This design comes from an exercise in tuning for small area on the open sky130 flow, not from production work. At most, simulation tests tie the RTL to the original design; equivalence was not proved. The series may have gaps, and a smaller design here may also do less where the tests do not look. Function not checked in runs 2 and 4 to 6: the RTL went through the layout flow alone. The clock port is modelled as an ideal driver; clocking choices that lean on that would not hold on a real chip.

`design/flow/design.v`:
```
module CH3_WT_SEP(
	NUMBER,
	SEP_A, SEP_B
);
input [6:0]NUMBER;
output [3:0]SEP_A, SEP_B;
reg [3:0]SEP_A, SEP_B;
always @(NUMBER)
begin
	if(NUMBER<=9)
		begin
			SEP_A=3'b000;
			SEP_B=NUMBER[3:0];
		end
	else if(NUMBER<=19)
		begin
			SEP_A=1;
			SEP_B=NUMBER-10;
		end
	else if(NUMBER<=29)
		begin
			SEP_A=2;
			SEP_B=NUMBER-20;
		end
	else if(NUMBER<=39)
		begin
			SEP_A=3;
			SEP_B=NUMBER-30;
		end
	else if(NUMBER<=49)
		begin
			SEP_A=4;
			SEP_B=NUMBER-40;
		end
	else if(NUMBER<=59)
		begin
			SEP_A=5;
			SEP_B=NUMBER-50;
		end
	else if(NUMBER<=69)
		begin
			SEP_A=6;
			SEP_B=NUMBER-60;
		end
	else if(NUMBER<=79)
		begin
			SEP_A=7;
			SEP_B=NUMBER-70;
		end
	else if(NUMBER<=89)
		begin
			SEP_A=8;
			SEP_B=NUMBER-80;
		end
	else if(NUMBER<=99)
		begin
			SEP_A=9;
			SEP_B=NUMBER-90;
		end
	else
		begin
			SEP_A=0;
			SEP_B=0;
		end
end
endmodule
module CH3_VFD(
	RESETN, CLK,
	KEY,
	LCD_E, LCD_RS, LCD_RW,
	LCD_DATA,
	PIEZO
);
input RESETN, CLK;
input [7:0]KEY;
output LCD_E, LCD_RS, LCD_RW;
output [7:0] LCD_DATA;
output PIEZO;
wire LCD_E;
reg LCD_RS, LCD_RW;
reg [7:0] LCD_DATA;
reg [7:0] STATE;
parameter DELAY = 3'b000,
		FUNCTION_SET = 3'b001,
		ENTRY_MODE = 3'b010,
		DISP_ONOFF = 3'b011,
		LINE1 = 3'b100,
		LINE2 = 3'b101,
		DELAY_T = 3'b110,
		CLEAR_DISP = 3'b111;
integer CNT;
reg [6:0]HOUR, MIN, SEC;
wire [3:0]H10, H1, M10, M1, S10, S1;
reg [3:0]NUM;
integer CNT_T;
integer C_SIGNAL;
reg signal;
reg [2:0] flag;
reg alarm_set;
reg melody_set;
wire [3:0]H10_SET, H1_SET, M10_SET, M1_SET, S10_SET, S1_SET;
reg [6:0]HOUR_BUF, MIN_BUF, SEC_BUF;
integer TIME_SET_CURSOR;
integer KEY_TIMER;
reg [6:0]ALRM_HOUR, ALRM_MIN, ALRM_SEC; 
reg [7:0] ALRM_SET1, ALRM_SET2, ALRM_SET3, ALRM_SET4, ALRM_BUF;
integer ALRM_SET_CNT;
reg P_CLK;
wire PIEZO;
integer LIMIT;
integer CNT_SOUND;
integer P_CNT;
integer OFF_CNT;
reg [7:0] P_SCAN;
integer LIMIT_n, P_CNT_n;
reg [7:0] P_SCAN_n, ALRM_BUF_n;
reg [2:0] flag_n;
reg alarm_set_n, melody_set_n;
reg [6:0] HOUR_BUF_n, MIN_BUF_n, SEC_BUF_n;
integer TIME_SET_CURSOR_n, KEY_TIMER_n, OFF_CNT_n, ALRM_SET_CNT_n;
reg [6:0] ALRM_HOUR_n, ALRM_MIN_n, ALRM_SEC_n;
reg [7:0] ALRM_SET1_n, ALRM_SET2_n, ALRM_SET3_n, ALRM_SET4_n;
wire sig_rise = (C_SIGNAL >= 40) && (signal == 1'b0);
always @(posedge CLK)
begin
	if(~RESETN)
		begin
			P_CLK <=  1'b0;
			CNT_SOUND <=  0;
		end
	else
		begin
			if(CNT_SOUND >= LIMIT)
				begin
					CNT_SOUND <=  0;
					P_CLK <=  ~P_CLK;
				end
			else
				CNT_SOUND <=  CNT_SOUND + 1;
		end
end
assign PIEZO = P_CLK;
always @(posedge CLK)
begin
	LIMIT_n = LIMIT;
	P_CNT_n = P_CNT;
	P_SCAN_n = P_SCAN;
	ALRM_BUF_n = ALRM_BUF;
	if(~RESETN)
		begin
			LIMIT_n = 0;
			P_CNT_n = 0;
			P_SCAN_n = 8'h00;
			ALRM_BUF_n = 8'h00;
		end
	else
		begin
			if(alarm_set == 1'b1 && flag == 3'b111)
				begin
					if(CNT_T >= 99999)
						P_CNT_n = P_CNT_n + 1;
					if(P_CNT_n < 2)
						begin
							if(melody_set == 1'b0)
								ALRM_BUF_n = 8'b00001000;
							else
								ALRM_BUF_n = ALRM_SET1;
						end
					else if(P_CNT_n < 4)
						begin
							if(melody_set == 1'b0)
								ALRM_BUF_n = 8'b00000100;
							else
								ALRM_BUF_n = ALRM_SET2;
						end
					else if(P_CNT_n < 6)
						begin
							if(melody_set == 1'b0)
								ALRM_BUF_n = 8'b00000010;
							else
								ALRM_BUF_n = ALRM_SET3;
						end
					else if(P_CNT_n < 8)
						begin
							if(melody_set == 1'b0)
								ALRM_BUF_n = 8'b00000001;
							else
								ALRM_BUF_n = ALRM_SET4;
						end
					else
						P_CNT_n = 0;
					case(ALRM_BUF_n)
						8'b00001000: LIMIT_n = 190;
						8'b00000100: LIMIT_n = 169;
						8'b00000010: LIMIT_n = 151;
						8'b00000001: LIMIT_n = 142;
					endcase
					P_SCAN_n = ALRM_BUF_n;
				end
			else
				begin
					P_CNT_n = 0;
					LIMIT_n = 0;
				end
		end
	LIMIT <= LIMIT_n;
	P_CNT <= P_CNT_n;
	P_SCAN <= P_SCAN_n;
	ALRM_BUF <= ALRM_BUF_n;
end
always @(posedge CLK)
begin
	flag_n = flag;
	TIME_SET_CURSOR_n = TIME_SET_CURSOR;
	SEC_BUF_n = SEC_BUF;
	MIN_BUF_n = MIN_BUF;
	HOUR_BUF_n = HOUR_BUF;
	KEY_TIMER_n = KEY_TIMER;
	ALRM_HOUR_n = ALRM_HOUR;
	ALRM_MIN_n = ALRM_MIN;
	ALRM_SEC_n = ALRM_SEC;
	alarm_set_n = alarm_set;
	OFF_CNT_n = OFF_CNT;
	ALRM_SET_CNT_n = ALRM_SET_CNT;
	ALRM_SET1_n = ALRM_SET1;
	ALRM_SET2_n = ALRM_SET2;
	ALRM_SET3_n = ALRM_SET3;
	ALRM_SET4_n = ALRM_SET4;
	melody_set_n = melody_set;
	if(~RESETN)
		begin
			flag_n = 3'b000;
			TIME_SET_CURSOR_n = 0;
			SEC_BUF_n = 0;
			MIN_BUF_n = 0;
			HOUR_BUF_n = 0;
			KEY_TIMER_n = 0;
			ALRM_HOUR_n = 0;
			ALRM_MIN_n = 0;
			ALRM_SEC_n = 0;
			alarm_set_n = 1'b0;
			OFF_CNT_n = 0;
			ALRM_SET_CNT_n = 0;
			ALRM_SET1_n = 8'h00;
			ALRM_SET2_n = 8'h00;
			ALRM_SET3_n = 8'h00;
			ALRM_SET4_n = 8'h00;
			melody_set_n = 1'b0;
		end
	else
		begin
			if(alarm_set_n == 1'b1 && HOUR == ALRM_HOUR_n && MIN == ALRM_MIN_n && SEC == ALRM_SEC_n)
				flag_n = 3'b111;
			if(KEY_TIMER_n <= 99999)
				KEY_TIMER_n = KEY_TIMER_n + 1;
			else
				begin
					KEY_TIMER_n = 0;
					if(flag_n == 3'b000)
						begin
							if(KEY == 8'b10000000)	 
								begin
									flag_n = 3'b001;
									HOUR_BUF_n = HOUR;
									MIN_BUF_n = MIN;
									SEC_BUF_n = SEC;
								end
							else if(KEY == 8'b01000000)
								begin
									flag_n = 3'b010;
									HOUR_BUF_n = HOUR;
									MIN_BUF_n = MIN;
									SEC_BUF_n = SEC;
								end
							else if(KEY == 8'b00100000)
								begin
									flag_n = 3'b011;
									HOUR_BUF_n = HOUR;
									MIN_BUF_n = MIN;
									SEC_BUF_n = SEC;
								end
							else if(KEY == 8'b00010000)
								begin
									flag_n = 3'b100;
									melody_set_n = 1'b1;
									ALRM_SET_CNT_n = 0;
								end
							else
								flag_n = flag_n;
						end
					if(flag_n == 3'b001 || flag_n == 3'b010)
						begin
							if(KEY == 8'b00000010)
								begin
									if(flag_n == 3'b010)
										begin
											ALRM_HOUR_n = HOUR_BUF_n;
											ALRM_MIN_n = MIN_BUF_n;
											ALRM_SEC_n = SEC_BUF_n;
											alarm_set_n = 1'b1;
										end
									flag_n = 3'b000;
									TIME_SET_CURSOR_n = 0;
								end
							else if(KEY == 8'b00000100)	 
								begin
									TIME_SET_CURSOR_n = TIME_SET_CURSOR_n + 1;
									if(TIME_SET_CURSOR_n >= 6)
										TIME_SET_CURSOR_n = 0;
								end
							else if(KEY == 8'b00001000)
								begin
									begin
										case(TIME_SET_CURSOR_n)
											0:
												begin
													HOUR_BUF_n = HOUR_BUF_n + 10;
												end
											1:
												begin
													HOUR_BUF_n = HOUR_BUF_n + 1;
												end
											2:
												begin
													MIN_BUF_n = MIN_BUF_n + 10;
												end
											3:
												begin
													MIN_BUF_n = MIN_BUF_n + 1;
												end
											4:
												begin
													SEC_BUF_n = SEC_BUF_n + 10;
												end
											5:
												begin
													SEC_BUF_n = SEC_BUF_n + 1;
												end
										endcase
									end
								end
							else
								begin
								end
						end
					if(flag_n == 3'b011)
						begin
							if(KEY == 8'b00000010)
								flag_n = 3'b000;
							if(alarm_set_n == 1'b1)
								begin
									SEC_BUF_n = ALRM_SEC_n;
									MIN_BUF_n = ALRM_MIN_n;
									HOUR_BUF_n = ALRM_HOUR_n;
								end
							else
								flag_n = 3'b010;
						end
					if(flag_n == 3'b100)
						begin
							if(KEY == 8'b00001000 || KEY == 8'b00000100 || KEY == 8'b00000010 || KEY == 8'b00000001)
								begin
									case(ALRM_SET_CNT_n)
										0:
											ALRM_SET1_n = KEY;
										1:
											ALRM_SET2_n = KEY;
										2:
											ALRM_SET3_n = KEY;
										3:
											ALRM_SET4_n = KEY;
										default:
											ALRM_SET_CNT_n = ALRM_SET_CNT_n;
									endcase
									if(ALRM_SET_CNT_n >= 3)
										begin
											flag_n = 3'b000;
											ALRM_SET_CNT_n = 0;
										end
									else
										ALRM_SET_CNT_n = ALRM_SET_CNT_n + 1;
								end
						end
					if(flag_n == 3'b111)
						begin
							if(OFF_CNT_n >= 4)
								begin
									OFF_CNT_n = 0;
									flag_n = 3'b000;
								end
							if(KEY == P_SCAN)
								OFF_CNT_n = OFF_CNT_n + 1;
						end
					if(SEC_BUF_n > 59)
						SEC_BUF_n = 0;
					if(MIN_BUF_n > 59)
						MIN_BUF_n = 0;
					if(HOUR_BUF_n > 23)
						HOUR_BUF_n = 0;
				end
		end
	flag <= flag_n;
	TIME_SET_CURSOR <= TIME_SET_CURSOR_n;
	SEC_BUF <= SEC_BUF_n;
	MIN_BUF <= MIN_BUF_n;
	HOUR_BUF <= HOUR_BUF_n;
	KEY_TIMER <= KEY_TIMER_n;
	ALRM_HOUR <= ALRM_HOUR_n;
	ALRM_MIN <= ALRM_MIN_n;
	ALRM_SEC <= ALRM_SEC_n;
	alarm_set <= alarm_set_n;
	OFF_CNT <= OFF_CNT_n;
	ALRM_SET_CNT <= ALRM_SET_CNT_n;
	ALRM_SET1 <= ALRM_SET1_n;
	ALRM_SET2 <= ALRM_SET2_n;
	ALRM_SET3 <= ALRM_SET3_n;
	ALRM_SET4 <= ALRM_SET4_n;
	melody_set <= melody_set_n;
end
always @(posedge CLK)
begin
	if(~RESETN)
		begin
			C_SIGNAL <=  0;
			signal <=  1'b0;
		end
	else
		begin
			if(C_SIGNAL >= 40)
				begin
					signal <=  ~signal;
					C_SIGNAL <=  0;
				end
			else
				C_SIGNAL <=  C_SIGNAL + 1;
		end
end
always @(posedge CLK)
begin
	if(~RESETN)
		CNT_T <= 0;
	else
		begin
			if(CNT_T>=99999)
				CNT_T <= 0;
			else
				CNT_T <=  CNT_T+1;
		end
end
always @(posedge CLK)
begin
	if(~RESETN)
		begin
			SEC <= 0;
			MIN <= 0;
			HOUR <= 0;
		end
	else
		begin
			if(flag == 3'b001)
				begin
					HOUR <=  HOUR_BUF;
					MIN <=  MIN_BUF;
					SEC <=  SEC_BUF;
				end
			else
				begin
					if((CNT_T==99999)&&(SEC==59)&&(MIN==59))
						begin
							if(HOUR>=23)
								HOUR <= 0;
							else
								HOUR <= HOUR+1;
						end
					if((CNT_T == 99999)&&(SEC == 59))
						begin
							if(MIN>=59)
								MIN <=  0;
							else
								MIN <=  MIN+1;
						end
					if(CNT_T==99999)
						begin
							if(SEC>=59)
								SEC <= 0;
							else
								SEC <= SEC+1;
						end	
				end
		end
end
always @(posedge CLK)
begin
	if(RESETN == 1'b0)
		STATE <=  DELAY;
	else if(sig_rise)
		begin
			case(STATE)
				DELAY:
					if(CNT == 70) STATE <=  FUNCTION_SET;
				FUNCTION_SET:
					if(CNT == 30) STATE <=  DISP_ONOFF;
				DISP_ONOFF:
					if(CNT == 30) STATE <=  ENTRY_MODE;
				ENTRY_MODE:
					if(CNT == 30) STATE <=  LINE1;
				LINE1:
					if(CNT == 20) STATE <=  LINE2;
				LINE2:
					if(CNT == 20) STATE <=  LINE1;
				DELAY_T:
					if(CNT == 0) STATE <=  CLEAR_DISP;
				CLEAR_DISP:
					if(CNT == 0) STATE <=  LINE1;
				default:STATE <=  DELAY;
			endcase
		end
end
always @(posedge CLK)
begin
	if(RESETN == 1'b0)
		CNT <=  0;
	else if(sig_rise)
		begin
			case(STATE)
				DELAY:
					if(CNT >= 70) CNT <=  0;
					else CNT <=  CNT + 1;
				FUNCTION_SET:
					if(CNT >= 30) CNT <=  0;
					else CNT <=  CNT + 1;
				DISP_ONOFF:
					if(CNT >= 30) CNT <=  0;
					else CNT <=  CNT + 1;
				ENTRY_MODE:
					if(CNT >= 30) CNT <=  0;
					else CNT <=  CNT + 1;
				LINE1:
					if(CNT >= 20) CNT <=  0;
					else CNT <=  CNT + 1;
				LINE2:
					if(CNT >= 20) CNT <=  0;
					else CNT <=  CNT + 1;
				DELAY_T:
					if(CNT >= 0)CNT <=  0;
					else CNT <=  CNT;
				CLEAR_DISP:
					if(CNT >= 0)CNT <=  0;
					else CNT <=  CNT;
				default: CNT <=  0;
			endcase
	end
end
always @(posedge CLK)
begin 
	if(RESETN == 1'b0)
		begin
			LCD_RS <=  1'b1;
			LCD_RW <=  1'b1;
			LCD_DATA <=  8'b00000000;
			NUM = 0;
		end
	else if(sig_rise)
		begin
				case (STATE)
					FUNCTION_SET:
						begin
							LCD_RS <=  1'b0;
							LCD_RW <=  1'b0;
							LCD_DATA <=  8'b00111100;
						end
					DISP_ONOFF:
						begin
							LCD_RS <=  1'b0;
							LCD_RW <=  1'b0;
							LCD_DATA <=  8'b00001100;
						end
					ENTRY_MODE:
						begin
							LCD_RS <=  1'b0;
							LCD_RW <=  1'b0;
							LCD_DATA <=  8'b00000110;
						end
					LINE1:
						begin
							if(flag == 3'b001 || flag == 3'b010 || flag == 3'b011)
								begin
									LCD_RW <=  1'b0;
									case (CNT)
										0:
											begin
												LCD_RS <=  1'b0;
												LCD_DATA <=  8'b10000000;
											end
										1:
											begin
												LCD_RS <=  1'b1;
												LCD_DATA <=  8'b00100000;
											end
										2:
											begin
												LCD_RS <=  1'b1;
												NUM = H10_SET;
												case(NUM)
													4'b0000:LCD_DATA <= 8'h30;	 
													4'b0001:LCD_DATA <= 8'h31;	 
													4'b0010:LCD_DATA <= 8'h32;	 
													4'b0011:LCD_DATA <= 8'h33;	 
													4'b0100:LCD_DATA <= 8'h34;	 
													4'b0101:LCD_DATA <= 8'h35;	 
													4'b0110:LCD_DATA <= 8'h36;	 
													4'b0111:LCD_DATA <= 8'h37;	 
													4'b1000:LCD_DATA <= 8'h38;	 
													4'b1001:LCD_DATA <= 8'h39;	 
													default:LCD_DATA <= 8'h00;	 
												endcase
											end
										3:
											begin
												LCD_RS <=  1'b1;
												NUM = H1_SET;
												case(NUM)
													4'b0000:LCD_DATA <= 8'h30;	 
													4'b0001:LCD_DATA <= 8'h31;	 
													4'b0010:LCD_DATA <= 8'h32;	 
													4'b0011:LCD_DATA <= 8'h33;	 
													4'b0100:LCD_DATA <= 8'h34;	 
													4'b0101:LCD_DATA <= 8'h35;	 
													4'b0110:LCD_DATA <= 8'h36;	 
													4'b0111:LCD_DATA <= 8'h37;	 
													4'b1000:LCD_DATA <= 8'h38;	 
													4'b1001:LCD_DATA <= 8'h39;	 
													default:LCD_DATA <= 8'h00;	 
												endcase
											end
										4:
											begin
												LCD_RS <=  1'b1;
												if(CNT_T < 50000)
													LCD_DATA <=  8'h3A; 
												else
													LCD_DATA <=  8'h20;
											end
										5:
											begin
												LCD_RS <=  1'b1;
												NUM = M10_SET;
												case(NUM)
													4'b0000:LCD_DATA <= 8'h30;	 
													4'b0001:LCD_DATA <= 8'h31;	 
													4'b0010:LCD_DATA <= 8'h32;	 
													4'b0011:LCD_DATA <= 8'h33;	 
													4'b0100:LCD_DATA <= 8'h34;	 
													4'b0101:LCD_DATA <= 8'h35;	 
													4'b0110:LCD_DATA <= 8'h36;	 
													4'b0111:LCD_DATA <= 8'h37;	 
													4'b1000:LCD_DATA <= 8'h38;	 
													4'b1001:LCD_DATA <= 8'h39;	 
													default:LCD_DATA <= 8'h00;	 
												endcase
											end
										6:	
											begin
												LCD_RS <=  1'b1;
												NUM = M1_SET;
												case(NUM)
													4'b0000:LCD_DATA <= 8'h30;	 
													4'b0001:LCD_DATA <= 8'h31;	 
													4'b0010:LCD_DATA <= 8'h32;	 
													4'b0011:LCD_DATA <= 8'h33;	 
													4'b0100:LCD_DATA <= 8'h34;	 
													4'b0101:LCD_DATA <= 8'h35;	 
													4'b0110:LCD_DATA <= 8'h36;	 
													4'b0111:LCD_DATA <= 8'h37;	 
													4'b1000:LCD_DATA <= 8'h38;	 
													4'b1001:LCD_DATA <= 8'h39;	 
													default:LCD_DATA <= 8'h00;	 
												endcase
											end
										7:
											begin
												LCD_RS <=  1'b1;
												if(CNT_T < 50000)
													LCD_DATA <=  8'h3A; 
												else
													LCD_DATA <=  8'h20;
											end
										8:
											begin
												LCD_RS <=  1'b1;
												NUM = S10_SET;
												case(NUM)
													4'b0000:LCD_DATA <= 8'h30;	 
													4'b0001:LCD_DATA <= 8'h31;	 
													4'b0010:LCD_DATA <= 8'h32;	 
													4'b0011:LCD_DATA <= 8'h33;	 
													4'b0100:LCD_DATA <= 8'h34;	 
													4'b0101:LCD_DATA <= 8'h35;	 
													4'b0110:LCD_DATA <= 8'h36;	 
													4'b0111:LCD_DATA <= 8'h37;	 
													4'b1000:LCD_DATA <= 8'h38;	 
													4'b1001:LCD_DATA <= 8'h39;	 
													default:LCD_DATA <= 8'h00;	 
												endcase
											end
										9:
											begin
												LCD_RS <=  1'b1;
												NUM = S1_SET;
												case(NUM)
													4'b0000:LCD_DATA <= 8'h30;	 
													4'b0001:LCD_DATA <= 8'h31;	 
													4'b0010:LCD_DATA <= 8'h32;	 
													4'b0011:LCD_DATA <= 8'h33;	 
													4'b0100:LCD_DATA <= 8'h34;	 
													4'b0101:LCD_DATA <= 8'h35;	 
													4'b0110:LCD_DATA <= 8'h36;	 
													4'b0111:LCD_DATA <= 8'h37;	 
													4'b1000:LCD_DATA <= 8'h38;	 
													4'b1001:LCD_DATA <= 8'h39;	 
													default:LCD_DATA <= 8'h00;	 
												endcase
											end
										11:
											begin
												LCD_RS <=  1'b1;
												if(flag == 3'b010 || flag == 3'b011)
													LCD_DATA <=  8'h41;	 
												else if(flag == 3'b001)
													LCD_DATA <=  8'h54;	 
												else
													LCD_DATA <=  8'h4D;	 
											end
										12:
											begin
												LCD_RS <=  1'b1;
												if(flag == 3'b010 || flag == 3'b011)
													LCD_DATA <=  8'h4C;	 
												else if(flag == 3'b001)
													LCD_DATA <=  8'h49;	 
												else
													LCD_DATA <=  8'h65;	 
											end
										13:
											begin
												LCD_RS <=  1'b1;
												if(flag == 3'b010 || flag == 3'b011)
													LCD_DATA <=  8'h41;	 
												else if(flag == 3'b001)
													LCD_DATA <=  8'h4D;	 
												else
													LCD_DATA <=  8'h6C;	 
											end
										14:
											begin
												LCD_RS <=  1'b1;
												if(flag == 3'b010 || flag == 3'b011)
													LCD_DATA <=  8'h52;	 
												else if(flag == 3'b001)
													LCD_DATA <=  8'h45;	 
												else
													LCD_DATA <=  8'h6F;	 
											end
										15:
											begin
												LCD_RS <=  1'b1;
												if(flag == 3'b010 || flag == 3'b011)
													LCD_DATA <=  8'h4D;	 
												else if(flag == 3'b001)
													LCD_DATA <=  8'h20;
												else
													LCD_DATA <=  8'h64;	 
											end
										16:
											begin
												LCD_RS <=  1'b1;
												if(flag == 3'b100)
													LCD_DATA <=  8'h64;	 
												else
													LCD_DATA <=  8'h20;
											end
										default:
											begin
												LCD_RS <=  1'b1;
												LCD_DATA <=  8'b00100000;
											end
										endcase
									end
							else	 
								begin
									LCD_RW <=  1'b0;
									case (CNT)
										0:
											begin
												LCD_RS <=  1'b0;
												LCD_DATA <=  8'b10000000;
											end
										2:
											begin
												LCD_RS <=  1'b1;
												NUM = H10;
												case(NUM)
													4'b0000:LCD_DATA <= 8'h30;	 
													4'b0001:LCD_DATA <= 8'h31;	 
													4'b0010:LCD_DATA <= 8'h32;	 
													4'b0011:LCD_DATA <= 8'h33;	 
													4'b0100:LCD_DATA <= 8'h34;	 
													4'b0101:LCD_DATA <= 8'h35;	 
													4'b0110:LCD_DATA <= 8'h36;	 
													4'b0111:LCD_DATA <= 8'h37;	 
													4'b1000:LCD_DATA <= 8'h38;	 
													4'b1001:LCD_DATA <= 8'h39;	 
													default:LCD_DATA <= 8'h00;	 
												endcase
											end
										3:
											begin
												LCD_RS <=  1'b1;
												NUM = H1;
												case(NUM)
													4'b0000:LCD_DATA <= 8'h30;	 
													4'b0001:LCD_DATA <= 8'h31;	 
													4'b0010:LCD_DATA <= 8'h32;	 
													4'b0011:LCD_DATA <= 8'h33;	 
													4'b0100:LCD_DATA <= 8'h34;	 
													4'b0101:LCD_DATA <= 8'h35;	 
													4'b0110:LCD_DATA <= 8'h36;	 
													4'b0111:LCD_DATA <= 8'h37;	 
													4'b1000:LCD_DATA <= 8'h38;	 
													4'b1001:LCD_DATA <= 8'h39;	 
													default:LCD_DATA <= 8'h00;	 
												endcase
											end
										4:
											begin
												LCD_RS <=  1'b1;
												if(CNT_T < 50000)
													LCD_DATA <=  8'h3A; 
												else
													LCD_DATA <=  8'h20;
											end
										5:
											begin
												LCD_RS <=  1'b1;
												NUM = M10;
												case(NUM)
													4'b0000:LCD_DATA <= 8'h30;	 
													4'b0001:LCD_DATA <= 8'h31;	 
													4'b0010:LCD_DATA <= 8'h32;	 
													4'b0011:LCD_DATA <= 8'h33;	 
													4'b0100:LCD_DATA <= 8'h34;	 
													4'b0101:LCD_DATA <= 8'h35;	 
													4'b0110:LCD_DATA <= 8'h36;	 
													4'b0111:LCD_DATA <= 8'h37;	 
													4'b1000:LCD_DATA <= 8'h38;	 
													4'b1001:LCD_DATA <= 8'h39;	 
													default:LCD_DATA <= 8'h00;	 
												endcase
											end
										6:	
											begin
												LCD_RS <=  1'b1;
												NUM = M1;
												case(NUM)
													4'b0000:LCD_DATA <= 8'h30;	 
													4'b0001:LCD_DATA <= 8'h31;	 
													4'b0010:LCD_DATA <= 8'h32;	 
													4'b0011:LCD_DATA <= 8'h33;	 
													4'b0100:LCD_DATA <= 8'h34;	 
													4'b0101:LCD_DATA <= 8'h35;	 
													4'b0110:LCD_DATA <= 8'h36;	 
													4'b0111:LCD_DATA <= 8'h37;	 
													4'b1000:LCD_DATA <= 8'h38;	 
													4'b1001:LCD_DATA <= 8'h39;	 
													default:LCD_DATA <= 8'h00;	 
												endcase
											end
										7:
											begin
												LCD_RS <=  1'b1;
												if(CNT_T < 50000)
													LCD_DATA <=  8'h3A; 
												else
													LCD_DATA <=  8'h20;
											end
										8:
											begin
												LCD_RS <=  1'b1;
												NUM = S10;
												case(NUM)
													4'b0000:LCD_DATA <= 8'h30;	 
													4'b0001:LCD_DATA <= 8'h31;	 
													4'b0010:LCD_DATA <= 8'h32;	 
													4'b0011:LCD_DATA <= 8'h33;	 
													4'b0100:LCD_DATA <= 8'h34;	 
													4'b0101:LCD_DATA <= 8'h35;	 
													4'b0110:LCD_DATA <= 8'h36;	 
													4'b0111:LCD_DATA <= 8'h37;	 
													4'b1000:LCD_DATA <= 8'h38;	 
													4'b1001:LCD_DATA <= 8'h39;	 
													default:LCD_DATA <= 8'h00;	 
												endcase
											end
										9:
											begin
												LCD_RS <=  1'b1;
												NUM = S1;
												case(NUM)
													4'b0000:LCD_DATA <= 8'h30;	 
													4'b0001:LCD_DATA <= 8'h31;	 
													4'b0010:LCD_DATA <= 8'h32;	 
													4'b0011:LCD_DATA <= 8'h33;	 
													4'b0100:LCD_DATA <= 8'h34;	 
													4'b0101:LCD_DATA <= 8'h35;	 
													4'b0110:LCD_DATA <= 8'h36;	 
													4'b0111:LCD_DATA <= 8'h37;	 
													4'b1000:LCD_DATA <= 8'h38;	 
													4'b1001:LCD_DATA <= 8'h39;	 
													default:LCD_DATA <= 8'h00;	 
												endcase
											end
										11:
											begin
												LCD_RS <=  1'b1;
												LCD_DATA <=  8'h43;	 
											end
										12:
											begin
												LCD_RS <=  1'b1;
												LCD_DATA <=  8'h4C;	 
											end
										13:
											begin
												LCD_RS <=  1'b1;
												LCD_DATA <=  8'h4F;	 
											end
										14:
											begin
												LCD_RS <=  1'b1;
												LCD_DATA <=  8'h43;	 
											end
										15:
											begin
												LCD_RS <=  1'b1;
												LCD_DATA <=  8'h4B;	 
											end
										default :
											begin
												LCD_RS <=  1'b1;
												LCD_DATA <=  8'h20;
											end
										endcase
									end
								end
					LINE2:
						begin
							LCD_RW <=  1'b0;
							if(flag == 3'b001 || flag == 3'b010)
								begin
									case (CNT)
										0:
											begin
												LCD_RS <=  1'b0;
												LCD_DATA <=  8'b11000000;
											end
										2:
											begin
												LCD_RS <=  1'b1;
												if(TIME_SET_CURSOR == 0)
													LCD_DATA <=  8'h18;
												else
													LCD_DATA <=  8'b00100000;
											end
										3:
											begin
												LCD_RS <=  1'b1;
												if(TIME_SET_CURSOR == 1)
													LCD_DATA <=  8'h18;	 
												else
													LCD_DATA <=  8'h20; 
											end
										5:
											begin
												LCD_RS <=  1'b1;
												if(TIME_SET_CURSOR == 2)
													LCD_DATA <=  8'h18;
												else
													LCD_DATA <=  8'h20; 
											end
										6:
											begin
												LCD_RS <=  1'b1;
												if(TIME_SET_CURSOR == 3)
													LCD_DATA <=  8'h18;
												else
													LCD_DATA <=  8'h20;
											end
										8:
											begin
												LCD_RS <=  1'b1;
												if(TIME_SET_CURSOR == 4)
													LCD_DATA <=  8'h18;
												else
													LCD_DATA <=  8'h20;
											end
										9:
											begin
												LCD_RS <=  1'b1;
												if(TIME_SET_CURSOR == 5)
													LCD_DATA <=  8'h18;
												else
													LCD_DATA <=  8'h20;
											end
										12:
											begin
												LCD_RS <=  1'b1;
												LCD_DATA <=  8'h53;
											end
										13:
											begin
												LCD_RS <=  1'b1;
												LCD_DATA <=  8'h45;
											end
										14:
											begin
												LCD_RS <=  1'b1;
												LCD_DATA <=  8'h54;
											end
										default :
											begin
												LCD_RS <=  1'b1;
												LCD_DATA <=  8'h20;
											end
										endcase
									end
							else if(flag == 3'b011)
								begin
									case(CNT)
										0:
											begin
												LCD_RS <=  1'b0;
												LCD_DATA <=  8'b11000000;
											end
										10:
											begin
												LCD_RS <=  1'b1;
												LCD_DATA <=  8'h53;	 
											end
										11:
											begin
												LCD_RS <=  1'b1;
												LCD_DATA <=  8'h65;	 
											end
										12:
											begin
												LCD_RS <=  1'b1;
												LCD_DATA <=  8'h74;	 
											end
										13:
											begin
												LCD_RS <=  1'b1;
												LCD_DATA <=  8'h74;	 
											end
										14:
											begin
												LCD_RS <=  1'b1;
												LCD_DATA <=  8'h65;	 
											end
										15:
											begin
												LCD_RS <=  1'b1;
												LCD_DATA <=  8'h64;	 
											end
										default :
											begin
												LCD_RS <=  1'b1;
												LCD_DATA <=  8'h20;
											end
										endcase
									end
							else if(flag == 3'b100)
								begin
									case(CNT)
										0:
											begin
												LCD_RS <=  1'b0;
												LCD_DATA <=  8'b11000000;
											end
										2:
											begin
												LCD_RS <=  1'b1;
												case(ALRM_SET_CNT)
													0: LCD_DATA <=  8'h30;
													1:	LCD_DATA <=  8'h31;
													2: LCD_DATA <=  8'h32;
													3: LCD_DATA <=  8'h33;
												endcase
											end
										3:
											begin
												LCD_RS <=  1'b1;
												LCD_DATA <=  8'h2F;	 
											end
										4:
											begin
												LCD_RS <=  1'b1;
												LCD_DATA <=  8'h34;	 
											end
										6:
											begin
												LCD_RS <=  1'b1;
												LCD_DATA <=  8'h53;	 
											end
										7:
											begin
												LCD_RS <=  1'b1;
												LCD_DATA <=  8'h65;	 
											end
										8:
											begin
												LCD_RS <=  1'b1;
												LCD_DATA <=  8'h74;	 
											end
										default :
											begin
												LCD_RS <=  1'b1;
												LCD_DATA <=  8'h20;
											end
										endcase
								end
							else if(flag == 3'b111)
								begin
									case(CNT)
										0:
											begin
												LCD_RS <=  1'b0;
												LCD_DATA <=  8'b11000000;
											end
										2:
											begin
												LCD_RS <=  1'b1;
												case(OFF_CNT)
													0: LCD_DATA <=  8'h30;
													1:	LCD_DATA <=  8'h31;
													2: LCD_DATA <=  8'h32;
													3: LCD_DATA <=  8'h33;
													4: LCD_DATA <=  8'h34;
												endcase
											end
										3:
											begin
												LCD_RS <=  1'b1;
												LCD_DATA <=  8'h2F;	 
											end
										4:
											begin
												LCD_RS <=  1'b1;
												LCD_DATA <=  8'h34;	 
											end
										6:
											begin
												LCD_RS <=  1'b1;
												LCD_DATA <=  8'h53;	 
											end
										7:
											begin
												LCD_RS <=  1'b1;
												LCD_DATA <=  8'h65;	 
											end
										8:
											begin
												LCD_RS <=  1'b1;
												LCD_DATA <=  8'h74;	 
											end
										default :
											begin
												LCD_RS <=  1'b1;
												LCD_DATA <=  8'h20;
											end
									endcase
								end
							else
								begin
									case (CNT)
										0:
											begin
												LCD_RS <=  1'b0;
												LCD_DATA <=  8'b11000000;
											end
										2:
											begin
												LCD_RS <=  1'b1;
												LCD_DATA <=  8'h31;	 
											end
										3:
											begin
												LCD_RS <=  1'b1;
												LCD_DATA <=  8'h2C;	 
											end
										4:
											begin
												LCD_RS <=  1'b1;
												LCD_DATA <=  8'h32;	 
											end
										5:
											begin
												LCD_RS <=  1'b1;
												LCD_DATA <=  8'h2C;	 
											end
										6:
											begin
												LCD_RS <=  1'b1;
												LCD_DATA <=  8'h33;	 
											end
										7:
											begin
												LCD_RS <=  1'b1;
												LCD_DATA <=  8'h2C;	 
											end
										8:
											begin
												LCD_RS <=  1'b1;
												LCD_DATA <=  8'h34;	 
											end
										9:
											begin
												LCD_RS <=  1'b1;
												LCD_DATA <=  8'h3A;	 
											end
										11:
											begin
												LCD_RS <=  1'b1;
												LCD_DATA <=  8'h4D;	 
											end
										12:
											begin
												LCD_RS <=  1'b1;
												LCD_DATA <=  8'h45;	 
											end
										13:
											begin
												LCD_RS <=  1'b1;
												LCD_DATA <=  8'h4E;	 
											end
										14:
											begin
												LCD_RS <=  1'b1;
												LCD_DATA <=  8'h55;	 
											end
										default :
											begin
												LCD_RS <=  1'b1;
												LCD_DATA <=  8'h20;
											end
										endcase
									end
							end
					DELAY_T:
						begin
							LCD_RS <=  1'b0;
							LCD_RW <=  1'b0;
							LCD_DATA <=  8'b00000010;
						end
					CLEAR_DISP:
						begin
							LCD_RS <=  1'b0;
							LCD_RW <=  1'b0;
							LCD_DATA <=  8'b00000001;
						end
					default :
						begin
							LCD_RS <=  1'b1;
							LCD_RW <=  1'b1;
							LCD_DATA <=  8'b00000000;
						end
				endcase
			end
end
CH3_WT_SEP S_SEP(SEC, S10, S1);
CH3_WT_SEP M_SEP(MIN, M10, M1);
CH3_WT_SEP H_SEP(HOUR, H10, H1);
CH3_WT_SEP S_BUF_SEP(SEC_BUF, S10_SET, S1_SET);
CH3_WT_SEP M_BUF_SEP(MIN_BUF, M10_SET, M1_SET);
CH3_WT_SEP H_BUF_SEP(HOUR_BUF, H10_SET, H1_SET);
assign LCD_E = ~signal;
endmodule
```
`design/flow/run.sh`:
```
#!/bin/bash
# synth_recipe.tcl (not shown) runs the flow's synth.tcl, then flattens the netlist and writes it again
# the make line also repeats each setting of config.mk as NAME=value (left out here)
make -C /OpenROAD-flow-scripts/flow DESIGN_CONFIG=/design/flow/config.mk WORK_HOME=/design/flow/orfs CLKGATE_MAP_FILE= SYNTH_SCRIPT=/design/flow/synth_recipe.tcl finish
```
`design/flow/config.mk`:
```
export PLATFORM = sky130hd
export DESIGN_NAME = CH3_VFD
export DESIGN_NICKNAME = CH3_VFD
export VERILOG_FILES = /design/flow/design.v
export SDC_FILE = /design/flow/constraint.sdc
export NUM_CORES = 4
export LEC_CHECK = 0
export CAP_MARGIN = 20
export CORE_MARGIN = 2
export CORE_UTILIZATION = 40
export SLEW_MARGIN = 20
```
`design/flow/constraint.sdc`:
```
create_clock -name core_clock -period 10.0 [get_ports {CLK}]
set_input_delay 2.0000 -clock core_clock [delete_from_list [all_inputs] [get_ports {CLK}]]
set_output_delay 2.0000 -clock core_clock [all_outputs]
set_load 0.01 [all_outputs]
```
==> results_dict.tcl, run 1 <==
set metrics [dict create \
    reg2reg_to "LIMIT[0]$_SDFFE_PN0P_" \
    worst-endpoint-arrival_ns 7.12 \
    layout-drive-gt1-share_pct 4.726 \
    synth-seq-cells 426 \
    synth_edf_count 0 \
    routed_via_density 5.845 \
    yosysMostFrequentCell "nand2_1" \
    fin_ws_ns 3.418 \
    holdPathStages 1 \
    max_cap_violations 0 \
    cts_tree "done" \
    first_iter_violations 2303 \
    path_buf_inv 2 \
    cpPeakStageDelay_ns 0.69 \
    clk_latency_ns 0.59 \
    drc_errors 0 \
    numPortBuffers 21 \
    crit_fanout 32 \
    synthToLayoutAreaGrowth_pct 8.808 \
    antenna_found_initial 2 \
    hold_viol_final 0 \
    r2r_start "CNT_T[14]$_SDFF_PP0_" \
    synth_area_leaders "dfxtp_1, nand2_1, nor2_1, ha_1, a21oi_1" \
    fin_crit_sh_pct 65.82 \
    status "timing/DRC/antenna clean" \
    start_kind "primary input" \
    fin_nets 3899 \
    synth_common_cells "nand2_1, dfxtp_1, nor2_1" \
    syn_avg_cell_area_um2 7.431 \
    vias 27950 \
    cts_resized 0 \
    rrSetupSlack_ns 3.78 \
    cts_buffers 48 \
    rsz0062_at_grt "false" \
    cpMostUsedCell "or3_1" \
    path_delay_family "simple AND/OR/NAND/NOR gates" \
    first_global_vias 25754 \
    grt_max_degree 79 \
    detail_route.wl_per_cell_um 17.51 \
    async_reset_ff_share_pct 0 \
    overflow 0 \
    max_slew_margin_pct 22.41 \
    setup.worst_path.class "in -> reg" \
    grt_pass1_wl_um 136700 \
    initial_core_util_pct 40.56 \
    fin_crit_ns 6.582 \
    wirelength_um 83740 \
    fmax_ghz 0.1519 \
    synth.top_cell.area_share_pct 29.31 \
    place_congestion 0.9314 \
    post-cts-setup-buffers 0 \
    end_kind "flip-flop" \
    worstPathRequired_ns 10.54 \
    postCtsHoldBufs 0 \
    hold_class "reg -> reg" \
    crit_chain "clkdlybuf4s50_1 -> or3_1 -> nor4_1 -> nand4_1 -> a31oi_4 -> buf_4 -> mux2i_1 -> o21a_1 -> nor2_1 -> or3_1 -> a31o_2 -> and2_0 -> a311oi_1 -> a32o_1" \
    grtUsageTotal_pct 21.74 \
    dp_slack_ns 2.862 \
    cts_htree_levels 2 \
    yosysWarnings 2 \
    drt_pass1_iterations 7 \
    synth_nets 4019 \
    ctsRootBufferMaster "clkbuf_16" \
    fin_tns_setup_ns 0 \
    r2r_cells 19 \
    clk_pin_slew_worst_paths_ns 0.06 \
    num_io_pins 22 \
    cts_buffer_depth 3 \
    setup-violations-final 0 \
    synth_ff_type "dfxtp_1" \
    hold_path_end "KEY_TIMER[0]$_SDFF_PN0_" \
    hpwl_um 58890 \
    slowest_stage "clkdlybuf4s50_1" \
    synth_area_um2 29090 \
    tightest_slew_ns 1.153 \
    synth_largest_area_cell "dfxtp_1" \
    ys_seq_area_share_pct 29.31 \
    finClkSkew_ns 0.01267 \
    worstHoldStart "KEY_TIMER[0]$_SDFF_PN0_" \
    synth_cells 3915 \
    cts.sinks 426 \
    maxSlewViolCount 0 \
    die-area_um2 74910 \
    ant_nets 0 \
    synth_cell_types 93 \
]
[run 1: area by class of cell]
class                   count  area [um2]
diodes                      2       5.005
clock buffers              63        1359
flip-flops and latches    426        8528
fillers                  7304       40080
well taps                 950        1189
inverters                 123       461.7
multi-input cells        3132       19260
clock inverters            22       306.5
repair buffers             64       545.5
[run 1: how the worst max path moves through the flow]
stage          depth (start not counted)                       to  slack (ns)  startpoint
2_1_floorplan                         18  SEC_BUF[1]$_SDFFE_PN0N_        3.84      KEY[2]
3_3_place_gp                          15  MIN_BUF[1]$_SDFFE_PN0N_        2.99      KEY[2]
3_5_place_dp                          17  SEC_BUF[1]$_SDFFE_PN0N_        2.86      KEY[2]
4_1_cts                               17  SEC_BUF[1]$_SDFFE_PN0N_        3.47      KEY[2]
5_1_grt                               17  SEC_BUF[1]$_SDFFE_PN0N_        3.00      KEY[2]
6_report                              14  SEC_BUF[1]$_SDFFE_PN0N_        3.42      KEY[2]
[run 1: through the flow]
stage / hold WS (ns) / std cells / util [%] / area (um2)
6_report: 0.4600 / 4782 / 44.13 / 31660
5_1_grt: 0.4801 / 4782 / 44.13 / 31660
4_1_cts: 0.4621 / 4778 / 44.09 / 31620
3_5_place_dp: 0.4533 / 4693 / 41.77 / 29960
3_3_place_gp: 0.4413 / 4693 / 41.77 / 29960
2_1_floorplan: 0.4260 / 3915 / - / 29090
[run 1: registers in the layout, indices dropped and copies added (netlist names), 8 cells and up, named ones only]
register	count
ALRM_SET1	8
ALRM_SET2	8
ALRM_SET3	8
ALRM_SET4	8
ALRM_SET_CNT	32
CNT	32
CNT_SOUND	32
CNT_T	32
C_SIGNAL	32
KEY_TIMER	32
LCD_DATA	8
OFF_CNT	32
P_CNT	32
P_SCAN	8
TIME_SET_CURSOR	32
[run 1: kinds of logic (layout without fill, tap and decap cells)]
group / Yosys count / count (layout) / synth area share [%]
fa+ha+maj: 94 / 94 / 4.043
other cells: 0 / 2 / 0
simple gates: 1771 / 1771 / 30.10
compound gates: 961 / 961 / 22.33
buf+inv: 357 / 272 / 4.739
xor+xnor: 251 / 251 / 7.556
mux: 55 / 55 / 1.918
flops: 426 / 426 / 29.31
[run 1: metal layers]
| metal | part of all wire (%) | track usage [%] | up-vias |
|---|---|---|---|
| met1 | 48 | 30.48 | 13125 |
| met5 | 0 | 0 | - |
| met3 | 5.1 | 2.789 | 161 |
| li1 | - | - | 13904 |
| met4 | 3.0 | 7.492 | 0 |
| met2 | 44 | 34.17 | 760 |
[run 1: placed cells by master (no fill, tap or decap), drive strengths merged, types with 63 or more instances in the layout]
| cell type | n |
|---|---|
| nand2 | 435 |
| dfxtp | 426 |
| nor2 | 418 |
| a21oi | 228 |
| o21ai | 200 |
| nand3 | 189 |
| xnor2 | 127 |
| xor2 | 124 |
| inv | 123 |
| nor3 | 122 |
| and3 | 115 |
| ha | 94 |
| nor4 | 91 |
| nor2b | 85 |
| nand4 | 76 |
| and2 | 67 |
| clkbuf | 63 |
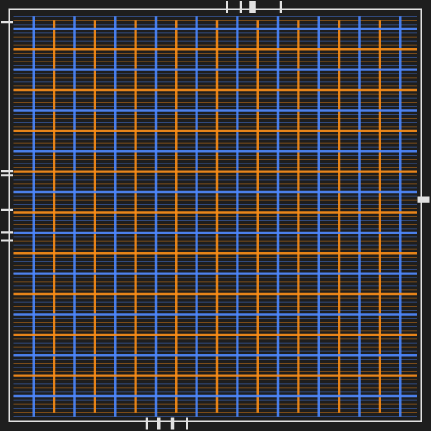
*Floorplan with the power grid, run 1*
Drawn at 1.5 px/um. Pins as bars on the die edge.
- orange: VDD
- blue: VSS
- met5 straps: 19
- met4 straps: 19
die width: 273.7 um
core area: 71730 um2

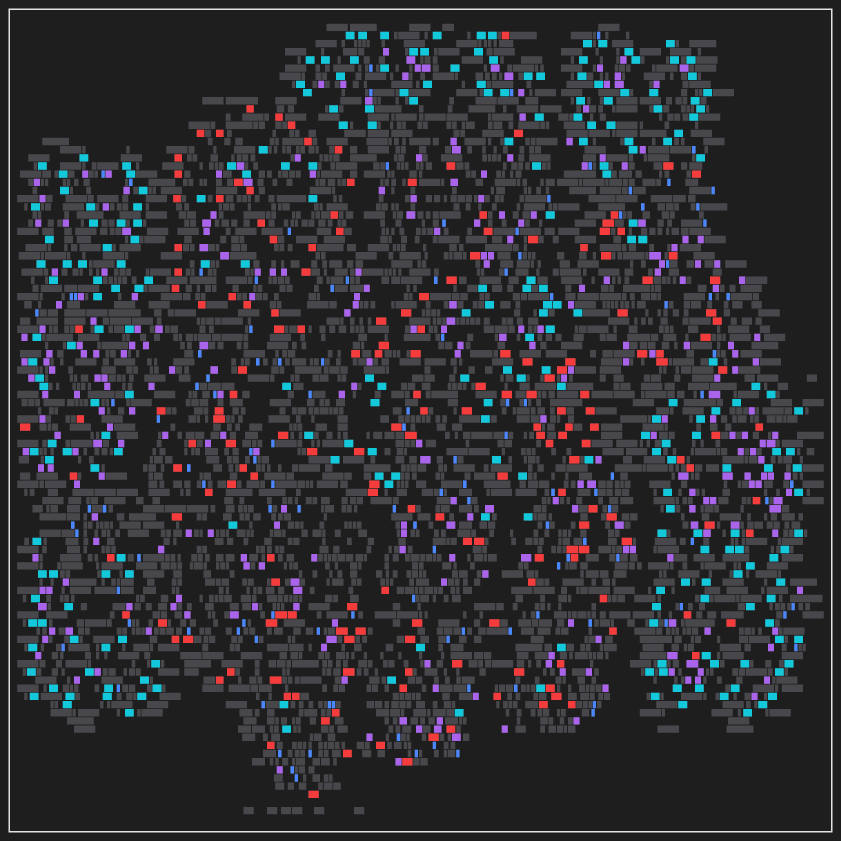
*Logic cells by family, run 1*
Drawn at 3 px/um.
- blue: inverters (cells 123; where widely spread)
- red: AND-OR and OR-AND gates (cells 181)
- cyan: XOR/XNOR gates (cells 251; where widely spread)
- purple: AND and OR gates (cells 284)
Non-Filler Instances: 4782
commonest non-fill, non-tap cell in the layout: nand2_1

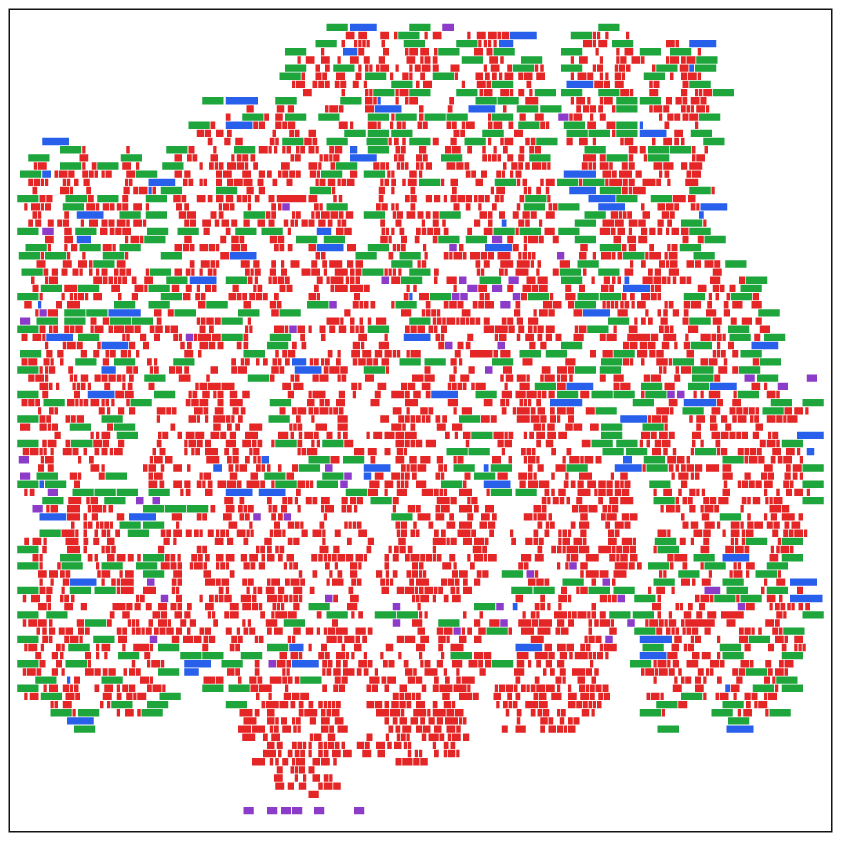
*Placed cells, one colour a class, run 1*
Drawn at 3 px/um.
- purple: other buffers and delay cells (cells 64)
- red: all other logic (cells 3255)
- green: flops (cells 426)
- blue: clock drivers and dummy loads (cells 85)
final instance area: 31660 um2
Row Count: 98
sequential cell area share: 26.94%
Finished Core Util: 44.13%

### Cell outlines without signal wires, run 1

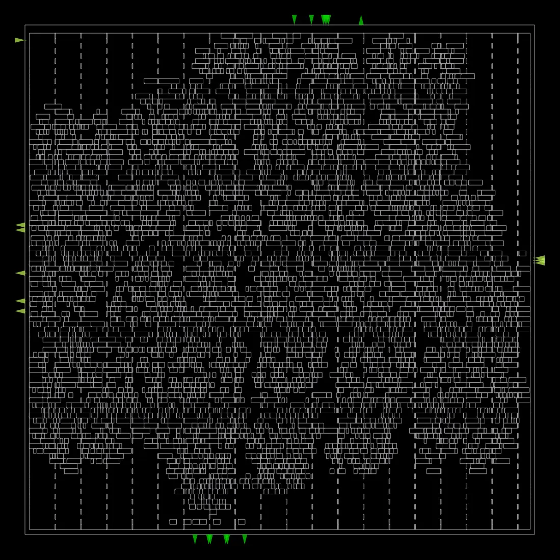

--- run 2 (changed files replaced; the others as in run 1) ---
removed: design/flow/run.sh
==> design/flow/design.v <==
module CH3_WT_SEP(
	NUMBER,
	SEP_A, SEP_B
);
input [5:0]NUMBER;
output [3:0]SEP_A, SEP_B;
wire [3:0] SEP_A = (NUMBER >= 6'd50) ? 4'd5 :
                   (NUMBER >= 6'd40) ? 4'd4 :
                   (NUMBER >= 6'd30) ? 4'd3 :
                   (NUMBER >= 6'd20) ? 4'd2 :
                   (NUMBER >= 6'd10) ? 4'd1 : 4'd0;
wire [5:0] REM = NUMBER - {SEP_A[2:0], 3'b000} - {SEP_A[2:0], 1'b0};
wire [3:0] SEP_B = REM[3:0];
endmodule
module CH3_VFD(
	RESETN, CLK,
	KEY,
	LCD_E, LCD_RS, LCD_RW,
	LCD_DATA,
	PIEZO
);
input RESETN, CLK;
input [7:0]KEY;
output LCD_E, LCD_RS, LCD_RW;
output [7:0] LCD_DATA;
output PIEZO;
reg LCD_RS;
reg [7:0] LCD_DATA;
reg P_CLK;
reg        half;
reg [15:0] ct;
wire ct_end = ~ct[14] & ~ct[13] & ct[11] & ~ct[10] & ct[9] & ~ct[7] & ct[6] & ~ct[5] &
              ct[4] & ct[3] & ct[2] & ct[1] & ct[0];
wire tick = half & ct_end;                  
wire colon = ~half;                         
always @(posedge CLK)
begin
	if(~RESETN | ct_end)
		ct <= 16'd20350;
	else
		ct <= {ct[14:0], ct[15] ^ ct[14] ^ ct[12] ^ ct[3]};
	if(~RESETN)
		half <= 1'b0;
	else if(ct_end)
		half <= ~half;
end
reg [16:0] kt;
wire sample = kt[15] & ~kt[14] & kt[13] & kt[12] & kt[11] & kt[10] & ~kt[9] & kt[8] &
              ~kt[7] & kt[5] & ~kt[4] & ~kt[3] & ~kt[2] & kt[1] & ~kt[0];
always @(posedge CLK)
begin
	if(~RESETN | sample)
		kt <= 17'd13708;
	else
		kt <= {kt[15:0], kt[16] ^ kt[13]};
end
reg [5:0] cs;
reg signal;
wire cs_end = cs[5] & cs[2] & cs[1] & ~cs[0];      
wire sig_rise = cs_end & ~signal;
always @(posedge CLK)
begin
	if(~RESETN | cs_end)
		cs <= 6'd1;
	else
		cs <= {cs[4:0], cs[5] ^ cs[4]};
	if(~RESETN)
		signal <= 1'b0;
	else if(cs_end)
		signal <= ~signal;
end
assign LCD_E = ~signal;
reg [4:0] hr;
reg [5:0] mn, sc;
reg [4:0] hb;            
reg [5:0] mb, sb;
reg [4:0] ah;            
reg [5:0] am, as;
reg [2:0] flag;
reg alarm_set, melody_set;
reg [2:0] cursor;
reg [1:0] asc;           
reg [2:0] off_cnt;
reg [2:0] aset0, aset1, aset2, aset3;    
reg [2:0] p_cnt;
reg [2:0] p_scan;        
reg [2:0] limit;         
reg [7:0] cnt_sound;
wire sc59 = sc[5] & sc[4] & sc[3] & sc[1] & sc[0];
wire mn59 = mn[5] & mn[4] & mn[3] & mn[1] & mn[0];
wire hr23 = hr[4] & hr[2] & hr[1] & hr[0];
always @(posedge CLK)
begin
	if(~RESETN)
		begin
			hr <= 5'd0;
			mn <= 6'd0;
			sc <= 6'd0;
		end
	else if(flag == 3'b001)
		begin
			hr <= hb;
			mn <= mb;
			sc <= sb;
		end
	else if(tick)
		begin
			sc <= sc59 ? 6'd0 : sc + 6'd1;
			if(sc59)
				mn <= mn59 ? 6'd0 : mn + 6'd1;
			if(sc59 & mn59)
				hr <= hr23 ? 5'd0 : hr + 5'd1;
		end
end
wire alarm_hit = alarm_set & (hr == ah) & (mn == am) & (sc == as);
wire k80 = (KEY == 8'h80);
wire k40 = (KEY == 8'h40);
wire k20 = (KEY == 8'h20);
wire k10 = (KEY == 8'h10);
wire k08 = (KEY == 8'h08);
wire k04 = (KEY == 8'h04);
wire k02 = (KEY == 8'h02);
wire knote = (KEY[7:4] == 4'h0) & ((KEY[3:0] == 4'h8) | (KEY[3:0] == 4'h4) | (KEY[3:0] == 4'h2) | (KEY[3:0] == 4'h1));
wire [1:0] kidx = {KEY[1] | KEY[0], KEY[2] | KEY[0]};
wire [7:0] p_key = p_scan[2] ? (8'h08 >> p_scan[1:0]) : 8'h00;
wire [5:0] e_val = (cursor[2:1] == 2'd0) ? {1'b0, hb} : (cursor[2:1] == 2'd1) ? mb : sb;
wire [6:0] e_sum = {1'b0, e_val} + (cursor[0] ? 7'd1 : 7'd10);
wire e_over = (cursor[2:1] == 2'd0) ? (e_sum > 7'd23) : (e_sum > 7'd59);
wire [5:0] e_res = e_over ? 6'd0 : e_sum[5:0];
reg [2:0] flag_n;
reg [4:0] hb_n, ah_n;
reg [5:0] mb_n, sb_n, am_n, as_n;
reg alarm_set_n, melody_set_n;
reg [2:0] cursor_n, off_cnt_n;
reg [1:0] asc_n;
reg [2:0] aset0_n, aset1_n, aset2_n, aset3_n;
always @(*)
begin
	flag_n = flag;
	hb_n = hb; mb_n = mb; sb_n = sb;
	ah_n = ah; am_n = am; as_n = as;
	alarm_set_n = alarm_set;
	melody_set_n = melody_set;
	cursor_n = cursor;
	off_cnt_n = off_cnt;
	asc_n = asc;
	aset0_n = aset0; aset1_n = aset1; aset2_n = aset2; aset3_n = aset3;
	if(alarm_hit)
		flag_n = 3'b111;
	if(sample)
		begin
			if(flag_n == 3'b000)
				begin
					if(k80 | k40 | k20)
						begin
							flag_n = k80 ? 3'b001 : k40 ? 3'b010 : 3'b011;
							hb_n = hr; mb_n = mn; sb_n = sc;
						end
					else if(k10)
						begin
							flag_n = 3'b100;
							melody_set_n = 1'b1;
							asc_n = 2'd0;
						end
				end
			if(flag_n == 3'b001 || flag_n == 3'b010)
				begin
					if(k02)
						begin
							if(flag_n == 3'b010)
								begin
									ah_n = hb_n; am_n = mb_n; as_n = sb_n;
									alarm_set_n = 1'b1;
								end
							flag_n = 3'b000;
							cursor_n = 3'd0;
						end
					else if(k04)
						cursor_n = (cursor_n == 3'd5) ? 3'd0 : cursor_n + 3'd1;
					else if(k08)
						case(cursor_n[2:1])
							2'd0: hb_n = e_res[4:0];
							2'd1: mb_n = e_res;
							default: sb_n = e_res;
						endcase
				end
			if(flag_n == 3'b011)
				begin
					if(k02)
						flag_n = 3'b000;
					if(alarm_set_n)
						begin
							hb_n = ah_n; mb_n = am_n; sb_n = as_n;
						end
					else
						flag_n = 3'b010;
				end
			if(flag_n == 3'b100)
				begin
					if(knote)
						begin
							case(asc_n)
								2'd0: aset0_n = {1'b1, kidx};
								2'd1: aset1_n = {1'b1, kidx};
								2'd2: aset2_n = {1'b1, kidx};
								2'd3: aset3_n = {1'b1, kidx};
							endcase
							if(asc_n == 2'd3)
								flag_n = 3'b000;
							asc_n = asc_n + 2'd1;
						end
				end
			if(flag_n == 3'b111)
				begin
					if(off_cnt_n[2])
						begin
							off_cnt_n = 3'd0;
							flag_n = 3'b000;
						end
					if(KEY == p_key)
						off_cnt_n = off_cnt_n + 3'd1;
				end
		end
end
always @(posedge CLK)
begin
	hb <= hb_n; mb <= mb_n; sb <= sb_n;
	ah <= ah_n; am <= am_n; as <= as_n;
	if(~RESETN)
		begin
			flag <= 3'b000;
			alarm_set <= 1'b0;
			melody_set <= 1'b0;
			cursor <= 3'd0;
			off_cnt <= 3'd0;
			asc <= 2'd0;
			aset0 <= 3'd0; aset1 <= 3'd0; aset2 <= 3'd0; aset3 <= 3'd0;
		end
	else
		begin
			flag <= flag_n;
			alarm_set <= alarm_set_n;
			melody_set <= melody_set_n;
			cursor <= cursor_n;
			off_cnt <= off_cnt_n;
			asc <= asc_n;
			aset0 <= aset0_n; aset1 <= aset1_n; aset2 <= aset2_n; aset3 <= aset3_n;
		end
end
wire ringing = alarm_set & (flag == 3'b111);
wire [3:0] p_next = {1'b0, p_cnt} + {3'b000, tick};
wire [2:0] p_note = melody_set ?
	((p_next[2:1] == 2'd0) ? aset0 : (p_next[2:1] == 2'd1) ? aset1 : (p_next[2:1] == 2'd2) ? aset2 : aset3) :
	{1'b1, p_next[2:1]};
always @(posedge CLK)
begin
	if(~RESETN)
		begin
			p_cnt <= 3'd0;
			p_scan <= 3'd0;
			limit <= 3'd0;
		end
	else if(ringing)
		begin
			p_cnt <= p_next[2:0];
			if(~p_next[3])
				begin
					p_scan <= p_note;
					if(p_note[2])
						limit <= p_note;
				end
		end
	else
		begin
			p_cnt <= 3'd0;
			limit <= 3'd0;
		end
end
wire snd_ge = ~limit[2] |
	((limit[1:0] == 2'd0) ? (cnt_sound >= 8'd190) :
	 (limit[1:0] == 2'd1) ? (cnt_sound >= 8'd169) :
	 (limit[1:0] == 2'd2) ? (cnt_sound >= 8'd151) : (cnt_sound >= 8'd142));
always @(posedge CLK)
begin
	if(~RESETN)
		begin
			P_CLK <= 1'b0;
			cnt_sound <= 8'd0;
		end
	else if(snd_ge)
		begin
			cnt_sound <= 8'd0;
			P_CLK <= ~P_CLK;
		end
	else
		cnt_sound <= cnt_sound + 8'd1;
end
assign PIEZO = P_CLK;
reg [7:0] lc;
wire init = lc[7] | lc[6];
wire [4:0] cnt = lc[4:0];
wire line2 = lc[5];
wire ph_delay = init & (lc < 8'd163);
wire ph_fs = init & (lc >= 8'd163) & (lc < 8'd194);
wire ph_do = init & (lc >= 8'd194) & (lc < 8'd225);
wire line_end = ~init & cnt[4] & cnt[2];     
always @(posedge CLK)
begin
	if(~RESETN)
		lc <= 8'd92;
	else if(sig_rise)
		begin
			if(line_end)
				lc <= {2'b00, ~line2, 5'd0};
			else
				lc <= lc + 8'd1;
		end
end
assign LCD_RW = init & (lc < 8'd164);
wire setmode = (flag == 3'b001) | (flag == 3'b010) | (flag == 3'b011);
wire [5:0] d_hr = setmode ? {1'b0, hb} : {1'b0, hr};
wire [5:0] d_mn = setmode ? mb : mn;
wire [5:0] d_sc = setmode ? sb : sc;
wire [5:0] d_val = (cnt == 5'd2 || cnt == 5'd3) ? d_hr : (cnt == 5'd5 || cnt == 5'd6) ? d_mn : d_sc;
wire d_tens = (cnt == 5'd2) | (cnt == 5'd5) | (cnt == 5'd8);
wire [3:0] d_t, d_o;
CH3_WT_SEP SEP(d_val, d_t, d_o);
wire [3:0] digit = d_tens ? d_t : d_o;
reg [7:0] l1, l2;
always @(*)
begin
	case(cnt)
		5'd0: l1 = 8'h80;
		5'd2, 5'd3, 5'd5, 5'd6, 5'd8, 5'd9: l1 = {4'h3, digit};
		5'd4, 5'd7: l1 = colon ? 8'h3A : 8'h20;
		5'd11: l1 = ~setmode ? 8'h43 : (flag == 3'b001) ? 8'h54 : 8'h41;
		5'd12: l1 = ~setmode ? 8'h4C : (flag == 3'b001) ? 8'h49 : 8'h4C;
		5'd13: l1 = ~setmode ? 8'h4F : (flag == 3'b001) ? 8'h4D : 8'h41;
		5'd14: l1 = ~setmode ? 8'h43 : (flag == 3'b001) ? 8'h45 : 8'h52;
		5'd15: l1 = ~setmode ? 8'h4B : (flag == 3'b001) ? 8'h20 : 8'h4D;
		default: l1 = 8'h20;
	endcase
	l2 = 8'h20;
	if(cnt == 5'd0)
		l2 = 8'hC0;
	else if(flag == 3'b001 || flag == 3'b010)
		case(cnt)
			5'd2: l2 = (cursor == 3'd0) ? 8'h18 : 8'h20;
			5'd3: l2 = (cursor == 3'd1) ? 8'h18 : 8'h20;
			5'd5: l2 = (cursor == 3'd2) ? 8'h18 : 8'h20;
			5'd6: l2 = (cursor == 3'd3) ? 8'h18 : 8'h20;
			5'd8: l2 = (cursor == 3'd4) ? 8'h18 : 8'h20;
			5'd9: l2 = (cursor == 3'd5) ? 8'h18 : 8'h20;
			5'd12: l2 = 8'h53;
			5'd13: l2 = 8'h45;
			5'd14: l2 = 8'h54;
			default: l2 = 8'h20;
		endcase
	else if(flag == 3'b011)
		case(cnt)
			5'd10: l2 = 8'h53;
			5'd11: l2 = 8'h65;
			5'd12: l2 = 8'h74;
			5'd13: l2 = 8'h74;
			5'd14: l2 = 8'h65;
			5'd15: l2 = 8'h64;
			default: l2 = 8'h20;
		endcase
	else if(flag == 3'b100 || flag == 3'b111)
		case(cnt)
			5'd2: l2 = (flag == 3'b100) ? {6'b001100, asc} : {5'b00110, off_cnt};
			5'd3: l2 = 8'h2F;
			5'd4: l2 = 8'h34;
			5'd6: l2 = 8'h53;
			5'd7: l2 = 8'h65;
			5'd8: l2 = 8'h74;
			default: l2 = 8'h20;
		endcase
	else
		case(cnt)
			5'd2: l2 = 8'h31;
			5'd3: l2 = 8'h2C;
			5'd4: l2 = 8'h32;
			5'd5: l2 = 8'h2C;
			5'd6: l2 = 8'h33;
			5'd7: l2 = 8'h2C;
			5'd8: l2 = 8'h34;
			5'd9: l2 = 8'h3A;
			5'd11: l2 = 8'h4D;
			5'd12: l2 = 8'h45;
			5'd13: l2 = 8'h4E;
			5'd14: l2 = 8'h55;
			default: l2 = 8'h20;
		endcase
end
always @(posedge CLK)
begin
	if(~RESETN)
		begin
			LCD_RS <= 1'b1;
			LCD_DATA <= 8'h00;
		end
	else if(sig_rise)
		begin
			if(init)
				begin
					LCD_RS <= ph_delay;
					LCD_DATA <= ph_delay ? 8'h00 : ph_fs ? 8'h3C : ph_do ? 8'h0C : 8'h06;
				end
			else
				begin
					LCD_RS <= (cnt != 5'd0);
					LCD_DATA <= line2 ? l2 : l1;
				end
		end
end
endmodule
==> design/flow/flow/run.sh <==
#!/bin/bash
# Own layout flow: the standard flow, except that synthesis maps the
# logic with an area-oriented ABC script (flow/abc_area.script). Registers,
# their names and cells are the standard synthesis's; only the combinational
# mapping differs. Each tool's output goes to a log file in this folder.
set -euo pipefail
W=$PWD
rm -rf "$W/scripts_area"
mkdir -p "$W/scripts_area"
cp -r "$FLOW_HOME/scripts/." "$W/scripts_area/"
cp "$W/flow/abc_area.script" "$W/scripts_area/abc_area.script"
bash standard.sh synth ABC_AREA=1 SCRIPTS_DIR="$W/scripts_area" > "$W/synth.log" 2>&1
bash standard.sh finish > "$W/layout.log" 2>&1
test -s "$W/out/final.def"
==> design/flow/flow/abc_area.script <==
strash
&get -n
&deepsyn -I 4 -T 60
&put
dch -f
amap
topo
==> design/flow/standard.sh <==
#!/bin/bash
# synth_recipe.tcl (not shown) runs the flow's synth.tcl, then flattens the netlist and writes it again
# the make line also repeats each setting of config.mk as NAME=value (left out here)
make -C /OpenROAD-flow-scripts/flow DESIGN_CONFIG=/design/flow/config.mk WORK_HOME=/design/flow/orfs CLKGATE_MAP_FILE= SYNTH_SCRIPT=/design/flow/synth_recipe.tcl "${@:-finish}"
==> design/flow/config.mk <==
export PLATFORM = sky130hd
export DESIGN_NAME = CH3_VFD
export DESIGN_NICKNAME = CH3_VFD
export VERILOG_FILES = /design/flow/design.v
export SDC_FILE = /design/flow/constraint.sdc
export NUM_CORES = 4
export LEC_CHECK = 0
export ABC_AREA = 1
export CAP_MARGIN = 20
export CORE_MARGIN = 2
export CORE_UTILIZATION = 40
export SLEW_MARGIN = 20
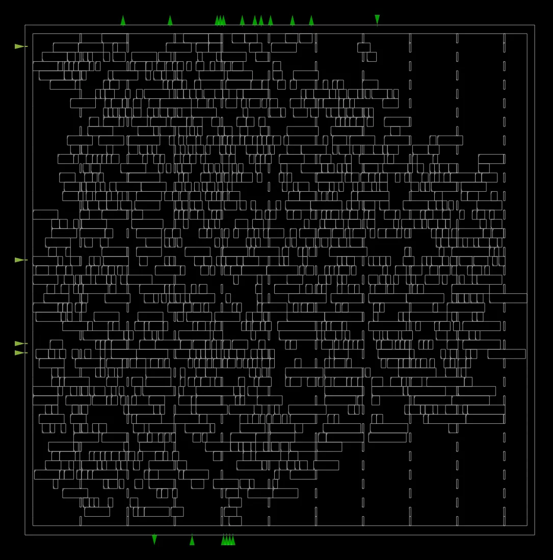
*Cell outlines without signal wires, run 2*
Tap Count: 275
sequential cell area share: 36.44%
Seq Cell Count: 159
core area: 20890 um2

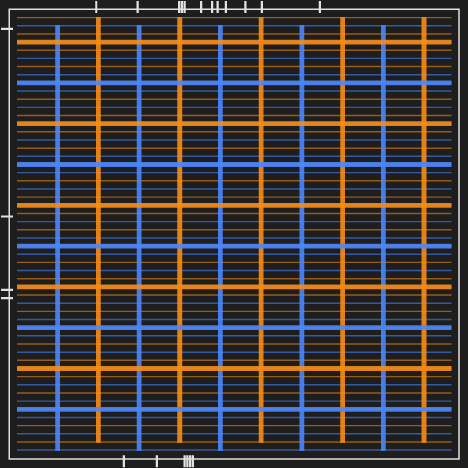
*Floorplan with the power grid, run 2*
Drawn at 3 px/um. Pins as bars on the die edge.
- orange: VDD
- blue: VSS
- met4 straps: 10
- met5 straps: 10
- rows: 53
- met1 rails: 54
Die H: 149.4 um
die width: 149.4 um

==> run 2 against run 1 <==
  * Still clean
  * Die area fell by 70%
  * Non-clock buffer count is 36 lower
  * Area after synthesis is 71% lower
  * Global-route usage is 0.16 points higher
  * Sequential share of layout area rose by 9.5 points
  * Wire length fell by 72%
  * Register-to-register slack better by 0.50 ns
  * Final area shrank 69%
==> results_dict.tcl, run 2 <==
set metrics [dict create \
    status "timing/DRC/antenna clean" \
    final_cell_mix "nor2_1, clkinv_1, dfxtp_1" \
    worstPathRequired_ns 10.13 \
    cts_tree "done" \
    post-cts-setup-buffers 0 \
    die-area_um2 22320 \
    synth.top_cell.area_share_pct 29.59 \
    maxSlewViolCount 0 \
    synth_cells 1086 \
    synthToLayoutAreaGrowth_pct 14.30 \
    cts_resized 0 \
    num_io_pins 22 \
    synth_nets 1129 \
    start_kind "primary input" \
    fmax_ghz 0.1480 \
    numPortBuffers 21 \
    fin_ws_ns 3.245 \
    initial_core_util_pct 40.49 \
    grtUsageTotal_pct 21.90 \
    dp_slack_ns 2.843 \
    tightest_slew_ns 1.005 \
    layout-drive-gt1-share_pct 3.671 \
    post-route-util_pct 46.28 \
    grt_pass1_wl_um 38580 \
    holdPathStages 1 \
    synth_cell_types 52 \
    wirelength_um 23860 \
    synth_ff_type "dfxtp_1" \
    rrSetupSlack_ns 4.28 \
    max_cap_violations 0 \
    diodes 0 \
    fin_crit_sh_pct 67.55 \
    place_congestion 0.9307 \
    top_register "kt" \
    r2r_cells 17 \
    largest_reg_flops 17 \
    setup-violations-final 0 \
    worstHoldStart "ct[8]$_SDFF_PP1_" \
    detail_route.wl_per_cell_um 16.81 \
    yosysMostFrequentCell "nor2_1" \
    setup.worst_path.class "in -> reg" \
    r2r_start "mn[3]$_SDFFE_PN0P_" \
    max_slew_margin_pct 32.46 \
    clk_pin_slew_worst_paths_ns 0.07 \
    drc_errors 0 \
    cts.sinks 159 \
    overflow 0 \
    grt_max_degree 42 \
    yosysWarnings 1 \
    fin_tns_setup_ns 0 \
    cts_buffers 17 \
    rows 53 \
    hold_path_end "ct[9]$_SDFF_PP1_" \
    first_iter_violations 679 \
    worst-endpoint-arrival_ns 6.89 \
    hold_viol_final 0 \
    reg2reg_to "mb[1]$_DFFE_PP_" \
    drt_pass1_iterations 7 \
    async_reset_ff_share_pct 0 \
    postCtsHoldBufs 0 \
    synth_common_cells "nor2_1, clkinv_1, dfxtp_1" \
    synth_area_um2 8458 \
    synth_area_leaders "dfxtp_1, edfxtp_1, nor2_1, clkinv_1, ha_1" \
    ant_nets 0 \
    cts_buffer_depth 2 \
    rsz0062_at_grt "false" \
    hpwl_um 17960 \
    fin_crit_ns 6.755 \
    synth-seq-cells 159 \
    first_global_vias 7520 \
    hold_class "reg -> reg" \
    ys_seq_area_share_pct 41.66 \
    antenna_found_initial 0 \
    top_regs "kt (17), ct (16)" \
    ctsRootBufferMaster "clkbuf_16" \
    fin_nets 1174 \
    finClkSkew_ns 0.01917 \
    synth_edf_count 34 \
    syn_avg_cell_area_um2 7.788 \
    end_kind "flip-flop" \
    cts_htree_levels 4 \
    final_common_cell "nor2_1" \
    crit_fanout 28 \
    clk_latency_ns 0.43 \
    routed_via_density 5.649 \
    vias 8016 \
    synth_largest_area_cell "dfxtp_1" \
]
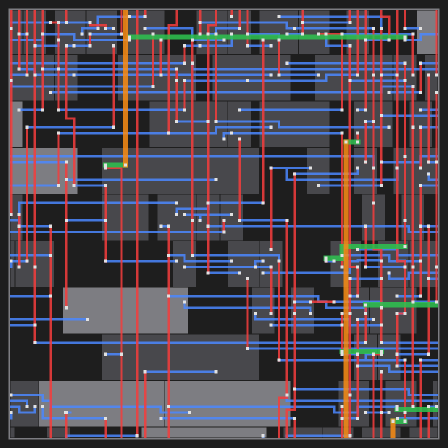
*Layout detail, run 2*
Window x 25 to 50, y 100 to 125 um. Cells in grey, sequential cells in the stronger grey; small squares are vias.
- red: met2
- blue: met1
- orange: met4
- green: met3
- sequential cells in the window: 4
- most frequent: clkinv_1 (10), nor2_1 (10), ha_1 (5)
- cells with their middle in the window: 52
- netlist names of flops here include: `lc` (1)

==> run 2: stage by stage <==
stage	cell area (um2)	hold slack (ns)	instances
after floorplan	8458	0.3844	1086
after global placement	9070	0.3865	1387
after detailed placement	9070	0.3957	1387
after CTS	9664	0.4120	1419
after global routing	9668	0.4293	1419
final	9668	0.4082	1419
==> run 2: worst max-delay path, stage by stage <==
cell and delay (ns):
clkdlybuf4s50_1 0.55, nor2_1 0.22, nand2_1 0.11, nor2_1 0.18
nand3_1 0.15, nor4_2 0.75, clkinv_1 0.62, o21ai_0 0.52
nor2_1 0.12, nand2_1 0.30, clkinv_1 0.73, o22a_1 0.48
nor2_1 0.09, a41oi_1 0.05
==> run 2: worst max-delay path by stage <==
stage	slack, ns	end	from	depth (start not counted)
floorplan	4.22	sb[3]$_DFFE_PP_	KEY[1]	16
global placement	3.16	mb[1]$_DFFE_PP_	KEY[2]	14
detailed placement	2.84	mb[1]$_DFFE_PP_	KEY[2]	14
CTS	3.31	mb[1]$_DFFE_PP_	KEY[2]	14
global route	2.84	mb[3]$_DFFE_PP_	KEY[2]	13
finish	3.25	mb[1]$_DFFE_PP_	KEY[2]	14
==> run 2: final cells by class <==
| cell class | instances | area, um2 |
|---|---|---|
| multi-input combinational | 756 | 4309 |
| tap | 275 | 344.1 |
| inverter | 169 | 634.4 |
| timing repair buffer | 28 | 262.8 |
| fill | 2098 | 11220 |
| clock inverter | 15 | 168.9 |
| clock buffer | 17 | 425.4 |
| sequential | 159 | 3523 |
==> run 2: layer usage <==
layer  track usage, %  vias up  wire [um]
li1                 -     4002          -
met1            29.72     3665      10880
met2            33.88      293      10750
met3            3.628       56       1385
met4            10.67        0        845
met5                0        -          0
==> run 2: cells by family (layout without fill, tap and decap cells) <==
logic type | after synthesis | in the layout | share of synthesized area, %
adder cells (fa/ha/maj) | 33 | 33 | 4.970
buffers and inverters | 171 | 229 | 7.589
AND/OR/NAND/NOR | 431 | 431 | 22.66
AO/OA/AOI/OAI | 292 | 292 | 23.12
flip-flops | 159 | 159 | 41.66
### Placed cells, one colour a class, run 2

Drawn at 4 px/um.
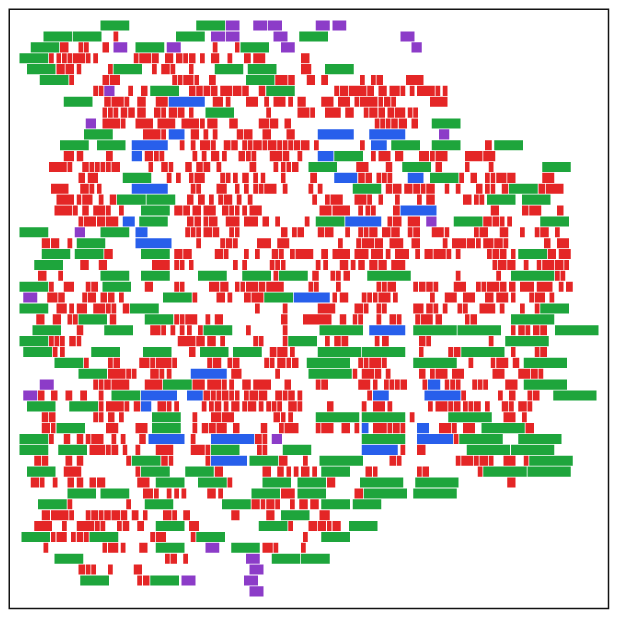

==> inputs of run 3 (changes only) <==
--- a/design/flow/design.v
+++ b/design/flow/design.v
@@ -29,45 +29,51 @@
 reg P_CLK;
 reg        half;
 reg [15:0] ct;
-wire ct_end = ~ct[14] & ~ct[13] & ct[11] & ~ct[10] & ct[9] & ~ct[7] & ct[6] & ~ct[5] &
-              ct[4] & ct[3] & ct[2] & ct[1] & ct[0];
+wire ct_end = ct[15] & ct[14] & ct[9] & ct[8] & ct[6] & ct[3] & ct[2] & ct[1] & ct[0];  
 wire tick = half & ct_end;                  
 wire colon = ~half;                         
 always @(posedge CLK)
 begin
-	if(~RESETN | ct_end)
-		ct <= 16'd20350;
-	else
-		ct <= {ct[14:0], ct[15] ^ ct[14] ^ ct[12] ^ ct[3]};
 	if(~RESETN)
-		half <= 1'b0;
+		begin
+			ct <= 16'd0;
+			half <= 1'b0;
+		end
 	else if(ct_end)
-		half <= ~half;
+		begin
+			ct <= 16'd0;
+			half <= ~half;
+		end
+	else
+		ct <= ct + 16'd1;
 end
 reg [16:0] kt;
-wire sample = kt[15] & ~kt[14] & kt[13] & kt[12] & kt[11] & kt[10] & ~kt[9] & kt[8] &
-              ~kt[7] & kt[5] & ~kt[4] & ~kt[3] & ~kt[2] & kt[1] & ~kt[0];
+wire sample = kt[16] & kt[15] & kt[10] & kt[9] & kt[7] & kt[5];    
 always @(posedge CLK)
 begin
 	if(~RESETN | sample)
-		kt <= 17'd13708;
+		kt <= 17'd0;
 	else
-		kt <= {kt[15:0], kt[16] ^ kt[13]};
+		kt <= kt + 17'd1;
 end
 reg [5:0] cs;
 reg signal;
-wire cs_end = cs[5] & cs[2] & cs[1] & ~cs[0];      
+wire cs_end = cs[5] & cs[3];               
 wire sig_rise = cs_end & ~signal;
 always @(posedge CLK)
 begin
-	if(~RESETN | cs_end)
-		cs <= 6'd1;
-	else
-		cs <= {cs[4:0], cs[5] ^ cs[4]};
 	if(~RESETN)
-		signal <= 1'b0;
+		begin
+			cs <= 6'd0;
+			signal <= 1'b0;
+		end
 	else if(cs_end)
-		signal <= ~signal;
+		begin
+			cs <= 6'd0;
+			signal <= ~signal;
+		end
+	else
+		cs <= cs + 6'd1;
 end
 assign LCD_E = ~signal;
 reg [4:0] hr;
==> design/flow/run.sh (new file) <==
#!/bin/bash
# synth_recipe.tcl (not shown) runs the flow's synth.tcl, then flattens the netlist and writes it again
# the make line also repeats each setting of config.mk as NAME=value (left out here)
make -C /OpenROAD-flow-scripts/flow DESIGN_CONFIG=/design/flow/config.mk WORK_HOME=/design/flow/orfs CLKGATE_MAP_FILE= SYNTH_SCRIPT=/design/flow/synth_recipe.tcl finish
--- a/design/flow/config.mk
+++ b/design/flow/config.mk
@@ -5,7 +5,6 @@
 export SDC_FILE = /design/flow/constraint.sdc
 export NUM_CORES = 4
 export LEC_CHECK = 0
-export ABC_AREA = 1
 export CAP_MARGIN = 20
 export CORE_MARGIN = 2
 export CORE_UTILIZATION = 40
removed: design/flow/flow/run.sh
removed: design/flow/flow/abc_area.script
removed: design/flow/standard.sh
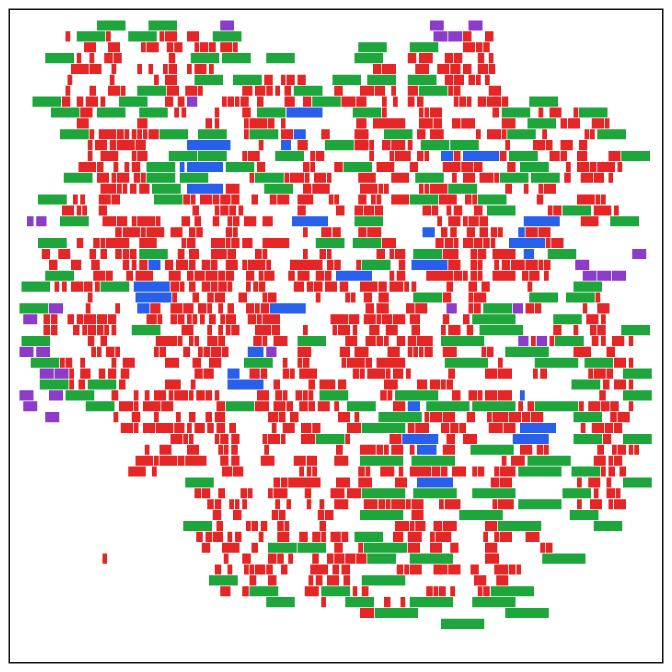
*Placed cells, one colour a class, run 3*
Drawn at 4 px/um.
- red: all other logic (cells 1005)
- purple: other buffers and delay cells (cells 28)
- blue: clock drivers and dummy loads (cells 32)
- green: flops (cells 159)
final instance area: 11100 um2
core area: 24960 um2
Row Count: 58
sequential cell area share: 31.75%
Finished Core Util: 44.45%

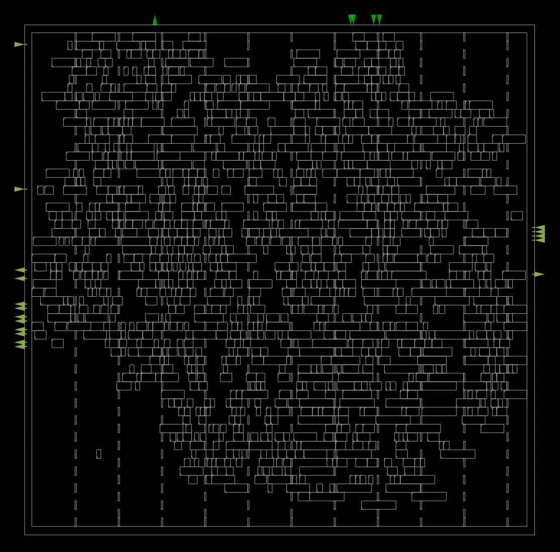
*Cell outlines without signal wires, run 3*
Tap Count: 330
Non-Filler Instances: 1554
Fill cells: 2486

==> run 3 against run 2 <==
  * Still clean
  * Final area rose by 15%
  * Via count rose by 10%
  * Hold slack improved by 0.049 ns
  * Sequential cell count did not move
  * Core utilization fell by 1.8 points
  * Clock skew fell by 0.0070 ns
  * Maximum frequency rose by 36%
  * First-iteration DRC count rose by 32%
==> results_dict.tcl, run 3 <==
set metrics [dict create \
    status "timing/DRC/antenna clean" \
    worstHoldStart "limit[2]$_SDFFE_PN0P_" \
    detail_route.wl_per_cell_um 16.94 \
    fmax_ghz 0.2015 \
    grt_pass1_wl_um 42730 \
    final_common_cell "nand2_1" \
    fin_crit_ns 4.963 \
    routed_via_density 5.672 \
    ctsRootBufferMaster "clkbuf_16" \
    rsz0062_at_grt "false" \
    top_register "kt" \
    yosysWarnings 1 \
    rrSetupSlack_ns 5.85 \
    r2r_start "lc[0]$_SDFFE_PN0P_" \
    antenna_found_initial 0 \
    drc_errors 0 \
    highest_layer "met4" \
    hpwl_um 18640 \
    r2r_cells 17 \
    wl_met2_um 11920 \
    dp_slack_ns 4.594 \
    synth_cell_types 91 \
    fin_nets 1258 \
    postCtsHoldBufs 0 \
    synth_nets 1274 \
    synth_common_cells "nand2_1, nor2_1, dfxtp_1" \
    largest_reg_flops 17 \
    first_iter_violations 893 \
    worstPathRequired_ns 10.19 \
    cts_resized 0 \
    overflow 0 \
    start_kind "primary input" \
    holdPathStages 2 \
    synthToLayoutAreaGrowth_pct 9.738 \
    cts_buffer_depth 2 \
    yosysMostFrequentCell "nand2_1" \
    first_global_vias 8175 \
    clk_pin_slew_worst_paths_ns 0.07 \
    numPortBuffers 21 \
    synth-seq-cells 159 \
    hold_viol_final 0 \
    synth_cells 1227 \
    cts_htree_levels 4 \
    clk_latency_ns 0.44 \
    cts_tree "done" \
    cts_buffers 17 \
    maxSlewViolCount 0 \
    synth_edf_count 34 \
    diodes 0 \
    drt_pass1_iterations 5 \
    place_congestion 0.8815 \
    hold_path_end "limit[2]$_SDFFE_PN0P_" \
    layout-drive-gt1-share_pct 7.190 \
    max_slew_margin_pct 33.90 \
    ys_seq_area_share_pct 34.85 \
    top_regs "kt (17), ct (16)" \
    syn_avg_cell_area_um2 8.240 \
    synth_largest_area_cell "dfxtp_1" \
    grtUsageTotal_pct 20.10 \
    cts.sinks 159 \
    fin_tns_setup_ns 0 \
    num_io_pins 22 \
    fin_ws_ns 5.037 \
    place_area_um2 10530 \
    reg2reg_to "LCD_DATA[2]$_SDFFE_PN0P_" \
    setup-violations-final 0 \
    synth_ff_type "dfxtp_1" \
    crit_fanout 21 \
    worst-endpoint-arrival_ns 5.15 \
    synth.top_cell.area_share_pct 24.75 \
]
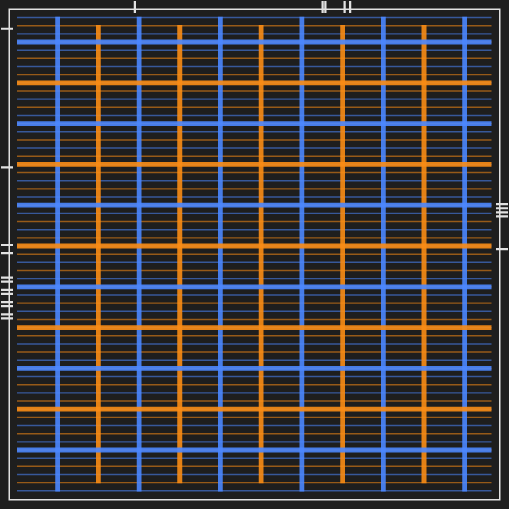
*Floorplan with the power grid, run 3*
Drawn at 3 px/um. Pins as bars on the die edge.
- blue: VSS
- orange: VDD
- rows: 58
- met4 straps: 11
- met1 rails: 59
- signal pins: 22
die width: 163.0 um
Die H: 163.0 um

## run 3: per-layer routing
layer	track usage, %	vias to the layer above
li1	-	4344
met1	28.14	4168
met2	31.90	256
met3	3.285	47
met4	5.873	0
met5	0	-
## run 3: worst max-delay path by stage
stage	depth (start not counted)	startpoint	endpoint	slack [ns]
after floorplan	10	KEY[2]	cursor[2]$_SDFFE_PN0P_	5.56
after global routing	10	KEY[1]	mb[5]$_DFFE_PP_	4.87
after global placement	10	KEY[1]	mb[5]$_DFFE_PP_	4.67
final	10	KEY[2]	mb[5]$_DFFE_PP_	5.04
after CTS	10	KEY[2]	mb[5]$_DFFE_PP_	5.04
after detailed placement	9	KEY[2]	hb[2]$_DFFE_PP_	4.59
## run 3: area by class of cell
class / instances / area (um2) / area share, %
sequential: 159 / 3523 / 31.75
clock buffer: 19 / 442.9 / 3.992
tap: 330 / 412.9 / 3.721
clock inverter: 13 / 126.4 / 1.139
inverter: 42 / 157.7 / 1.421
timing repair buffer: 28 / 257.7 / 2.323
multi-input combinational: 963 / 6175 / 55.65
## run 3: logic make-up (layout without fill, tap and decap cells)
group	Yosys count	count (layout)	share of synthesized area, %
AO/OA/AOI/OAI	277	277	18.59
buffers and inverters	105	102	4.195
multiplexers	52	52	5.593
adder cells (fa/ha/maj)	37	37	4.653
flip-flops	159	159	34.85
AND/OR/NAND/NOR	518	518	25.28
XOR/XNOR	79	79	6.843
## run 3: critical path: stages
cell and delay [ns]:
clkdlybuf4s50_1 0.53, nor2_2 0.23, nand4b_1 0.19, or2_1 0.29, o32ai_2 0.38, nand2_2 0.23
nand4_1 0.68, and2_1 0.36, a22oi_1 0.13, o21a_1 0.12
## run 3: per-stage QoR
stage,hold WS (ns),cells,utilization [%]
2_1_floorplan,0.4175,1227,-
3_3_place_gp,0.4317,1522,42.17
3_5_place_dp,0.4387,1522,42.17
4_1_cts,0.4625,1554,44.45
5_1_grt,0.4876,1554,44.45
6_report,0.4569,1554,44.45
### Layout detail, run 3

Window x 28 to 53, y 110 to 135 um. Cells in grey, sequential cells in the stronger grey; small squares are vias.
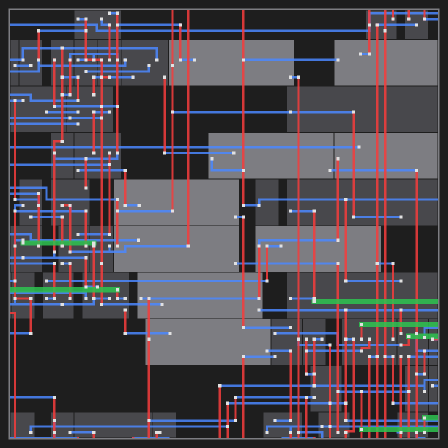

==> run 4: a larger rewrite; changed files in full <==
removed: design/flow/run.sh
==> design/flow/design.v <==
module CH3_WT_SEP(
	NUMBER,
	SEP_A, SEP_B
);
input [4:0]NUMBER;	 
output reg [2:0]SEP_A, SEP_B;	 
always @(*)
	case(NUMBER)
		5'd0: begin SEP_A = 3'd0; SEP_B = 3'd0; end
		5'd1: begin SEP_A = 3'd0; SEP_B = 3'd1; end
		5'd2: begin SEP_A = 3'd0; SEP_B = 3'd2; end
		5'd3: begin SEP_A = 3'd0; SEP_B = 3'd3; end
		5'd4: begin SEP_A = 3'd0; SEP_B = 3'd4; end
		5'd5: begin SEP_A = 3'd1; SEP_B = 3'd0; end
		5'd6: begin SEP_A = 3'd1; SEP_B = 3'd1; end
		5'd7: begin SEP_A = 3'd1; SEP_B = 3'd2; end
		5'd8: begin SEP_A = 3'd1; SEP_B = 3'd3; end
		5'd9: begin SEP_A = 3'd1; SEP_B = 3'd4; end
		5'd10: begin SEP_A = 3'd2; SEP_B = 3'd0; end
		5'd11: begin SEP_A = 3'd2; SEP_B = 3'd1; end
		5'd12: begin SEP_A = 3'd2; SEP_B = 3'd2; end
		5'd13: begin SEP_A = 3'd2; SEP_B = 3'd3; end
		5'd14: begin SEP_A = 3'd2; SEP_B = 3'd4; end
		5'd15: begin SEP_A = 3'd3; SEP_B = 3'd0; end
		5'd16: begin SEP_A = 3'd3; SEP_B = 3'd1; end
		5'd17: begin SEP_A = 3'd3; SEP_B = 3'd2; end
		5'd18: begin SEP_A = 3'd3; SEP_B = 3'd3; end
		5'd19: begin SEP_A = 3'd3; SEP_B = 3'd4; end
		5'd20: begin SEP_A = 3'd4; SEP_B = 3'd0; end
		5'd21: begin SEP_A = 3'd4; SEP_B = 3'd1; end
		5'd22: begin SEP_A = 3'd4; SEP_B = 3'd2; end
		5'd23: begin SEP_A = 3'd4; SEP_B = 3'd3; end
		5'd24: begin SEP_A = 3'd4; SEP_B = 3'd4; end
		5'd25: begin SEP_A = 3'd5; SEP_B = 3'd0; end
		5'd26: begin SEP_A = 3'd5; SEP_B = 3'd1; end
		5'd27: begin SEP_A = 3'd5; SEP_B = 3'd2; end
		5'd28: begin SEP_A = 3'd5; SEP_B = 3'd3; end
		5'd29: begin SEP_A = 3'd5; SEP_B = 3'd4; end
		5'd30: begin SEP_A = 3'd6; SEP_B = 3'd0; end
		5'd31: begin SEP_A = 3'd6; SEP_B = 3'd1; end
	endcase
endmodule
module CH3_VFD(
	RESETN, CLK,
	KEY,
	LCD_E, LCD_RS, LCD_RW,
	LCD_DATA,
	PIEZO
);
input RESETN, CLK;
input [7:0]KEY;
output LCD_E, LCD_RS, LCD_RW;
output [7:0] LCD_DATA;
output PIEZO;
reg LCD_RS;
reg [7:0] LCD_DATA;
reg P_CLK;
reg        half;
reg [15:0] ct;
wire ct_end = ~ct[14] & ~ct[13] & ct[11] & ~ct[10] & ct[9] & ~ct[7] & ct[6] & ~ct[5] &
              ct[4] & ct[3] & ct[2] & ct[1] & ct[0];
wire tick = half & ct_end;                  
wire colon = ~half;                         
always @(posedge CLK)
begin
	if(~RESETN | ct_end)
		ct <= 16'd20350;
	else
		ct <= {ct[14:0], ct[15] ^ ct[14] ^ ct[12] ^ ct[3]};
	if(~RESETN)
		half <= 1'b0;
	else if(ct_end)
		half <= ~half;
end
reg [16:0] kt;
wire sample = kt[15] & ~kt[14] & kt[13] & kt[12] & kt[11] & kt[10] & ~kt[9] & kt[8] &
              ~kt[7] & kt[5] & ~kt[4] & ~kt[3] & ~kt[2] & kt[1] & ~kt[0];
always @(posedge CLK)
begin
	if(~RESETN | sample)
		kt <= 17'd13708;
	else
		kt <= {kt[15:0], kt[16] ^ kt[13]};
end
reg [5:0] cs;
reg signal;
wire cs_end = cs[5] & cs[2] & cs[1] & ~cs[0];      
wire sig_rise = cs_end & ~signal;
always @(posedge CLK)
begin
	if(~RESETN | cs_end)
		cs <= 6'd1;
	else
		cs <= {cs[4:0], cs[5] ^ cs[4]};
	if(~RESETN)
		signal <= 1'b0;
	else if(cs_end)
		signal <= ~signal;
end
assign LCD_E = ~signal;
reg [4:0] hr;
reg [5:0] mn, sc;
reg [4:0] hb;            
reg [5:0] mb, sb;
reg [4:0] ah;            
reg [5:0] am, as;
reg [2:0] flag;
reg alarm_set, melody_set;
reg [2:0] cursor;
reg [1:0] asc;           
reg [2:0] off_cnt;
reg [2:0] aset0, aset1, aset2, aset3;    
reg [2:0] p_cnt;
reg [2:0] p_scan;        
reg [2:0] limit;         
reg [7:0] cnt_sound;
wire sc59 = sc[5] & sc[4] & sc[3] & sc[1] & sc[0];
wire mn59 = mn[5] & mn[4] & mn[3] & mn[1] & mn[0];
wire hr23 = hr[4] & hr[2] & hr[1] & hr[0];
always @(posedge CLK)
begin
	if(~RESETN)
		begin
			hr <= 5'd0;
			mn <= 6'd0;
			sc <= 6'd0;
		end
	else if(flag == 3'b001)
		begin
			hr <= hb;
			mn <= mb;
			sc <= sb;
		end
	else if(tick)
		begin
			sc <= sc59 ? 6'd0 : sc + 6'd1;
			if(sc59)
				mn <= mn59 ? 6'd0 : mn + 6'd1;
			if(sc59 & mn59)
				hr <= hr23 ? 5'd0 : hr + 5'd1;
		end
end
wire alarm_hit = alarm_set & (hr == ah) & (mn == am) & (sc == as);
wire k80 = (KEY == 8'h80);
wire k40 = (KEY == 8'h40);
wire k20 = (KEY == 8'h20);
wire k10 = (KEY == 8'h10);
wire k08 = (KEY == 8'h08);
wire k04 = (KEY == 8'h04);
wire k02 = (KEY == 8'h02);
wire knote = (KEY[7:4] == 4'h0) & ((KEY[3:0] == 4'h8) | (KEY[3:0] == 4'h4) | (KEY[3:0] == 4'h2) | (KEY[3:0] == 4'h1));
wire [1:0] kidx = {KEY[1] | KEY[0], KEY[2] | KEY[0]};
wire [7:0] p_key = p_scan[2] ? (8'h08 >> p_scan[1:0]) : 8'h00;
wire [5:0] e_val = (cursor[2:1] == 2'd0) ? {1'b0, hb} : (cursor[2:1] == 2'd1) ? mb : sb;
wire [6:0] e_sum = {1'b0, e_val} + (cursor[0] ? 7'd1 : 7'd10);
wire e_over = (cursor[2:1] == 2'd0) ? (e_sum > 7'd23) : (e_sum > 7'd59);
wire [5:0] e_res = e_over ? 6'd0 : e_sum[5:0];
reg [2:0] flag_n;
reg [4:0] hb_n, ah_n;
reg [5:0] mb_n, sb_n, am_n, as_n;
reg alarm_set_n, melody_set_n;
reg [2:0] cursor_n, off_cnt_n;
reg [1:0] asc_n;
reg [2:0] aset0_n, aset1_n, aset2_n, aset3_n;
always @(*)
begin
	flag_n = flag;
	hb_n = hb; mb_n = mb; sb_n = sb;
	ah_n = ah; am_n = am; as_n = as;
	alarm_set_n = alarm_set;
	melody_set_n = melody_set;
	cursor_n = cursor;
	off_cnt_n = off_cnt;
	asc_n = asc;
	aset0_n = aset0; aset1_n = aset1; aset2_n = aset2; aset3_n = aset3;
	if(alarm_hit)
		flag_n = 3'b111;
	if(sample)
		begin
			if(flag_n == 3'b000)
				begin
					if(k80 | k40 | k20)
						begin
							flag_n = k80 ? 3'b001 : k40 ? 3'b010 : 3'b011;
							hb_n = hr; mb_n = mn; sb_n = sc;
						end
					else if(k10)
						begin
							flag_n = 3'b100;
							melody_set_n = 1'b1;
							asc_n = 2'd0;
						end
				end
			if(flag_n == 3'b001 || flag_n == 3'b010)
				begin
					if(k02)
						begin
							if(flag_n == 3'b010)
								begin
									ah_n = hb_n; am_n = mb_n; as_n = sb_n;
									alarm_set_n = 1'b1;
								end
							flag_n = 3'b000;
							cursor_n = 3'd0;
						end
					else if(k04)
						cursor_n = (cursor_n == 3'd5) ? 3'd0 : cursor_n + 3'd1;
					else if(k08)
						case(cursor_n[2:1])
							2'd0: hb_n = e_res[4:0];
							2'd1: mb_n = e_res;
							default: sb_n = e_res;
						endcase
				end
			if(flag_n == 3'b011)
				begin
					if(k02)
						flag_n = 3'b000;
					if(alarm_set_n)
						begin
							hb_n = ah_n; mb_n = am_n; sb_n = as_n;
						end
					else
						flag_n = 3'b010;
				end
			if(flag_n == 3'b100)
				begin
					if(knote)
						begin
							case(asc_n)
								2'd0: aset0_n = {1'b1, kidx};
								2'd1: aset1_n = {1'b1, kidx};
								2'd2: aset2_n = {1'b1, kidx};
								2'd3: aset3_n = {1'b1, kidx};
							endcase
							if(asc_n == 2'd3)
								flag_n = 3'b000;
							asc_n = asc_n + 2'd1;
						end
				end
			if(flag_n == 3'b111)
				begin
					if(off_cnt_n[2])
						begin
							off_cnt_n = 3'd0;
							flag_n = 3'b000;
						end
					if(KEY == p_key)
						off_cnt_n = off_cnt_n + 3'd1;
				end
		end
end
always @(posedge CLK)
begin
	hb <= hb_n; mb <= mb_n; sb <= sb_n;
	ah <= ah_n; am <= am_n; as <= as_n;
	if(~RESETN)
		begin
			flag <= 3'b000;
			alarm_set <= 1'b0;
			melody_set <= 1'b0;
			cursor <= 3'd0;
			off_cnt <= 3'd0;
			asc <= 2'd0;
			aset0 <= 3'd0; aset1 <= 3'd0; aset2 <= 3'd0; aset3 <= 3'd0;
		end
	else
		begin
			flag <= flag_n;
			alarm_set <= alarm_set_n;
			melody_set <= melody_set_n;
			cursor <= cursor_n;
			off_cnt <= off_cnt_n;
			asc <= asc_n;
			aset0 <= aset0_n; aset1 <= aset1_n; aset2 <= aset2_n; aset3 <= aset3_n;
		end
end
wire ringing = alarm_set & (flag == 3'b111);
wire [3:0] p_next = {1'b0, p_cnt} + {3'b000, tick};
wire [2:0] p_note = melody_set ?
	((p_next[2:1] == 2'd0) ? aset0 : (p_next[2:1] == 2'd1) ? aset1 : (p_next[2:1] == 2'd2) ? aset2 : aset3) :
	{1'b1, p_next[2:1]};
always @(posedge CLK)
begin
	if(~RESETN)
		begin
			p_cnt <= 3'd0;
			p_scan <= 3'd0;
			limit <= 3'd0;
		end
	else if(ringing)
		begin
			p_cnt <= p_next[2:0];
			if(~p_next[3])
				begin
					p_scan <= p_note;
					if(p_note[2])
						limit <= p_note;
				end
		end
	else
		begin
			p_cnt <= 3'd0;
			limit <= 3'd0;
		end
end
wire snd_ge = ~limit[2] |
	((limit[1:0] == 2'd0) ? (cnt_sound >= 8'd190) :
	 (limit[1:0] == 2'd1) ? (cnt_sound >= 8'd169) :
	 (limit[1:0] == 2'd2) ? (cnt_sound >= 8'd151) : (cnt_sound >= 8'd142));
always @(posedge CLK)
begin
	if(~RESETN)
		begin
			P_CLK <= 1'b0;
			cnt_sound <= 8'd0;
		end
	else if(snd_ge)
		begin
			cnt_sound <= 8'd0;
			P_CLK <= ~P_CLK;
		end
	else
		cnt_sound <= cnt_sound + 8'd1;
end
assign PIEZO = P_CLK;
reg [7:0] lc;
wire init = lc[7] | lc[6];
wire [4:0] cnt = lc[4:0];
wire line2 = lc[5];
wire ph_delay = init & (lc < 8'd163);
wire ph_fs = init & (lc >= 8'd163) & (lc < 8'd194);
wire ph_do = init & (lc >= 8'd194) & (lc < 8'd225);
wire line_end = ~init & cnt[4] & cnt[2];     
always @(posedge CLK)
begin
	if(~RESETN)
		lc <= 8'd92;
	else if(sig_rise)
		begin
			if(line_end)
				lc <= {2'b00, ~line2, 5'd0};
			else
				lc <= lc + 8'd1;
		end
end
assign LCD_RW = init & (lc < 8'd164);
wire f_clock = (flag == 3'b000);
wire f_time = (flag == 3'b001);
wire f_edit = (flag == 3'b001) | (flag == 3'b010);
wire f_show = (flag == 3'b011);
wire setmode = f_edit | f_show;
wire f_ring = flag[2];                   
wire [1:0] fsel = cnt[3] ? 2'd2 : (cnt[2] & (cnt[1] | cnt[0])) ? 2'd1 : 2'd0;
wire osel = (cnt == 5'd3) | (cnt == 5'd6) | (cnt == 5'd9);
wire [5:0] d_hr = setmode ? {1'b0, hb} : {1'b0, hr};
wire [5:0] d_mn = setmode ? mb : mn;
wire [5:0] d_sc = setmode ? sb : sc;
wire [5:0] d_val = (fsel == 2'd0) ? d_hr : (fsel == 2'd1) ? d_mn : d_sc;
wire [2:0] d_q, d_r;
CH3_WT_SEP SEP(d_val[5:1], d_q, d_r);
wire [3:0] digit = osel ? {d_r, d_val[0]} : {1'b0, d_q};
wire arrow = f_edit & (cursor == {fsel, osel});
wire [7:0] sp = 8'h20;
reg [7:0] l1, l2;
always @(*)
begin
	case(cnt)
		5'd0: l1 = 8'h80;
		5'd2, 5'd3, 5'd5, 5'd6, 5'd8, 5'd9: l1 = {4'h3, digit};
		5'd4, 5'd7: l1 = colon ? 8'h3A : sp;
		5'd11: l1 = ~setmode ? 8'h43 : f_time ? 8'h54 : 8'h41;
		5'd12: l1 = ~setmode ? 8'h4C : f_time ? 8'h49 : 8'h4C;
		5'd13: l1 = ~setmode ? 8'h4F : f_time ? 8'h4D : 8'h41;
		5'd14: l1 = ~setmode ? 8'h43 : f_time ? 8'h45 : 8'h52;
		5'd15: l1 = ~setmode ? 8'h4B : f_time ? sp : 8'h4D;
		default: l1 = sp;
	endcase
	case(cnt)
		5'd0: l2 = 8'hC0;
		5'd2: l2 = arrow ? 8'h18 : f_ring ? {5'b00110, (flag[0] ? off_cnt : {1'b0, asc})} : f_clock ? 8'h31 : sp;
		5'd3: l2 = arrow ? 8'h18 : f_ring ? 8'h2F : f_clock ? 8'h2C : sp;
		5'd4: l2 = f_ring ? 8'h34 : f_clock ? 8'h32 : sp;
		5'd5: l2 = arrow ? 8'h18 : f_clock ? 8'h2C : sp;
		5'd6: l2 = arrow ? 8'h18 : f_ring ? 8'h53 : f_clock ? 8'h33 : sp;
		5'd7: l2 = f_ring ? 8'h65 : f_clock ? 8'h2C : sp;
		5'd8: l2 = arrow ? 8'h18 : f_ring ? 8'h74 : f_clock ? 8'h34 : sp;
		5'd9: l2 = arrow ? 8'h18 : f_clock ? 8'h3A : sp;
		5'd10: l2 = f_show ? 8'h53 : sp;
		5'd11: l2 = f_show ? 8'h65 : f_clock ? 8'h4D : sp;
		5'd12: l2 = f_edit ? 8'h53 : f_show ? 8'h74 : f_clock ? 8'h45 : sp;
		5'd13: l2 = f_edit ? 8'h45 : f_show ? 8'h74 : f_clock ? 8'h4E : sp;
		5'd14: l2 = f_edit ? 8'h54 : f_show ? 8'h65 : f_clock ? 8'h55 : sp;
		5'd15: l2 = f_show ? 8'h64 : sp;
		default: l2 = sp;
	endcase
end
always @(posedge CLK)
begin
	if(~RESETN)
		begin
			LCD_RS <= 1'b1;
			LCD_DATA <= 8'h00;
		end
	else if(sig_rise)
		begin
			if(init)
				begin
					LCD_RS <= ph_delay;
					LCD_DATA <= ph_delay ? 8'h00 : ph_fs ? 8'h3C : ph_do ? 8'h0C : 8'h06;
				end
			else
				begin
					LCD_RS <= (cnt != 5'd0);
					LCD_DATA <= line2 ? l2 : l1;
				end
		end
end
endmodule
==> design/flow/flow/run.sh <==
#!/bin/bash
# Own layout flow: the standard flow with two changes.
# 1. Synthesis maps the logic with an area-oriented ABC script
#    (flow/abc_area.script). Registers, their names and cells are the
#    standard synthesis's; only the combinational mapping differs.
# 2. Clock tree synthesis uses the options in flow/cts_args.txt (smaller
#    clock buffers, no dummy loads).
# Each tool's output goes to a log file in this folder.
set -euo pipefail
W=$PWD
rm -rf "$W/scripts_area"
mkdir -p "$W/scripts_area"
cp -r "$FLOW_HOME/scripts/." "$W/scripts_area/"
cp "$W/flow/abc_area.script" "$W/scripts_area/abc_area.script"
bash standard.sh synth ABC_AREA=1 SCRIPTS_DIR="$W/scripts_area" > "$W/synth.log" 2>&1
CTS_ARGS="$(tr '\n' ' ' < "$W/flow/cts_args.txt")"
bash standard.sh finish "CTS_ARGS=$CTS_ARGS" > "$W/layout.log" 2>&1
test -s "$W/out/final.def"
==> design/flow/flow/abc_area.script <==
strash
&get -n
&deepsyn -I 4 -T 60
&put
dch -f
amap
topo
==> design/flow/flow/cts_args.txt <==
-sink_clustering_enable -repair_clock_nets -dont_use_dummy_load
==> design/flow/standard.sh <==
#!/bin/bash
# synth_recipe.tcl (not shown) runs the flow's synth.tcl, then flattens the netlist and writes it again
# the make line also repeats each setting of config.mk as NAME=value (left out here)
make -C /OpenROAD-flow-scripts/flow DESIGN_CONFIG=/design/flow/config.mk WORK_HOME=/design/flow/orfs CLKGATE_MAP_FILE= SYNTH_SCRIPT=/design/flow/synth_recipe.tcl "${@:-finish}"
==> design/flow/config.mk <==
export PLATFORM = sky130hd
export DESIGN_NAME = CH3_VFD
export DESIGN_NICKNAME = CH3_VFD
export VERILOG_FILES = /design/flow/design.v
export SDC_FILE = /design/flow/constraint.sdc
export NUM_CORES = 4
export LEC_CHECK = 0
export ABC_AREA = 1
export CAP_MARGIN = 20
export CORE_MARGIN = 2
export CORE_UTILIZATION = 40
export SLEW_MARGIN = 20
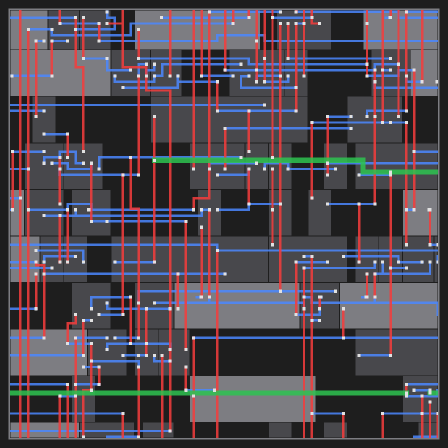
*Layout detail, run 4*
Window x 24 to 49, y 97 to 122 um. Cells in grey, sequential cells in the stronger grey; small squares are vias.
- red: met2
- green: met3
- blue: met1
- netlist names of flops here include: `aset2` (2), `p_cnt` (2), `p_scan` (2)
- cells with their middle in the window: 46
- most frequent: nor2_1 (8), dfxtp_1 (7)
- sequential cells in the window: 7

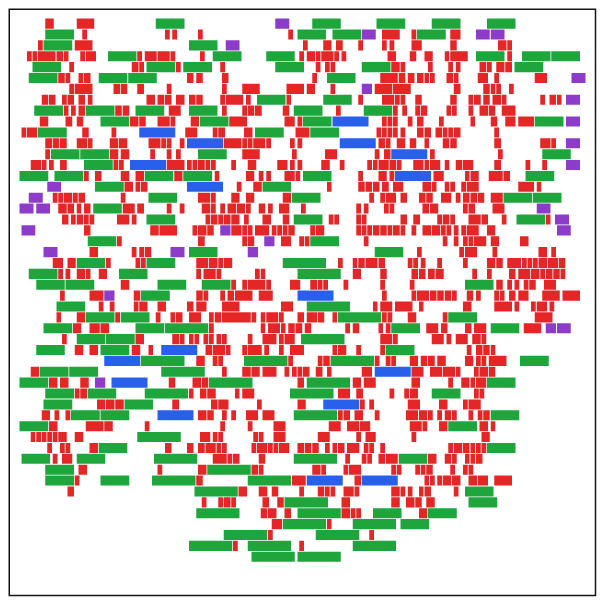
*Placed cells, one colour a class, run 4*
Drawn at 4 px/um.
- green: flops (cells 152)
- blue: cells driving clock nets (cells 17)
- purple: other buffers and delay cells (cells 28)
- red: all other logic (cells 889)
sequential cell area share: 37.05%
Finished Core Util: 45.57%

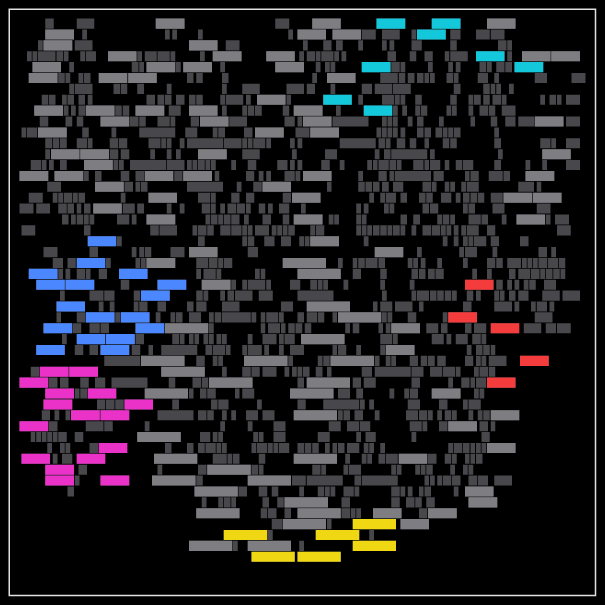
*Sequential cells grouped by signal name, run 4*
Drawn at 4 px/um. Other sequential cells in the stronger grey, the rest of the logic in the fainter grey.
- yellow: `am` (placed flops 6; where bottom centre)
- magenta: `ct` (placed flops 16)
- blue: `kt` (placed flops 17; where middle left)
- red: `hr` (placed flops 5; where middle right)
- cyan: `lc` (placed flops 8)
register area: 3383 um2

==> run 4 against run 3 <==
  * Still clean
  * Maximum frequency down 9.7%
  * Synthesized cell count fell by 15%
  * Setup slack got worse by 0.53 ns
==> results_dict.tcl, run 4 <==
set metrics [dict create \
    ant_nets 0 \
    setup.worst_path.class "in -> reg" \
    wirelength_um 23070 \
    ctsRootBufferMaster "clkbuf_16" \
    drc_errors 0 \
    synthToLayoutAreaGrowth_pct 12.88 \
    grt_pass1_wl_um 37630 \
    status "timing/DRC/antenna clean" \
    synth_area_um2 8089 \
    clk_pin_slew_worst_paths_ns 0.06 \
    path_delay_family "simple AND/OR/NAND/NOR gates" \
    cpMostUsedCell "nor2_1" \
    synth_cell_types 46 \
    synth_largest_area_cell "dfxtp_1" \
    async_reset_ff_share_pct 0 \
    cts_htree_levels 4 \
    synth_nets 1080 \
    diodes 0 \
    worstPathRequired_ns 10.16 \
    max_slew_margin_pct 33.99 \
    hold_viol_final 0 \
    crit_chain "clkdlybuf4s50_1 -> or2_0 -> nor3_1 -> nand2_1 -> nor2_1 -> o21ai_0 -> buf_4 -> nor2_1 -> nor2_1 -> clkinv_1 -> nor2_1 -> or4_1 -> or2_0 -> nor2_1 -> clkinv_1 -> nand2_1 -> nor2_1 -> o32a_1" \
    final_cell_mix "nor2_1, clkinv_1, dfxtp_1" \
    place_congestion 0.9337 \
    ys_seq_area_share_pct 41.83 \
    hpwl_um 17370 \
    synth_edf_count 34 \
    detail_route.wl_per_cell_um 17.01 \
    hold_class "reg -> reg" \
    final_common_cell "nor2_1" \
    clk_latency_ns 0.42 \
    numPortBuffers 21 \
    core_area_um2 20040 \
    hold_slack_ns 0.4138 \
    syn_avg_cell_area_um2 7.770 \
    start_kind "primary input" \
    layout-drive-gt1-share_pct 2.486 \
    rows 52 \
    routed_via_density 5.677 \
    worst-endpoint-arrival_ns 5.66 \
    synth_cells 1041 \
    postCtsHoldBufs 0 \
    fin_tns_setup_ns 0 \
    grt_max_degree 43 \
    fin_crit_sh_pct 54.97 \
    end_kind "flip-flop" \
    initial_core_util_pct 40.37 \
    first_global_vias 7316 \
    path_buf_inv 4 \
    yosysMostFrequentCell "nor2_1" \
    synth_area_leaders "dfxtp_1, edfxtp_1, nor2_1, clkinv_1, o21ai_0" \
    rsz0062_at_grt "false" \
    cts_tree "done" \
    cts.sinks 152 \
    yosysWarnings 2 \
    largest_reg_flops 17 \
    tightest_slew_ns 0.9811 \
    top_regs "kt (17), ct (16)" \
    vias 7698 \
    num_io_pins 22 \
    setup-violations-final 0 \
    cts_resized 0 \
    finClkSkew_ns 0.01847 \
    die_y_um 146.2 \
    synth_ff_type "dfxtp_1" \
    cts_buffer_depth 2 \
    first_iter_violations 724 \
    slowest_stage "clkdlybuf4s50_1" \
    antenna_found_initial 0 \
    fin_nets 1127 \
    crit_fanout 9 \
    synth.top_cell.area_share_pct 29.20 \
    top_register "kt" \
    drt_pass1_iterations 5 \
    grtUsageTotal_pct 21.81 \
    cts_buffers 17 \
    fp.dieW_um 146.2 \
    cpPeakStageDelay_ns 0.50 \
    synth_common_cells "nor2_1, clkinv_1, dfxtp_1" \
    fmax_ghz 0.1819 \
    fin_crit_ns 5.497 \
    die-area_um2 21380 \
    synth-seq-cells 152 \
    maxSlewViolCount 0 \
    max_cap_violations 0 \
    post-cts-setup-buffers 0 \
    overflow 0 \
]
run 4: area by class of cell:
class / count / area (um2)
well taps: 270 / 337.8
repair buffers: 28 / 262.8
inverters: 173 / 649.4
fillers: 2047 / 10910
multi-input cells: 716 / 4073
clock buffers: 17 / 425.4
flip-flops and latches: 152 / 3383
run 4: per-stage QoR:
| step | worst slack (ns) | utilization [%] | area (um2) | instances |
|---|---|---|---|---|
| 6_report | 4.503 | 45.57 | 9131 | 1356 |
| 5_1_grt | 4.202 | 45.57 | 9131 | 1356 |
| 4_1_cts | 4.557 | 45.57 | 9131 | 1356 |
| 3_5_place_dp | 4.150 | 43.44 | 8706 | 1339 |
| 3_3_place_gp | 4.270 | 43.44 | 8706 | 1339 |
| 2_1_floorplan | 3.931 | - | 8089 | 1041 |
run 4: worst register-to-register path, delay by kind of cell, from the launching register on:
kind                   cells  cell delay, ns
AND/OR/NAND/NOR           11            2.72
AO/OA/AOI/OAI              3            0.94
buffers and inverters      5            0.87
flip-flops                 1            0.33
run 4: final timing paths:
kind / slack (ns) / end / cells past startpoint / start
worst min register to register: 0.41 / kt[7]$_SDFF_PP1_ / 1 / kt[6]$_SDFF_PP0_
worst max register to register: 4.89 / mb[5]$_DFFE_PP_ / 19 / mn[2]$_SDFFE_PN0P_
worst min-delay path: 0.41 / kt[7]$_SDFF_PP1_ / 1 / kt[6]$_SDFF_PP0_
worst max-delay path: 4.50 / mb[5]$_DFFE_PP_ / 18 / KEY[0]
run 4: cell families after synthesis:
kind of cell    Yosys count  synth area share [%]
compound gates          301                 24.27
flops                   152                 41.83
fa+ha+maj                29                 4.579
buf+inv                 173                 8.028
simple gates            386                 21.30
run 4: per-layer routing:
| layer | part of all wire (%) | track usage (%) | vias to the layer above |
|---|---|---|---|
| met2 | 44 | 33.28 | 285 |
| met4 | 2.5 | 8.107 | 0 |
| met3 | 7.3 | 4.563 | 40 |
| met1 | 47 | 30.53 | 3535 |
| met5 | 0 | 0 | - |
| li1 | - | - | 3838 |
### Cell outlines without signal wires, run 4

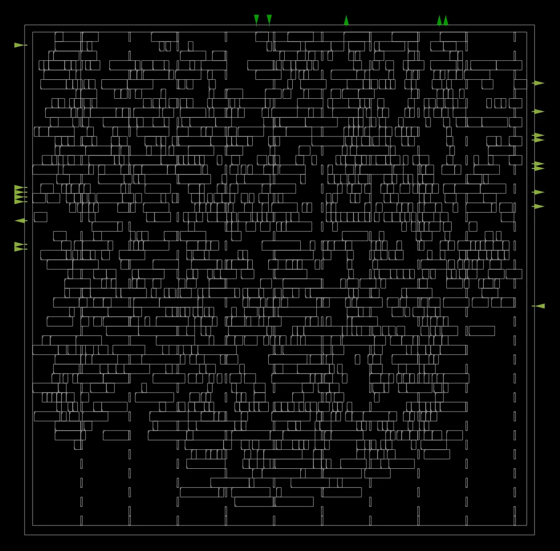

==> inputs of run 5 (changes only) <==
==> design/flow/flow/cts_args.txt (replaced) <==
-sink_clustering_enable -repair_clock_nets -dont_use_dummy_load -buf_list {sky130_fd_sc_hd__clkbuf_4 sky130_fd_sc_hd__clkbuf_8}
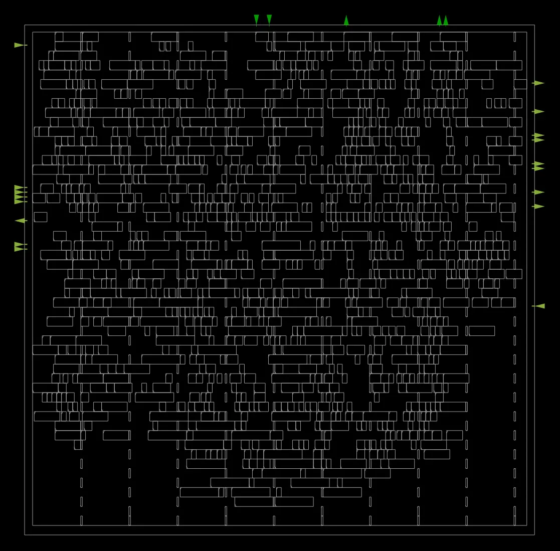
*Cell outlines without signal wires, run 5*
sequential cell area share: 37.84%
Non-Filler Instances: 1356
Tap Count: 270
Row Count: 52
Seq Cell Count: 152

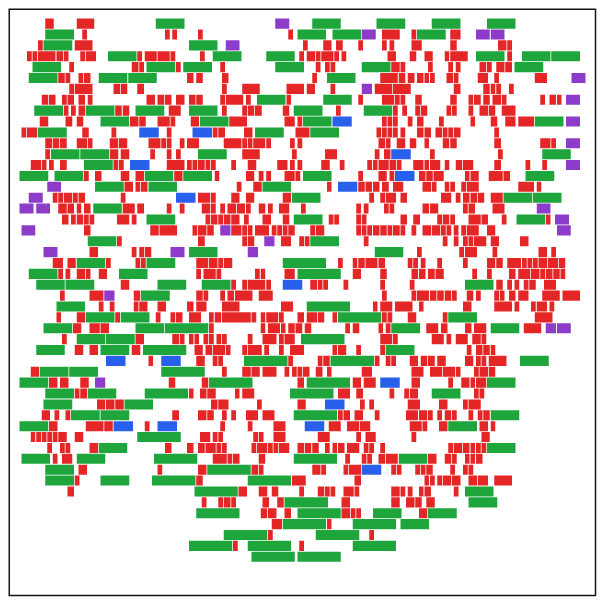
*Placed cells, one colour a class, run 5*
Drawn at 4 px/um.
- purple: other buffers and delay cells (cells 28)
- green: flops (cells 152)
- red: all other logic (cells 889)
- blue: cells driving clock nets (cells 17)
Finished Core Util: 44.61%
final instance area: 8940 um2

==> run 5 against run 4 <==
  * Still clean
  * Largest cell class unchanged
  * Area after synthesis unchanged
  * Synthesized cell count did not move
  * Sequential share of layout area rose by 0.79 points
  * Critical path type unchanged
==> results_dict.tcl, run 5 <==
set metrics [dict create \
    drt_pass1_iterations 5 \
    hold_class "reg -> reg" \
    top_regs "kt (17), ct (16)" \
    rsz0062_at_grt "false" \
    async_reset_ff_share_pct 0 \
    syn_avg_cell_area_um2 7.770 \
    clk_pin_slew_worst_paths_ns 0.08 \
    cts_buffers 17 \
    synth_ff_type "dfxtp_1" \
    path_buf_inv 4 \
    cts_resized 0 \
    fin_crit_sh_pct 54.83 \
    clk_latency_ns 0.45 \
    grt_max_degree 43 \
    fin_nets 1127 \
    detail_route.wl_per_cell_um 17.01 \
    setup.worst_path.class "in -> reg" \
    cts_htree_levels 4 \
    final_common_cell "nor2_1" \
    dp_slack_ns 4.150 \
    max_slew_margin_pct 33.05 \
    fp.dieW_um 146.2 \
    numPortBuffers 21 \
    finClkSkew_ns 0.02658 \
    core_area_um2 20040 \
    synth_cells 1041 \
    hold_slack_ns 0.4169 \
    worst-endpoint-arrival_ns 5.68 \
    ys_seq_area_share_pct 41.83 \
    first_global_vias 7264 \
    maxSlewViolCount 0 \
    hpwl_um 17370 \
    first_iter_violations 699 \
    worstPathRequired_ns 10.20 \
    status "timing/DRC/antenna clean" \
    ctsRootBufferMaster "clkbuf_8" \
    synth.top_cell.area_share_pct 29.20 \
    crit_chain "clkdlybuf4s50_1 -> or2_0 -> nor3_1 -> nand2_1 -> nor2_1 -> o21ai_0 -> buf_4 -> nor2_1 -> nor2_1 -> clkinv_1 -> nor2_1 -> or4_1 -> or2_0 -> nor2_1 -> clkinv_1 -> nand2_1 -> nor2_1 -> o32a_1" \
    cpMostUsedCell "nor2_1" \
    dp.cells 1339 \
    wirelength_um 23070 \
    initial_core_util_pct 40.37 \
    synth_edf_count 34 \
    num_io_pins 22 \
    crit_fanout 9 \
    final_cell_mix "nor2_1, clkinv_1, dfxtp_1" \
    layout-drive-gt1-share_pct 2.486 \
    cts_buffer_depth 2 \
    grt_pass1_wl_um 37490 \
    end_kind "flip-flop" \
    synthToLayoutAreaGrowth_pct 10.52 \
    start_kind "primary input" \
    post-cts-setup-buffers 0 \
    yosysMostFrequentCell "nor2_1" \
    fin_ws_ns 4.517 \
    path_delay_family "simple AND/OR/NAND/NOR gates" \
    synth-seq-cells 152 \
    synth_cell_types 46 \
    tightest_slew_ns 0.9951 \
    antenna_found_initial 0 \
    synth_area_leaders "dfxtp_1, edfxtp_1, nor2_1, clkinv_1, o21ai_0" \
    cpPeakStageDelay_ns 0.50 \
]
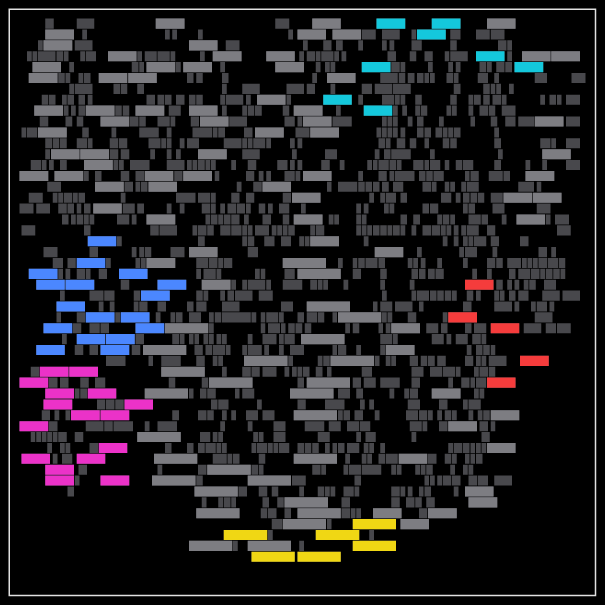
*Sequential cells grouped by signal name, run 5*
Drawn at 4 px/um. Other sequential cells in the stronger grey, the rest of the logic in the fainter grey.
- cyan: `lc` (placed flops 8)
- yellow: `am` (placed flops 6; where bottom centre)
- magenta: `ct` (placed flops 16)
- blue: `kt` (placed flops 17; where middle left)
- red: `hr` (placed flops 5; where middle right)
- not coloured: 100

-- run 5: cell counts after synthesis --
No cell type changed its count.
-- run 5: cells by family after synthesis --
| logic type | Yosys count | share of synthesized area (%) |
|---|---|---|
| AOI/OAI and AO/OA | 301 | 24.27 |
| adders and majority gates | 29 | 4.579 |
| buffers and inverters | 173 | 8.028 |
| DFF | 152 | 41.83 |
| and+or+nand+nor | 386 | 21.30 |
-- run 5: path summary, 6_finish.rpt --
check | startpoint | endpoint | slack (ns) | cells after the start
min reg2reg | kt[6]$_SDFF_PP0_ | kt[7]$_SDFF_PP1_ | 0.42 | 1
min | kt[6]$_SDFF_PP0_ | kt[7]$_SDFF_PP1_ | 0.42 | 1
max | KEY[0] | mb[5]$_DFFE_PP_ | 4.52 | 18
max reg2reg | mn[0]$_SDFFE_PN0P_ | mb[5]$_DFFE_PP_ | 4.87 | 21
-- run 5: layout make-up --
class                   instances  area [um2]
clock buffers                  17       234.0
fillers                      2061       11100
inverters                     173       649.4
multi-input cells             716        4073
flip-flops and latches        152        3383
well taps                     270       337.8
repair buffers                 28       262.8
-- run 5: per-layer routing --
metal / up-vias / part of all wire (%) / global-route usage, %
li1: 3828 / - / -
met1: 3549 / 47 / 30.66
met2: 295 / 43 / 33.33
met3: 42 / 6.8 / 4.250
met4: 0 / 2.4 / 7.427
met5: - / 0 / 0
-- run 5: worst reg2reg max path: cells and delay by family, from the launching register on --
family | cells | cell delay, ns
AND/OR/NAND/NOR | 12 | 2.81
buffers and inverters | 5 | 0.86
AO/OA/AOI/OAI | 4 | 0.76
flip-flops | 1 | 0.48
### Layout detail, run 5

Window x 24 to 49, y 97 to 122 um. Cells in grey, sequential cells in the stronger grey; small squares are vias.
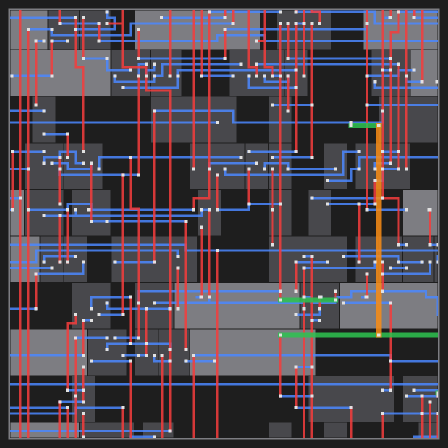

==> inputs of run 6 (changes only) <==
--- a/design/flow/flow/run.sh
+++ b/design/flow/flow/run.sh
@@ -5,6 +5,8 @@
 #    standard synthesis's; only the combinational mapping differs.
 # 2. Clock tree synthesis uses the options in flow/cts_args.txt (smaller
 #    clock buffers, no dummy loads).
+# 3. Every input and output port still gets its own buffer, of the cell
+#    named in flow/port_buffer.txt.
 # Each tool's output goes to a log file in this folder.
 set -euo pipefail
 W=$PWD
@@ -14,5 +16,6 @@
 cp "$W/flow/abc_area.script" "$W/scripts_area/abc_area.script"
 bash standard.sh synth ABC_AREA=1 SCRIPTS_DIR="$W/scripts_area" > "$W/synth.log" 2>&1
 CTS_ARGS="$(tr '\n' ' ' < "$W/flow/cts_args.txt")"
-bash standard.sh finish "CTS_ARGS=$CTS_ARGS" > "$W/layout.log" 2>&1
+PORT_BUF="$(tr -d ' \n' < "$W/flow/port_buffer.txt")"
+bash standard.sh finish "CTS_ARGS=$CTS_ARGS" "BUFFER_PORTS_ARGS=-buffer_cell $PORT_BUF" > "$W/layout.log" 2>&1
 test -s "$W/out/final.def"
==> design/flow/flow/cts_args.txt (replaced) <==
-sink_clustering_enable -repair_clock_nets -dont_use_dummy_load -buf_list {sky130_fd_sc_hd__clkbuf_4 sky130_fd_sc_hd__clkbuf_8} -sink_clustering_size 25 -sink_clustering_max_diameter 80
==> design/flow/flow/port_buffer.txt (new file) <==
sky130_fd_sc_hd__buf_1
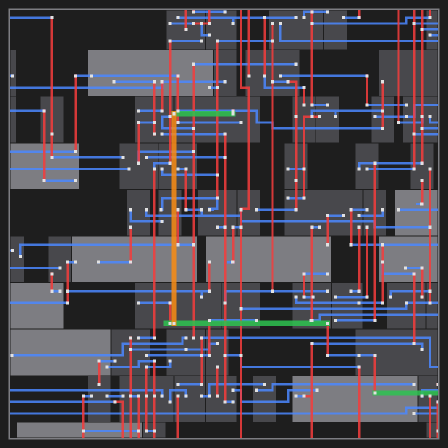
*Layout detail, run 6*
Window x 24 to 49, y 97 to 122 um. Cells in grey, sequential cells in the stronger grey; small squares are vias.
- blue: met1
- green: met3
- red: met2
- orange: met4
- sequential cells in the window: 6
- netlist names of flops here include: `limit` (3), `p_scan` (2)
- most frequent: clkinv_1 (9), nor2_1 (7), dfxtp_1 (6)
- cells with their middle in the window: 47

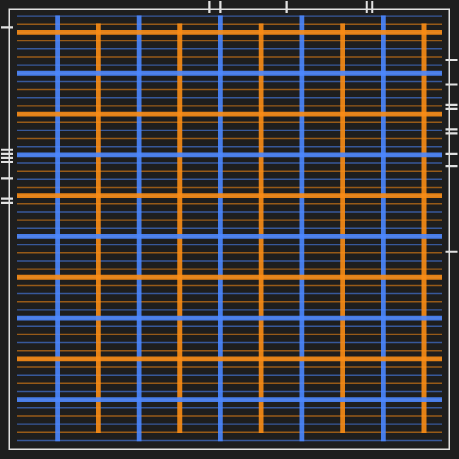
*Floorplan with the power grid, run 6*
Drawn at 3 px/um. Pins as bars on the die edge.
- orange: VDD
- blue: VSS
- rows: 52
- met5 straps: 10
- met1 rails: 53
core area: 20040 um2
die width: 146.2 um
Die H: 146.2 um

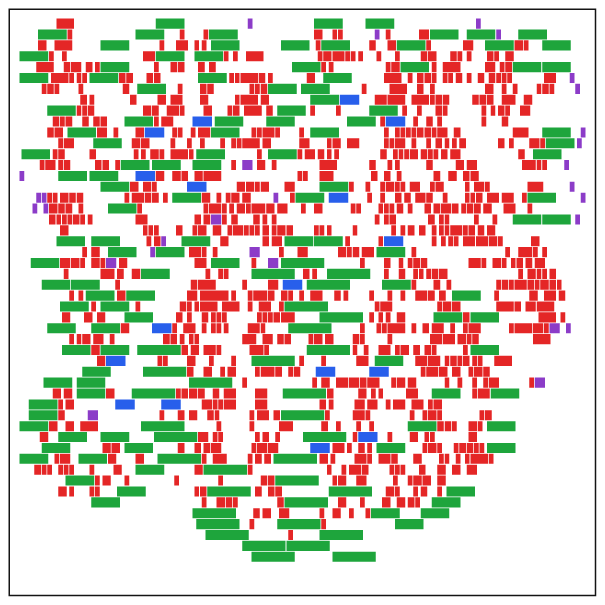
*Placed cells, one colour a class, run 6*
Drawn at 4 px/um.
- green: flops (cells 152)
- blue: cells driving clock nets (cells 17)
- red: all other logic (cells 889)
- purple: other buffers and delay cells (cells 29)
sequential cell area share: 38.38%
final instance area: 8816 um2
Finished Core Util: 43.99%

==> run 6 against run 5 <==
  * Area after synthesis unchanged
  * Setup slack better by 0.36 ns
  * Die area unchanged
  * Sequential cell count unchanged
  * Sequential share of layout area up 0.53 points
  * Cell count about the same
  * Maximum frequency up 7.0%
  * Critical path depth unchanged
  * Core utilization down 0.62 points
  * Via count down 0.38%
  * Critical endpoint unchanged
==> results_dict.tcl, run 6 <==
set metrics [dict create \
    synth_nets 1080 \
    synth_ff_type "dfxtp_1" \
    setup.worst_path.class "in -> reg" \
    drt_pass1_iterations 6 \
    ys_seq_area_share_pct 41.83 \
    wirelength_um 22840 \
    rrSetupSlack_ns 4.93 \
    top_regs "kt (17), ct (16)" \
    overflow 0 \
    numPortBuffers 21 \
    reg2reg_to "mb[5]$_DFFE_PP_" \
    ctsRootBufferMaster "clkbuf_8" \
    cts_tree "done" \
    grt_max_degree 46 \
    postCtsHoldBufs 0 \
    yosysWarnings 2 \
    finClkSkew_ns 0.03619 \
    antenna_found_initial 0 \
    synthToLayoutAreaGrowth_pct 8.987 \
    async_reset_ff_share_pct 0 \
    maxSlewViolCount 0 \
    hold_viol_final 0 \
    synth_edf_count 34 \
    largest_reg_flops 17 \
    cts_buffer_depth 2 \
    top_register "kt" \
    synth_area_um2 8089 \
    fin_tns_setup_ns 0 \
    fin_nets 1128 \
    crit_fanout 9 \
    synth_cells 1041 \
    worst-endpoint-arrival_ns 5.31 \
    synth_area_leaders "dfxtp_1, edfxtp_1, nor2_1, clkinv_1, o21ai_0" \
    synth_largest_area_cell "dfxtp_1" \
    clk_pin_slew_worst_paths_ns 0.06 \
    grt_pass1_wl_um 37470 \
    num_io_pins 22 \
    final_cell_mix "nor2_1, clkinv_1, dfxtp_1" \
    final_common_cell "nor2_1" \
    r2r_start "mn[2]$_SDFFE_PN0P_" \
    yosysMostFrequentCell "nor2_1" \
    hpwl_um 17160 \
    cts_buffers 17 \
    max_slew_margin_pct 38.38 \
    dp.cells 1340 \
    ant_nets 0 \
    synth_common_cells "nor2_1, clkinv_1, dfxtp_1" \
    syn_avg_cell_area_um2 7.770 \
    synth_cell_types 46 \
    crit_path_end "mb[5]$_DFFE_PP_" \
    initial_core_util_pct 40.37 \
    r2r_cells 19 \
    rsz0062_at_grt "false" \
    first_global_vias 7132 \
    setup-violations-final 0 \
    status "timing/DRC/antenna clean" \
]
[run 6: cell count changes in the layout (fill, tap and decap cells not counted)]
cell / before / now
clkdlybuf4s50_1: 21 / 0
buf_4: 7 / 8
buf_1: 0 / 21
[run 6: metal layers]
layer	wire length (um)	global-route usage (%)	vias to the layer above
met5	0	0	-
li1	-	-	3820
met4	498	7.184	0
met2	9949	33.25	256
met1	11040	30.87	3568
met3	1354	4.125	41
[run 6: area by class of cell]
type,instances,area (um2),area share [%]
inverters,173,649.4,7.366
well taps,270,337.8,3.832
repair buffers,29,138.9,1.575
clock buffers,17,234.0,2.654
multi-input cells,716,4073,46.20
flip-flops and latches,152,3383,38.38
[run 6: cell families after synthesis]
| group | share of synthesized area [%] |
|---|---|
| compound gates | 24.27 |
| fa+ha+maj | 4.579 |
| buf+inv | 8.028 |
| flops | 41.83 |
| simple gates | 21.30 |
[run 6: worst min path at each step]
stage                                 from          endpoint  cells after the start
after floorplan           ct[8]$_SDFF_PP1_  ct[9]$_SDFF_PP1_                      1
after global placement    ct[8]$_SDFF_PP1_  ct[9]$_SDFF_PP1_                      1
after detailed placement  ct[8]$_SDFF_PP1_  ct[9]$_SDFF_PP1_                      1
after CTS                 kt[6]$_SDFF_PP0_  kt[7]$_SDFF_PP1_                      1
after global routing      ct[8]$_SDFF_PP1_  ct[9]$_SDFF_PP1_                      1
final                     kt[6]$_SDFF_PP0_  kt[7]$_SDFF_PP1_                      1
[run 6: worst max-delay path, cell delays in order]
cell and delay (ns):
buf_1 0.14, or2_0 0.26, nor3_1 0.36, nand2_1 0.12, nor2_1 0.16, o21ai_0 0.10, buf_4 0.20, nor2_1 0.09
nor2_1 0.07, clkinv_1 0.08, nor2_1 0.06, or4_1 0.43, or2_0 0.32, nor2_1 0.25, clkinv_1 0.17, nand2_1 0.17
nor2_1 0.06, o32a_1 0.28
[run 6: through the flow]
step	hold slack [ns]	util (%)
floorplan	0.3844	-
global placement	0.3864	42.83
detailed placement	0.3948	42.83
CTS	0.4039	43.99
global route	0.4281	43.99
finish	0.4034	43.99
### Cell outlines without signal wires, run 6

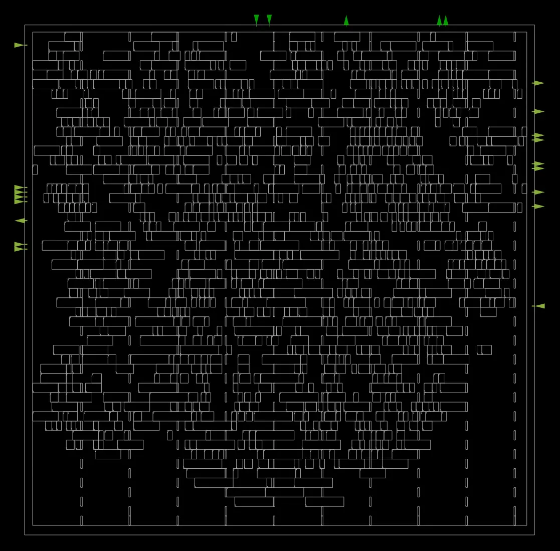

==> inputs of run 7 (changes only) <==
--- a/design/flow/design.v
+++ b/design/flow/design.v
@@ -117,29 +117,38 @@
 wire sc59 = sc[5] & sc[4] & sc[3] & sc[1] & sc[0];
 wire mn59 = mn[5] & mn[4] & mn[3] & mn[1] & mn[0];
 wire hr23 = hr[4] & hr[2] & hr[1] & hr[0];
-always @(posedge CLK)
+reg [4:0] hr_d;
+reg [5:0] mn_d, sc_d;
+always @(*)
 begin
+	hr_d = hr; mn_d = mn; sc_d = sc;
 	if(~RESETN)
 		begin
-			hr <= 5'd0;
-			mn <= 6'd0;
-			sc <= 6'd0;
+			hr_d = 5'd0;
+			mn_d = 6'd0;
+			sc_d = 6'd0;
 		end
 	else if(flag == 3'b001)
 		begin
-			hr <= hb;
-			mn <= mb;
-			sc <= sb;
+			hr_d = hb;
+			mn_d = mb;
+			sc_d = sb;
 		end
 	else if(tick)
 		begin
-			sc <= sc59 ? 6'd0 : sc + 6'd1;
+			sc_d = sc59 ? 6'd0 : sc + 6'd1;
 			if(sc59)
-				mn <= mn59 ? 6'd0 : mn + 6'd1;
+				mn_d = mn59 ? 6'd0 : mn + 6'd1;
 			if(sc59 & mn59)
-				hr <= hr23 ? 5'd0 : hr + 5'd1;
+				hr_d = hr23 ? 5'd0 : hr + 5'd1;
 		end
 end
+always @(posedge CLK)
+begin
+	hr <= hr_d;
+	mn <= mn_d;
+	sc <= sc_d;
+end
 wire alarm_hit = alarm_set & (hr == ah) & (mn == am) & (sc == as);
 wire k80 = (KEY == 8'h80);
 wire k40 = (KEY == 8'h40);
@@ -180,10 +189,7 @@
 			if(flag_n == 3'b000)
 				begin
 					if(k80 | k40 | k20)
-						begin
-							flag_n = k80 ? 3'b001 : k40 ? 3'b010 : 3'b011;
-							hb_n = hr; mb_n = mn; sb_n = sc;
-						end
+						flag_n = k80 ? 3'b001 : k40 ? 3'b010 : 3'b011;
 					else if(k10)
 						begin
 							flag_n = 3'b100;
@@ -250,10 +256,19 @@
 				end
 		end
 end
+wire follow = ~RESETN | ~((flag_n == 3'b001) | (flag_n == 3'b010) | (flag_n == 3'b011));
 always @(posedge CLK)
 begin
-	hb <= hb_n; mb <= mb_n; sb <= sb_n;
+	if(follow)
+		begin
+			hb <= hr_d; mb <= mn_d; sb <= sc_d;
+		end
+	else
+		begin
+			hb <= hb_n; mb <= mb_n; sb <= sb_n;
+		end
 	ah <= ah_n; am <= am_n; as <= as_n;
+	asc <= asc_n;
 	if(~RESETN)
 		begin
 			flag <= 3'b000;
@@ -261,7 +276,6 @@
 			melody_set <= 1'b0;
 			cursor <= 3'd0;
 			off_cnt <= 3'd0;
-			asc <= 2'd0;
 			aset0 <= 3'd0; aset1 <= 3'd0; aset2 <= 3'd0; aset3 <= 3'd0;
 		end
 	else
@@ -271,7 +285,6 @@
 			melody_set <= melody_set_n;
 			cursor <= cursor_n;
 			off_cnt <= off_cnt_n;
-			asc <= asc_n;
 			aset0 <= aset0_n; aset1 <= aset1_n; aset2 <= aset2_n; aset3 <= aset3_n;
 		end
 end
@@ -353,10 +366,7 @@
 wire f_ring = flag[2];                   
 wire [1:0] fsel = cnt[3] ? 2'd2 : (cnt[2] & (cnt[1] | cnt[0])) ? 2'd1 : 2'd0;
 wire osel = (cnt == 5'd3) | (cnt == 5'd6) | (cnt == 5'd9);
-wire [5:0] d_hr = setmode ? {1'b0, hb} : {1'b0, hr};
-wire [5:0] d_mn = setmode ? mb : mn;
-wire [5:0] d_sc = setmode ? sb : sc;
-wire [5:0] d_val = (fsel == 2'd0) ? d_hr : (fsel == 2'd1) ? d_mn : d_sc;
+wire [5:0] d_val = (fsel == 2'd0) ? {1'b0, hb} : (fsel == 2'd1) ? mb : sb;
 wire [2:0] d_q, d_r;
 CH3_WT_SEP SEP(d_val[5:1], d_q, d_r);
 wire [3:0] digit = osel ? {d_r, d_val[0]} : {1'b0, d_q};
==> design/flow/flow/cts_args.txt (replaced) <==
-sink_clustering_enable -repair_clock_nets -dont_use_dummy_load -buf_list {sky130_fd_sc_hd__clkbuf_8} -sink_clustering_size 30 -sink_clustering_max_diameter 250
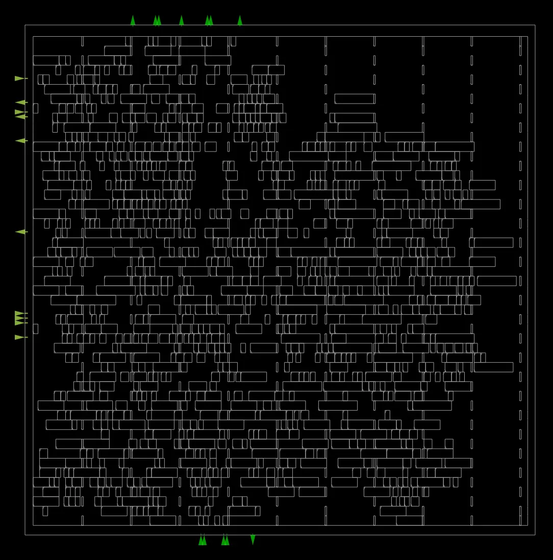
*Cell outlines without signal wires, run 7*
core area: 19460 um2
Tap Count: 265

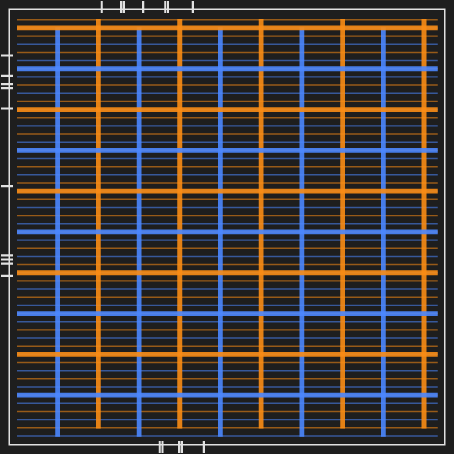
*Floorplan with the power grid, run 7*
Drawn at 3 px/um. Pins as bars on the die edge.
- blue: VSS
- orange: VDD
- met4 straps: 10
- met1 rails: 52
- signal pins: 22
- met5 straps: 10
die width: 144.7 um
Die H: 144.7 um

==> run 7 against run 6 <==
  * Highest routed layer unchanged
  * Maximum frequency shrank 22%
  * Core utilization grew 0.26 points
  * Via count shrank 2.8%
  * Still clean on timing, DRC and antenna
==> results_dict.tcl, run 7 <==
set metrics [dict create \
    status "timing/DRC/antenna clean" \
    worstPathRequired_ns 10.17 \
    setup-violations-final 0 \
    post-cts-setup-buffers 0 \
    synth_edf_count 36 \
    dp_slack_ns 3.025 \
    clk_pin_slew_worst_paths_ns 0.09 \
    cts_buffer_depth 2 \
    detail_route.wl_per_cell_um 16.58 \
    async_reset_ff_share_pct 0 \
    rsz0062_at_grt "false" \
    place_area_um2 8379 \
    grt_max_degree 34 \
    max_slew_margin_pct 26.96 \
    grtUsageTotal_pct 21.91 \
    synthToLayoutAreaGrowth_pct 8.769 \
    finClkSkew_ns 0.03077 \
    crit_fanout 20 \
    final_cell_mix "nor2_1, clkinv_1, dfxtp_1" \
    yosysMostFrequentCell "nor2_1" \
    first_iter_violations 600 \
    wl_met2_um 9994 \
    synth-seq-cells 152 \
    top_regs "kt (17), ct (16)" \
    initial_core_util_pct 40.69 \
    post-route-util_pct 44.26 \
    rrSetupSlack_ns 3.95 \
    synth_area_leaders "dfxtp_1, edfxtp_1, nor2_1, clkinv_1, ha_1" \
    hold_class "reg -> reg" \
    drt_pass1_iterations 5 \
    fin_ws_ns 3.404 \
    first_global_vias 6930 \
    tightest_slew_ns 1.086 \
    worst-endpoint-arrival_ns 6.76 \
    layout-drive-gt1-share_pct 2.279 \
    ys_seq_area_share_pct 42.98 \
    maxSlewViolCount 0 \
    dp.cells 1301 \
    hold_slack_ns 0.3999 \
    grt_pass1_wl_um 35790 \
    clk_latency_ns 0.47 \
    rows 51 \
    fin_crit_sh_pct 65.96 \
    cts_resized 0 \
    ant_nets 0 \
    reg2reg_to "hb[4]$_DFFE_PP_" \
    fin_nets 1094 \
    synth.top_cell.area_share_pct 29.33 \
    synth_nets 1048 \
    num_io_pins 22 \
    holdPathStages 1 \
    postLayoutCellArea_um2 8613 \
    stdcell_count 1318 \
    syn_avg_cell_area_um2 7.848 \
    die-area_um2 20940 \
    routed_via_density 5.668 \
    highest_layer "met4" \
    worstHoldStart "ct[8]$_SDFF_PP1_" \
    r2r_start "as[2]$_DFFE_PP_" \
    synth_largest_area_cell "dfxtp_1" \
    end_kind "flip-flop" \
    hold_path_end "ct[9]$_SDFF_PP1_" \
    m1WireLength_um 10010 \
    synth_cells 1009 \
    max_cap_violations 0 \
    cts_buffers 17 \
    fmax_ghz 0.1516 \
    r2r_cells 21 \
    fill_cells 1984 \
    top_register "kt" \
    met3_length_um 1412 \
    fin_tns_setup_ns 0 \
    vias 7470 \
    wirelength_um 21850 \
    fin_crit_ns 6.596 \
    start_kind "primary input" \
    overflow 0 \
    synth_common_cells "nor2_1, clkinv_1, dfxtp_1" \
    diodes 0 \
    cts.sinks 152 \
    final_common_cell "nor2_1" \
    synth_ff_type "dfxtp_1" \
    hold_viol_final 0 \
    antenna_found_initial 0 \
    cts_htree_levels 4 \
    cts_tree "done" \
    drc_errors 0 \
    postCtsHoldBufs 0 \
    synth_area_um2 7919 \
    place_congestion 0.9406 \
    ctsRootBufferMaster "clkbuf_8" \
    numPortBuffers 21 \
    largest_reg_flops 17 \
    hpwl_um 16780 \
    yosysWarnings 2 \
    synth_cell_types 48 \
    setup.worst_path.class "in -> reg" \
]
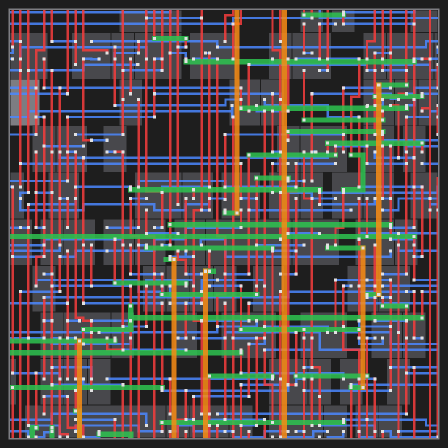
*Layout detail, run 7*
Window x 24 to 49, y 96 to 121 um. Cells in grey, sequential cells in the stronger grey; small squares are vias.
- green: met3
- blue: met1
- red: met2
- orange: met4
- most frequent: nor2_1 (18), o21ai_0 (11), nand2_1 (10)
- cells with their middle in the window: 73
- sequential cells in the window: 0

[run 7: changes by cell type after synthesis, moves of 6 or more]
cell,delta
nor2b_1,+9
clkinv_1,-25
nor2_1,+23
a21oi_1,+14
o21ai_0,-29
a221oi_1,-8
nand3_1,-6
nor4_1,+9
o22ai_1,-10
a211oi_1,-8
[run 7: routing by layer]
layer  global-route usage (%)  up-vias
li1                         -     3715
met1                    30.28     3423
met2                    35.07      287
met3                    4.245       45
met4                    6.234        0
met5                        0        -
[run 7: worst max-delay path by stage]
stage	startpoint	endpoint	slack, ns
CTS	KEY[0]	hb[4]$_DFFE_PP_	3.48
finish	KEY[0]	hb[4]$_DFFE_PP_	3.40
floorplan	KEY[0]	hb[4]$_DFFE_PP_	3.73
global placement	KEY[0]	hb[4]$_DFFE_PP_	3.24
global route	KEY[0]	hb[2]$_DFFE_PP_	2.72
detailed placement	KEY[0]	hb[4]$_DFFE_PP_	3.03
[run 7: area by class of cell]
class / count / area [um2] / share of cell area, %
multi-input combinational: 709 / 3965 / 46.03
sequential: 152 / 3403 / 39.51
inverter: 148 / 555.5 / 6.450
tap: 265 / 331.6 / 3.850
clock buffer: 17 / 234.0 / 2.716
timing repair buffer: 27 / 123.9 / 1.438
[run 7: cells by family after synthesis]
family | synth area share, %
simple gates | 24.11
compound gates | 21.22
flops | 42.98
buf+inv | 7.015
fa+ha+maj | 4.677
[run 7: critical path, stage by stage]
cell      delay (ns)
buf_1           0.10
nor2_1          0.20
nand2_1         0.14
or3_1           0.41
nor3_1          0.25
clkinv_1        0.09
o21ai_0         0.36
clkinv_1        0.19
nor2_1          0.28
nand3_1         0.15
o21ai_0         0.50
nor2_1          0.12
o21ai_0         0.20
buf_4           0.19
clkinv_1        0.47
nand3_1         0.71
nor2_1          0.11
a21oi_1         0.15
o221ai_1        0.12
### Placed cells, one colour a class, run 7

Drawn at 6 px/um.
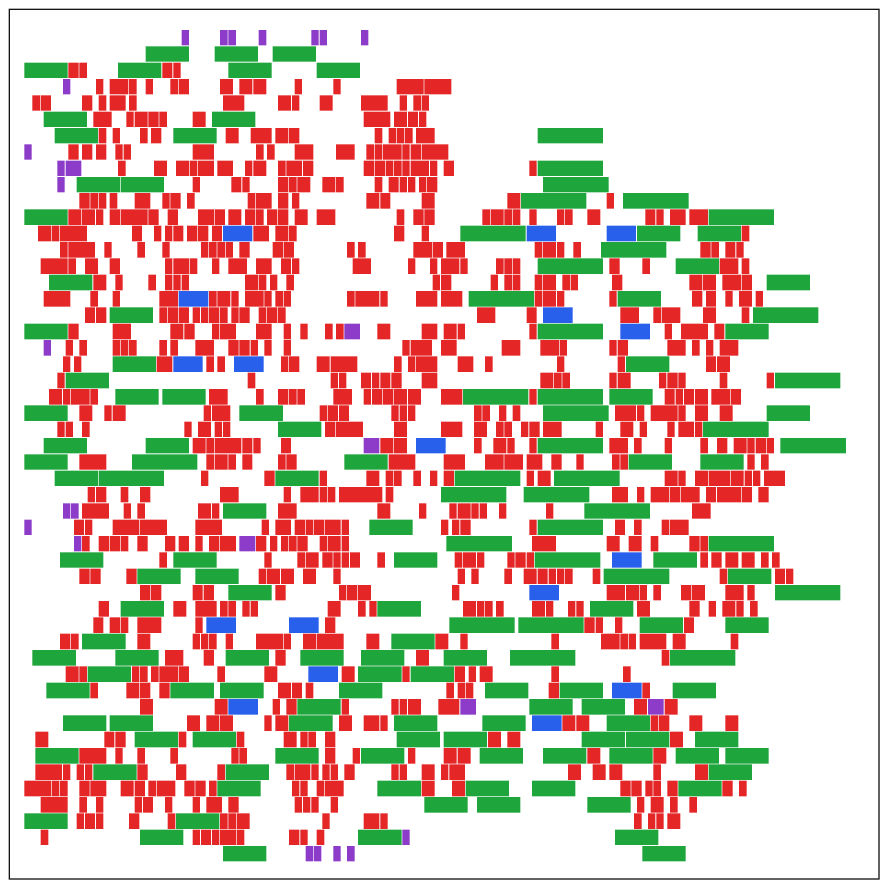

==> inputs of run 8 (changes only) <==
==> design/flow/flow/abc_area.script (replaced) <==
strash
&get -n
&deepsyn -T 90
&put
dch -f
amap -m -F 4 -A 10
topo
==> design/flow/flow/cts_args.txt (replaced) <==
-sink_clustering_enable -repair_clock_nets -dont_use_dummy_load -buf_list {sky130_fd_sc_hd__clkbuf_8}
--- a/design/flow/config.mk
+++ b/design/flow/config.mk
@@ -8,5 +8,6 @@
 export ABC_AREA = 1
 export CAP_MARGIN = 20
 export CORE_MARGIN = 2
-export CORE_UTILIZATION = 40
+export CORE_UTILIZATION = 65
+export PLACE_DENSITY = 0.8
 export SLEW_MARGIN = 20
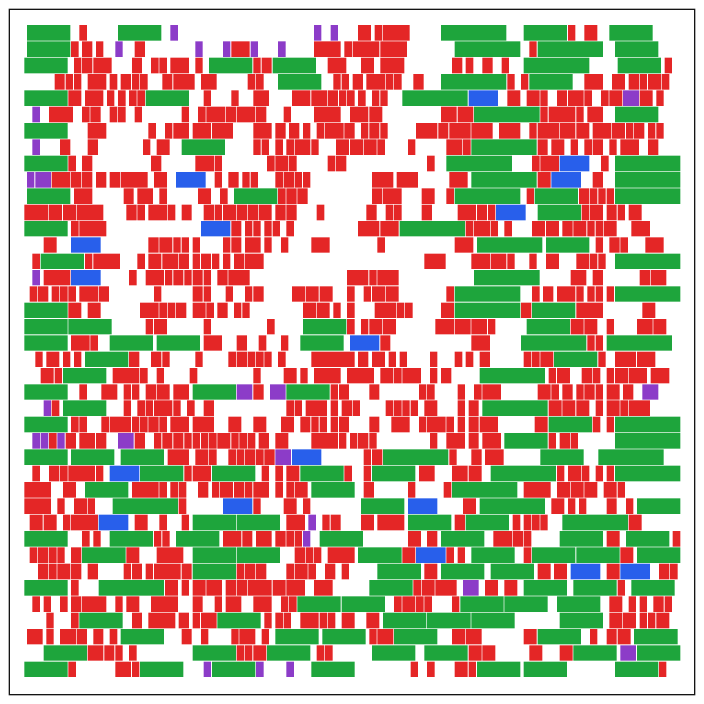
*Placed cells, one colour a class, run 8*
Drawn at 6 px/um.
- red: all other logic (cells 816)
- blue: cells driving clock nets (cells 17)
- purple: other buffers and delay cells (cells 30)
- green: flops (cells 152)
core area: 11910 um2
Finished Core Util: 70.82%

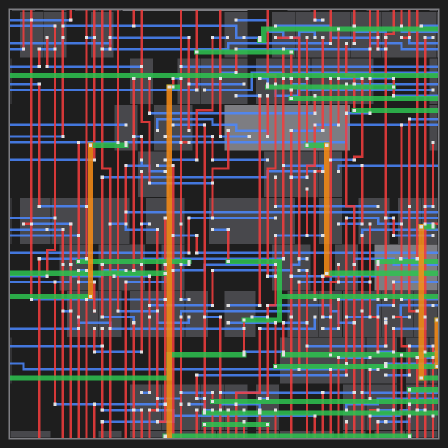
*Layout detail, run 8*
Window x 16 to 41, y 73 to 98 um. Cells in grey, sequential cells in the stronger grey; small squares are vias.
- orange: met4
- green: met3
- blue: met1
- red: met2
- netlist names of flops here include: `LCD_DATA` (2)
- most frequent: nor2_1 (11), clkinv_1 (9), o21ai_0 (4)
- sequential cells in the window: 2
- cells with their middle in the window: 54

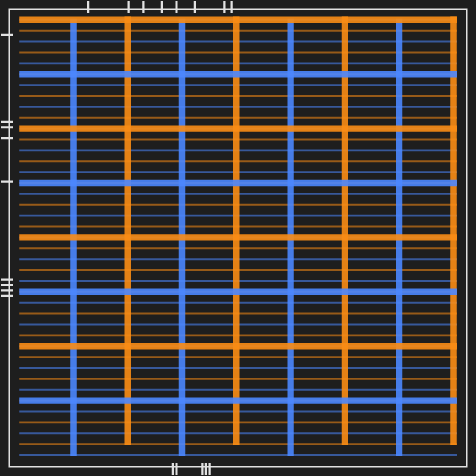
*Floorplan with the power grid, run 8*
Drawn at 4 px/um. Pins as bars on the die edge.
- blue: VSS
- orange: VDD
- met5 straps: 8
- met4 straps: 8
die width: 114.0 um
Die H: 114.0 um

==> run 8 against run 7 <==
  * Critical path type unchanged
  * Clock skew grew 0.0057 ns
  * Cell count shrank 12%
==> results_dict.tcl, run 8 <==
set metrics [dict create \
    fmax_ghz 0.1742 \
    ys_seq_area_share_pct 43.29 \
    tightest_slew_ns 0.7771 \
    synth_area_um2 7861 \
    hold_class "reg -> reg" \
    cts_tree "done" \
    synth_area_leaders "dfxtp_1, edfxtp_1, clkinv_1, nor2_1, o21ai_0" \
    max_slew_margin_pct 46.85 \
    yosysWarnings 2 \
    setup.worst_path.class "in -> reg" \
    rows 40 \
    overflow 0 \
    num_io_pins 22 \
    multi_input_area_um2 3837 \
    use_met2_pct 56.19 \
    synth_ff_type "dfxtp_1" \
    grt_busiest_layer "met2" \
    clk_latency_ns 0.46 \
    rrSetupSlack_ns 4.77 \
    fin_tns_setup_ns 0 \
    path_delay_family "simple AND/OR/NAND/NOR gates" \
    status "timing/DRC/antenna clean" \
    final_cell_mix "clkinv_1, nor2_1, dfxtp_1" \
    finClkSkew_ns 0.03647 \
    seq_area_um2 3403 \
    async_reset_ff_share_pct 0 \
    synth.top_cell.area_share_pct 29.54 \
    fin_nets 1056 \
    hpwl_um 16290 \
    worst-endpoint-arrival_ns 5.94 \
    first_iter_violations 943 \
    drt_pass1_iterations 6 \
    synth_largest_area_cell "dfxtp_1" \
    ctsRootBufferMaster "clkbuf_8" \
    crit_chain "buf_1 -> nor2_1 -> nand2_1 -> o21ai_0 -> clkinv_1 -> nor4_1 -> a21oi_1 -> clkinv_1 -> nor2_1 -> o21ai_0 -> buf_4 -> clkinv_1 -> nand3_1 -> nor2_1 -> or3_1 -> o21a_1" \
    dp_slack_ns 4.033 \
    cpPeakStageDelay_ns 0.47 \
    grtUsageTotal_pct 33.73 \
    top_regs "kt (17), ct (16)" \
    drc_errors 0 \
    first_global_vias 7085 \
    cts_resized 0 \
    synthToLayoutAreaGrowth_pct 7.305 \
    setup-violations-final 0 \
    maxSlewViolCount 0 \
    cts_htree_levels 4 \
    grt_max_degree 46 \
    wirelength_um 21450 \
    routed_via_density 6.504 \
    syn_avg_cell_area_um2 8.121 \
    synth-seq-cells 152 \
    end_kind "flip-flop" \
    postCtsHoldBufs 0 \
    vias 7558 \
    max_cap_violations 0 \
    yosysMostFrequentCell "clkinv_1" \
    synth_cell_types 47 \
    top_register "kt" \
    use_met1_pct 42.25 \
    cts_buffers 17 \
    synth_edf_count 36 \
    place_congestion 1.031 \
    rsz0062_at_grt "false" \
    hold_viol_final 0 \
    cts.sinks 152 \
    cts_buffer_depth 2 \
    initial_core_util_pct 66.00 \
    start_kind "primary input" \
    synth_common_cells "clkinv_1, nor2_1, dfxtp_1" \
    synth_cells 968 \
    crit_fanout 14 \
    detail_route.wl_per_cell_um 18.46 \
    worstPathRequired_ns 10.20 \
    diodes 0 \
    fill_cells 976 \
    ant_nets 0 \
    slowest_stage "nor4_1" \
    die-area_um2 12990 \
    layout-drive-gt1-share_pct 2.759 \
    final_common_cell "clkinv_1" \
    grt_pass1_wl_um 34530 \
]
run 8: path summary, 6_finish.rpt:
kind | from | endpoint | depth (start not counted)
worst max-delay path | KEY[1] | mb[4]$_DFFE_PP_ | 16
worst min-delay path | kt[6]$_SDFF_PP0_ | kt[7]$_SDFF_PP1_ | 1
worst max register to register | mn[2]$_DFF_P_ | mb[4]$_DFFE_PP_ | 20
worst min register to register | kt[6]$_SDFF_PP0_ | kt[7]$_SDFF_PP1_ | 1
run 8: layer usage:
metal,routed length [um],up-vias,share of wire [%]
li1,-,3636,-
met1,8707,3442,41
met2,10180,421,47
met3,1930,59,9.0
met4,623,0,2.9
met5,0,-,0
run 8: logic make-up (layout without fill, tap and decap cells):
family | Yosys count | count (layout) | synth area share, %
compound gates | 293 | 293 | 25.35
flops | 152 | 152 | 43.29
buf+inv | 168 | 215 | 8.022
fa+ha+maj | 29 | 29 | 4.711
simple gates | 326 | 326 | 18.62
run 8: per-stage QoR:
step / std cells / cell area, um2 / utilization (%) / hold WS (ns)
final: 1162 / 8436 / 70.82 / 0.3942
after global routing: 1162 / 8436 / 70.82 / 0.4101
after CTS: 1162 / 8436 / 70.82 / 0.3961
after detailed placement: 1145 / 8202 / 68.86 / 0.4003
after global placement: 1145 / 8202 / 68.86 / 0.3861
after floorplan: 968 / 7861 / - / 0.3844
run 8: cell type report:
| type | count | share of cell area, % |
|---|---|---|
| Timing Repair Buffer | 30 | 1.735 |
| Tap cell | 147 | 2.180 |
| Clock buffer | 17 | 2.774 |
| Inverter | 168 | 7.476 |
| Multi-Input combinational cell | 648 | 45.49 |
| Sequential cell | 152 | 40.34 |
### Sequential cells grouped by signal name, run 8

Drawn at 4 px/um. Other sequential cells in the stronger grey, the rest of the logic in the fainter grey.
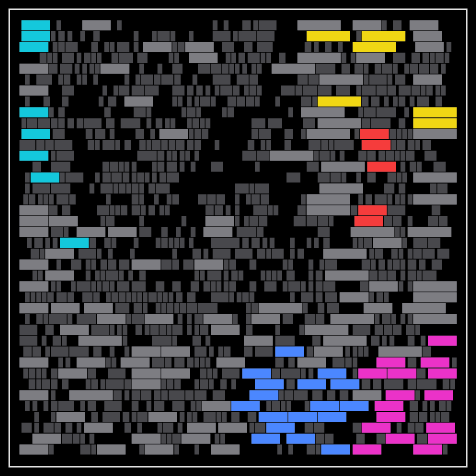

==> inputs of run 9 (changes only) <==
==> design/flow/flow/run.sh (replaced) <==
#!/bin/bash
# Own layout flow: the standard flow (standard.sh) with these changes.
# 1. Synthesis maps the logic with an area-oriented ABC script
#    (flow/abc_area.script). Registers, their names and cells are the
#    standard synthesis's; only the combinational mapping differs.
# 2. Clock tree synthesis uses the options in flow/cts_args.txt: small
#    clock buffers and no dummy loads. After it, flow/post_cts.tcl upsizes
#    each clock buffer whose flip-flop clock pins see a slow slew.
# 3. Every input and output port still gets its own buffer, of the cell
#    named in flow/port_buffer.txt.
# Each tool's output goes to a log file in this folder (synth.log,
# layout.log, and ORFS's own logs under orfs/logs).
set -euo pipefail
W=$PWD
rm -rf "$W/scripts_area"
mkdir -p "$W/scripts_area"
cp -r "$FLOW_HOME/scripts/." "$W/scripts_area/"
cp "$W/flow/abc_area.script" "$W/scripts_area/abc_area.script"
bash standard.sh synth ABC_AREA=1 SCRIPTS_DIR="$W/scripts_area" > "$W/synth.log" 2>&1
CTS_ARGS="$(tr '\n' ' ' < "$W/flow/cts_args.txt")"
PORT_BUF="$(tr -d ' \n' < "$W/flow/port_buffer.txt")"
bash standard.sh finish "CTS_ARGS=$CTS_ARGS" "BUFFER_PORTS_ARGS=-buffer_cell $PORT_BUF" \
  "POST_CTS_TCL=$W/flow/post_cts.tcl" > "$W/layout.log" 2>&1
test -s "$W/out/final.def"
==> design/flow/flow/cts_args.txt (replaced) <==
-sink_clustering_enable -repair_clock_nets -dont_use_dummy_load -buf_list {sky130_fd_sc_hd__clkbuf_4} -root_buf sky130_fd_sc_hd__clkbuf_8
==> design/flow/flow/post_cts.tcl (new file) <==
estimate_parasitics -placement
set fixed 0
foreach pass {1 2 3} {
  set up {}
  foreach pin [get_pins -hierarchical */CLK] {
    set s [get_property $pin slew_max]
    if {$s eq "" || $s < 0.110} { continue }
    set net [get_nets -of_objects $pin]
    foreach drv [get_pins -of_objects $net -filter "direction==output"] {
      set inst [get_cells -of_objects $drv]
      set m [get_property $inst ref_name]
      if {[string match "sky130_fd_sc_hd__clkbuf_*" $m] && [lsearch $up [get_full_name $inst]] < 0} {
        lappend up [get_full_name $inst]
      }
    }
  }
  if {[llength $up] == 0} { break }
  foreach name $up {
    set inst [get_cells $name]
    set m [get_property $inst ref_name]
    set nm [string map {clkbuf_1 clkbuf_2 clkbuf_2 clkbuf_4 clkbuf_4 clkbuf_8 clkbuf_8 clkbuf_16} $m]
    if {$nm ne $m} { replace_cell $inst [get_lib_cells */$nm]; incr fixed }
  }
  estimate_parasitics -placement
}
puts "post_cts: upsized $fixed clock buffers"
detailed_placement
estimate_parasitics -placement
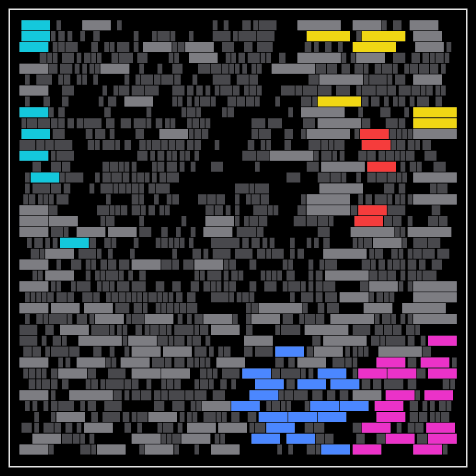
*Sequential cells grouped by signal name, run 9*
Drawn at 4 px/um. Other sequential cells in the stronger grey, the rest of the logic in the fainter grey.
- yellow: `am` (placed flops 6; where upper right)
- red: `hr` (placed flops 5)
- magenta: `ct` (placed flops 16; where lower right)
- cyan: `lc` (placed flops 8)
- blue: `kt` (placed flops 17)
register area: 3403 um2
Finished Core Util: 70.24%
sequential cell area share: 40.68%

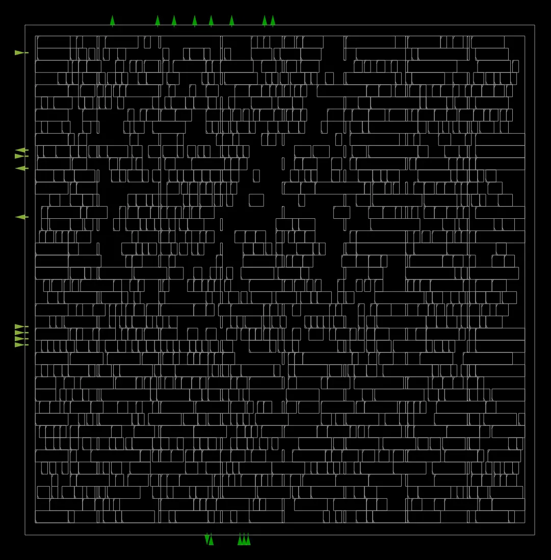
*Cell outlines without signal wires, run 9*
Row Count: 40
Non-Filler Instances: 1162
Fill cells: 984
Tap Count: 147

==> run 9 against run 8 <==
  * Critical endpoint unchanged
  * Sequential cell count stayed put
  * Setup slack better by 0.020 ns
  * Via count hardly changed
  * Die area stayed put
  * Register-to-register slack better by 0.04 ns
  * Critical path type unchanged
  * Core utilization is 0.58 points lower
  * Synthesized cell count stayed put
  * Cell count stayed put
  * Global-route usage is 0.18 points lower
  * Area after synthesis stayed put
==> results_dict.tcl, run 9 <==
set metrics [dict create \
    status "timing/DRC/antenna clean" \
    path_delay_family "simple AND/OR/NAND/NOR gates" \
    finClkSkew_ns 0.03242 \
    drt_pass1_iterations 7 \
    die_y_um 114.0 \
    synth_top_family_by_area "compound AO/OA/AOI/OAI gates" \
    start_kind "primary input" \
    synthAdderAreaFrac_pct 4.711 \
    synth.top_cell.area_share_pct 29.54 \
    synth_cell_types 47 \
    cpPeakStageDelay_ns 0.44 \
    fin_crit_ns 5.720 \
    core_area_um2 11910 \
    ys_seq_area_share_pct 43.29 \
    path_buf_inv 5 \
    setup-violations-final 0 \
    largest_reg_flops 17 \
    initial_core_util_pct 66.00 \
    place_congestion 1.031 \
    synth_nets 1007 \
    worst-endpoint-arrival_ns 5.93 \
    yosysMostFrequentCell "clkinv_1" \
    yosys.area_share.simple_pct 18.62 \
    max_cap_violations 0 \
    top_register "kt" \
    top_regs "kt (17), ct (16)" \
    synth_area_leaders "dfxtp_1, edfxtp_1, clkinv_1, nor2_1, o21ai_0" \
    synth_edf_count 36 \
    synth_cells 968 \
    die-area_um2 12990 \
    maxSlewViolCount 0 \
    max_slew_margin_pct 49.13 \
    synth_common_cells "clkinv_1, nor2_1, dfxtp_1" \
    synth-seq-cells 152 \
    num_io_pins 22 \
    clk_latency_ns 0.44 \
    end_kind "flip-flop" \
    synthMuxAreaShare_pct 0 \
    cts.sinks 152 \
    place_area_um2 8202 \
    cts_tree "done" \
    overflow 0 \
    hold_viol_final 0 \
    hpwl_um 16290 \
    synth_ff_type "dfxtp_1" \
    crit_fanout 14 \
    rsz0062_at_grt "false" \
    detail_route.wl_per_cell_um 18.35 \
    ant_nets 0 \
    syn_avg_cell_area_um2 8.121 \
    final_cell_mix "clkinv_1, nor2_1, dfxtp_1" \
    drc_errors 0 \
    grtUsageTotal_pct 33.55 \
    fmax_ghz 0.1748 \
    synth_largest_area_cell "dfxtp_1" \
    yosysWarnings 2 \
    first_global_vias 7085 \
    synth_area_um2 7861 \
    antenna_found_initial 0 \
    setup.worst_path.class "in -> reg" \
    worstPathRequired_ns 10.21 \
    synth-xor-area-share_pct 0 \
    crit_chain "buf_1 -> nor2_1 -> nand2_1 -> o21ai_0 -> clkinv_1 -> nor4_1 -> a21oi_1 -> clkinv_1 -> nor2_1 -> o21ai_0 -> buf_4 -> clkinv_1 -> nand3_1 -> nor2_1 -> or3_1 -> o21a_1" \
    synth-compound-area-share_pct 25.35 \
    slowest_stage "nor4_1" \
    tightest_slew_ns 0.7438 \
    diodes 0 \
    hold_class "reg -> reg" \
    fin_crit_sh_pct 57.20 \
    fin_nets 1056 \
    first_iter_violations 953 \
    fin_tns_setup_ns 0 \
    grt_pass1_wl_um 34390 \
    vias 7551 \
    numPortBuffers 21 \
    clk_pin_slew_worst_paths_ns 0.11 \
    fp.dieW_um 114.0 \
    grt_max_degree 46 \
    routed_via_density 6.498 \
    layout-drive-gt1-share_pct 2.759 \
    final_common_cell "clkinv_1" \
    async_reset_ff_share_pct 0 \
    synthToLayoutAreaGrowth_pct 6.430 \
    wirelength_um 21330 \
]
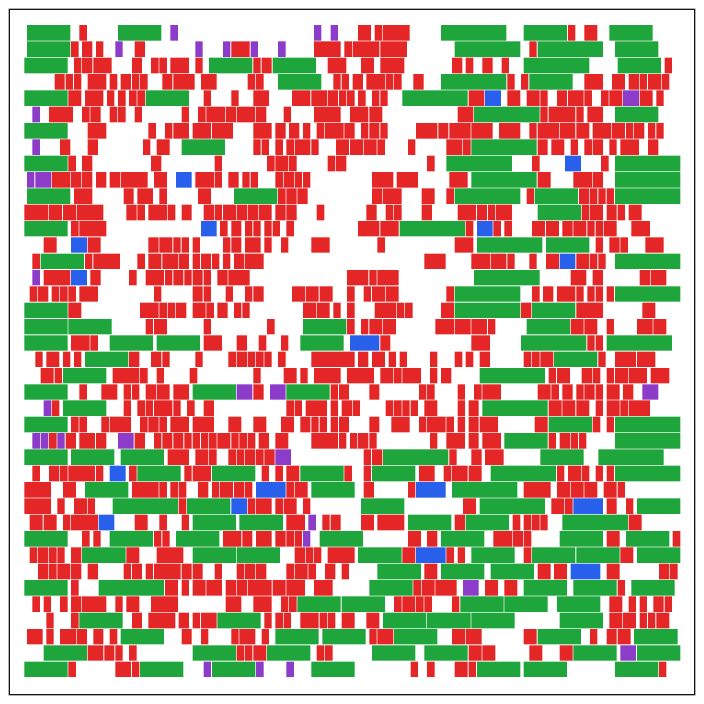
*Placed cells, one colour a class, run 9*
Drawn at 6 px/um.
- green: flops (cells 152)
- purple: other buffers and delay cells (cells 30)
- red: all other logic (cells 816)
- blue: cells driving clock nets (cells 17)
final instance area: 8367 um2

run 9: cell counts after synthesis:
Identical to the previous run, type by type.
run 9: logic make-up after synthesis:
group           Yosys count
flops                   152
simple gates            326
fa+ha+maj                29
buf+inv                 168
compound gates          293
run 9: area by class of cell:
class	instances	area, um2	share of cell area [%]
multi-input combinational	648	3837	45.87
sequential	152	3403	40.68
inverter	168	630.6	7.537
tap	147	183.9	2.198
clock buffer	17	165.2	1.974
timing repair buffer	30	146.4	1.750
run 9: layer usage:
| metal | vias up | GRT usage, % | wire, um |
|---|---|---|---|
| li1 | 3627 | - | - |
| met1 | 3454 | 42.87 | 8693 |
| met2 | 414 | 55.12 | 10060 |
| met3 | 56 | 7.067 | 1937 |
| met4 | 0 | 14.63 | 639 |
| met5 | - | 0 | 0 |
run 9: path summary, 6_finish.rpt:
path | cells after the start | from | endpoint | slack [ns]
setup reg to reg | 19 | am[2]$_DFFE_PP_ | mb[4]$_DFFE_PP_ | 4.81
hold / removal | 1 | kt[6]$_SDFF_PP0_ | kt[7]$_SDFF_PP1_ | 0.39
setup / recovery | 16 | KEY[1] | mb[4]$_DFFE_PP_ | 4.28
hold reg to reg | 1 | kt[6]$_SDFF_PP0_ | kt[7]$_SDFF_PP1_ | 0.39
run 9: through the flow:
| step | std cells | util (%) | hold WS [ns] | worst slack [ns] |
|---|---|---|---|---|
| finish | 1162 | 70.24 | 0.3941 | 4.280 |
| global route | 1162 | 70.24 | 0.4100 | 4.053 |
| detailed placement | 1145 | 68.86 | 0.4003 | 4.033 |
| global placement | 1145 | 68.86 | 0.3861 | 4.289 |
| floorplan | 968 | - | 0.3844 | 3.467 |
### Layout detail, run 9

Window x 16 to 41, y 73 to 98 um. Cells in grey, sequential cells in the stronger grey; small squares are vias.
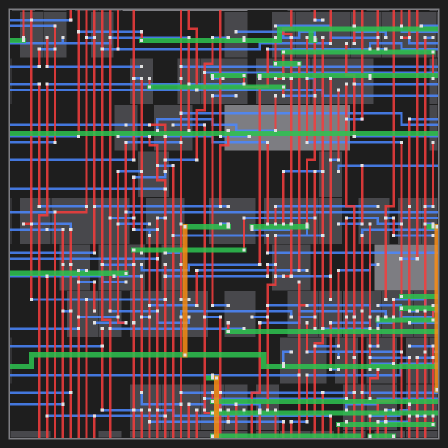

==> inputs of run 10 (changes only) <==
--- a/design/flow/flow/run.sh
+++ b/design/flow/flow/run.sh
@@ -1,8 +1,10 @@
 #!/bin/bash
 # Own layout flow: the standard flow (standard.sh) with these changes.
 # 1. Synthesis maps the logic with an area-oriented ABC script
-#    (flow/abc_area.script). Registers, their names and cells are the
-#    standard synthesis's; only the combinational mapping differs.
+#    (flow/abc_area.script), and leaves adders to ABC instead of mapping
+#    them to half/full adder cells first (ADDER_MAP_FILE empty). Registers,
+#    their names and cells are the standard synthesis's; only the
+#    combinational mapping differs.
 # 2. Clock tree synthesis uses the options in flow/cts_args.txt: small
 #    clock buffers and no dummy loads. After it, flow/post_cts.tcl upsizes
 #    each clock buffer whose flip-flop clock pins see a slow slew.
@@ -16,7 +18,7 @@
 mkdir -p "$W/scripts_area"
 cp -r "$FLOW_HOME/scripts/." "$W/scripts_area/"
 cp "$W/flow/abc_area.script" "$W/scripts_area/abc_area.script"
-bash standard.sh synth ABC_AREA=1 SCRIPTS_DIR="$W/scripts_area" > "$W/synth.log" 2>&1
+bash standard.sh synth ABC_AREA=1 SCRIPTS_DIR="$W/scripts_area" ADDER_MAP_FILE= > "$W/synth.log" 2>&1
 CTS_ARGS="$(tr '\n' ' ' < "$W/flow/cts_args.txt")"
 PORT_BUF="$(tr -d ' \n' < "$W/flow/port_buffer.txt")"
 bash standard.sh finish "CTS_ARGS=$CTS_ARGS" "BUFFER_PORTS_ARGS=-buffer_cell $PORT_BUF" \
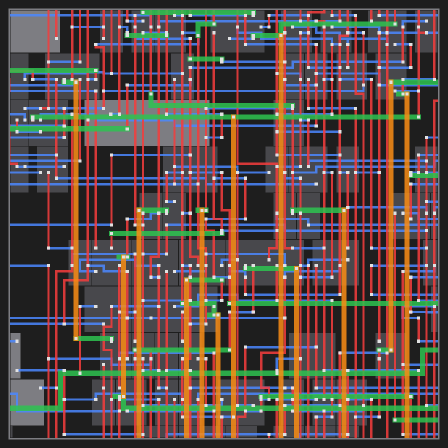
*Layout detail, run 10*
Window x 15 to 40, y 70 to 95 um. Cells in grey, sequential cells in the stronger grey; small squares are vias.
- red: met2
- blue: met1
- orange: met4
- green: met3
- netlist names of flops here include: `LCD_DATA` (1)
- most frequent: nor2_1 (18), o21ai_0 (6)
- sequential cells in the window: 1
- cells with their middle in the window: 55

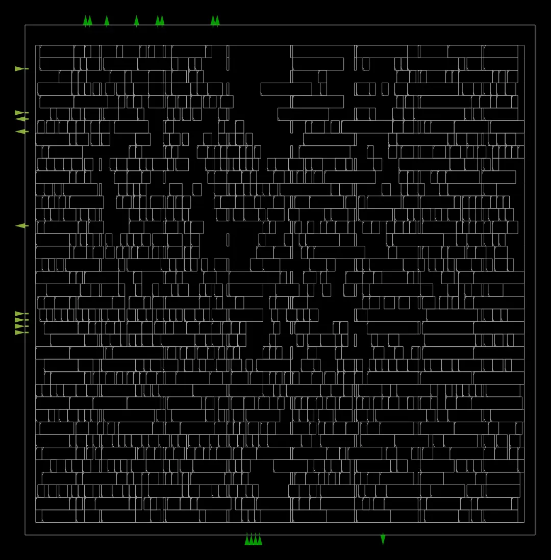
*Cell outlines without signal wires, run 10*
Finished Core Util: 71.77%
sequential cell area share: 43.36%
Fill cells: 851
core area: 10940 um2

==> run 10 against run 9 <==
  * Still clean on timing, DRC and antenna
  * Critical path depth is 2 lower
  * Via count shrank 0.33%
  * Sequential share of layout area is 2.7 points higher
  * Setup slack got worse by 0.82 ns
  * Area after synthesis fell by 6.3%
  * Non-clock buffer count is 2 lower
  * Clock skew grew 0.0064 ns
  * Wire length rose by 6.1%
  * Cell count down 3.7%
  * Final area shrank 6.2%
  * Highest routed layer unchanged
==> results_dict.tcl, run 10 <==
set metrics [dict create \
    grt_busiest_layer "met2" \
    max_slew_margin_pct 35.89 \
    use_met3_pct 9.001 \
    fp.dieW_um 110.5 \
    max_cap_violations 0 \
    cpMostUsedCell "clkinv_1" \
    overflow 0 \
    async_reset_ff_share_pct 0 \
    synthToLayoutAreaGrowth_pct 6.539 \
    tightest_slew_ns 0.9529 \
    fin_nets 991 \
    hold_class "reg -> reg" \
    top_register "kt" \
    yosysWarnings 2 \
    ant_nets 0 \
    largest_reg_flops 17 \
    status "timing/DRC/antenna clean" \
    grt_max_degree 39 \
    diodes 0 \
    wirelength_um 22630 \
    end_kind "flip-flop" \
    synth_largest_area_cell "dfxtp_1" \
    place_congestion 1.077 \
    synth_area_um2 7367 \
    synth_common_cells "nor2_1, clkinv_1, dfxtp_1" \
    yosysMostFrequentCell "nor2_1" \
    worstPathRequired_ns 10.06 \
    setup.worst_path.class "in -> reg" \
    syn_avg_cell_area_um2 7.888 \
    final_common_cell "nor2_1" \
    path_delay_family "simple AND/OR/NAND/NOR gates" \
    finClkSkew_ns 0.03877 \
    maxSlewViolCount 0 \
    start_kind "primary input" \
    die-area_um2 12200 \
    cts.sinks 152 \
    first_global_vias 7237 \
    synth_area_leaders "dfxtp_1, edfxtp_1, nor2_1, clkinv_1, o21ai_0" \
    ys_seq_area_share_pct 46.20 \
    synth_cell_types 43 \
    clk_latency_ns 0.45 \
    worst-endpoint-arrival_ns 6.60 \
    postLayoutCellArea_um2 7849 \
    clk_pin_slew_worst_paths_ns 0.09 \
    synth_nets 944 \
    initial_core_util_pct 67.37 \
    synth_ff_type "dfxtp_1" \
    numPortBuffers 21 \
    antenna_found_initial 0 \
    final_cell_mix "nor2_1, clkinv_1, dfxtp_1" \
    synth.top_cell.area_share_pct 31.52 \
    drc_errors 0 \
    grt_pass1_wl_um 36090 \
    path_buf_inv 5 \
    num_io_pins 22 \
    layout-drive-gt1-share_pct 2.656 \
    synth_edf_count 36 \
    use_met1_pct 43.89 \
    fmax_ghz 0.1529 \
    drt_pass1_iterations 6 \
    cpPeakStageDelay_ns 0.83 \
    fin_tns_setup_ns 0 \
    place_area_um2 7684 \
    setup-violations-final 0 \
    first_iter_violations 962 \
    hold_viol_final 0 \
    cts_tree "done" \
    fin_crit_sh_pct 65.42 \
    synth_cells 934 \
    grtUsageTotal_pct 37.14 \
    use_met2_pct 60.70 \
    crit_fanout 27 \
    vias 7526 \
]
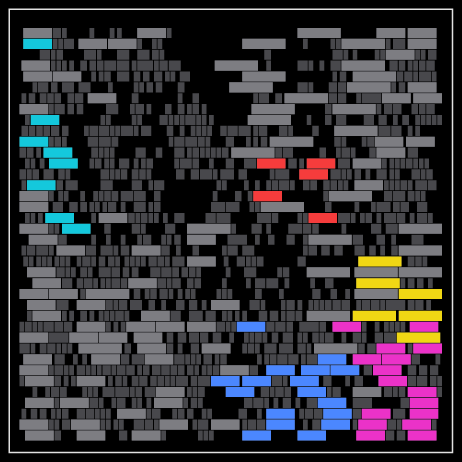
*Sequential cells grouped by signal name, run 10*
Drawn at 4 px/um. Other sequential cells in the stronger grey, the rest of the logic in the fainter grey.
- magenta: `ct` (placed flops 16; where lower right)
- yellow: `am` (placed flops 6)
- blue: `kt` (placed flops 17)
- cyan: `lc` (placed flops 8)
- red: `hr` (placed flops 5)
- not coloured: 100

run 10: metal layers:
metal,vias up,part of all wire [%]
li1,3490,-
met1,3382,37
met2,508,46
met3,146,9.5
met4,0,7.0
met5,-,0
run 10: cells by family (layout without fill, tap and decap cells):
| kind of cell | Yosys count | in the layout | share of synthesized area [%] |
|---|---|---|---|
| AOI/OAI and AO/OA | 298 | 298 | 25.90 |
| buffers and inverters | 153 | 198 | 7.796 |
| DFF | 152 | 152 | 46.20 |
| and+or+nand+nor | 331 | 331 | 20.11 |
run 10: path summary, 6_finish.rpt:
path,end,cells past startpoint,slack (ns),from
max,mb[0]$_DFFE_PP_,14,3.46,KEY[4]
min,kt[1]$_SDFF_PP0_,2,0.40,kt[0]$_SDFF_PP0_
max reg2reg,mb[0]$_DFFE_PP_,18,4.04,alarm_set$_SDFFE_PN0P_
min reg2reg,kt[1]$_SDFF_PP0_,2,0.40,kt[0]$_SDFF_PP0_
run 10: per-stage QoR:
step	util [%]	std cells	hold WS, ns	setup WS, ns
after floorplan	-	934	0.3844	3.216
after global placement	70.26	1102	0.3852	3.295
after detailed placement	70.26	1102	0.3928	3.182
after global routing	71.77	1119	0.4085	3.071
final	71.77	1119	0.3957	3.458
run 10: cell type report:
class | count | area, um2 | area share, %
tap | 140 | 175.2 | 2.232
timing repair buffer | 28 | 131.4 | 1.674
sequential | 152 | 3403 | 43.36
multi-input combinational | 629 | 3400 | 43.31
clock buffer | 17 | 165.2 | 2.104
inverter | 153 | 574.3 | 7.317
run 10: worst reg2reg max path, stage by stage, from the launching register on:
cell,delay (ns)
dfxtp_1,0.33
clkinv_1,0.19
a2111oi_0,0.52
o2111ai_1,0.17
a2111oi_0,0.44
buf_4,0.24
clkinv_1,0.08
o311ai_0,0.15
nand2_1,0.18
nor2_1,0.21
clkinv_1,0.28
nor2_1,0.26
clkinv_1,0.38
a21oi_1,0.25
nor3_1,0.07
o21ai_0,0.19
buf_4,0.22
clkinv_1,0.58
nand2_1,0.83
### Placed cells, one colour a class, run 10

Drawn at 6 px/um.
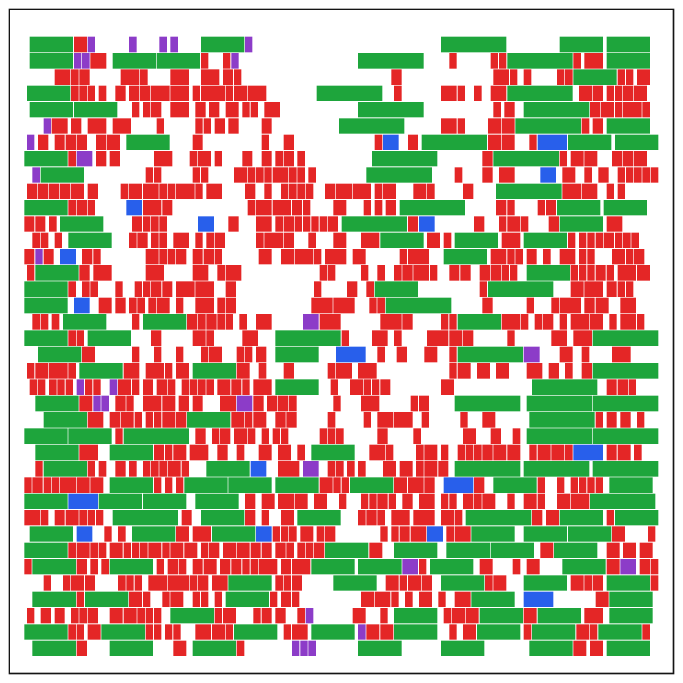

==> inputs of run 11 (changes only) <==
--- a/design/flow/design.v
+++ b/design/flow/design.v
@@ -52,7 +52,6 @@
 output LCD_E, LCD_RS, LCD_RW;
 output [7:0] LCD_DATA;
 output PIEZO;
-reg LCD_RS;
 reg [7:0] LCD_DATA;
 reg P_CLK;
 reg        half;
@@ -83,9 +82,9 @@
 		kt <= {kt[15:0], kt[16] ^ kt[13]};
 end
 reg [5:0] cs;
-reg signal;
+reg e_reg;
 wire cs_end = cs[5] & cs[2] & cs[1] & ~cs[0];      
-wire sig_rise = cs_end & ~signal;
+wire sig_rise = cs_end & e_reg;
 always @(posedge CLK)
 begin
 	if(~RESETN | cs_end)
@@ -93,11 +92,11 @@
 	else
 		cs <= {cs[4:0], cs[5] ^ cs[4]};
 	if(~RESETN)
-		signal <= 1'b0;
+		e_reg <= 1'b1;
 	else if(cs_end)
-		signal <= ~signal;
+		e_reg <= ~e_reg;
 end
-assign LCD_E = ~signal;
+assign LCD_E = e_reg;
 reg [4:0] hr;
 reg [5:0] mn, sc;
 reg [4:0] hb;            
@@ -358,6 +357,7 @@
 		end
 end
 assign LCD_RW = init & (lc < 8'd164);
+assign LCD_RS = ~((lc >= 8'd164) | (lc == 8'd1) | (lc == 8'd33) | ((lc == 8'd0) & LCD_DATA[2]));
 wire f_clock = (flag == 3'b000);
 wire f_time = (flag == 3'b001);
 wire f_edit = (flag == 3'b001) | (flag == 3'b010);
@@ -409,19 +409,16 @@
 begin
 	if(~RESETN)
 		begin
-			LCD_RS <= 1'b1;
 			LCD_DATA <= 8'h00;
 		end
 	else if(sig_rise)
 		begin
 			if(init)
 				begin
-					LCD_RS <= ph_delay;
 					LCD_DATA <= ph_delay ? 8'h00 : ph_fs ? 8'h3C : ph_do ? 8'h0C : 8'h06;
 				end
 			else
 				begin
-					LCD_RS <= (cnt != 5'd0);
 					LCD_DATA <= line2 ? l2 : l1;
 				end
 		end
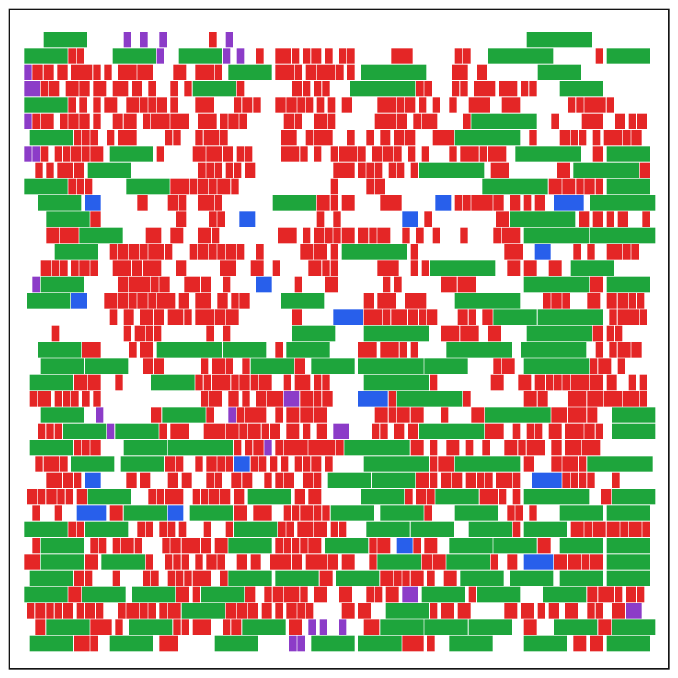
*Placed cells, one colour a class, run 11*
Drawn at 6 px/um.
- green: flops (cells 151)
- red: all other logic (cells 764)
- purple: other buffers and delay cells (cells 26)
- blue: cells driving clock nets (cells 17)
final instance area: 7726 um2
sequential cell area share: 43.79%
core area: 10890 um2

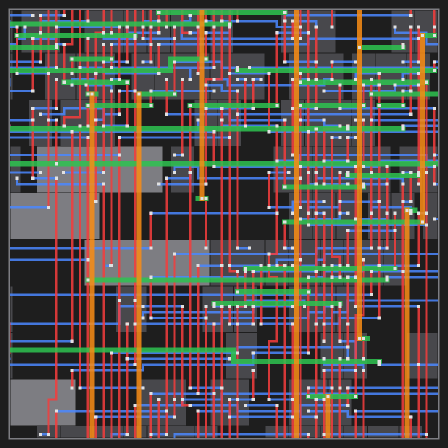
*Layout detail, run 11*
Window x 15 to 40, y 70 to 95 um. Cells in grey, sequential cells in the stronger grey; small squares are vias.
- orange: met4
- blue: met1
- red: met2
- green: met3
- netlist names of flops here include: `LCD_DATA` (3), `lc` (1)
- sequential cells in the window: 4
- most frequent: nor2_1 (13), clkinv_1 (9), nand2_1 (6)
- cells with their middle in the window: 59

==> run 11 against run 10 <==
  * Still clean
  * Hold slack better by 0.027 ns
  * Sequential share of layout area is 0.43 points higher
  * Via count is 3.5% lower
  * Synthesized cell count is 2.0% lower
  * Critical path type is now reg -> reg
==> results_dict.tcl, run 11 <==
set metrics [dict create \
    status "timing/DRC/antenna clean" \
    top_regs "kt (17), ct (16)" \
    fin_crit_ns 6.559 \
    fmax_ghz 0.1525 \
    use_met2_pct 60.23 \
    ant_nets 0 \
    clk_pin_slew_worst_paths_ns 0.11 \
    yosysMostFrequentCell "nor2_1" \
    rows 38 \
    die-area_um2 12030 \
    crit_fanout 26 \
    end_kind "flip-flop" \
    fin_tns_setup_ns 0 \
    grtUsageTotal_pct 37.12 \
    worst-endpoint-arrival_ns 6.61 \
    hold_class "reg -> reg" \
    maxSlewViolCount 0 \
    synth.top_cell.area_share_pct 31.72 \
    grt_busiest_layer "met2" \
    hold_slack_ns 0.4230 \
    clk_latency_ns 0.44 \
    largest_reg_flops 17 \
    crit_chain "clkinv_1 -> nand2_1 -> o21ai_0 -> a221oi_1 -> o2111ai_1 -> or4_1 -> or4_1 -> nor4_1 -> or2_0 -> nor2_1 -> nand2_1 -> nand2_1 -> nor4_2 -> buf_4 -> clkinv_1 -> a21oi_1 -> nor3_1 -> o21ai_0 -> clkinv_1 -> nand2_1" \
    drt_pass1_iterations 6 \
    synth_common_cells "nor2_1, clkinv_1, dfxtp_1" \
    first_iter_violations 911 \
    synth_ff_type "dfxtp_1" \
    use_met1_pct 44.37 \
    initial_core_util_pct 66.66 \
    antenna_found_initial 0 \
    routed_via_density 6.617 \
    start_kind "flip-flop" \
    detail_route.wl_per_cell_um 19.24 \
    diodes 0 \
    first_global_vias 6783 \
    fin_crit_sh_pct 65.59 \
    vias 7266 \
    synth-seq-cells 151 \
    cts_tree "done" \
    synth_cells 915 \
    syn_avg_cell_area_um2 7.932 \
    cpPeakStageDelay_ns 0.77 \
    rrSetupSlack_ns 3.44 \
    fin_nets 970 \
    hold_viol_final 0 \
    synth_cell_types 51 \
    place_congestion 0.9898 \
    yosysWarnings 2 \
    hpwl_um 16030 \
    synth_area_um2 7258 \
    synth_nets 925 \
    num_io_pins 22 \
    max_cap_violations 0 \
    ys_seq_area_share_pct 46.61 \
    async_reset_ff_share_pct 0 \
    cpMostUsedCell "nand2_1" \
    path_delay_family "simple AND/OR/NAND/NOR gates" \
    drc_errors 0 \
    finClkSkew_ns 0.03554 \
    tightest_slew_ns 0.9687 \
    numPortBuffers 21 \
    setup.worst_path.class "reg -> reg" \
    slowest_stage "nand2_1" \
    path_buf_inv 4 \
    max_slew_margin_pct 33.75 \
    synthToLayoutAreaGrowth_pct 6.447 \
    synth_edf_count 36 \
    overflow 0 \
    final_cell_mix "nor2_1, clkinv_1, dfxtp_1" \
    rsz0062_at_grt "false" \
    layout-drive-gt1-share_pct 2.505 \
    synth_largest_area_cell "dfxtp_1" \
    final_common_cell "nor2_1" \
    top_register "kt" \
    wirelength_um 21120 \
    grt_pass1_wl_um 33850 \
    worstPathRequired_ns 10.05 \
    grt_max_degree 42 \
    synth_area_leaders "dfxtp_1, edfxtp_1, nor2_1, clkinv_1, o21ai_0" \
    cts.sinks 151 \
    use_met3_pct 11.38 \
    setup-violations-final 0 \
]
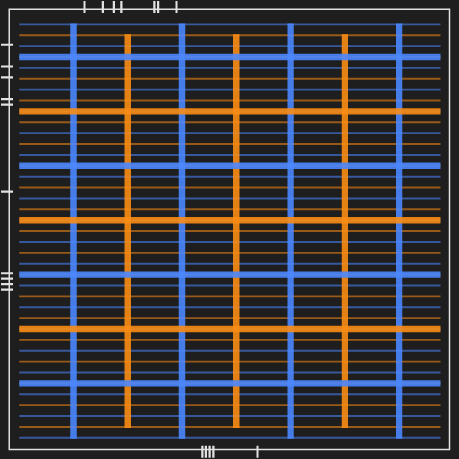
*Floorplan with the power grid, run 11*
Drawn at 4 px/um. Pins as bars on the die edge.
- orange: VDD
- blue: VSS
- met1 rails: 39
- rows: 38
Die H: 109.7 um
die width: 109.7 um

[run 11: changes by cell type in the layout (fill, tap and decap cells not counted), moves of 4 or more]
cell      change
or2_0         +5
clkinv_1     -14
o22ai_1      -19
a22oi_1       -7
nor2_1        -6
a211oi_1      -6
o211ai_1      -4
a21oi_1       -6
nand2_1      +32
a222oi_1      +5
a221oi_1     +14
[run 11: metal layers]
metal  share of wire (%)  wire [um]
met1                  38       7971
met2                  47       9973
met3                  10       2169
met4                 4.8       1009
met5                   0          0
[run 11: worst paths after layout]
check                           to              from  cells after the start
setup / recovery   hb[1]$_DFFE_PP_     hr[1]$_DFF_P_                     20
hold / removal    ct[8]$_SDFF_PP1_  ct[7]$_SDFF_PP0_                      1
setup reg to reg   hb[1]$_DFFE_PP_     hr[1]$_DFF_P_                     20
hold reg to reg   ct[8]$_SDFF_PP1_  ct[7]$_SDFF_PP0_                      1
[run 11: cell families after synthesis]
logic type	after synthesis	share of synthesized area [%]
buffers and inverters	139	7.188
DFF	151	46.61
and+or+nand+nor	349	21.20
AOI/OAI and AO/OA	276	25.00
[run 11: metrics by stage]
stage | area [um2] | util [%] | instances | setup slack, ns
finish | 7726 | 70.96 | 1098 | 3.441
global route | 7726 | 70.96 | 1098 | 3.058
detailed placement | 7561 | 69.44 | 1081 | 3.256
global placement | 7561 | 69.44 | 1081 | 3.593
floorplan | 7258 | - | 915 | 2.348
[run 11: cell type report]
type | instances | area [um2]
multi-input combinational | 625 | 3364
timing repair buffer | 26 | 116.4
tap | 140 | 175.2
clock buffer | 17 | 165.2
inverter | 139 | 521.8
sequential | 151 | 3383
fill | 876 | 3162
### Sequential cells grouped by signal name, run 11

Drawn at 4 px/um. Other sequential cells in the stronger grey, the rest of the logic in the fainter grey.
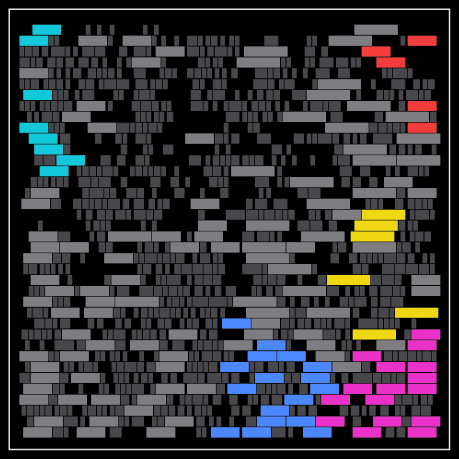

==> inputs of run 12 (changes only) <==
--- a/design/flow/design.v
+++ b/design/flow/design.v
@@ -293,16 +293,16 @@
 	((p_next[2:1] == 2'd0) ? aset0 : (p_next[2:1] == 2'd1) ? aset1 : (p_next[2:1] == 2'd2) ? aset2 : aset3) :
 	{1'b1, p_next[2:1]};
 always @(posedge CLK)
+	p_cnt <= ringing ? p_next[2:0] : 3'd0;
+always @(posedge CLK)
 begin
 	if(~RESETN)
 		begin
-			p_cnt <= 3'd0;
 			p_scan <= 3'd0;
 			limit <= 3'd0;
 		end
 	else if(ringing)
 		begin
-			p_cnt <= p_next[2:0];
 			if(~p_next[3])
 				begin
 					p_scan <= p_note;
@@ -311,29 +311,20 @@
 				end
 		end
 	else
-		begin
-			p_cnt <= 3'd0;
-			limit <= 3'd0;
-		end
+		limit <= 3'd0;
 end
 wire snd_ge = ~limit[2] |
 	((limit[1:0] == 2'd0) ? (cnt_sound >= 8'd190) :
 	 (limit[1:0] == 2'd1) ? (cnt_sound >= 8'd169) :
 	 (limit[1:0] == 2'd2) ? (cnt_sound >= 8'd151) : (cnt_sound >= 8'd142));
 always @(posedge CLK)
+	cnt_sound <= snd_ge ? 8'd0 : cnt_sound + 8'd1;
+always @(posedge CLK)
 begin
 	if(~RESETN)
-		begin
-			P_CLK <= 1'b0;
-			cnt_sound <= 8'd0;
-		end
+		P_CLK <= 1'b0;
 	else if(snd_ge)
-		begin
-			cnt_sound <= 8'd0;
-			P_CLK <= ~P_CLK;
-		end
-	else
-		cnt_sound <= cnt_sound + 8'd1;
+		P_CLK <= ~P_CLK;
 end
 assign PIEZO = P_CLK;
 reg [7:0] lc;
==> design/flow/flow/abc_area.script (replaced) <==
strash
&get -n
&deepsyn -T 200
&put
dch -f
amap -m -F 4 -A 10
topo
--- a/design/flow/config.mk
+++ b/design/flow/config.mk
@@ -8,6 +8,6 @@
 export ABC_AREA = 1
 export CAP_MARGIN = 20
 export CORE_MARGIN = 2
-export CORE_UTILIZATION = 65
-export PLACE_DENSITY = 0.8
+export CORE_UTILIZATION = 75
+export PLACE_DENSITY = 0.88
 export SLEW_MARGIN = 20
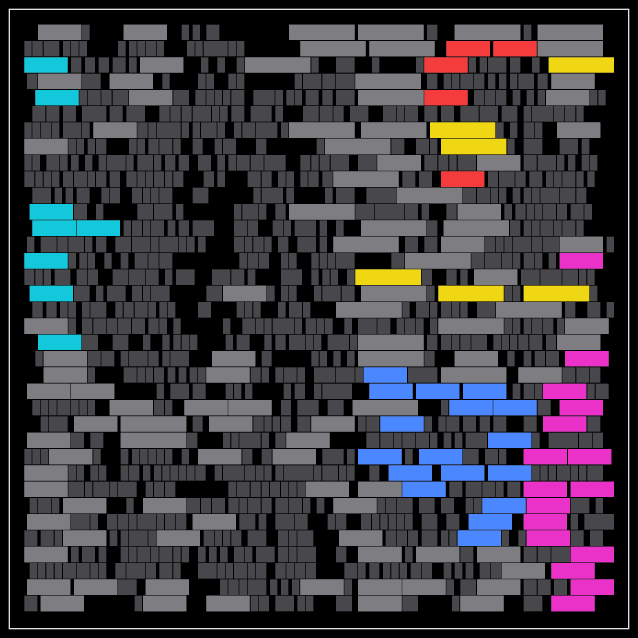
*Sequential cells grouped by signal name, run 12*
Drawn at 6 px/um. Other sequential cells in the stronger grey, the rest of the logic in the fainter grey.
- yellow: `am` (placed flops 6)
- red: `hr` (placed flops 5; where upper right)
- blue: `kt` (placed flops 17; where lower right)
- cyan: `lc` (placed flops 8)
- magenta: `ct` (placed flops 16; where lower right)
- not coloured: 99
sequential cell area share: 43.29%

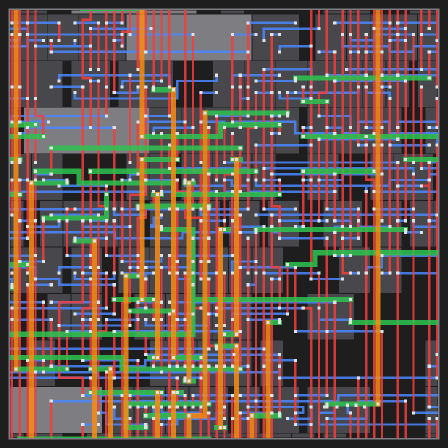
*Layout detail, run 12*
Window x 13 to 38, y 65 to 90 um. Cells in grey, sequential cells in the stronger grey; small squares are vias.
- green: met3
- blue: met1
- red: met2
- orange: met4
- most frequent: clkinv_1 (16), nor2_1 (16), o21ai_0 (10)
- cells with their middle in the window: 81
- sequential cells in the window: 3
- netlist names of flops here include: `LCD_DATA` (2), `lc` (1)

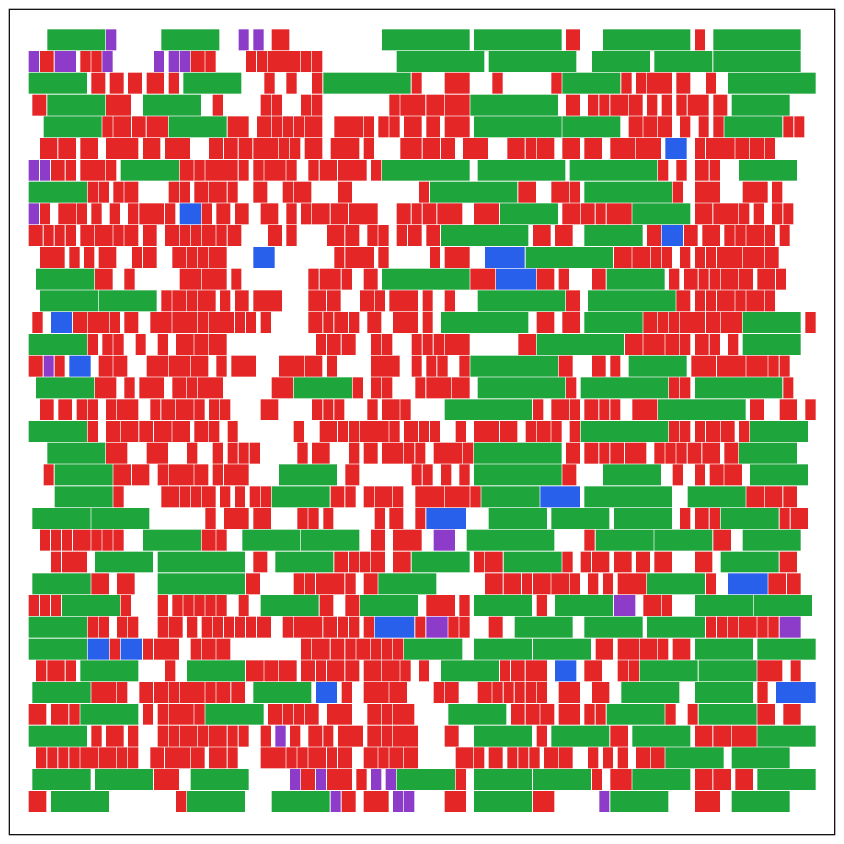
*Placed cells, one colour a class, run 12*
Drawn at 8 px/um.
- blue: cells driving clock nets (cells 17)
- green: flops (cells 151)
- red: all other logic (cells 780)
- purple: other buffers and delay cells (cells 26)
core area: 9639 um2
Row Count: 36

==> run 12 against run 11 <==
  * Setup slack gained 0.078 ns
  * Non-clock buffer count is the same
  * Still clean on timing, DRC and antenna
  * Maximum frequency grew 1.2%
  * Critical path type unchanged
==> results_dict.tcl, run 12 <==
set metrics [dict create \
    hold_class "reg -> reg" \
    synth_ff_type "dfxtp_1" \
    cts.sinks 151 \
    grt_pass1_wl_um 34000 \
    tightest_slew_ns 1.205 \
    hpwl_um 15720 \
    synth_nets 941 \
    reg2reg_to "hb[3]$_DFFE_PP_" \
    fmax_ghz 0.1543 \
    worst-endpoint-arrival_ns 6.73 \
    syn_avg_cell_area_um2 7.896 \
    routed_via_density 6.924 \
    synth_cell_types 43 \
    first_global_vias 7171 \
    cpMostUsedCell "clkinv_1" \
    layout-drive-gt1-share_pct 2.464 \
    cpPeakStageDelay_ns 0.96 \
    synth_largest_area_cell "dfxtp_1" \
    fin_crit_ns 6.481 \
    place_congestion 1.131 \
    async_reset_ff_share_pct 0 \
    crit_fanout 19 \
    rrSetupSlack_ns 3.52 \
    start_kind "flip-flop" \
    fp.dieW_um 103 \
    stdcell_count 1107 \
    worstPathRequired_ns 10.25 \
    final_cell_mix "clkinv_1, nor2_1, dfxtp_1" \
    synth_common_cells "clkinv_1, nor2_1, dfxtp_1" \
    dp.cells 1090 \
    setup.worst_path.class "reg -> reg" \
    final_common_cell "clkinv_1" \
    antenna_found_initial 0 \
    place_area_um2 7644 \
    synth_cells 931 \
    end_kind "flip-flop" \
    crit_path_end "hb[3]$_DFFE_PP_" \
    initial_core_util_pct 76.26 \
    top_register "kt" \
    postLayoutCellArea_um2 7815 \
    synth-seq-cells 151 \
    hold_slack_ns 0.4142 \
    clk_latency_ns 0.46 \
    drt_pass1_iterations 9 \
    grt_max_degree 37 \
    post-route-util_pct 81.07 \
    largest_reg_flops 17 \
    synth_area_leaders "dfxtp_1, edfxtp_1, clkinv_1, nor2_1, o21ai_0" \
    num_io_pins 22 \
    crit_chain "clkinv_1 -> a222oi_1 -> clkinv_1 -> a2111oi_0 -> o2111ai_1 -> nor4_1 -> nor2_1 -> o41ai_1 -> o21ai_0 -> nor4_1 -> nor2_1 -> nand3_1 -> a21oi_1 -> o21ai_0 -> clkinv_1 -> nand2_1 -> clkinv_1 -> a221oi_1" \
    status "timing/DRC/antenna clean" \
    synth_area_um2 7351 \
    synth_edf_count 36 \
    diodes 0 \
    fin_nets 986 \
    finClkSkew_ns 0.03972 \
    top_regs "kt (17), ct (16)" \
    max_slew_margin_pct 18.90 \
    die_y_um 103 \
    drc_errors 0 \
    detail_route.wl_per_cell_um 19.27 \
    hold_viol_final 0 \
    yosysMostFrequentCell "clkinv_1" \
    die-area_um2 10610 \
    max_cap_violations 0 \
    vias 7665 \
    clk_pin_slew_worst_paths_ns 0.10 \
    overflow 0 \
    dp_slack_ns 3.538 \
]
-- run 12: changes by cell type in the layout (fill, tap and decap cells not counted), sizes merged, moves of 7 or more --
cell | previous run | this run
nand2 | 88 | 60
o221ai | 7 | 14
clkinv | 139 | 175
nor2 | 160 | 153
nor3 | 19 | 26
or2 | 12 | 5
o22ai | 40 | 50
-- run 12: layout make-up --
class	instances	area, um2	share of cell area [%]
clock buffers	17	171.4	2.193
inverters	175	656.9	8.405
multi-input cells	605	3321	42.49
flip-flops and latches	151	3383	43.29
well taps	133	166.4	2.129
repair buffers	26	116.4	1.489
-- run 12: worst min path at each step --
stage,startpoint,end,cells past startpoint
finish,kt[16]$_SDFF_PP0_,kt[0]$_SDFF_PP0_,1
detailed placement,kt[6]$_SDFF_PP0_,kt[7]$_SDFF_PP1_,1
floorplan,ct[8]$_SDFF_PP1_,ct[9]$_SDFF_PP1_,1
global placement,kt[6]$_SDFF_PP0_,kt[7]$_SDFF_PP1_,1
global route,kt[16]$_SDFF_PP0_,kt[0]$_SDFF_PP0_,1
-- run 12: per-layer routing --
layer,vias to the layer above,share of wire [%],track usage (%)
li1,3458,-,-
met1,3460,37,50.83
met2,611,46,67.28
met3,136,12,11.19
met4,0,5.0,21.86
met5,-,0,0
-- run 12: cell families (layout without fill, tap and decap cells) --
group / Yosys count / after routing / share of synthesized area (%)
AO/OA/AOI/OAI: 282 / 282 / 25.31
buffers and inverters: 175 / 218 / 8.936
flip-flops: 151 / 151 / 46.03
AND/OR/NAND/NOR: 323 / 323 / 19.73
-- run 12: critical path, delay by kind of cell, from the launching register on --
kind                   cells  cell delay (ns)
AO/OA/AOI/OAI              8             2.32
buffers and inverters      4             1.15
flip-flops                 1             0.36
AND/OR/NAND/NOR            6             2.43
### Cell outlines without signal wires, run 12

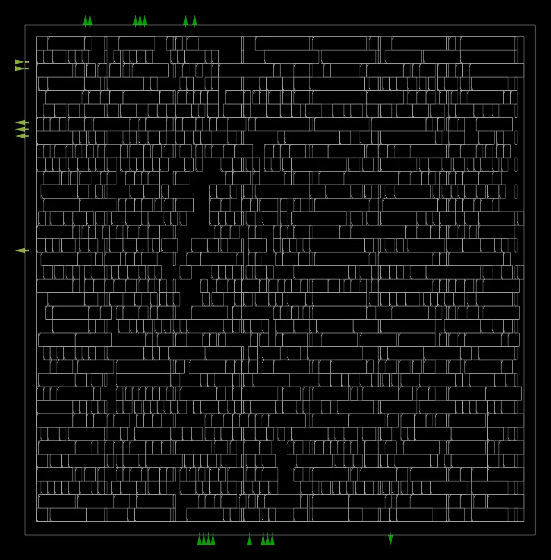

==> inputs of run 13 (changes only) <==
==> design/flow/flow/run.sh (replaced) <==
#!/bin/bash
# Own layout flow: the standard flow (standard.sh) with these changes.
# 1. Synthesis maps the logic with an area-oriented ABC script
#    (flow/abc_area.script), and leaves adders to ABC instead of mapping
#    them to half/full adder cells first (ADDER_MAP_FILE empty). It runs
#    four times in parallel with different ABC random seeds, and the flow
#    goes on with the netlist of smallest cell area. Registers, their names
#    and cells are the standard synthesis's in every run; only the
#    combinational mapping differs.
# 2. Clock tree synthesis uses the options in flow/cts_args.txt: small
#    clock buffers and no dummy loads. After it, flow/post_cts.tcl upsizes
#    each clock buffer whose flip-flop clock pins see a slow slew.
# 3. Every input and output port still gets its own buffer, of the cell
#    named in flow/port_buffer.txt.
# Each tool's output goes to a log file in this folder (synth_N.log,
# layout.log, and ORFS's own logs under orfs/logs).
set -euo pipefail
W=$PWD
SEEDS="1 2 3 4"
for s in $SEEDS; do
  rm -rf "$W/scripts_s$s" "$W/orfs_s$s"
  mkdir -p "$W/scripts_s$s"
  cp -r "$FLOW_HOME/scripts/." "$W/scripts_s$s/"
  sed "s/@SEED@/$s/" "$W/flow/abc_area.script" > "$W/scripts_s$s/abc_area.script"
  sed "s#WORK_HOME=\([^ ]*\)/orfs #WORK_HOME=\1/orfs_s$s #" standard.sh > "$W/standard_s$s.sh"
  grep -q "orfs_s$s " "$W/standard_s$s.sh"
  bash "$W/standard_s$s.sh" synth ABC_AREA=1 SCRIPTS_DIR="$W/scripts_s$s" ADDER_MAP_FILE= \
    > "$W/synth_$s.log" 2>&1 &
done
wait
best=""; best_area=""
for s in $SEEDS; do
  stat="$W/orfs_s$s/reports/$FLOW_PLATFORM/CH3_VFD/base/synth_stat.txt"
  [[ -s "$stat" && -s "$W/orfs_s$s/results/$FLOW_PLATFORM/CH3_VFD/base/1_synth.odb" ]] || continue
  a=$(grep -m1 "Chip area" "$stat" | awk '{print $NF}')
  echo "seed $s: $a" >> "$W/synth_choice.log"
  if [[ -z "$best" ]] || awk -v a="$a" -v b="$best_area" 'BEGIN{exit !(a < b)}'; then
    best=$s; best_area=$a
  fi
done
test -n "$best"
echo "chosen seed $best: $best_area" >> "$W/synth_choice.log"
rm -rf "$W/orfs"
mv "$W/orfs_s$best" "$W/orfs"
CTS_ARGS="$(tr '\n' ' ' < "$W/flow/cts_args.txt")"
PORT_BUF="$(tr -d ' \n' < "$W/flow/port_buffer.txt")"
bash standard.sh finish "CTS_ARGS=$CTS_ARGS" "BUFFER_PORTS_ARGS=-buffer_cell $PORT_BUF" \
  "POST_CTS_TCL=$W/flow/post_cts.tcl" > "$W/layout.log" 2>&1
test -s "$W/out/final.def"
==> design/flow/flow/abc_area.script (replaced) <==
strash
&get -n
&deepsyn -T 120 -S @SEED@
&put
dch -f
amap -m -F 4 -A 10
topo
--- a/design/flow/config.mk
+++ b/design/flow/config.mk
@@ -8,6 +8,6 @@
 export ABC_AREA = 1
 export CAP_MARGIN = 20
 export CORE_MARGIN = 2
-export CORE_UTILIZATION = 75
-export PLACE_DENSITY = 0.88
+export CORE_UTILIZATION = 65
+export PLACE_DENSITY = 0.8
 export SLEW_MARGIN = 20
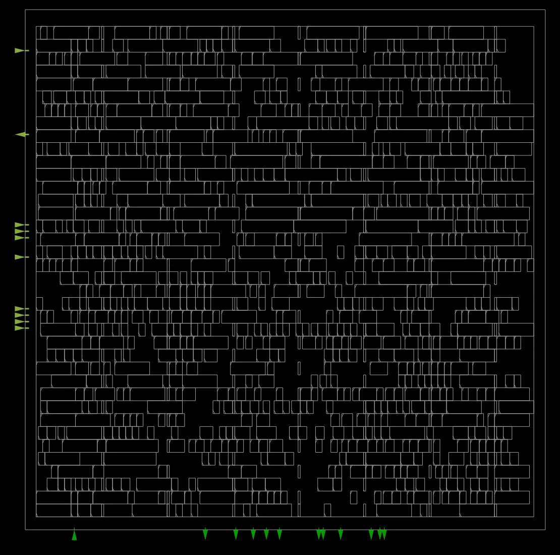
*Cell outlines without signal wires, run 13*
Seq Cell Count: 151
Non-Filler Instances: 1095

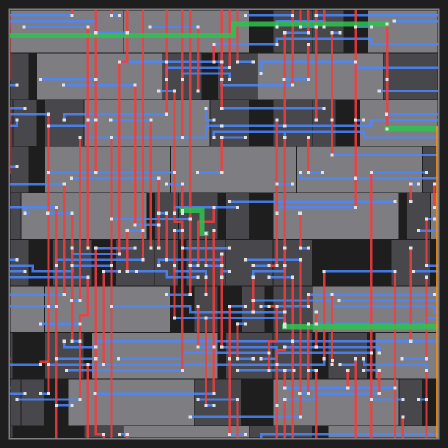
*Layout detail, run 13*
Window x 15 to 40, y 70 to 95 um. Cells in grey, sequential cells in the stronger grey; small squares are vias.
- orange: met4
- red: met2
- green: met3
- blue: met1
- cells with their middle in the window: 51
- netlist names of flops here include: `kt` (12), `ct` (5)
- sequential cells in the window: 17
- most frequent: dfxtp_1 (17), or3_1 (9), clkinv_1 (7)

==> run 13 against run 12 <==
  * Still clean
  * Cell count decreased by 1.1%
  * Setup slack got worse by 0.10 ns
  * Final area decreased by 1.3%
  * Synthesized cell count decreased by 2.0%
  * Wire length decreased by 2.1%
  * Maximum frequency decreased by 1.5%
  * Area after synthesis decreased by 1.4%
  * Critical path type is now in -> reg
  * Highest routed layer unchanged
==> results_dict.tcl, run 13 <==
set metrics [dict create \
    die-area_um2 12010 \
    fmax_ghz 0.1519 \
    synth-compound-area-share_pct 26.25 \
    grtUsageTotal_pct 37.13 \
    syn_avg_cell_area_um2 7.949 \
    worstPathRequired_ns 10.06 \
    rsz0062_at_grt "false" \
    setup.worst_path.class "in -> reg" \
    yosys.area_share.simple_pct 18.74 \
    drc_errors 0 \
    grt_pass1_wl_um 34000 \
    hpwl_um 15730 \
    synth_area_um2 7249 \
    maxSlewViolCount 0 \
    cpPeakStageDelay_ns 0.75 \
    slowest_stage "nand2_1" \
    synth_cell_types 48 \
    async_reset_ff_share_pct 0 \
    yosysWarnings 2 \
    largest_reg_flops 17 \
    initial_core_util_pct 66.87 \
    numPortBuffers 21 \
    synth_ff_type "dfxtp_1" \
    finClkSkew_ns 0.03762 \
    final_common_cell "clkinv_1" \
    fin_crit_sh_pct 65.83 \
    r2r_cells 18 \
    path_depth 19 \
    max_slew_margin_pct 29.96 \
    synthToLayoutAreaGrowth_pct 6.369 \
    diodes 0 \
    layout-drive-gt1-share_pct 2.408 \
    cts_tree "done" \
    fin_tns_setup_ns 0 \
    synthAdderAreaFrac_pct 0 \
    vias 7216 \
    top_register "kt" \
    synth_top_family_by_area "compound AO/OA/AOI/OAI gates" \
    detail_route.wl_per_cell_um 19.07 \
    yosysMostFrequentCell "clkinv_1" \
    crit_fanout 20 \
    final_cell_mix "clkinv_1, nor2_1, dfxtp_1" \
    synth_nets 922 \
    first_global_vias 6782 \
    crit_chain "buf_1 -> nor2_1 -> nand2_1 -> clkinv_1 -> nand2_1 -> nor3_1 -> o211ai_1 -> o21ai_0 -> clkinv_1 -> nor2_1 -> nand3_1 -> clkinv_1 -> nand2_1 -> nand2_1 -> o22ai_1 -> o21ai_1 -> buf_4 -> clkinv_1 -> nand2_1" \
    first_iter_violations 1027 \
    start_kind "primary input" \
    cts.sinks 151 \
    num_io_pins 22 \
    postLayoutCellArea_um2 7711 \
    hold_class "reg -> reg" \
    ys_seq_area_share_pct 46.67 \
    path_delay_family "simple AND/OR/NAND/NOR gates" \
    fill_cells 871 \
    setup-violations-final 0 \
    fin_nets 967 \
    overflow 0 \
    wirelength_um 20880 \
    grt_max_degree 39 \
    path_buf_inv 6 \
    routed_via_density 6.590 \
    multi_input_area_um2 3267 \
    synth_edf_count 36 \
    antenna_found_initial 0 \
    seq_area_um2 3383 \
    clk_latency_ns 0.45 \
    max_cap_violations 0 \
    synth.top_cell.area_share_pct 31.76 \
    synth_cells 912 \
    drt_pass1_iterations 6 \
    ant_nets 0 \
    worst-endpoint-arrival_ns 6.64 \
    end_kind "flip-flop" \
    cpMostUsedCell "nand2_1" \
    place_area_um2 7546 \
    dp.cells 1078 \
    hold_viol_final 0 \
    synth_largest_area_cell "dfxtp_1" \
    synth-xor-area-share_pct 0 \
    synthMuxAreaShare_pct 0 \
    rows 38 \
    status "timing/DRC/antenna clean" \
    place_congestion 1.033 \
    synth-seq-cells 151 \
    fin_crit_ns 6.583 \
    synth_area_leaders "dfxtp_1, edfxtp_1, clkinv_1, nor2_1, o21ai_0" \
    holdPathStages 1 \
    tightest_slew_ns 1.041 \
    synth_common_cells "clkinv_1, nor2_1, dfxtp_1" \
    top_regs "kt (17), ct (16)" \
    clk_pin_slew_worst_paths_ns 0.08 \
]
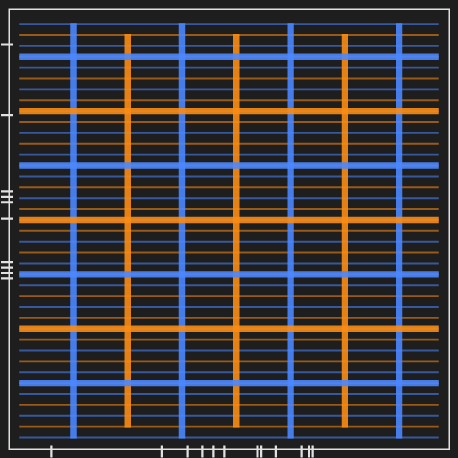
*Floorplan with the power grid, run 13*
Drawn at 4 px/um. Pins as bars on the die edge.
- orange: VDD
- blue: VSS
- met4 straps: 7
- signal pins: 22
- rows: 38
- met1 rails: 39
- met5 straps: 7
core area: 10840 um2
die width: 109.6 um
Die H: 109.6 um

## run 13: per-layer routing
layer | track usage [%] | share of wire [%]
met1 | 49.64 | 40
met2 | 56.57 | 44
met3 | 10.25 | 11
met4 | 16.09 | 3.9
met5 | 0 | 0
## run 13: path summary, 6_finish.rpt
kind | endpoint | slack, ns | from
worst max-delay path | hb[4]$_DFFE_PP_ | 3.42 | KEY[0]
worst max register to register | hb[4]$_DFFE_PP_ | 3.89 | hr[0]$_DFF_P_
worst min-delay path | kt[7]$_SDFF_PP1_ | 0.41 | kt[6]$_SDFF_PP0_
worst min register to register | kt[7]$_SDFF_PP1_ | 0.41 | kt[6]$_SDFF_PP0_
## run 13: logic make-up after synthesis
logic type,Yosys count
compound gates,294
buf+inv,161
flops,151
simple gates,306
## run 13: metrics by stage
| stage | setup WS [ns] | utilization [%] | hold slack (ns) |
|---|---|---|---|
| global placement | 3.373 | 69.61 | 0.3862 |
| detailed placement | 3.158 | 69.61 | 0.3940 |
| floorplan | 3.169 | - | 0.3844 |
| finish | 3.417 | 71.13 | 0.4118 |
| global route | 2.903 | 71.13 | 0.4415 |
## run 13: area by class of cell
type	instances	area share, %
Inverter	161	7.837
Multi-Input combinational cell	600	42.37
Clock buffer	17	2.142
Sequential cell	151	43.87
Tap cell	140	2.272
Timing Repair Buffer	26	1.509
### Sequential cells grouped by signal name, run 13

Drawn at 4 px/um. Other sequential cells in the stronger grey, the rest of the logic in the fainter grey.
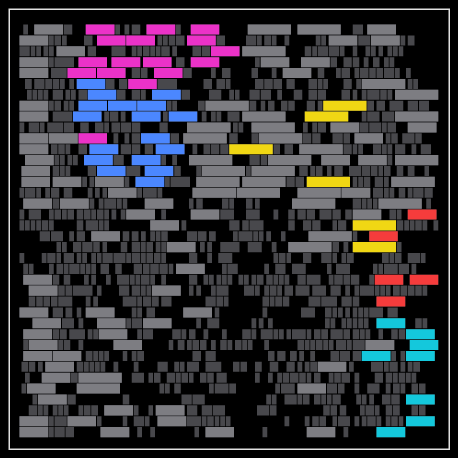

==> inputs of run 14 (changes only) <==
--- a/design/flow/design.v
+++ b/design/flow/design.v
@@ -293,16 +293,16 @@
 	((p_next[2:1] == 2'd0) ? aset0 : (p_next[2:1] == 2'd1) ? aset1 : (p_next[2:1] == 2'd2) ? aset2 : aset3) :
 	{1'b1, p_next[2:1]};
 always @(posedge CLK)
-	p_cnt <= ringing ? p_next[2:0] : 3'd0;
-always @(posedge CLK)
 begin
 	if(~RESETN)
 		begin
+			p_cnt <= 3'd0;
 			p_scan <= 3'd0;
 			limit <= 3'd0;
 		end
 	else if(ringing)
 		begin
+			p_cnt <= p_next[2:0];
 			if(~p_next[3])
 				begin
 					p_scan <= p_note;
@@ -311,20 +311,29 @@
 				end
 		end
 	else
-		limit <= 3'd0;
+		begin
+			p_cnt <= 3'd0;
+			limit <= 3'd0;
+		end
 end
 wire snd_ge = ~limit[2] |
 	((limit[1:0] == 2'd0) ? (cnt_sound >= 8'd190) :
 	 (limit[1:0] == 2'd1) ? (cnt_sound >= 8'd169) :
 	 (limit[1:0] == 2'd2) ? (cnt_sound >= 8'd151) : (cnt_sound >= 8'd142));
 always @(posedge CLK)
-	cnt_sound <= snd_ge ? 8'd0 : cnt_sound + 8'd1;
-always @(posedge CLK)
 begin
 	if(~RESETN)
-		P_CLK <= 1'b0;
+		begin
+			P_CLK <= 1'b0;
+			cnt_sound <= 8'd0;
+		end
 	else if(snd_ge)
-		P_CLK <= ~P_CLK;
+		begin
+			cnt_sound <= 8'd0;
+			P_CLK <= ~P_CLK;
+		end
+	else
+		cnt_sound <= cnt_sound + 8'd1;
 end
 assign PIEZO = P_CLK;
 reg [7:0] lc;
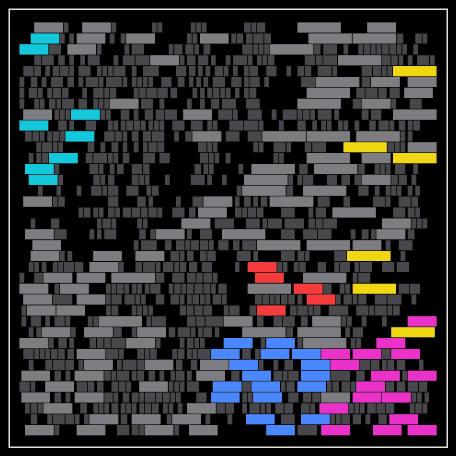
*Sequential cells grouped by signal name, run 14*
Drawn at 4 px/um. Other sequential cells in the stronger grey, the rest of the logic in the fainter grey.
- red: `hr` (placed flops 5)
- yellow: `am` (placed flops 6)
- cyan: `lc` (placed flops 8)
- blue: `kt` (placed flops 17; where bottom centre)
- magenta: `ct` (placed flops 16; where lower right)
- not coloured: 99
sequential cell area share: 44.16%
Finished Core Util: 70.98%
register area: 3383 um2

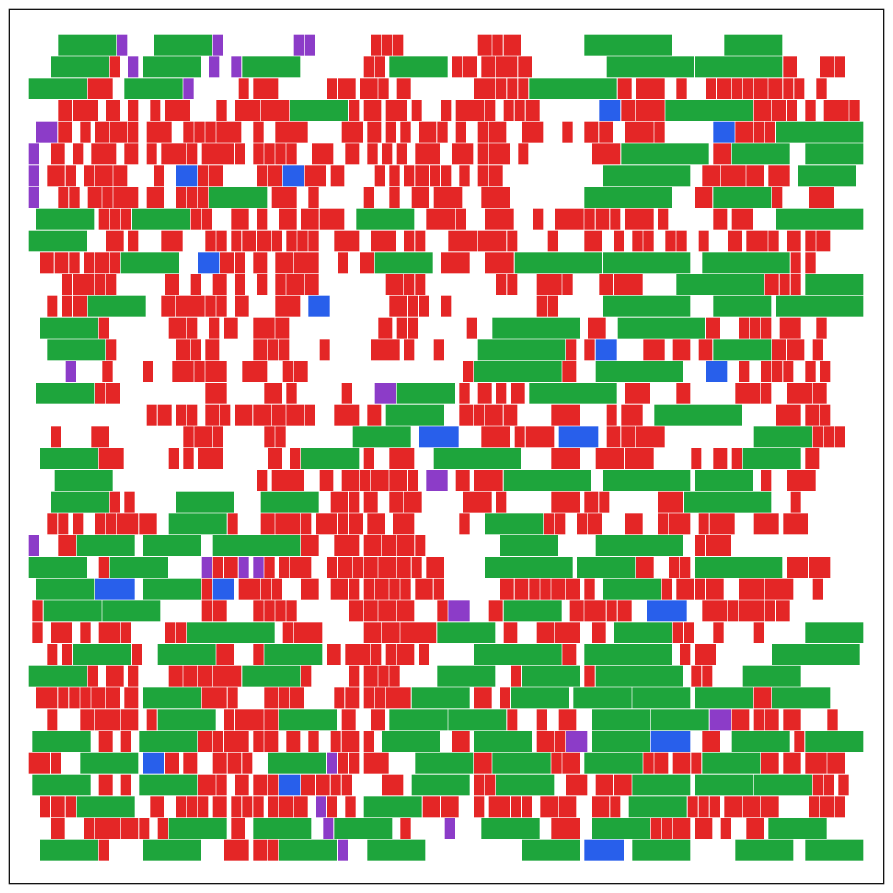
*Placed cells, one colour a class, run 14*
Drawn at 8 px/um.
- red: all other logic (cells 732)
- green: flops (cells 151)
- blue: cells driving clock nets (cells 17)
- purple: other buffers and delay cells (cells 27)
Row Count: 38
core area: 10790 um2
final instance area: 7661 um2

==> run 14 against run 13 <==
  * Sequential share of layout area increased by 0.29 points
  * Non-clock buffer count increased by 1
  * Critical path depth decreased by 1
  * Die area decreased by 0.89%
  * Hold slack improved by 0.0030 ns
  * Final area decreased by 0.65%
  * Register-to-register slack got worse by 0.07 ns
  * Wire length about the same
  * First-iteration DRC count decreased by 7.9%
  * Sequential cell count unchanged
  * Critical endpoint is now hb[3]$_DFFE_PP_
  * Largest cell class unchanged
==> results_dict.tcl, run 14 <==
set metrics [dict create \
    status "timing/DRC/antenna clean" \
    hold_viol_final 0 \
    drc_errors 0 \
    setup-violations-final 0 \
    path_buf_inv 3 \
    grtUsageTotal_pct 36.67 \
    synth_cell_types 46 \
    worst-endpoint-arrival_ns 6.38 \
    place_congestion 1.037 \
    slowest_stage "o21ai_2" \
    synth_edf_count 36 \
    maxSlewViolCount 0 \
    setup.worst_path.class "reg -> reg" \
    start_kind "flip-flop" \
    fmax_ghz 0.1618 \
    grt_pass1_wl_um 33220 \
    path_delay_family "simple AND/OR/NAND/NOR gates" \
    synthToLayoutAreaGrowth_pct 6.673 \
    wirelength_um 20870 \
    first_iter_violations 946 \
    synth_largest_area_cell "dfxtp_1" \
    synth.top_cell.area_share_pct 32.06 \
    rsz0062_at_grt "false" \
    fin_crit_ns 6.181 \
    cpPeakStageDelay_ns 0.61 \
    detail_route.wl_per_cell_um 19.55 \
    fin_crit_sh_pct 61.81 \
    worstPathRequired_ns 10.20 \
    max_slew_margin_pct 32.14 \
    synth_area_leaders "dfxtp_1, edfxtp_1, nor2_1, clkinv_1, o21ai_0" \
    synth_ff_type "dfxtp_1" \
    yosysMostFrequentCell "nor2_1" \
    cts.sinks 151 \
    fin_nets 939 \
    antenna_found_initial 0 \
    grt_max_degree 41 \
    synth_cells 883 \
    fp.dieW_um 109.1 \
    clk_latency_ns 0.45 \
    initial_core_util_pct 66.54 \
    ant_nets 0 \
    final_cell_mix "nor2_1, clkinv_1, dfxtp_1" \
    max_cap_violations 0 \
    numPortBuffers 21 \
    crit_chain "clkinv_1 -> a22o_1 -> a221o_1 -> or4_1 -> or4_1 -> nor4_1 -> or2_0 -> nor2_1 -> or2_0 -> nor4b_1 -> or2_0 -> nor3_1 -> o21ai_2 -> clkinv_1 -> nand3_1 -> clkinv_1 -> a222oi_1 -> o21ai_0" \
    end_kind "flip-flop" \
    crit_fanout 17 \
    synth_common_cells "nor2_1, clkinv_1, dfxtp_1" \
    cts_tree "done" \
    hpwl_um 15630 \
    top_regs "kt (17), ct (16)" \
    drt_pass1_iterations 8 \
    overflow 0 \
    routed_via_density 6.717 \
    synth_area_um2 7182 \
    synth_nets 893 \
    finClkSkew_ns 0.03212 \
    vias 7167 \
    hold_slack_ns 0.4148 \
    first_global_vias 6777 \
    synth-seq-cells 151 \
    diodes 0 \
    tightest_slew_ns 1.014 \
    final_common_cell "nor2_1" \
    die-area_um2 11910 \
    clk_pin_slew_worst_paths_ns 0.11 \
    largest_reg_flops 17 \
    hold_class "reg -> reg" \
    die_y_um 109.1 \
    layout-drive-gt1-share_pct 2.805 \
    num_io_pins 22 \
    ys_seq_area_share_pct 47.11 \
    async_reset_ff_share_pct 0 \
    yosysWarnings 2 \
    top_register "kt" \
    syn_avg_cell_area_um2 8.134 \
    fin_tns_setup_ns 0 \
]
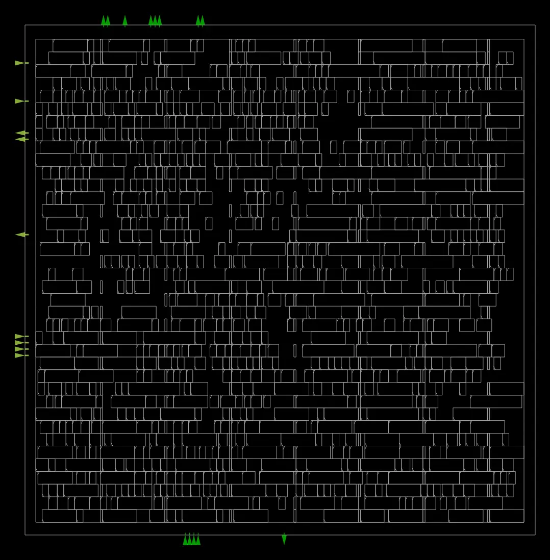
*Cell outlines without signal wires, run 14*
Non-Filler Instances: 1067
Fill cells: 877

[run 14: final timing paths]
path,from,endpoint,slack (ns),cells after the start
worst max register to register,hr[4]$_DFF_P_,hb[3]$_DFFE_PP_,3.82,18
worst min-delay path,ct[8]$_SDFF_PP1_,ct[9]$_SDFF_PP1_,0.41,1
worst min register to register,ct[8]$_SDFF_PP1_,ct[9]$_SDFF_PP1_,0.41,1
worst max-delay path,hr[4]$_DFF_P_,hb[3]$_DFFE_PP_,3.82,18
[run 14: cells by family (layout without fill, tap and decap cells)]
logic type | count (synthesis) | in the layout | share of synthesized area [%]
AND/OR/NAND/NOR | 327 | 327 | 20.37
AO/OA/AOI/OAI | 264 | 264 | 25.16
flip-flops | 151 | 151 | 47.11
buffers and inverters | 141 | 185 | 7.369
[run 14: stage by stage]
step	instance area [um2]	util, %	setup WS, ns	instances
after floorplan	7182	-	3.476	883
after global placement	7492	69.42	3.874	1050
after detailed placement	7492	69.42	3.589	1050
after global routing	7661	70.98	3.512	1067
final	7661	70.98	3.819	1067
[run 14: layout make-up]
| cell class | count | area [um2] |
|---|---|---|
| clock buffer | 17 | 165.2 |
| fill | 877 | 3132 |
| inverter | 141 | 529.3 |
| multi-input combinational | 591 | 3284 |
| sequential | 151 | 3383 |
| tap | 140 | 175.2 |
| timing repair buffer | 27 | 123.9 |
[run 14: per-layer routing]
metal	wire, um	part of all wire, %	track usage [%]
met1	7859	38	42.56
met2	9547	46	58.92
met3	2044	9.8	9.265
met4	1415	6.8	26.10
met5	0	0	0
==> inputs of run 15 (changes only) <==
--- a/design/flow/flow/run.sh
+++ b/design/flow/flow/run.sh
@@ -3,8 +3,8 @@
 # 1. Synthesis maps the logic with an area-oriented ABC script
 #    (flow/abc_area.script), and leaves adders to ABC instead of mapping
 #    them to half/full adder cells first (ADDER_MAP_FILE empty). It runs
-#    four times in parallel with different ABC random seeds, and the flow
-#    goes on with the netlist of smallest cell area. Registers, their names
+#    eight times (two rounds of four in parallel) with different ABC random
+#    seeds, and the flow goes on with the netlist of smallest cell area. Registers, their names
 #    and cells are the standard synthesis's in every run; only the
 #    combinational mapping differs.
 # 2. Clock tree synthesis uses the options in flow/cts_args.txt: small
@@ -16,8 +16,9 @@
 # layout.log, and ORFS's own logs under orfs/logs).
 set -euo pipefail
 W=$PWD
-SEEDS="1 2 3 4"
-for s in $SEEDS; do
+SEEDS="1 2 3 4 5 6 7 8"
+synth_seed() {
+  local s=$1
   rm -rf "$W/scripts_s$s" "$W/orfs_s$s"
   mkdir -p "$W/scripts_s$s"
   cp -r "$FLOW_HOME/scripts/." "$W/scripts_s$s/"
@@ -25,9 +26,12 @@
   sed "s#WORK_HOME=\([^ ]*\)/orfs #WORK_HOME=\1/orfs_s$s #" standard.sh > "$W/standard_s$s.sh"
   grep -q "orfs_s$s " "$W/standard_s$s.sh"
   bash "$W/standard_s$s.sh" synth ABC_AREA=1 SCRIPTS_DIR="$W/scripts_s$s" ADDER_MAP_FILE= \
-    > "$W/synth_$s.log" 2>&1 &
+    > "$W/synth_$s.log" 2>&1
+}
+for round in "1 2 3 4" "5 6 7 8"; do
+  for s in $round; do synth_seed $s & done
+  wait
 done
-wait
 best=""; best_area=""
 for s in $SEEDS; do
   stat="$W/orfs_s$s/reports/$FLOW_PLATFORM/CH3_VFD/base/synth_stat.txt"
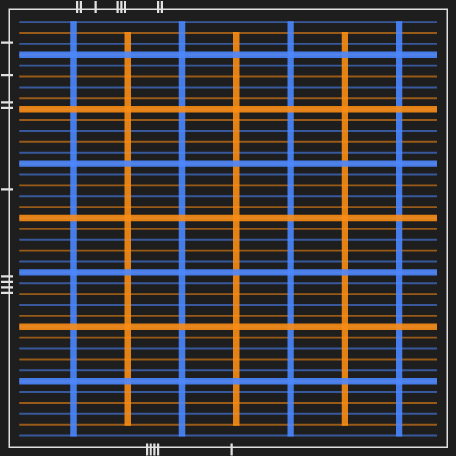
*Floorplan with the power grid, run 15*
Drawn at 4 px/um. Pins as bars on the die edge.
- orange: VDD
- blue: VSS
- signal pins: 22
- met1 rails: 39
- met4 straps: 7
- rows: 38
Die H: 109.1 um

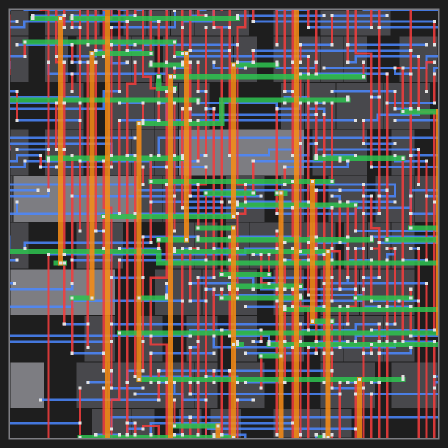
*Layout detail, run 15*
Window x 15 to 40, y 69 to 94 um. Cells in grey, sequential cells in the stronger grey; small squares are vias.
- orange: met4
- blue: met1
- green: met3
- red: met2
- sequential cells in the window: 3
- most frequent: nor2_1 (23), clkinv_1 (10), nand2_1 (6)
- netlist names of flops here include: `lc` (2), `LCD_DATA` (1)
- cells with their middle in the window: 80

==> run 15 against run 14 <==
  * Core utilization did not move
  * Count of clock-buffer cells in the layout unchanged
  * Largest cell class unchanged
  * Wire length unchanged
  * Critical endpoint unchanged
  * Die area unchanged
==> results_dict.tcl, run 15 <==
set metrics [dict create \
    status "timing/DRC/antenna clean" \
    fin_nets 939 \
    core_area_um2 10790 \
    synthToLayoutAreaGrowth_pct 6.673 \
    rsz0062_at_grt "false" \
    syn_avg_cell_area_um2 8.134 \
    synth_common_cells "nor2_1, clkinv_1, dfxtp_1" \
    cts.sinks 151 \
    multi_input_area_um2 3284 \
    yosysMostFrequentCell "nor2_1" \
    tightest_slew_ns 1.014 \
    finClkSkew_ns 0.03212 \
    antenna_found_initial 0 \
    fin_crit_ns 6.181 \
    synth_area_leaders "dfxtp_1, edfxtp_1, nor2_1, clkinv_1, o21ai_0" \
    worstPathRequired_ns 10.20 \
    fin_crit_sh_pct 61.81 \
    start_kind "flip-flop" \
    routed_via_density 6.717 \
    vias 7167 \
    top_regs "kt (17), ct (16)" \
    synth_nets 893 \
    top_register "kt" \
    setup.worst_path.class "reg -> reg" \
    grt_pass1_wl_um 33220 \
    overflow 0 \
    wirelength_um 20870 \
    async_reset_ff_share_pct 0 \
    hold_class "reg -> reg" \
    synth_area_um2 7182 \
    first_global_vias 6777 \
    num_io_pins 22 \
    synth_cells 883 \
    ant_nets 0 \
    max_slew_margin_pct 32.14 \
    drt_pass1_iterations 8 \
    die-area_um2 11910 \
    post-route-util_pct 70.98 \
    end_kind "flip-flop" \
    synth_edf_count 36 \
    initial_core_util_pct 66.54 \
    crit_fanout 17 \
    seq_area_um2 3383 \
    numPortBuffers 21 \
    layout-drive-gt1-share_pct 2.805 \
    diodes 0 \
    worst-endpoint-arrival_ns 6.38 \
    synth.top_cell.area_share_pct 32.06 \
    synth_largest_area_cell "dfxtp_1" \
    synth-seq-cells 151 \
    fin_tns_setup_ns 0 \
    yosysWarnings 2 \
    clk_latency_ns 0.45 \
    synth_ff_type "dfxtp_1" \
    clk_pin_slew_worst_paths_ns 0.11 \
    synth_cell_types 46 \
    cts_tree "done" \
    grtUsageTotal_pct 36.67 \
    final_common_cell "nor2_1" \
    hold_slack_ns 0.4148 \
    max_cap_violations 0 \
    place_congestion 1.037 \
    grt_max_degree 41 \
    ys_seq_area_share_pct 47.11 \
    fmax_ghz 0.1618 \
    maxSlewViolCount 0 \
    setup-violations-final 0 \
    final_cell_mix "nor2_1, clkinv_1, dfxtp_1" \
    hold_viol_final 0 \
    first_iter_violations 946 \
    drc_errors 0 \
    rows 38 \
    fp.dieW_um 109.1 \
    hpwl_um 15630 \
    largest_reg_flops 17 \
    fill_cells 877 \
    detail_route.wl_per_cell_um 19.55 \
]
[run 15: cell counts after synthesis]
No cell type changed its count.
[run 15: kinds of logic after synthesis]
kind of cell    Yosys count  synth area share [%]
buf+inv                 141                 7.369
simple gates            327                 20.37
compound gates          264                 25.16
flops                   151                 47.11
[run 15: final cells by class]
| cell class | instances | area share, % |
|---|---|---|
| multi-input cells | 591 | 42.87 |
| flip-flops and latches | 151 | 44.16 |
| clock buffers | 17 | 2.156 |
| well taps | 140 | 2.286 |
| repair buffers | 27 | 1.617 |
| inverters | 141 | 6.908 |
[run 15: critical path, cell delays in order, from the launching register on]
cell and delay (ns):
dfxtp_1 0.38, clkinv_1 0.11, a22o_1 0.24, a221o_1 0.25, or4_1 0.49, or4_1 0.43, nor4_1 0.49, or2_0 0.33
nor2_1 0.11, or2_0 0.30, nor4b_1 0.50, or2_0 0.28, nor3_1 0.12, o21ai_2 0.61, clkinv_1 0.42, nand3_1 0.19
clkinv_1 0.14, a222oi_1 0.40, o21ai_0 0.15
[run 15: final timing paths]
kind	from	to	slack, ns	cells past startpoint
worst min register to register	ct[8]$_SDFF_PP1_	ct[9]$_SDFF_PP1_	0.41	1
worst max register to register	hr[4]$_DFF_P_	hb[3]$_DFFE_PP_	3.82	18
worst max-delay path	hr[4]$_DFF_P_	hb[3]$_DFFE_PP_	3.82	18
worst min-delay path	ct[8]$_SDFF_PP1_	ct[9]$_SDFF_PP1_	0.41	1
[run 15: routing by layer]
layer | part of all wire (%) | vias up | track usage [%]
met5 | 0 | - | 0
met4 | 6.8 | 0 | 26.10
met3 | 9.8 | 126 | 9.265
met2 | 46 | 441 | 58.92
met1 | 38 | 3293 | 42.56
li1 | - | 3307 | -
[run 15: stage by stage]
stage	setup WS, ns	area, um2	cells
6_report	3.819	7661	1067
2_1_floorplan	3.476	7182	883
5_1_grt	3.512	7661	1067
3_3_place_gp	3.874	7492	1050
3_5_place_dp	3.589	7492	1050

==> layout pictures side by side <==
Sequential cells grouped by signal name.
Drawn at 4 px/um. Other sequential cells in the stronger grey, the rest of the logic in the fainter grey.
picture 1
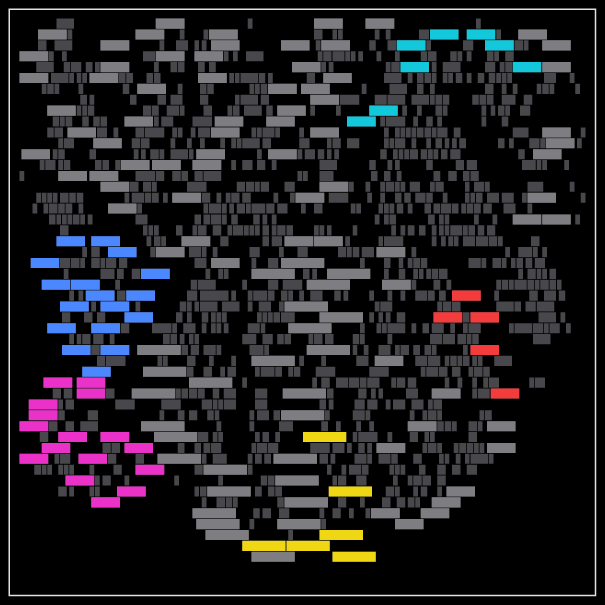
picture 2
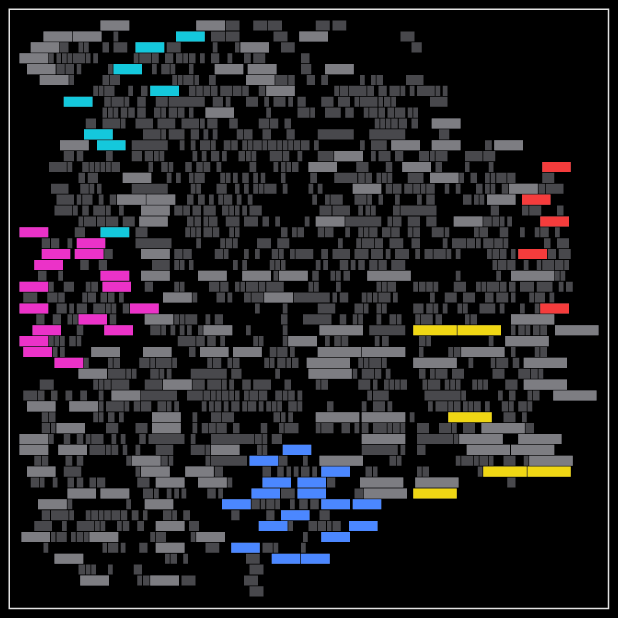
picture 3
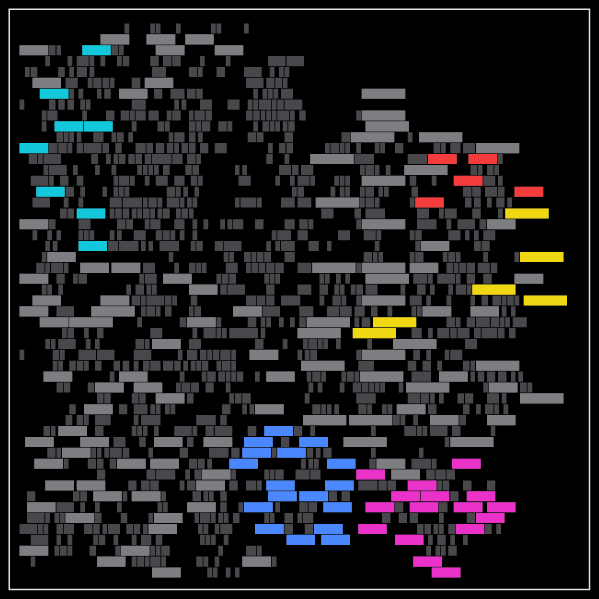
picture 4
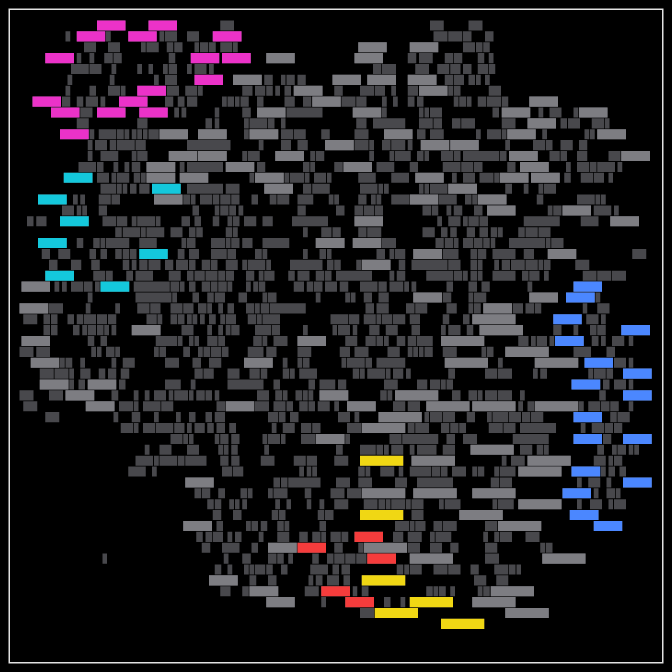
run 7: picture 3
run 3: picture 4
run 6: picture 1
run 2: picture 2

==> static timing again, ports no longer ideal <==
Ports are ideal in the flow. The routed layouts listed here were re-timed in OpenROAD.
Step 1 (the two cells are an assumption about what drives the block):
set clk [get_ports {CLK}]
set_driving_cell -lib_cell sky130_fd_sc_hd__clkbuf_16 $clk
set_driving_cell -lib_cell sky130_fd_sc_hd__buf_2 [delete_from_list [all_inputs] $clk]
Step 2 adds t to the input delays and takes it off the output delays; t is the mean of the earliest and latest rising clock arrival at the registers after step 1. Input paths then give back, and output paths get back, about the clock's delay inside the block.
Three values: ideal, step 1, step 2; two values: the first two.
| run | t (ns) | slack for setup (ns) | worst register clock-pin slew, ns |
|---|---|---|---|
| run 1 | 0.649 | 3.418 / 3.450 / 2.801 | 0.07 / 0.07 |
| run 2 | 0.471 | 3.245 / 3.271 / 2.800 | 0.07 / 0.07 |
| run 3 | 0.479 | 5.037 / 5.063 / 4.584 | 0.07 / 0.07 |
| run 4 | 0.455 | 4.503 / 4.524 / 4.069 | 0.06 / 0.06 |
| run 5 | 0.475 | 4.517 / 4.532 / 4.057 | 0.09 / 0.09 |
| run 6 | 0.484 | 4.876 / 4.896 / 4.413 | 0.09 / 0.09 |
| run 7 | 0.488 | 3.404 / 3.424 / 2.935 | 0.09 / 0.09 |
| run 8 | 0.478 | 4.260 / 4.261 / 3.784 | 0.09 / 0.09 |
| run 9 | 0.458 | 4.280 / 4.279 / 3.821 | 0.11 / 0.11 |
| run 10 | 0.468 | 3.458 / 3.461 / 2.993 | 0.11 / 0.11 |
| run 11 | 0.458 | 3.441 / 3.441 / 3.102 | 0.11 / 0.11 |
| run 12 | 0.475 | 3.519 / 3.519 / 3.324 | 0.11 / 0.11 |
| run 13 | 0.474 | 3.417 / 3.432 / 2.958 | 0.12 / 0.12 |
| run 14 | 0.473 | 3.819 / 3.819 / 3.819 | 0.11 / 0.11 |
| run 15 | 0.473 | 3.819 / 3.819 / 3.819 | 0.11 / 0.11 |
After both steps every run listed still meets setup and hold. For run 1, which loses most, drivers alone change the setup slack by +0.032 ns; drivers and shift together by -0.617 ns.
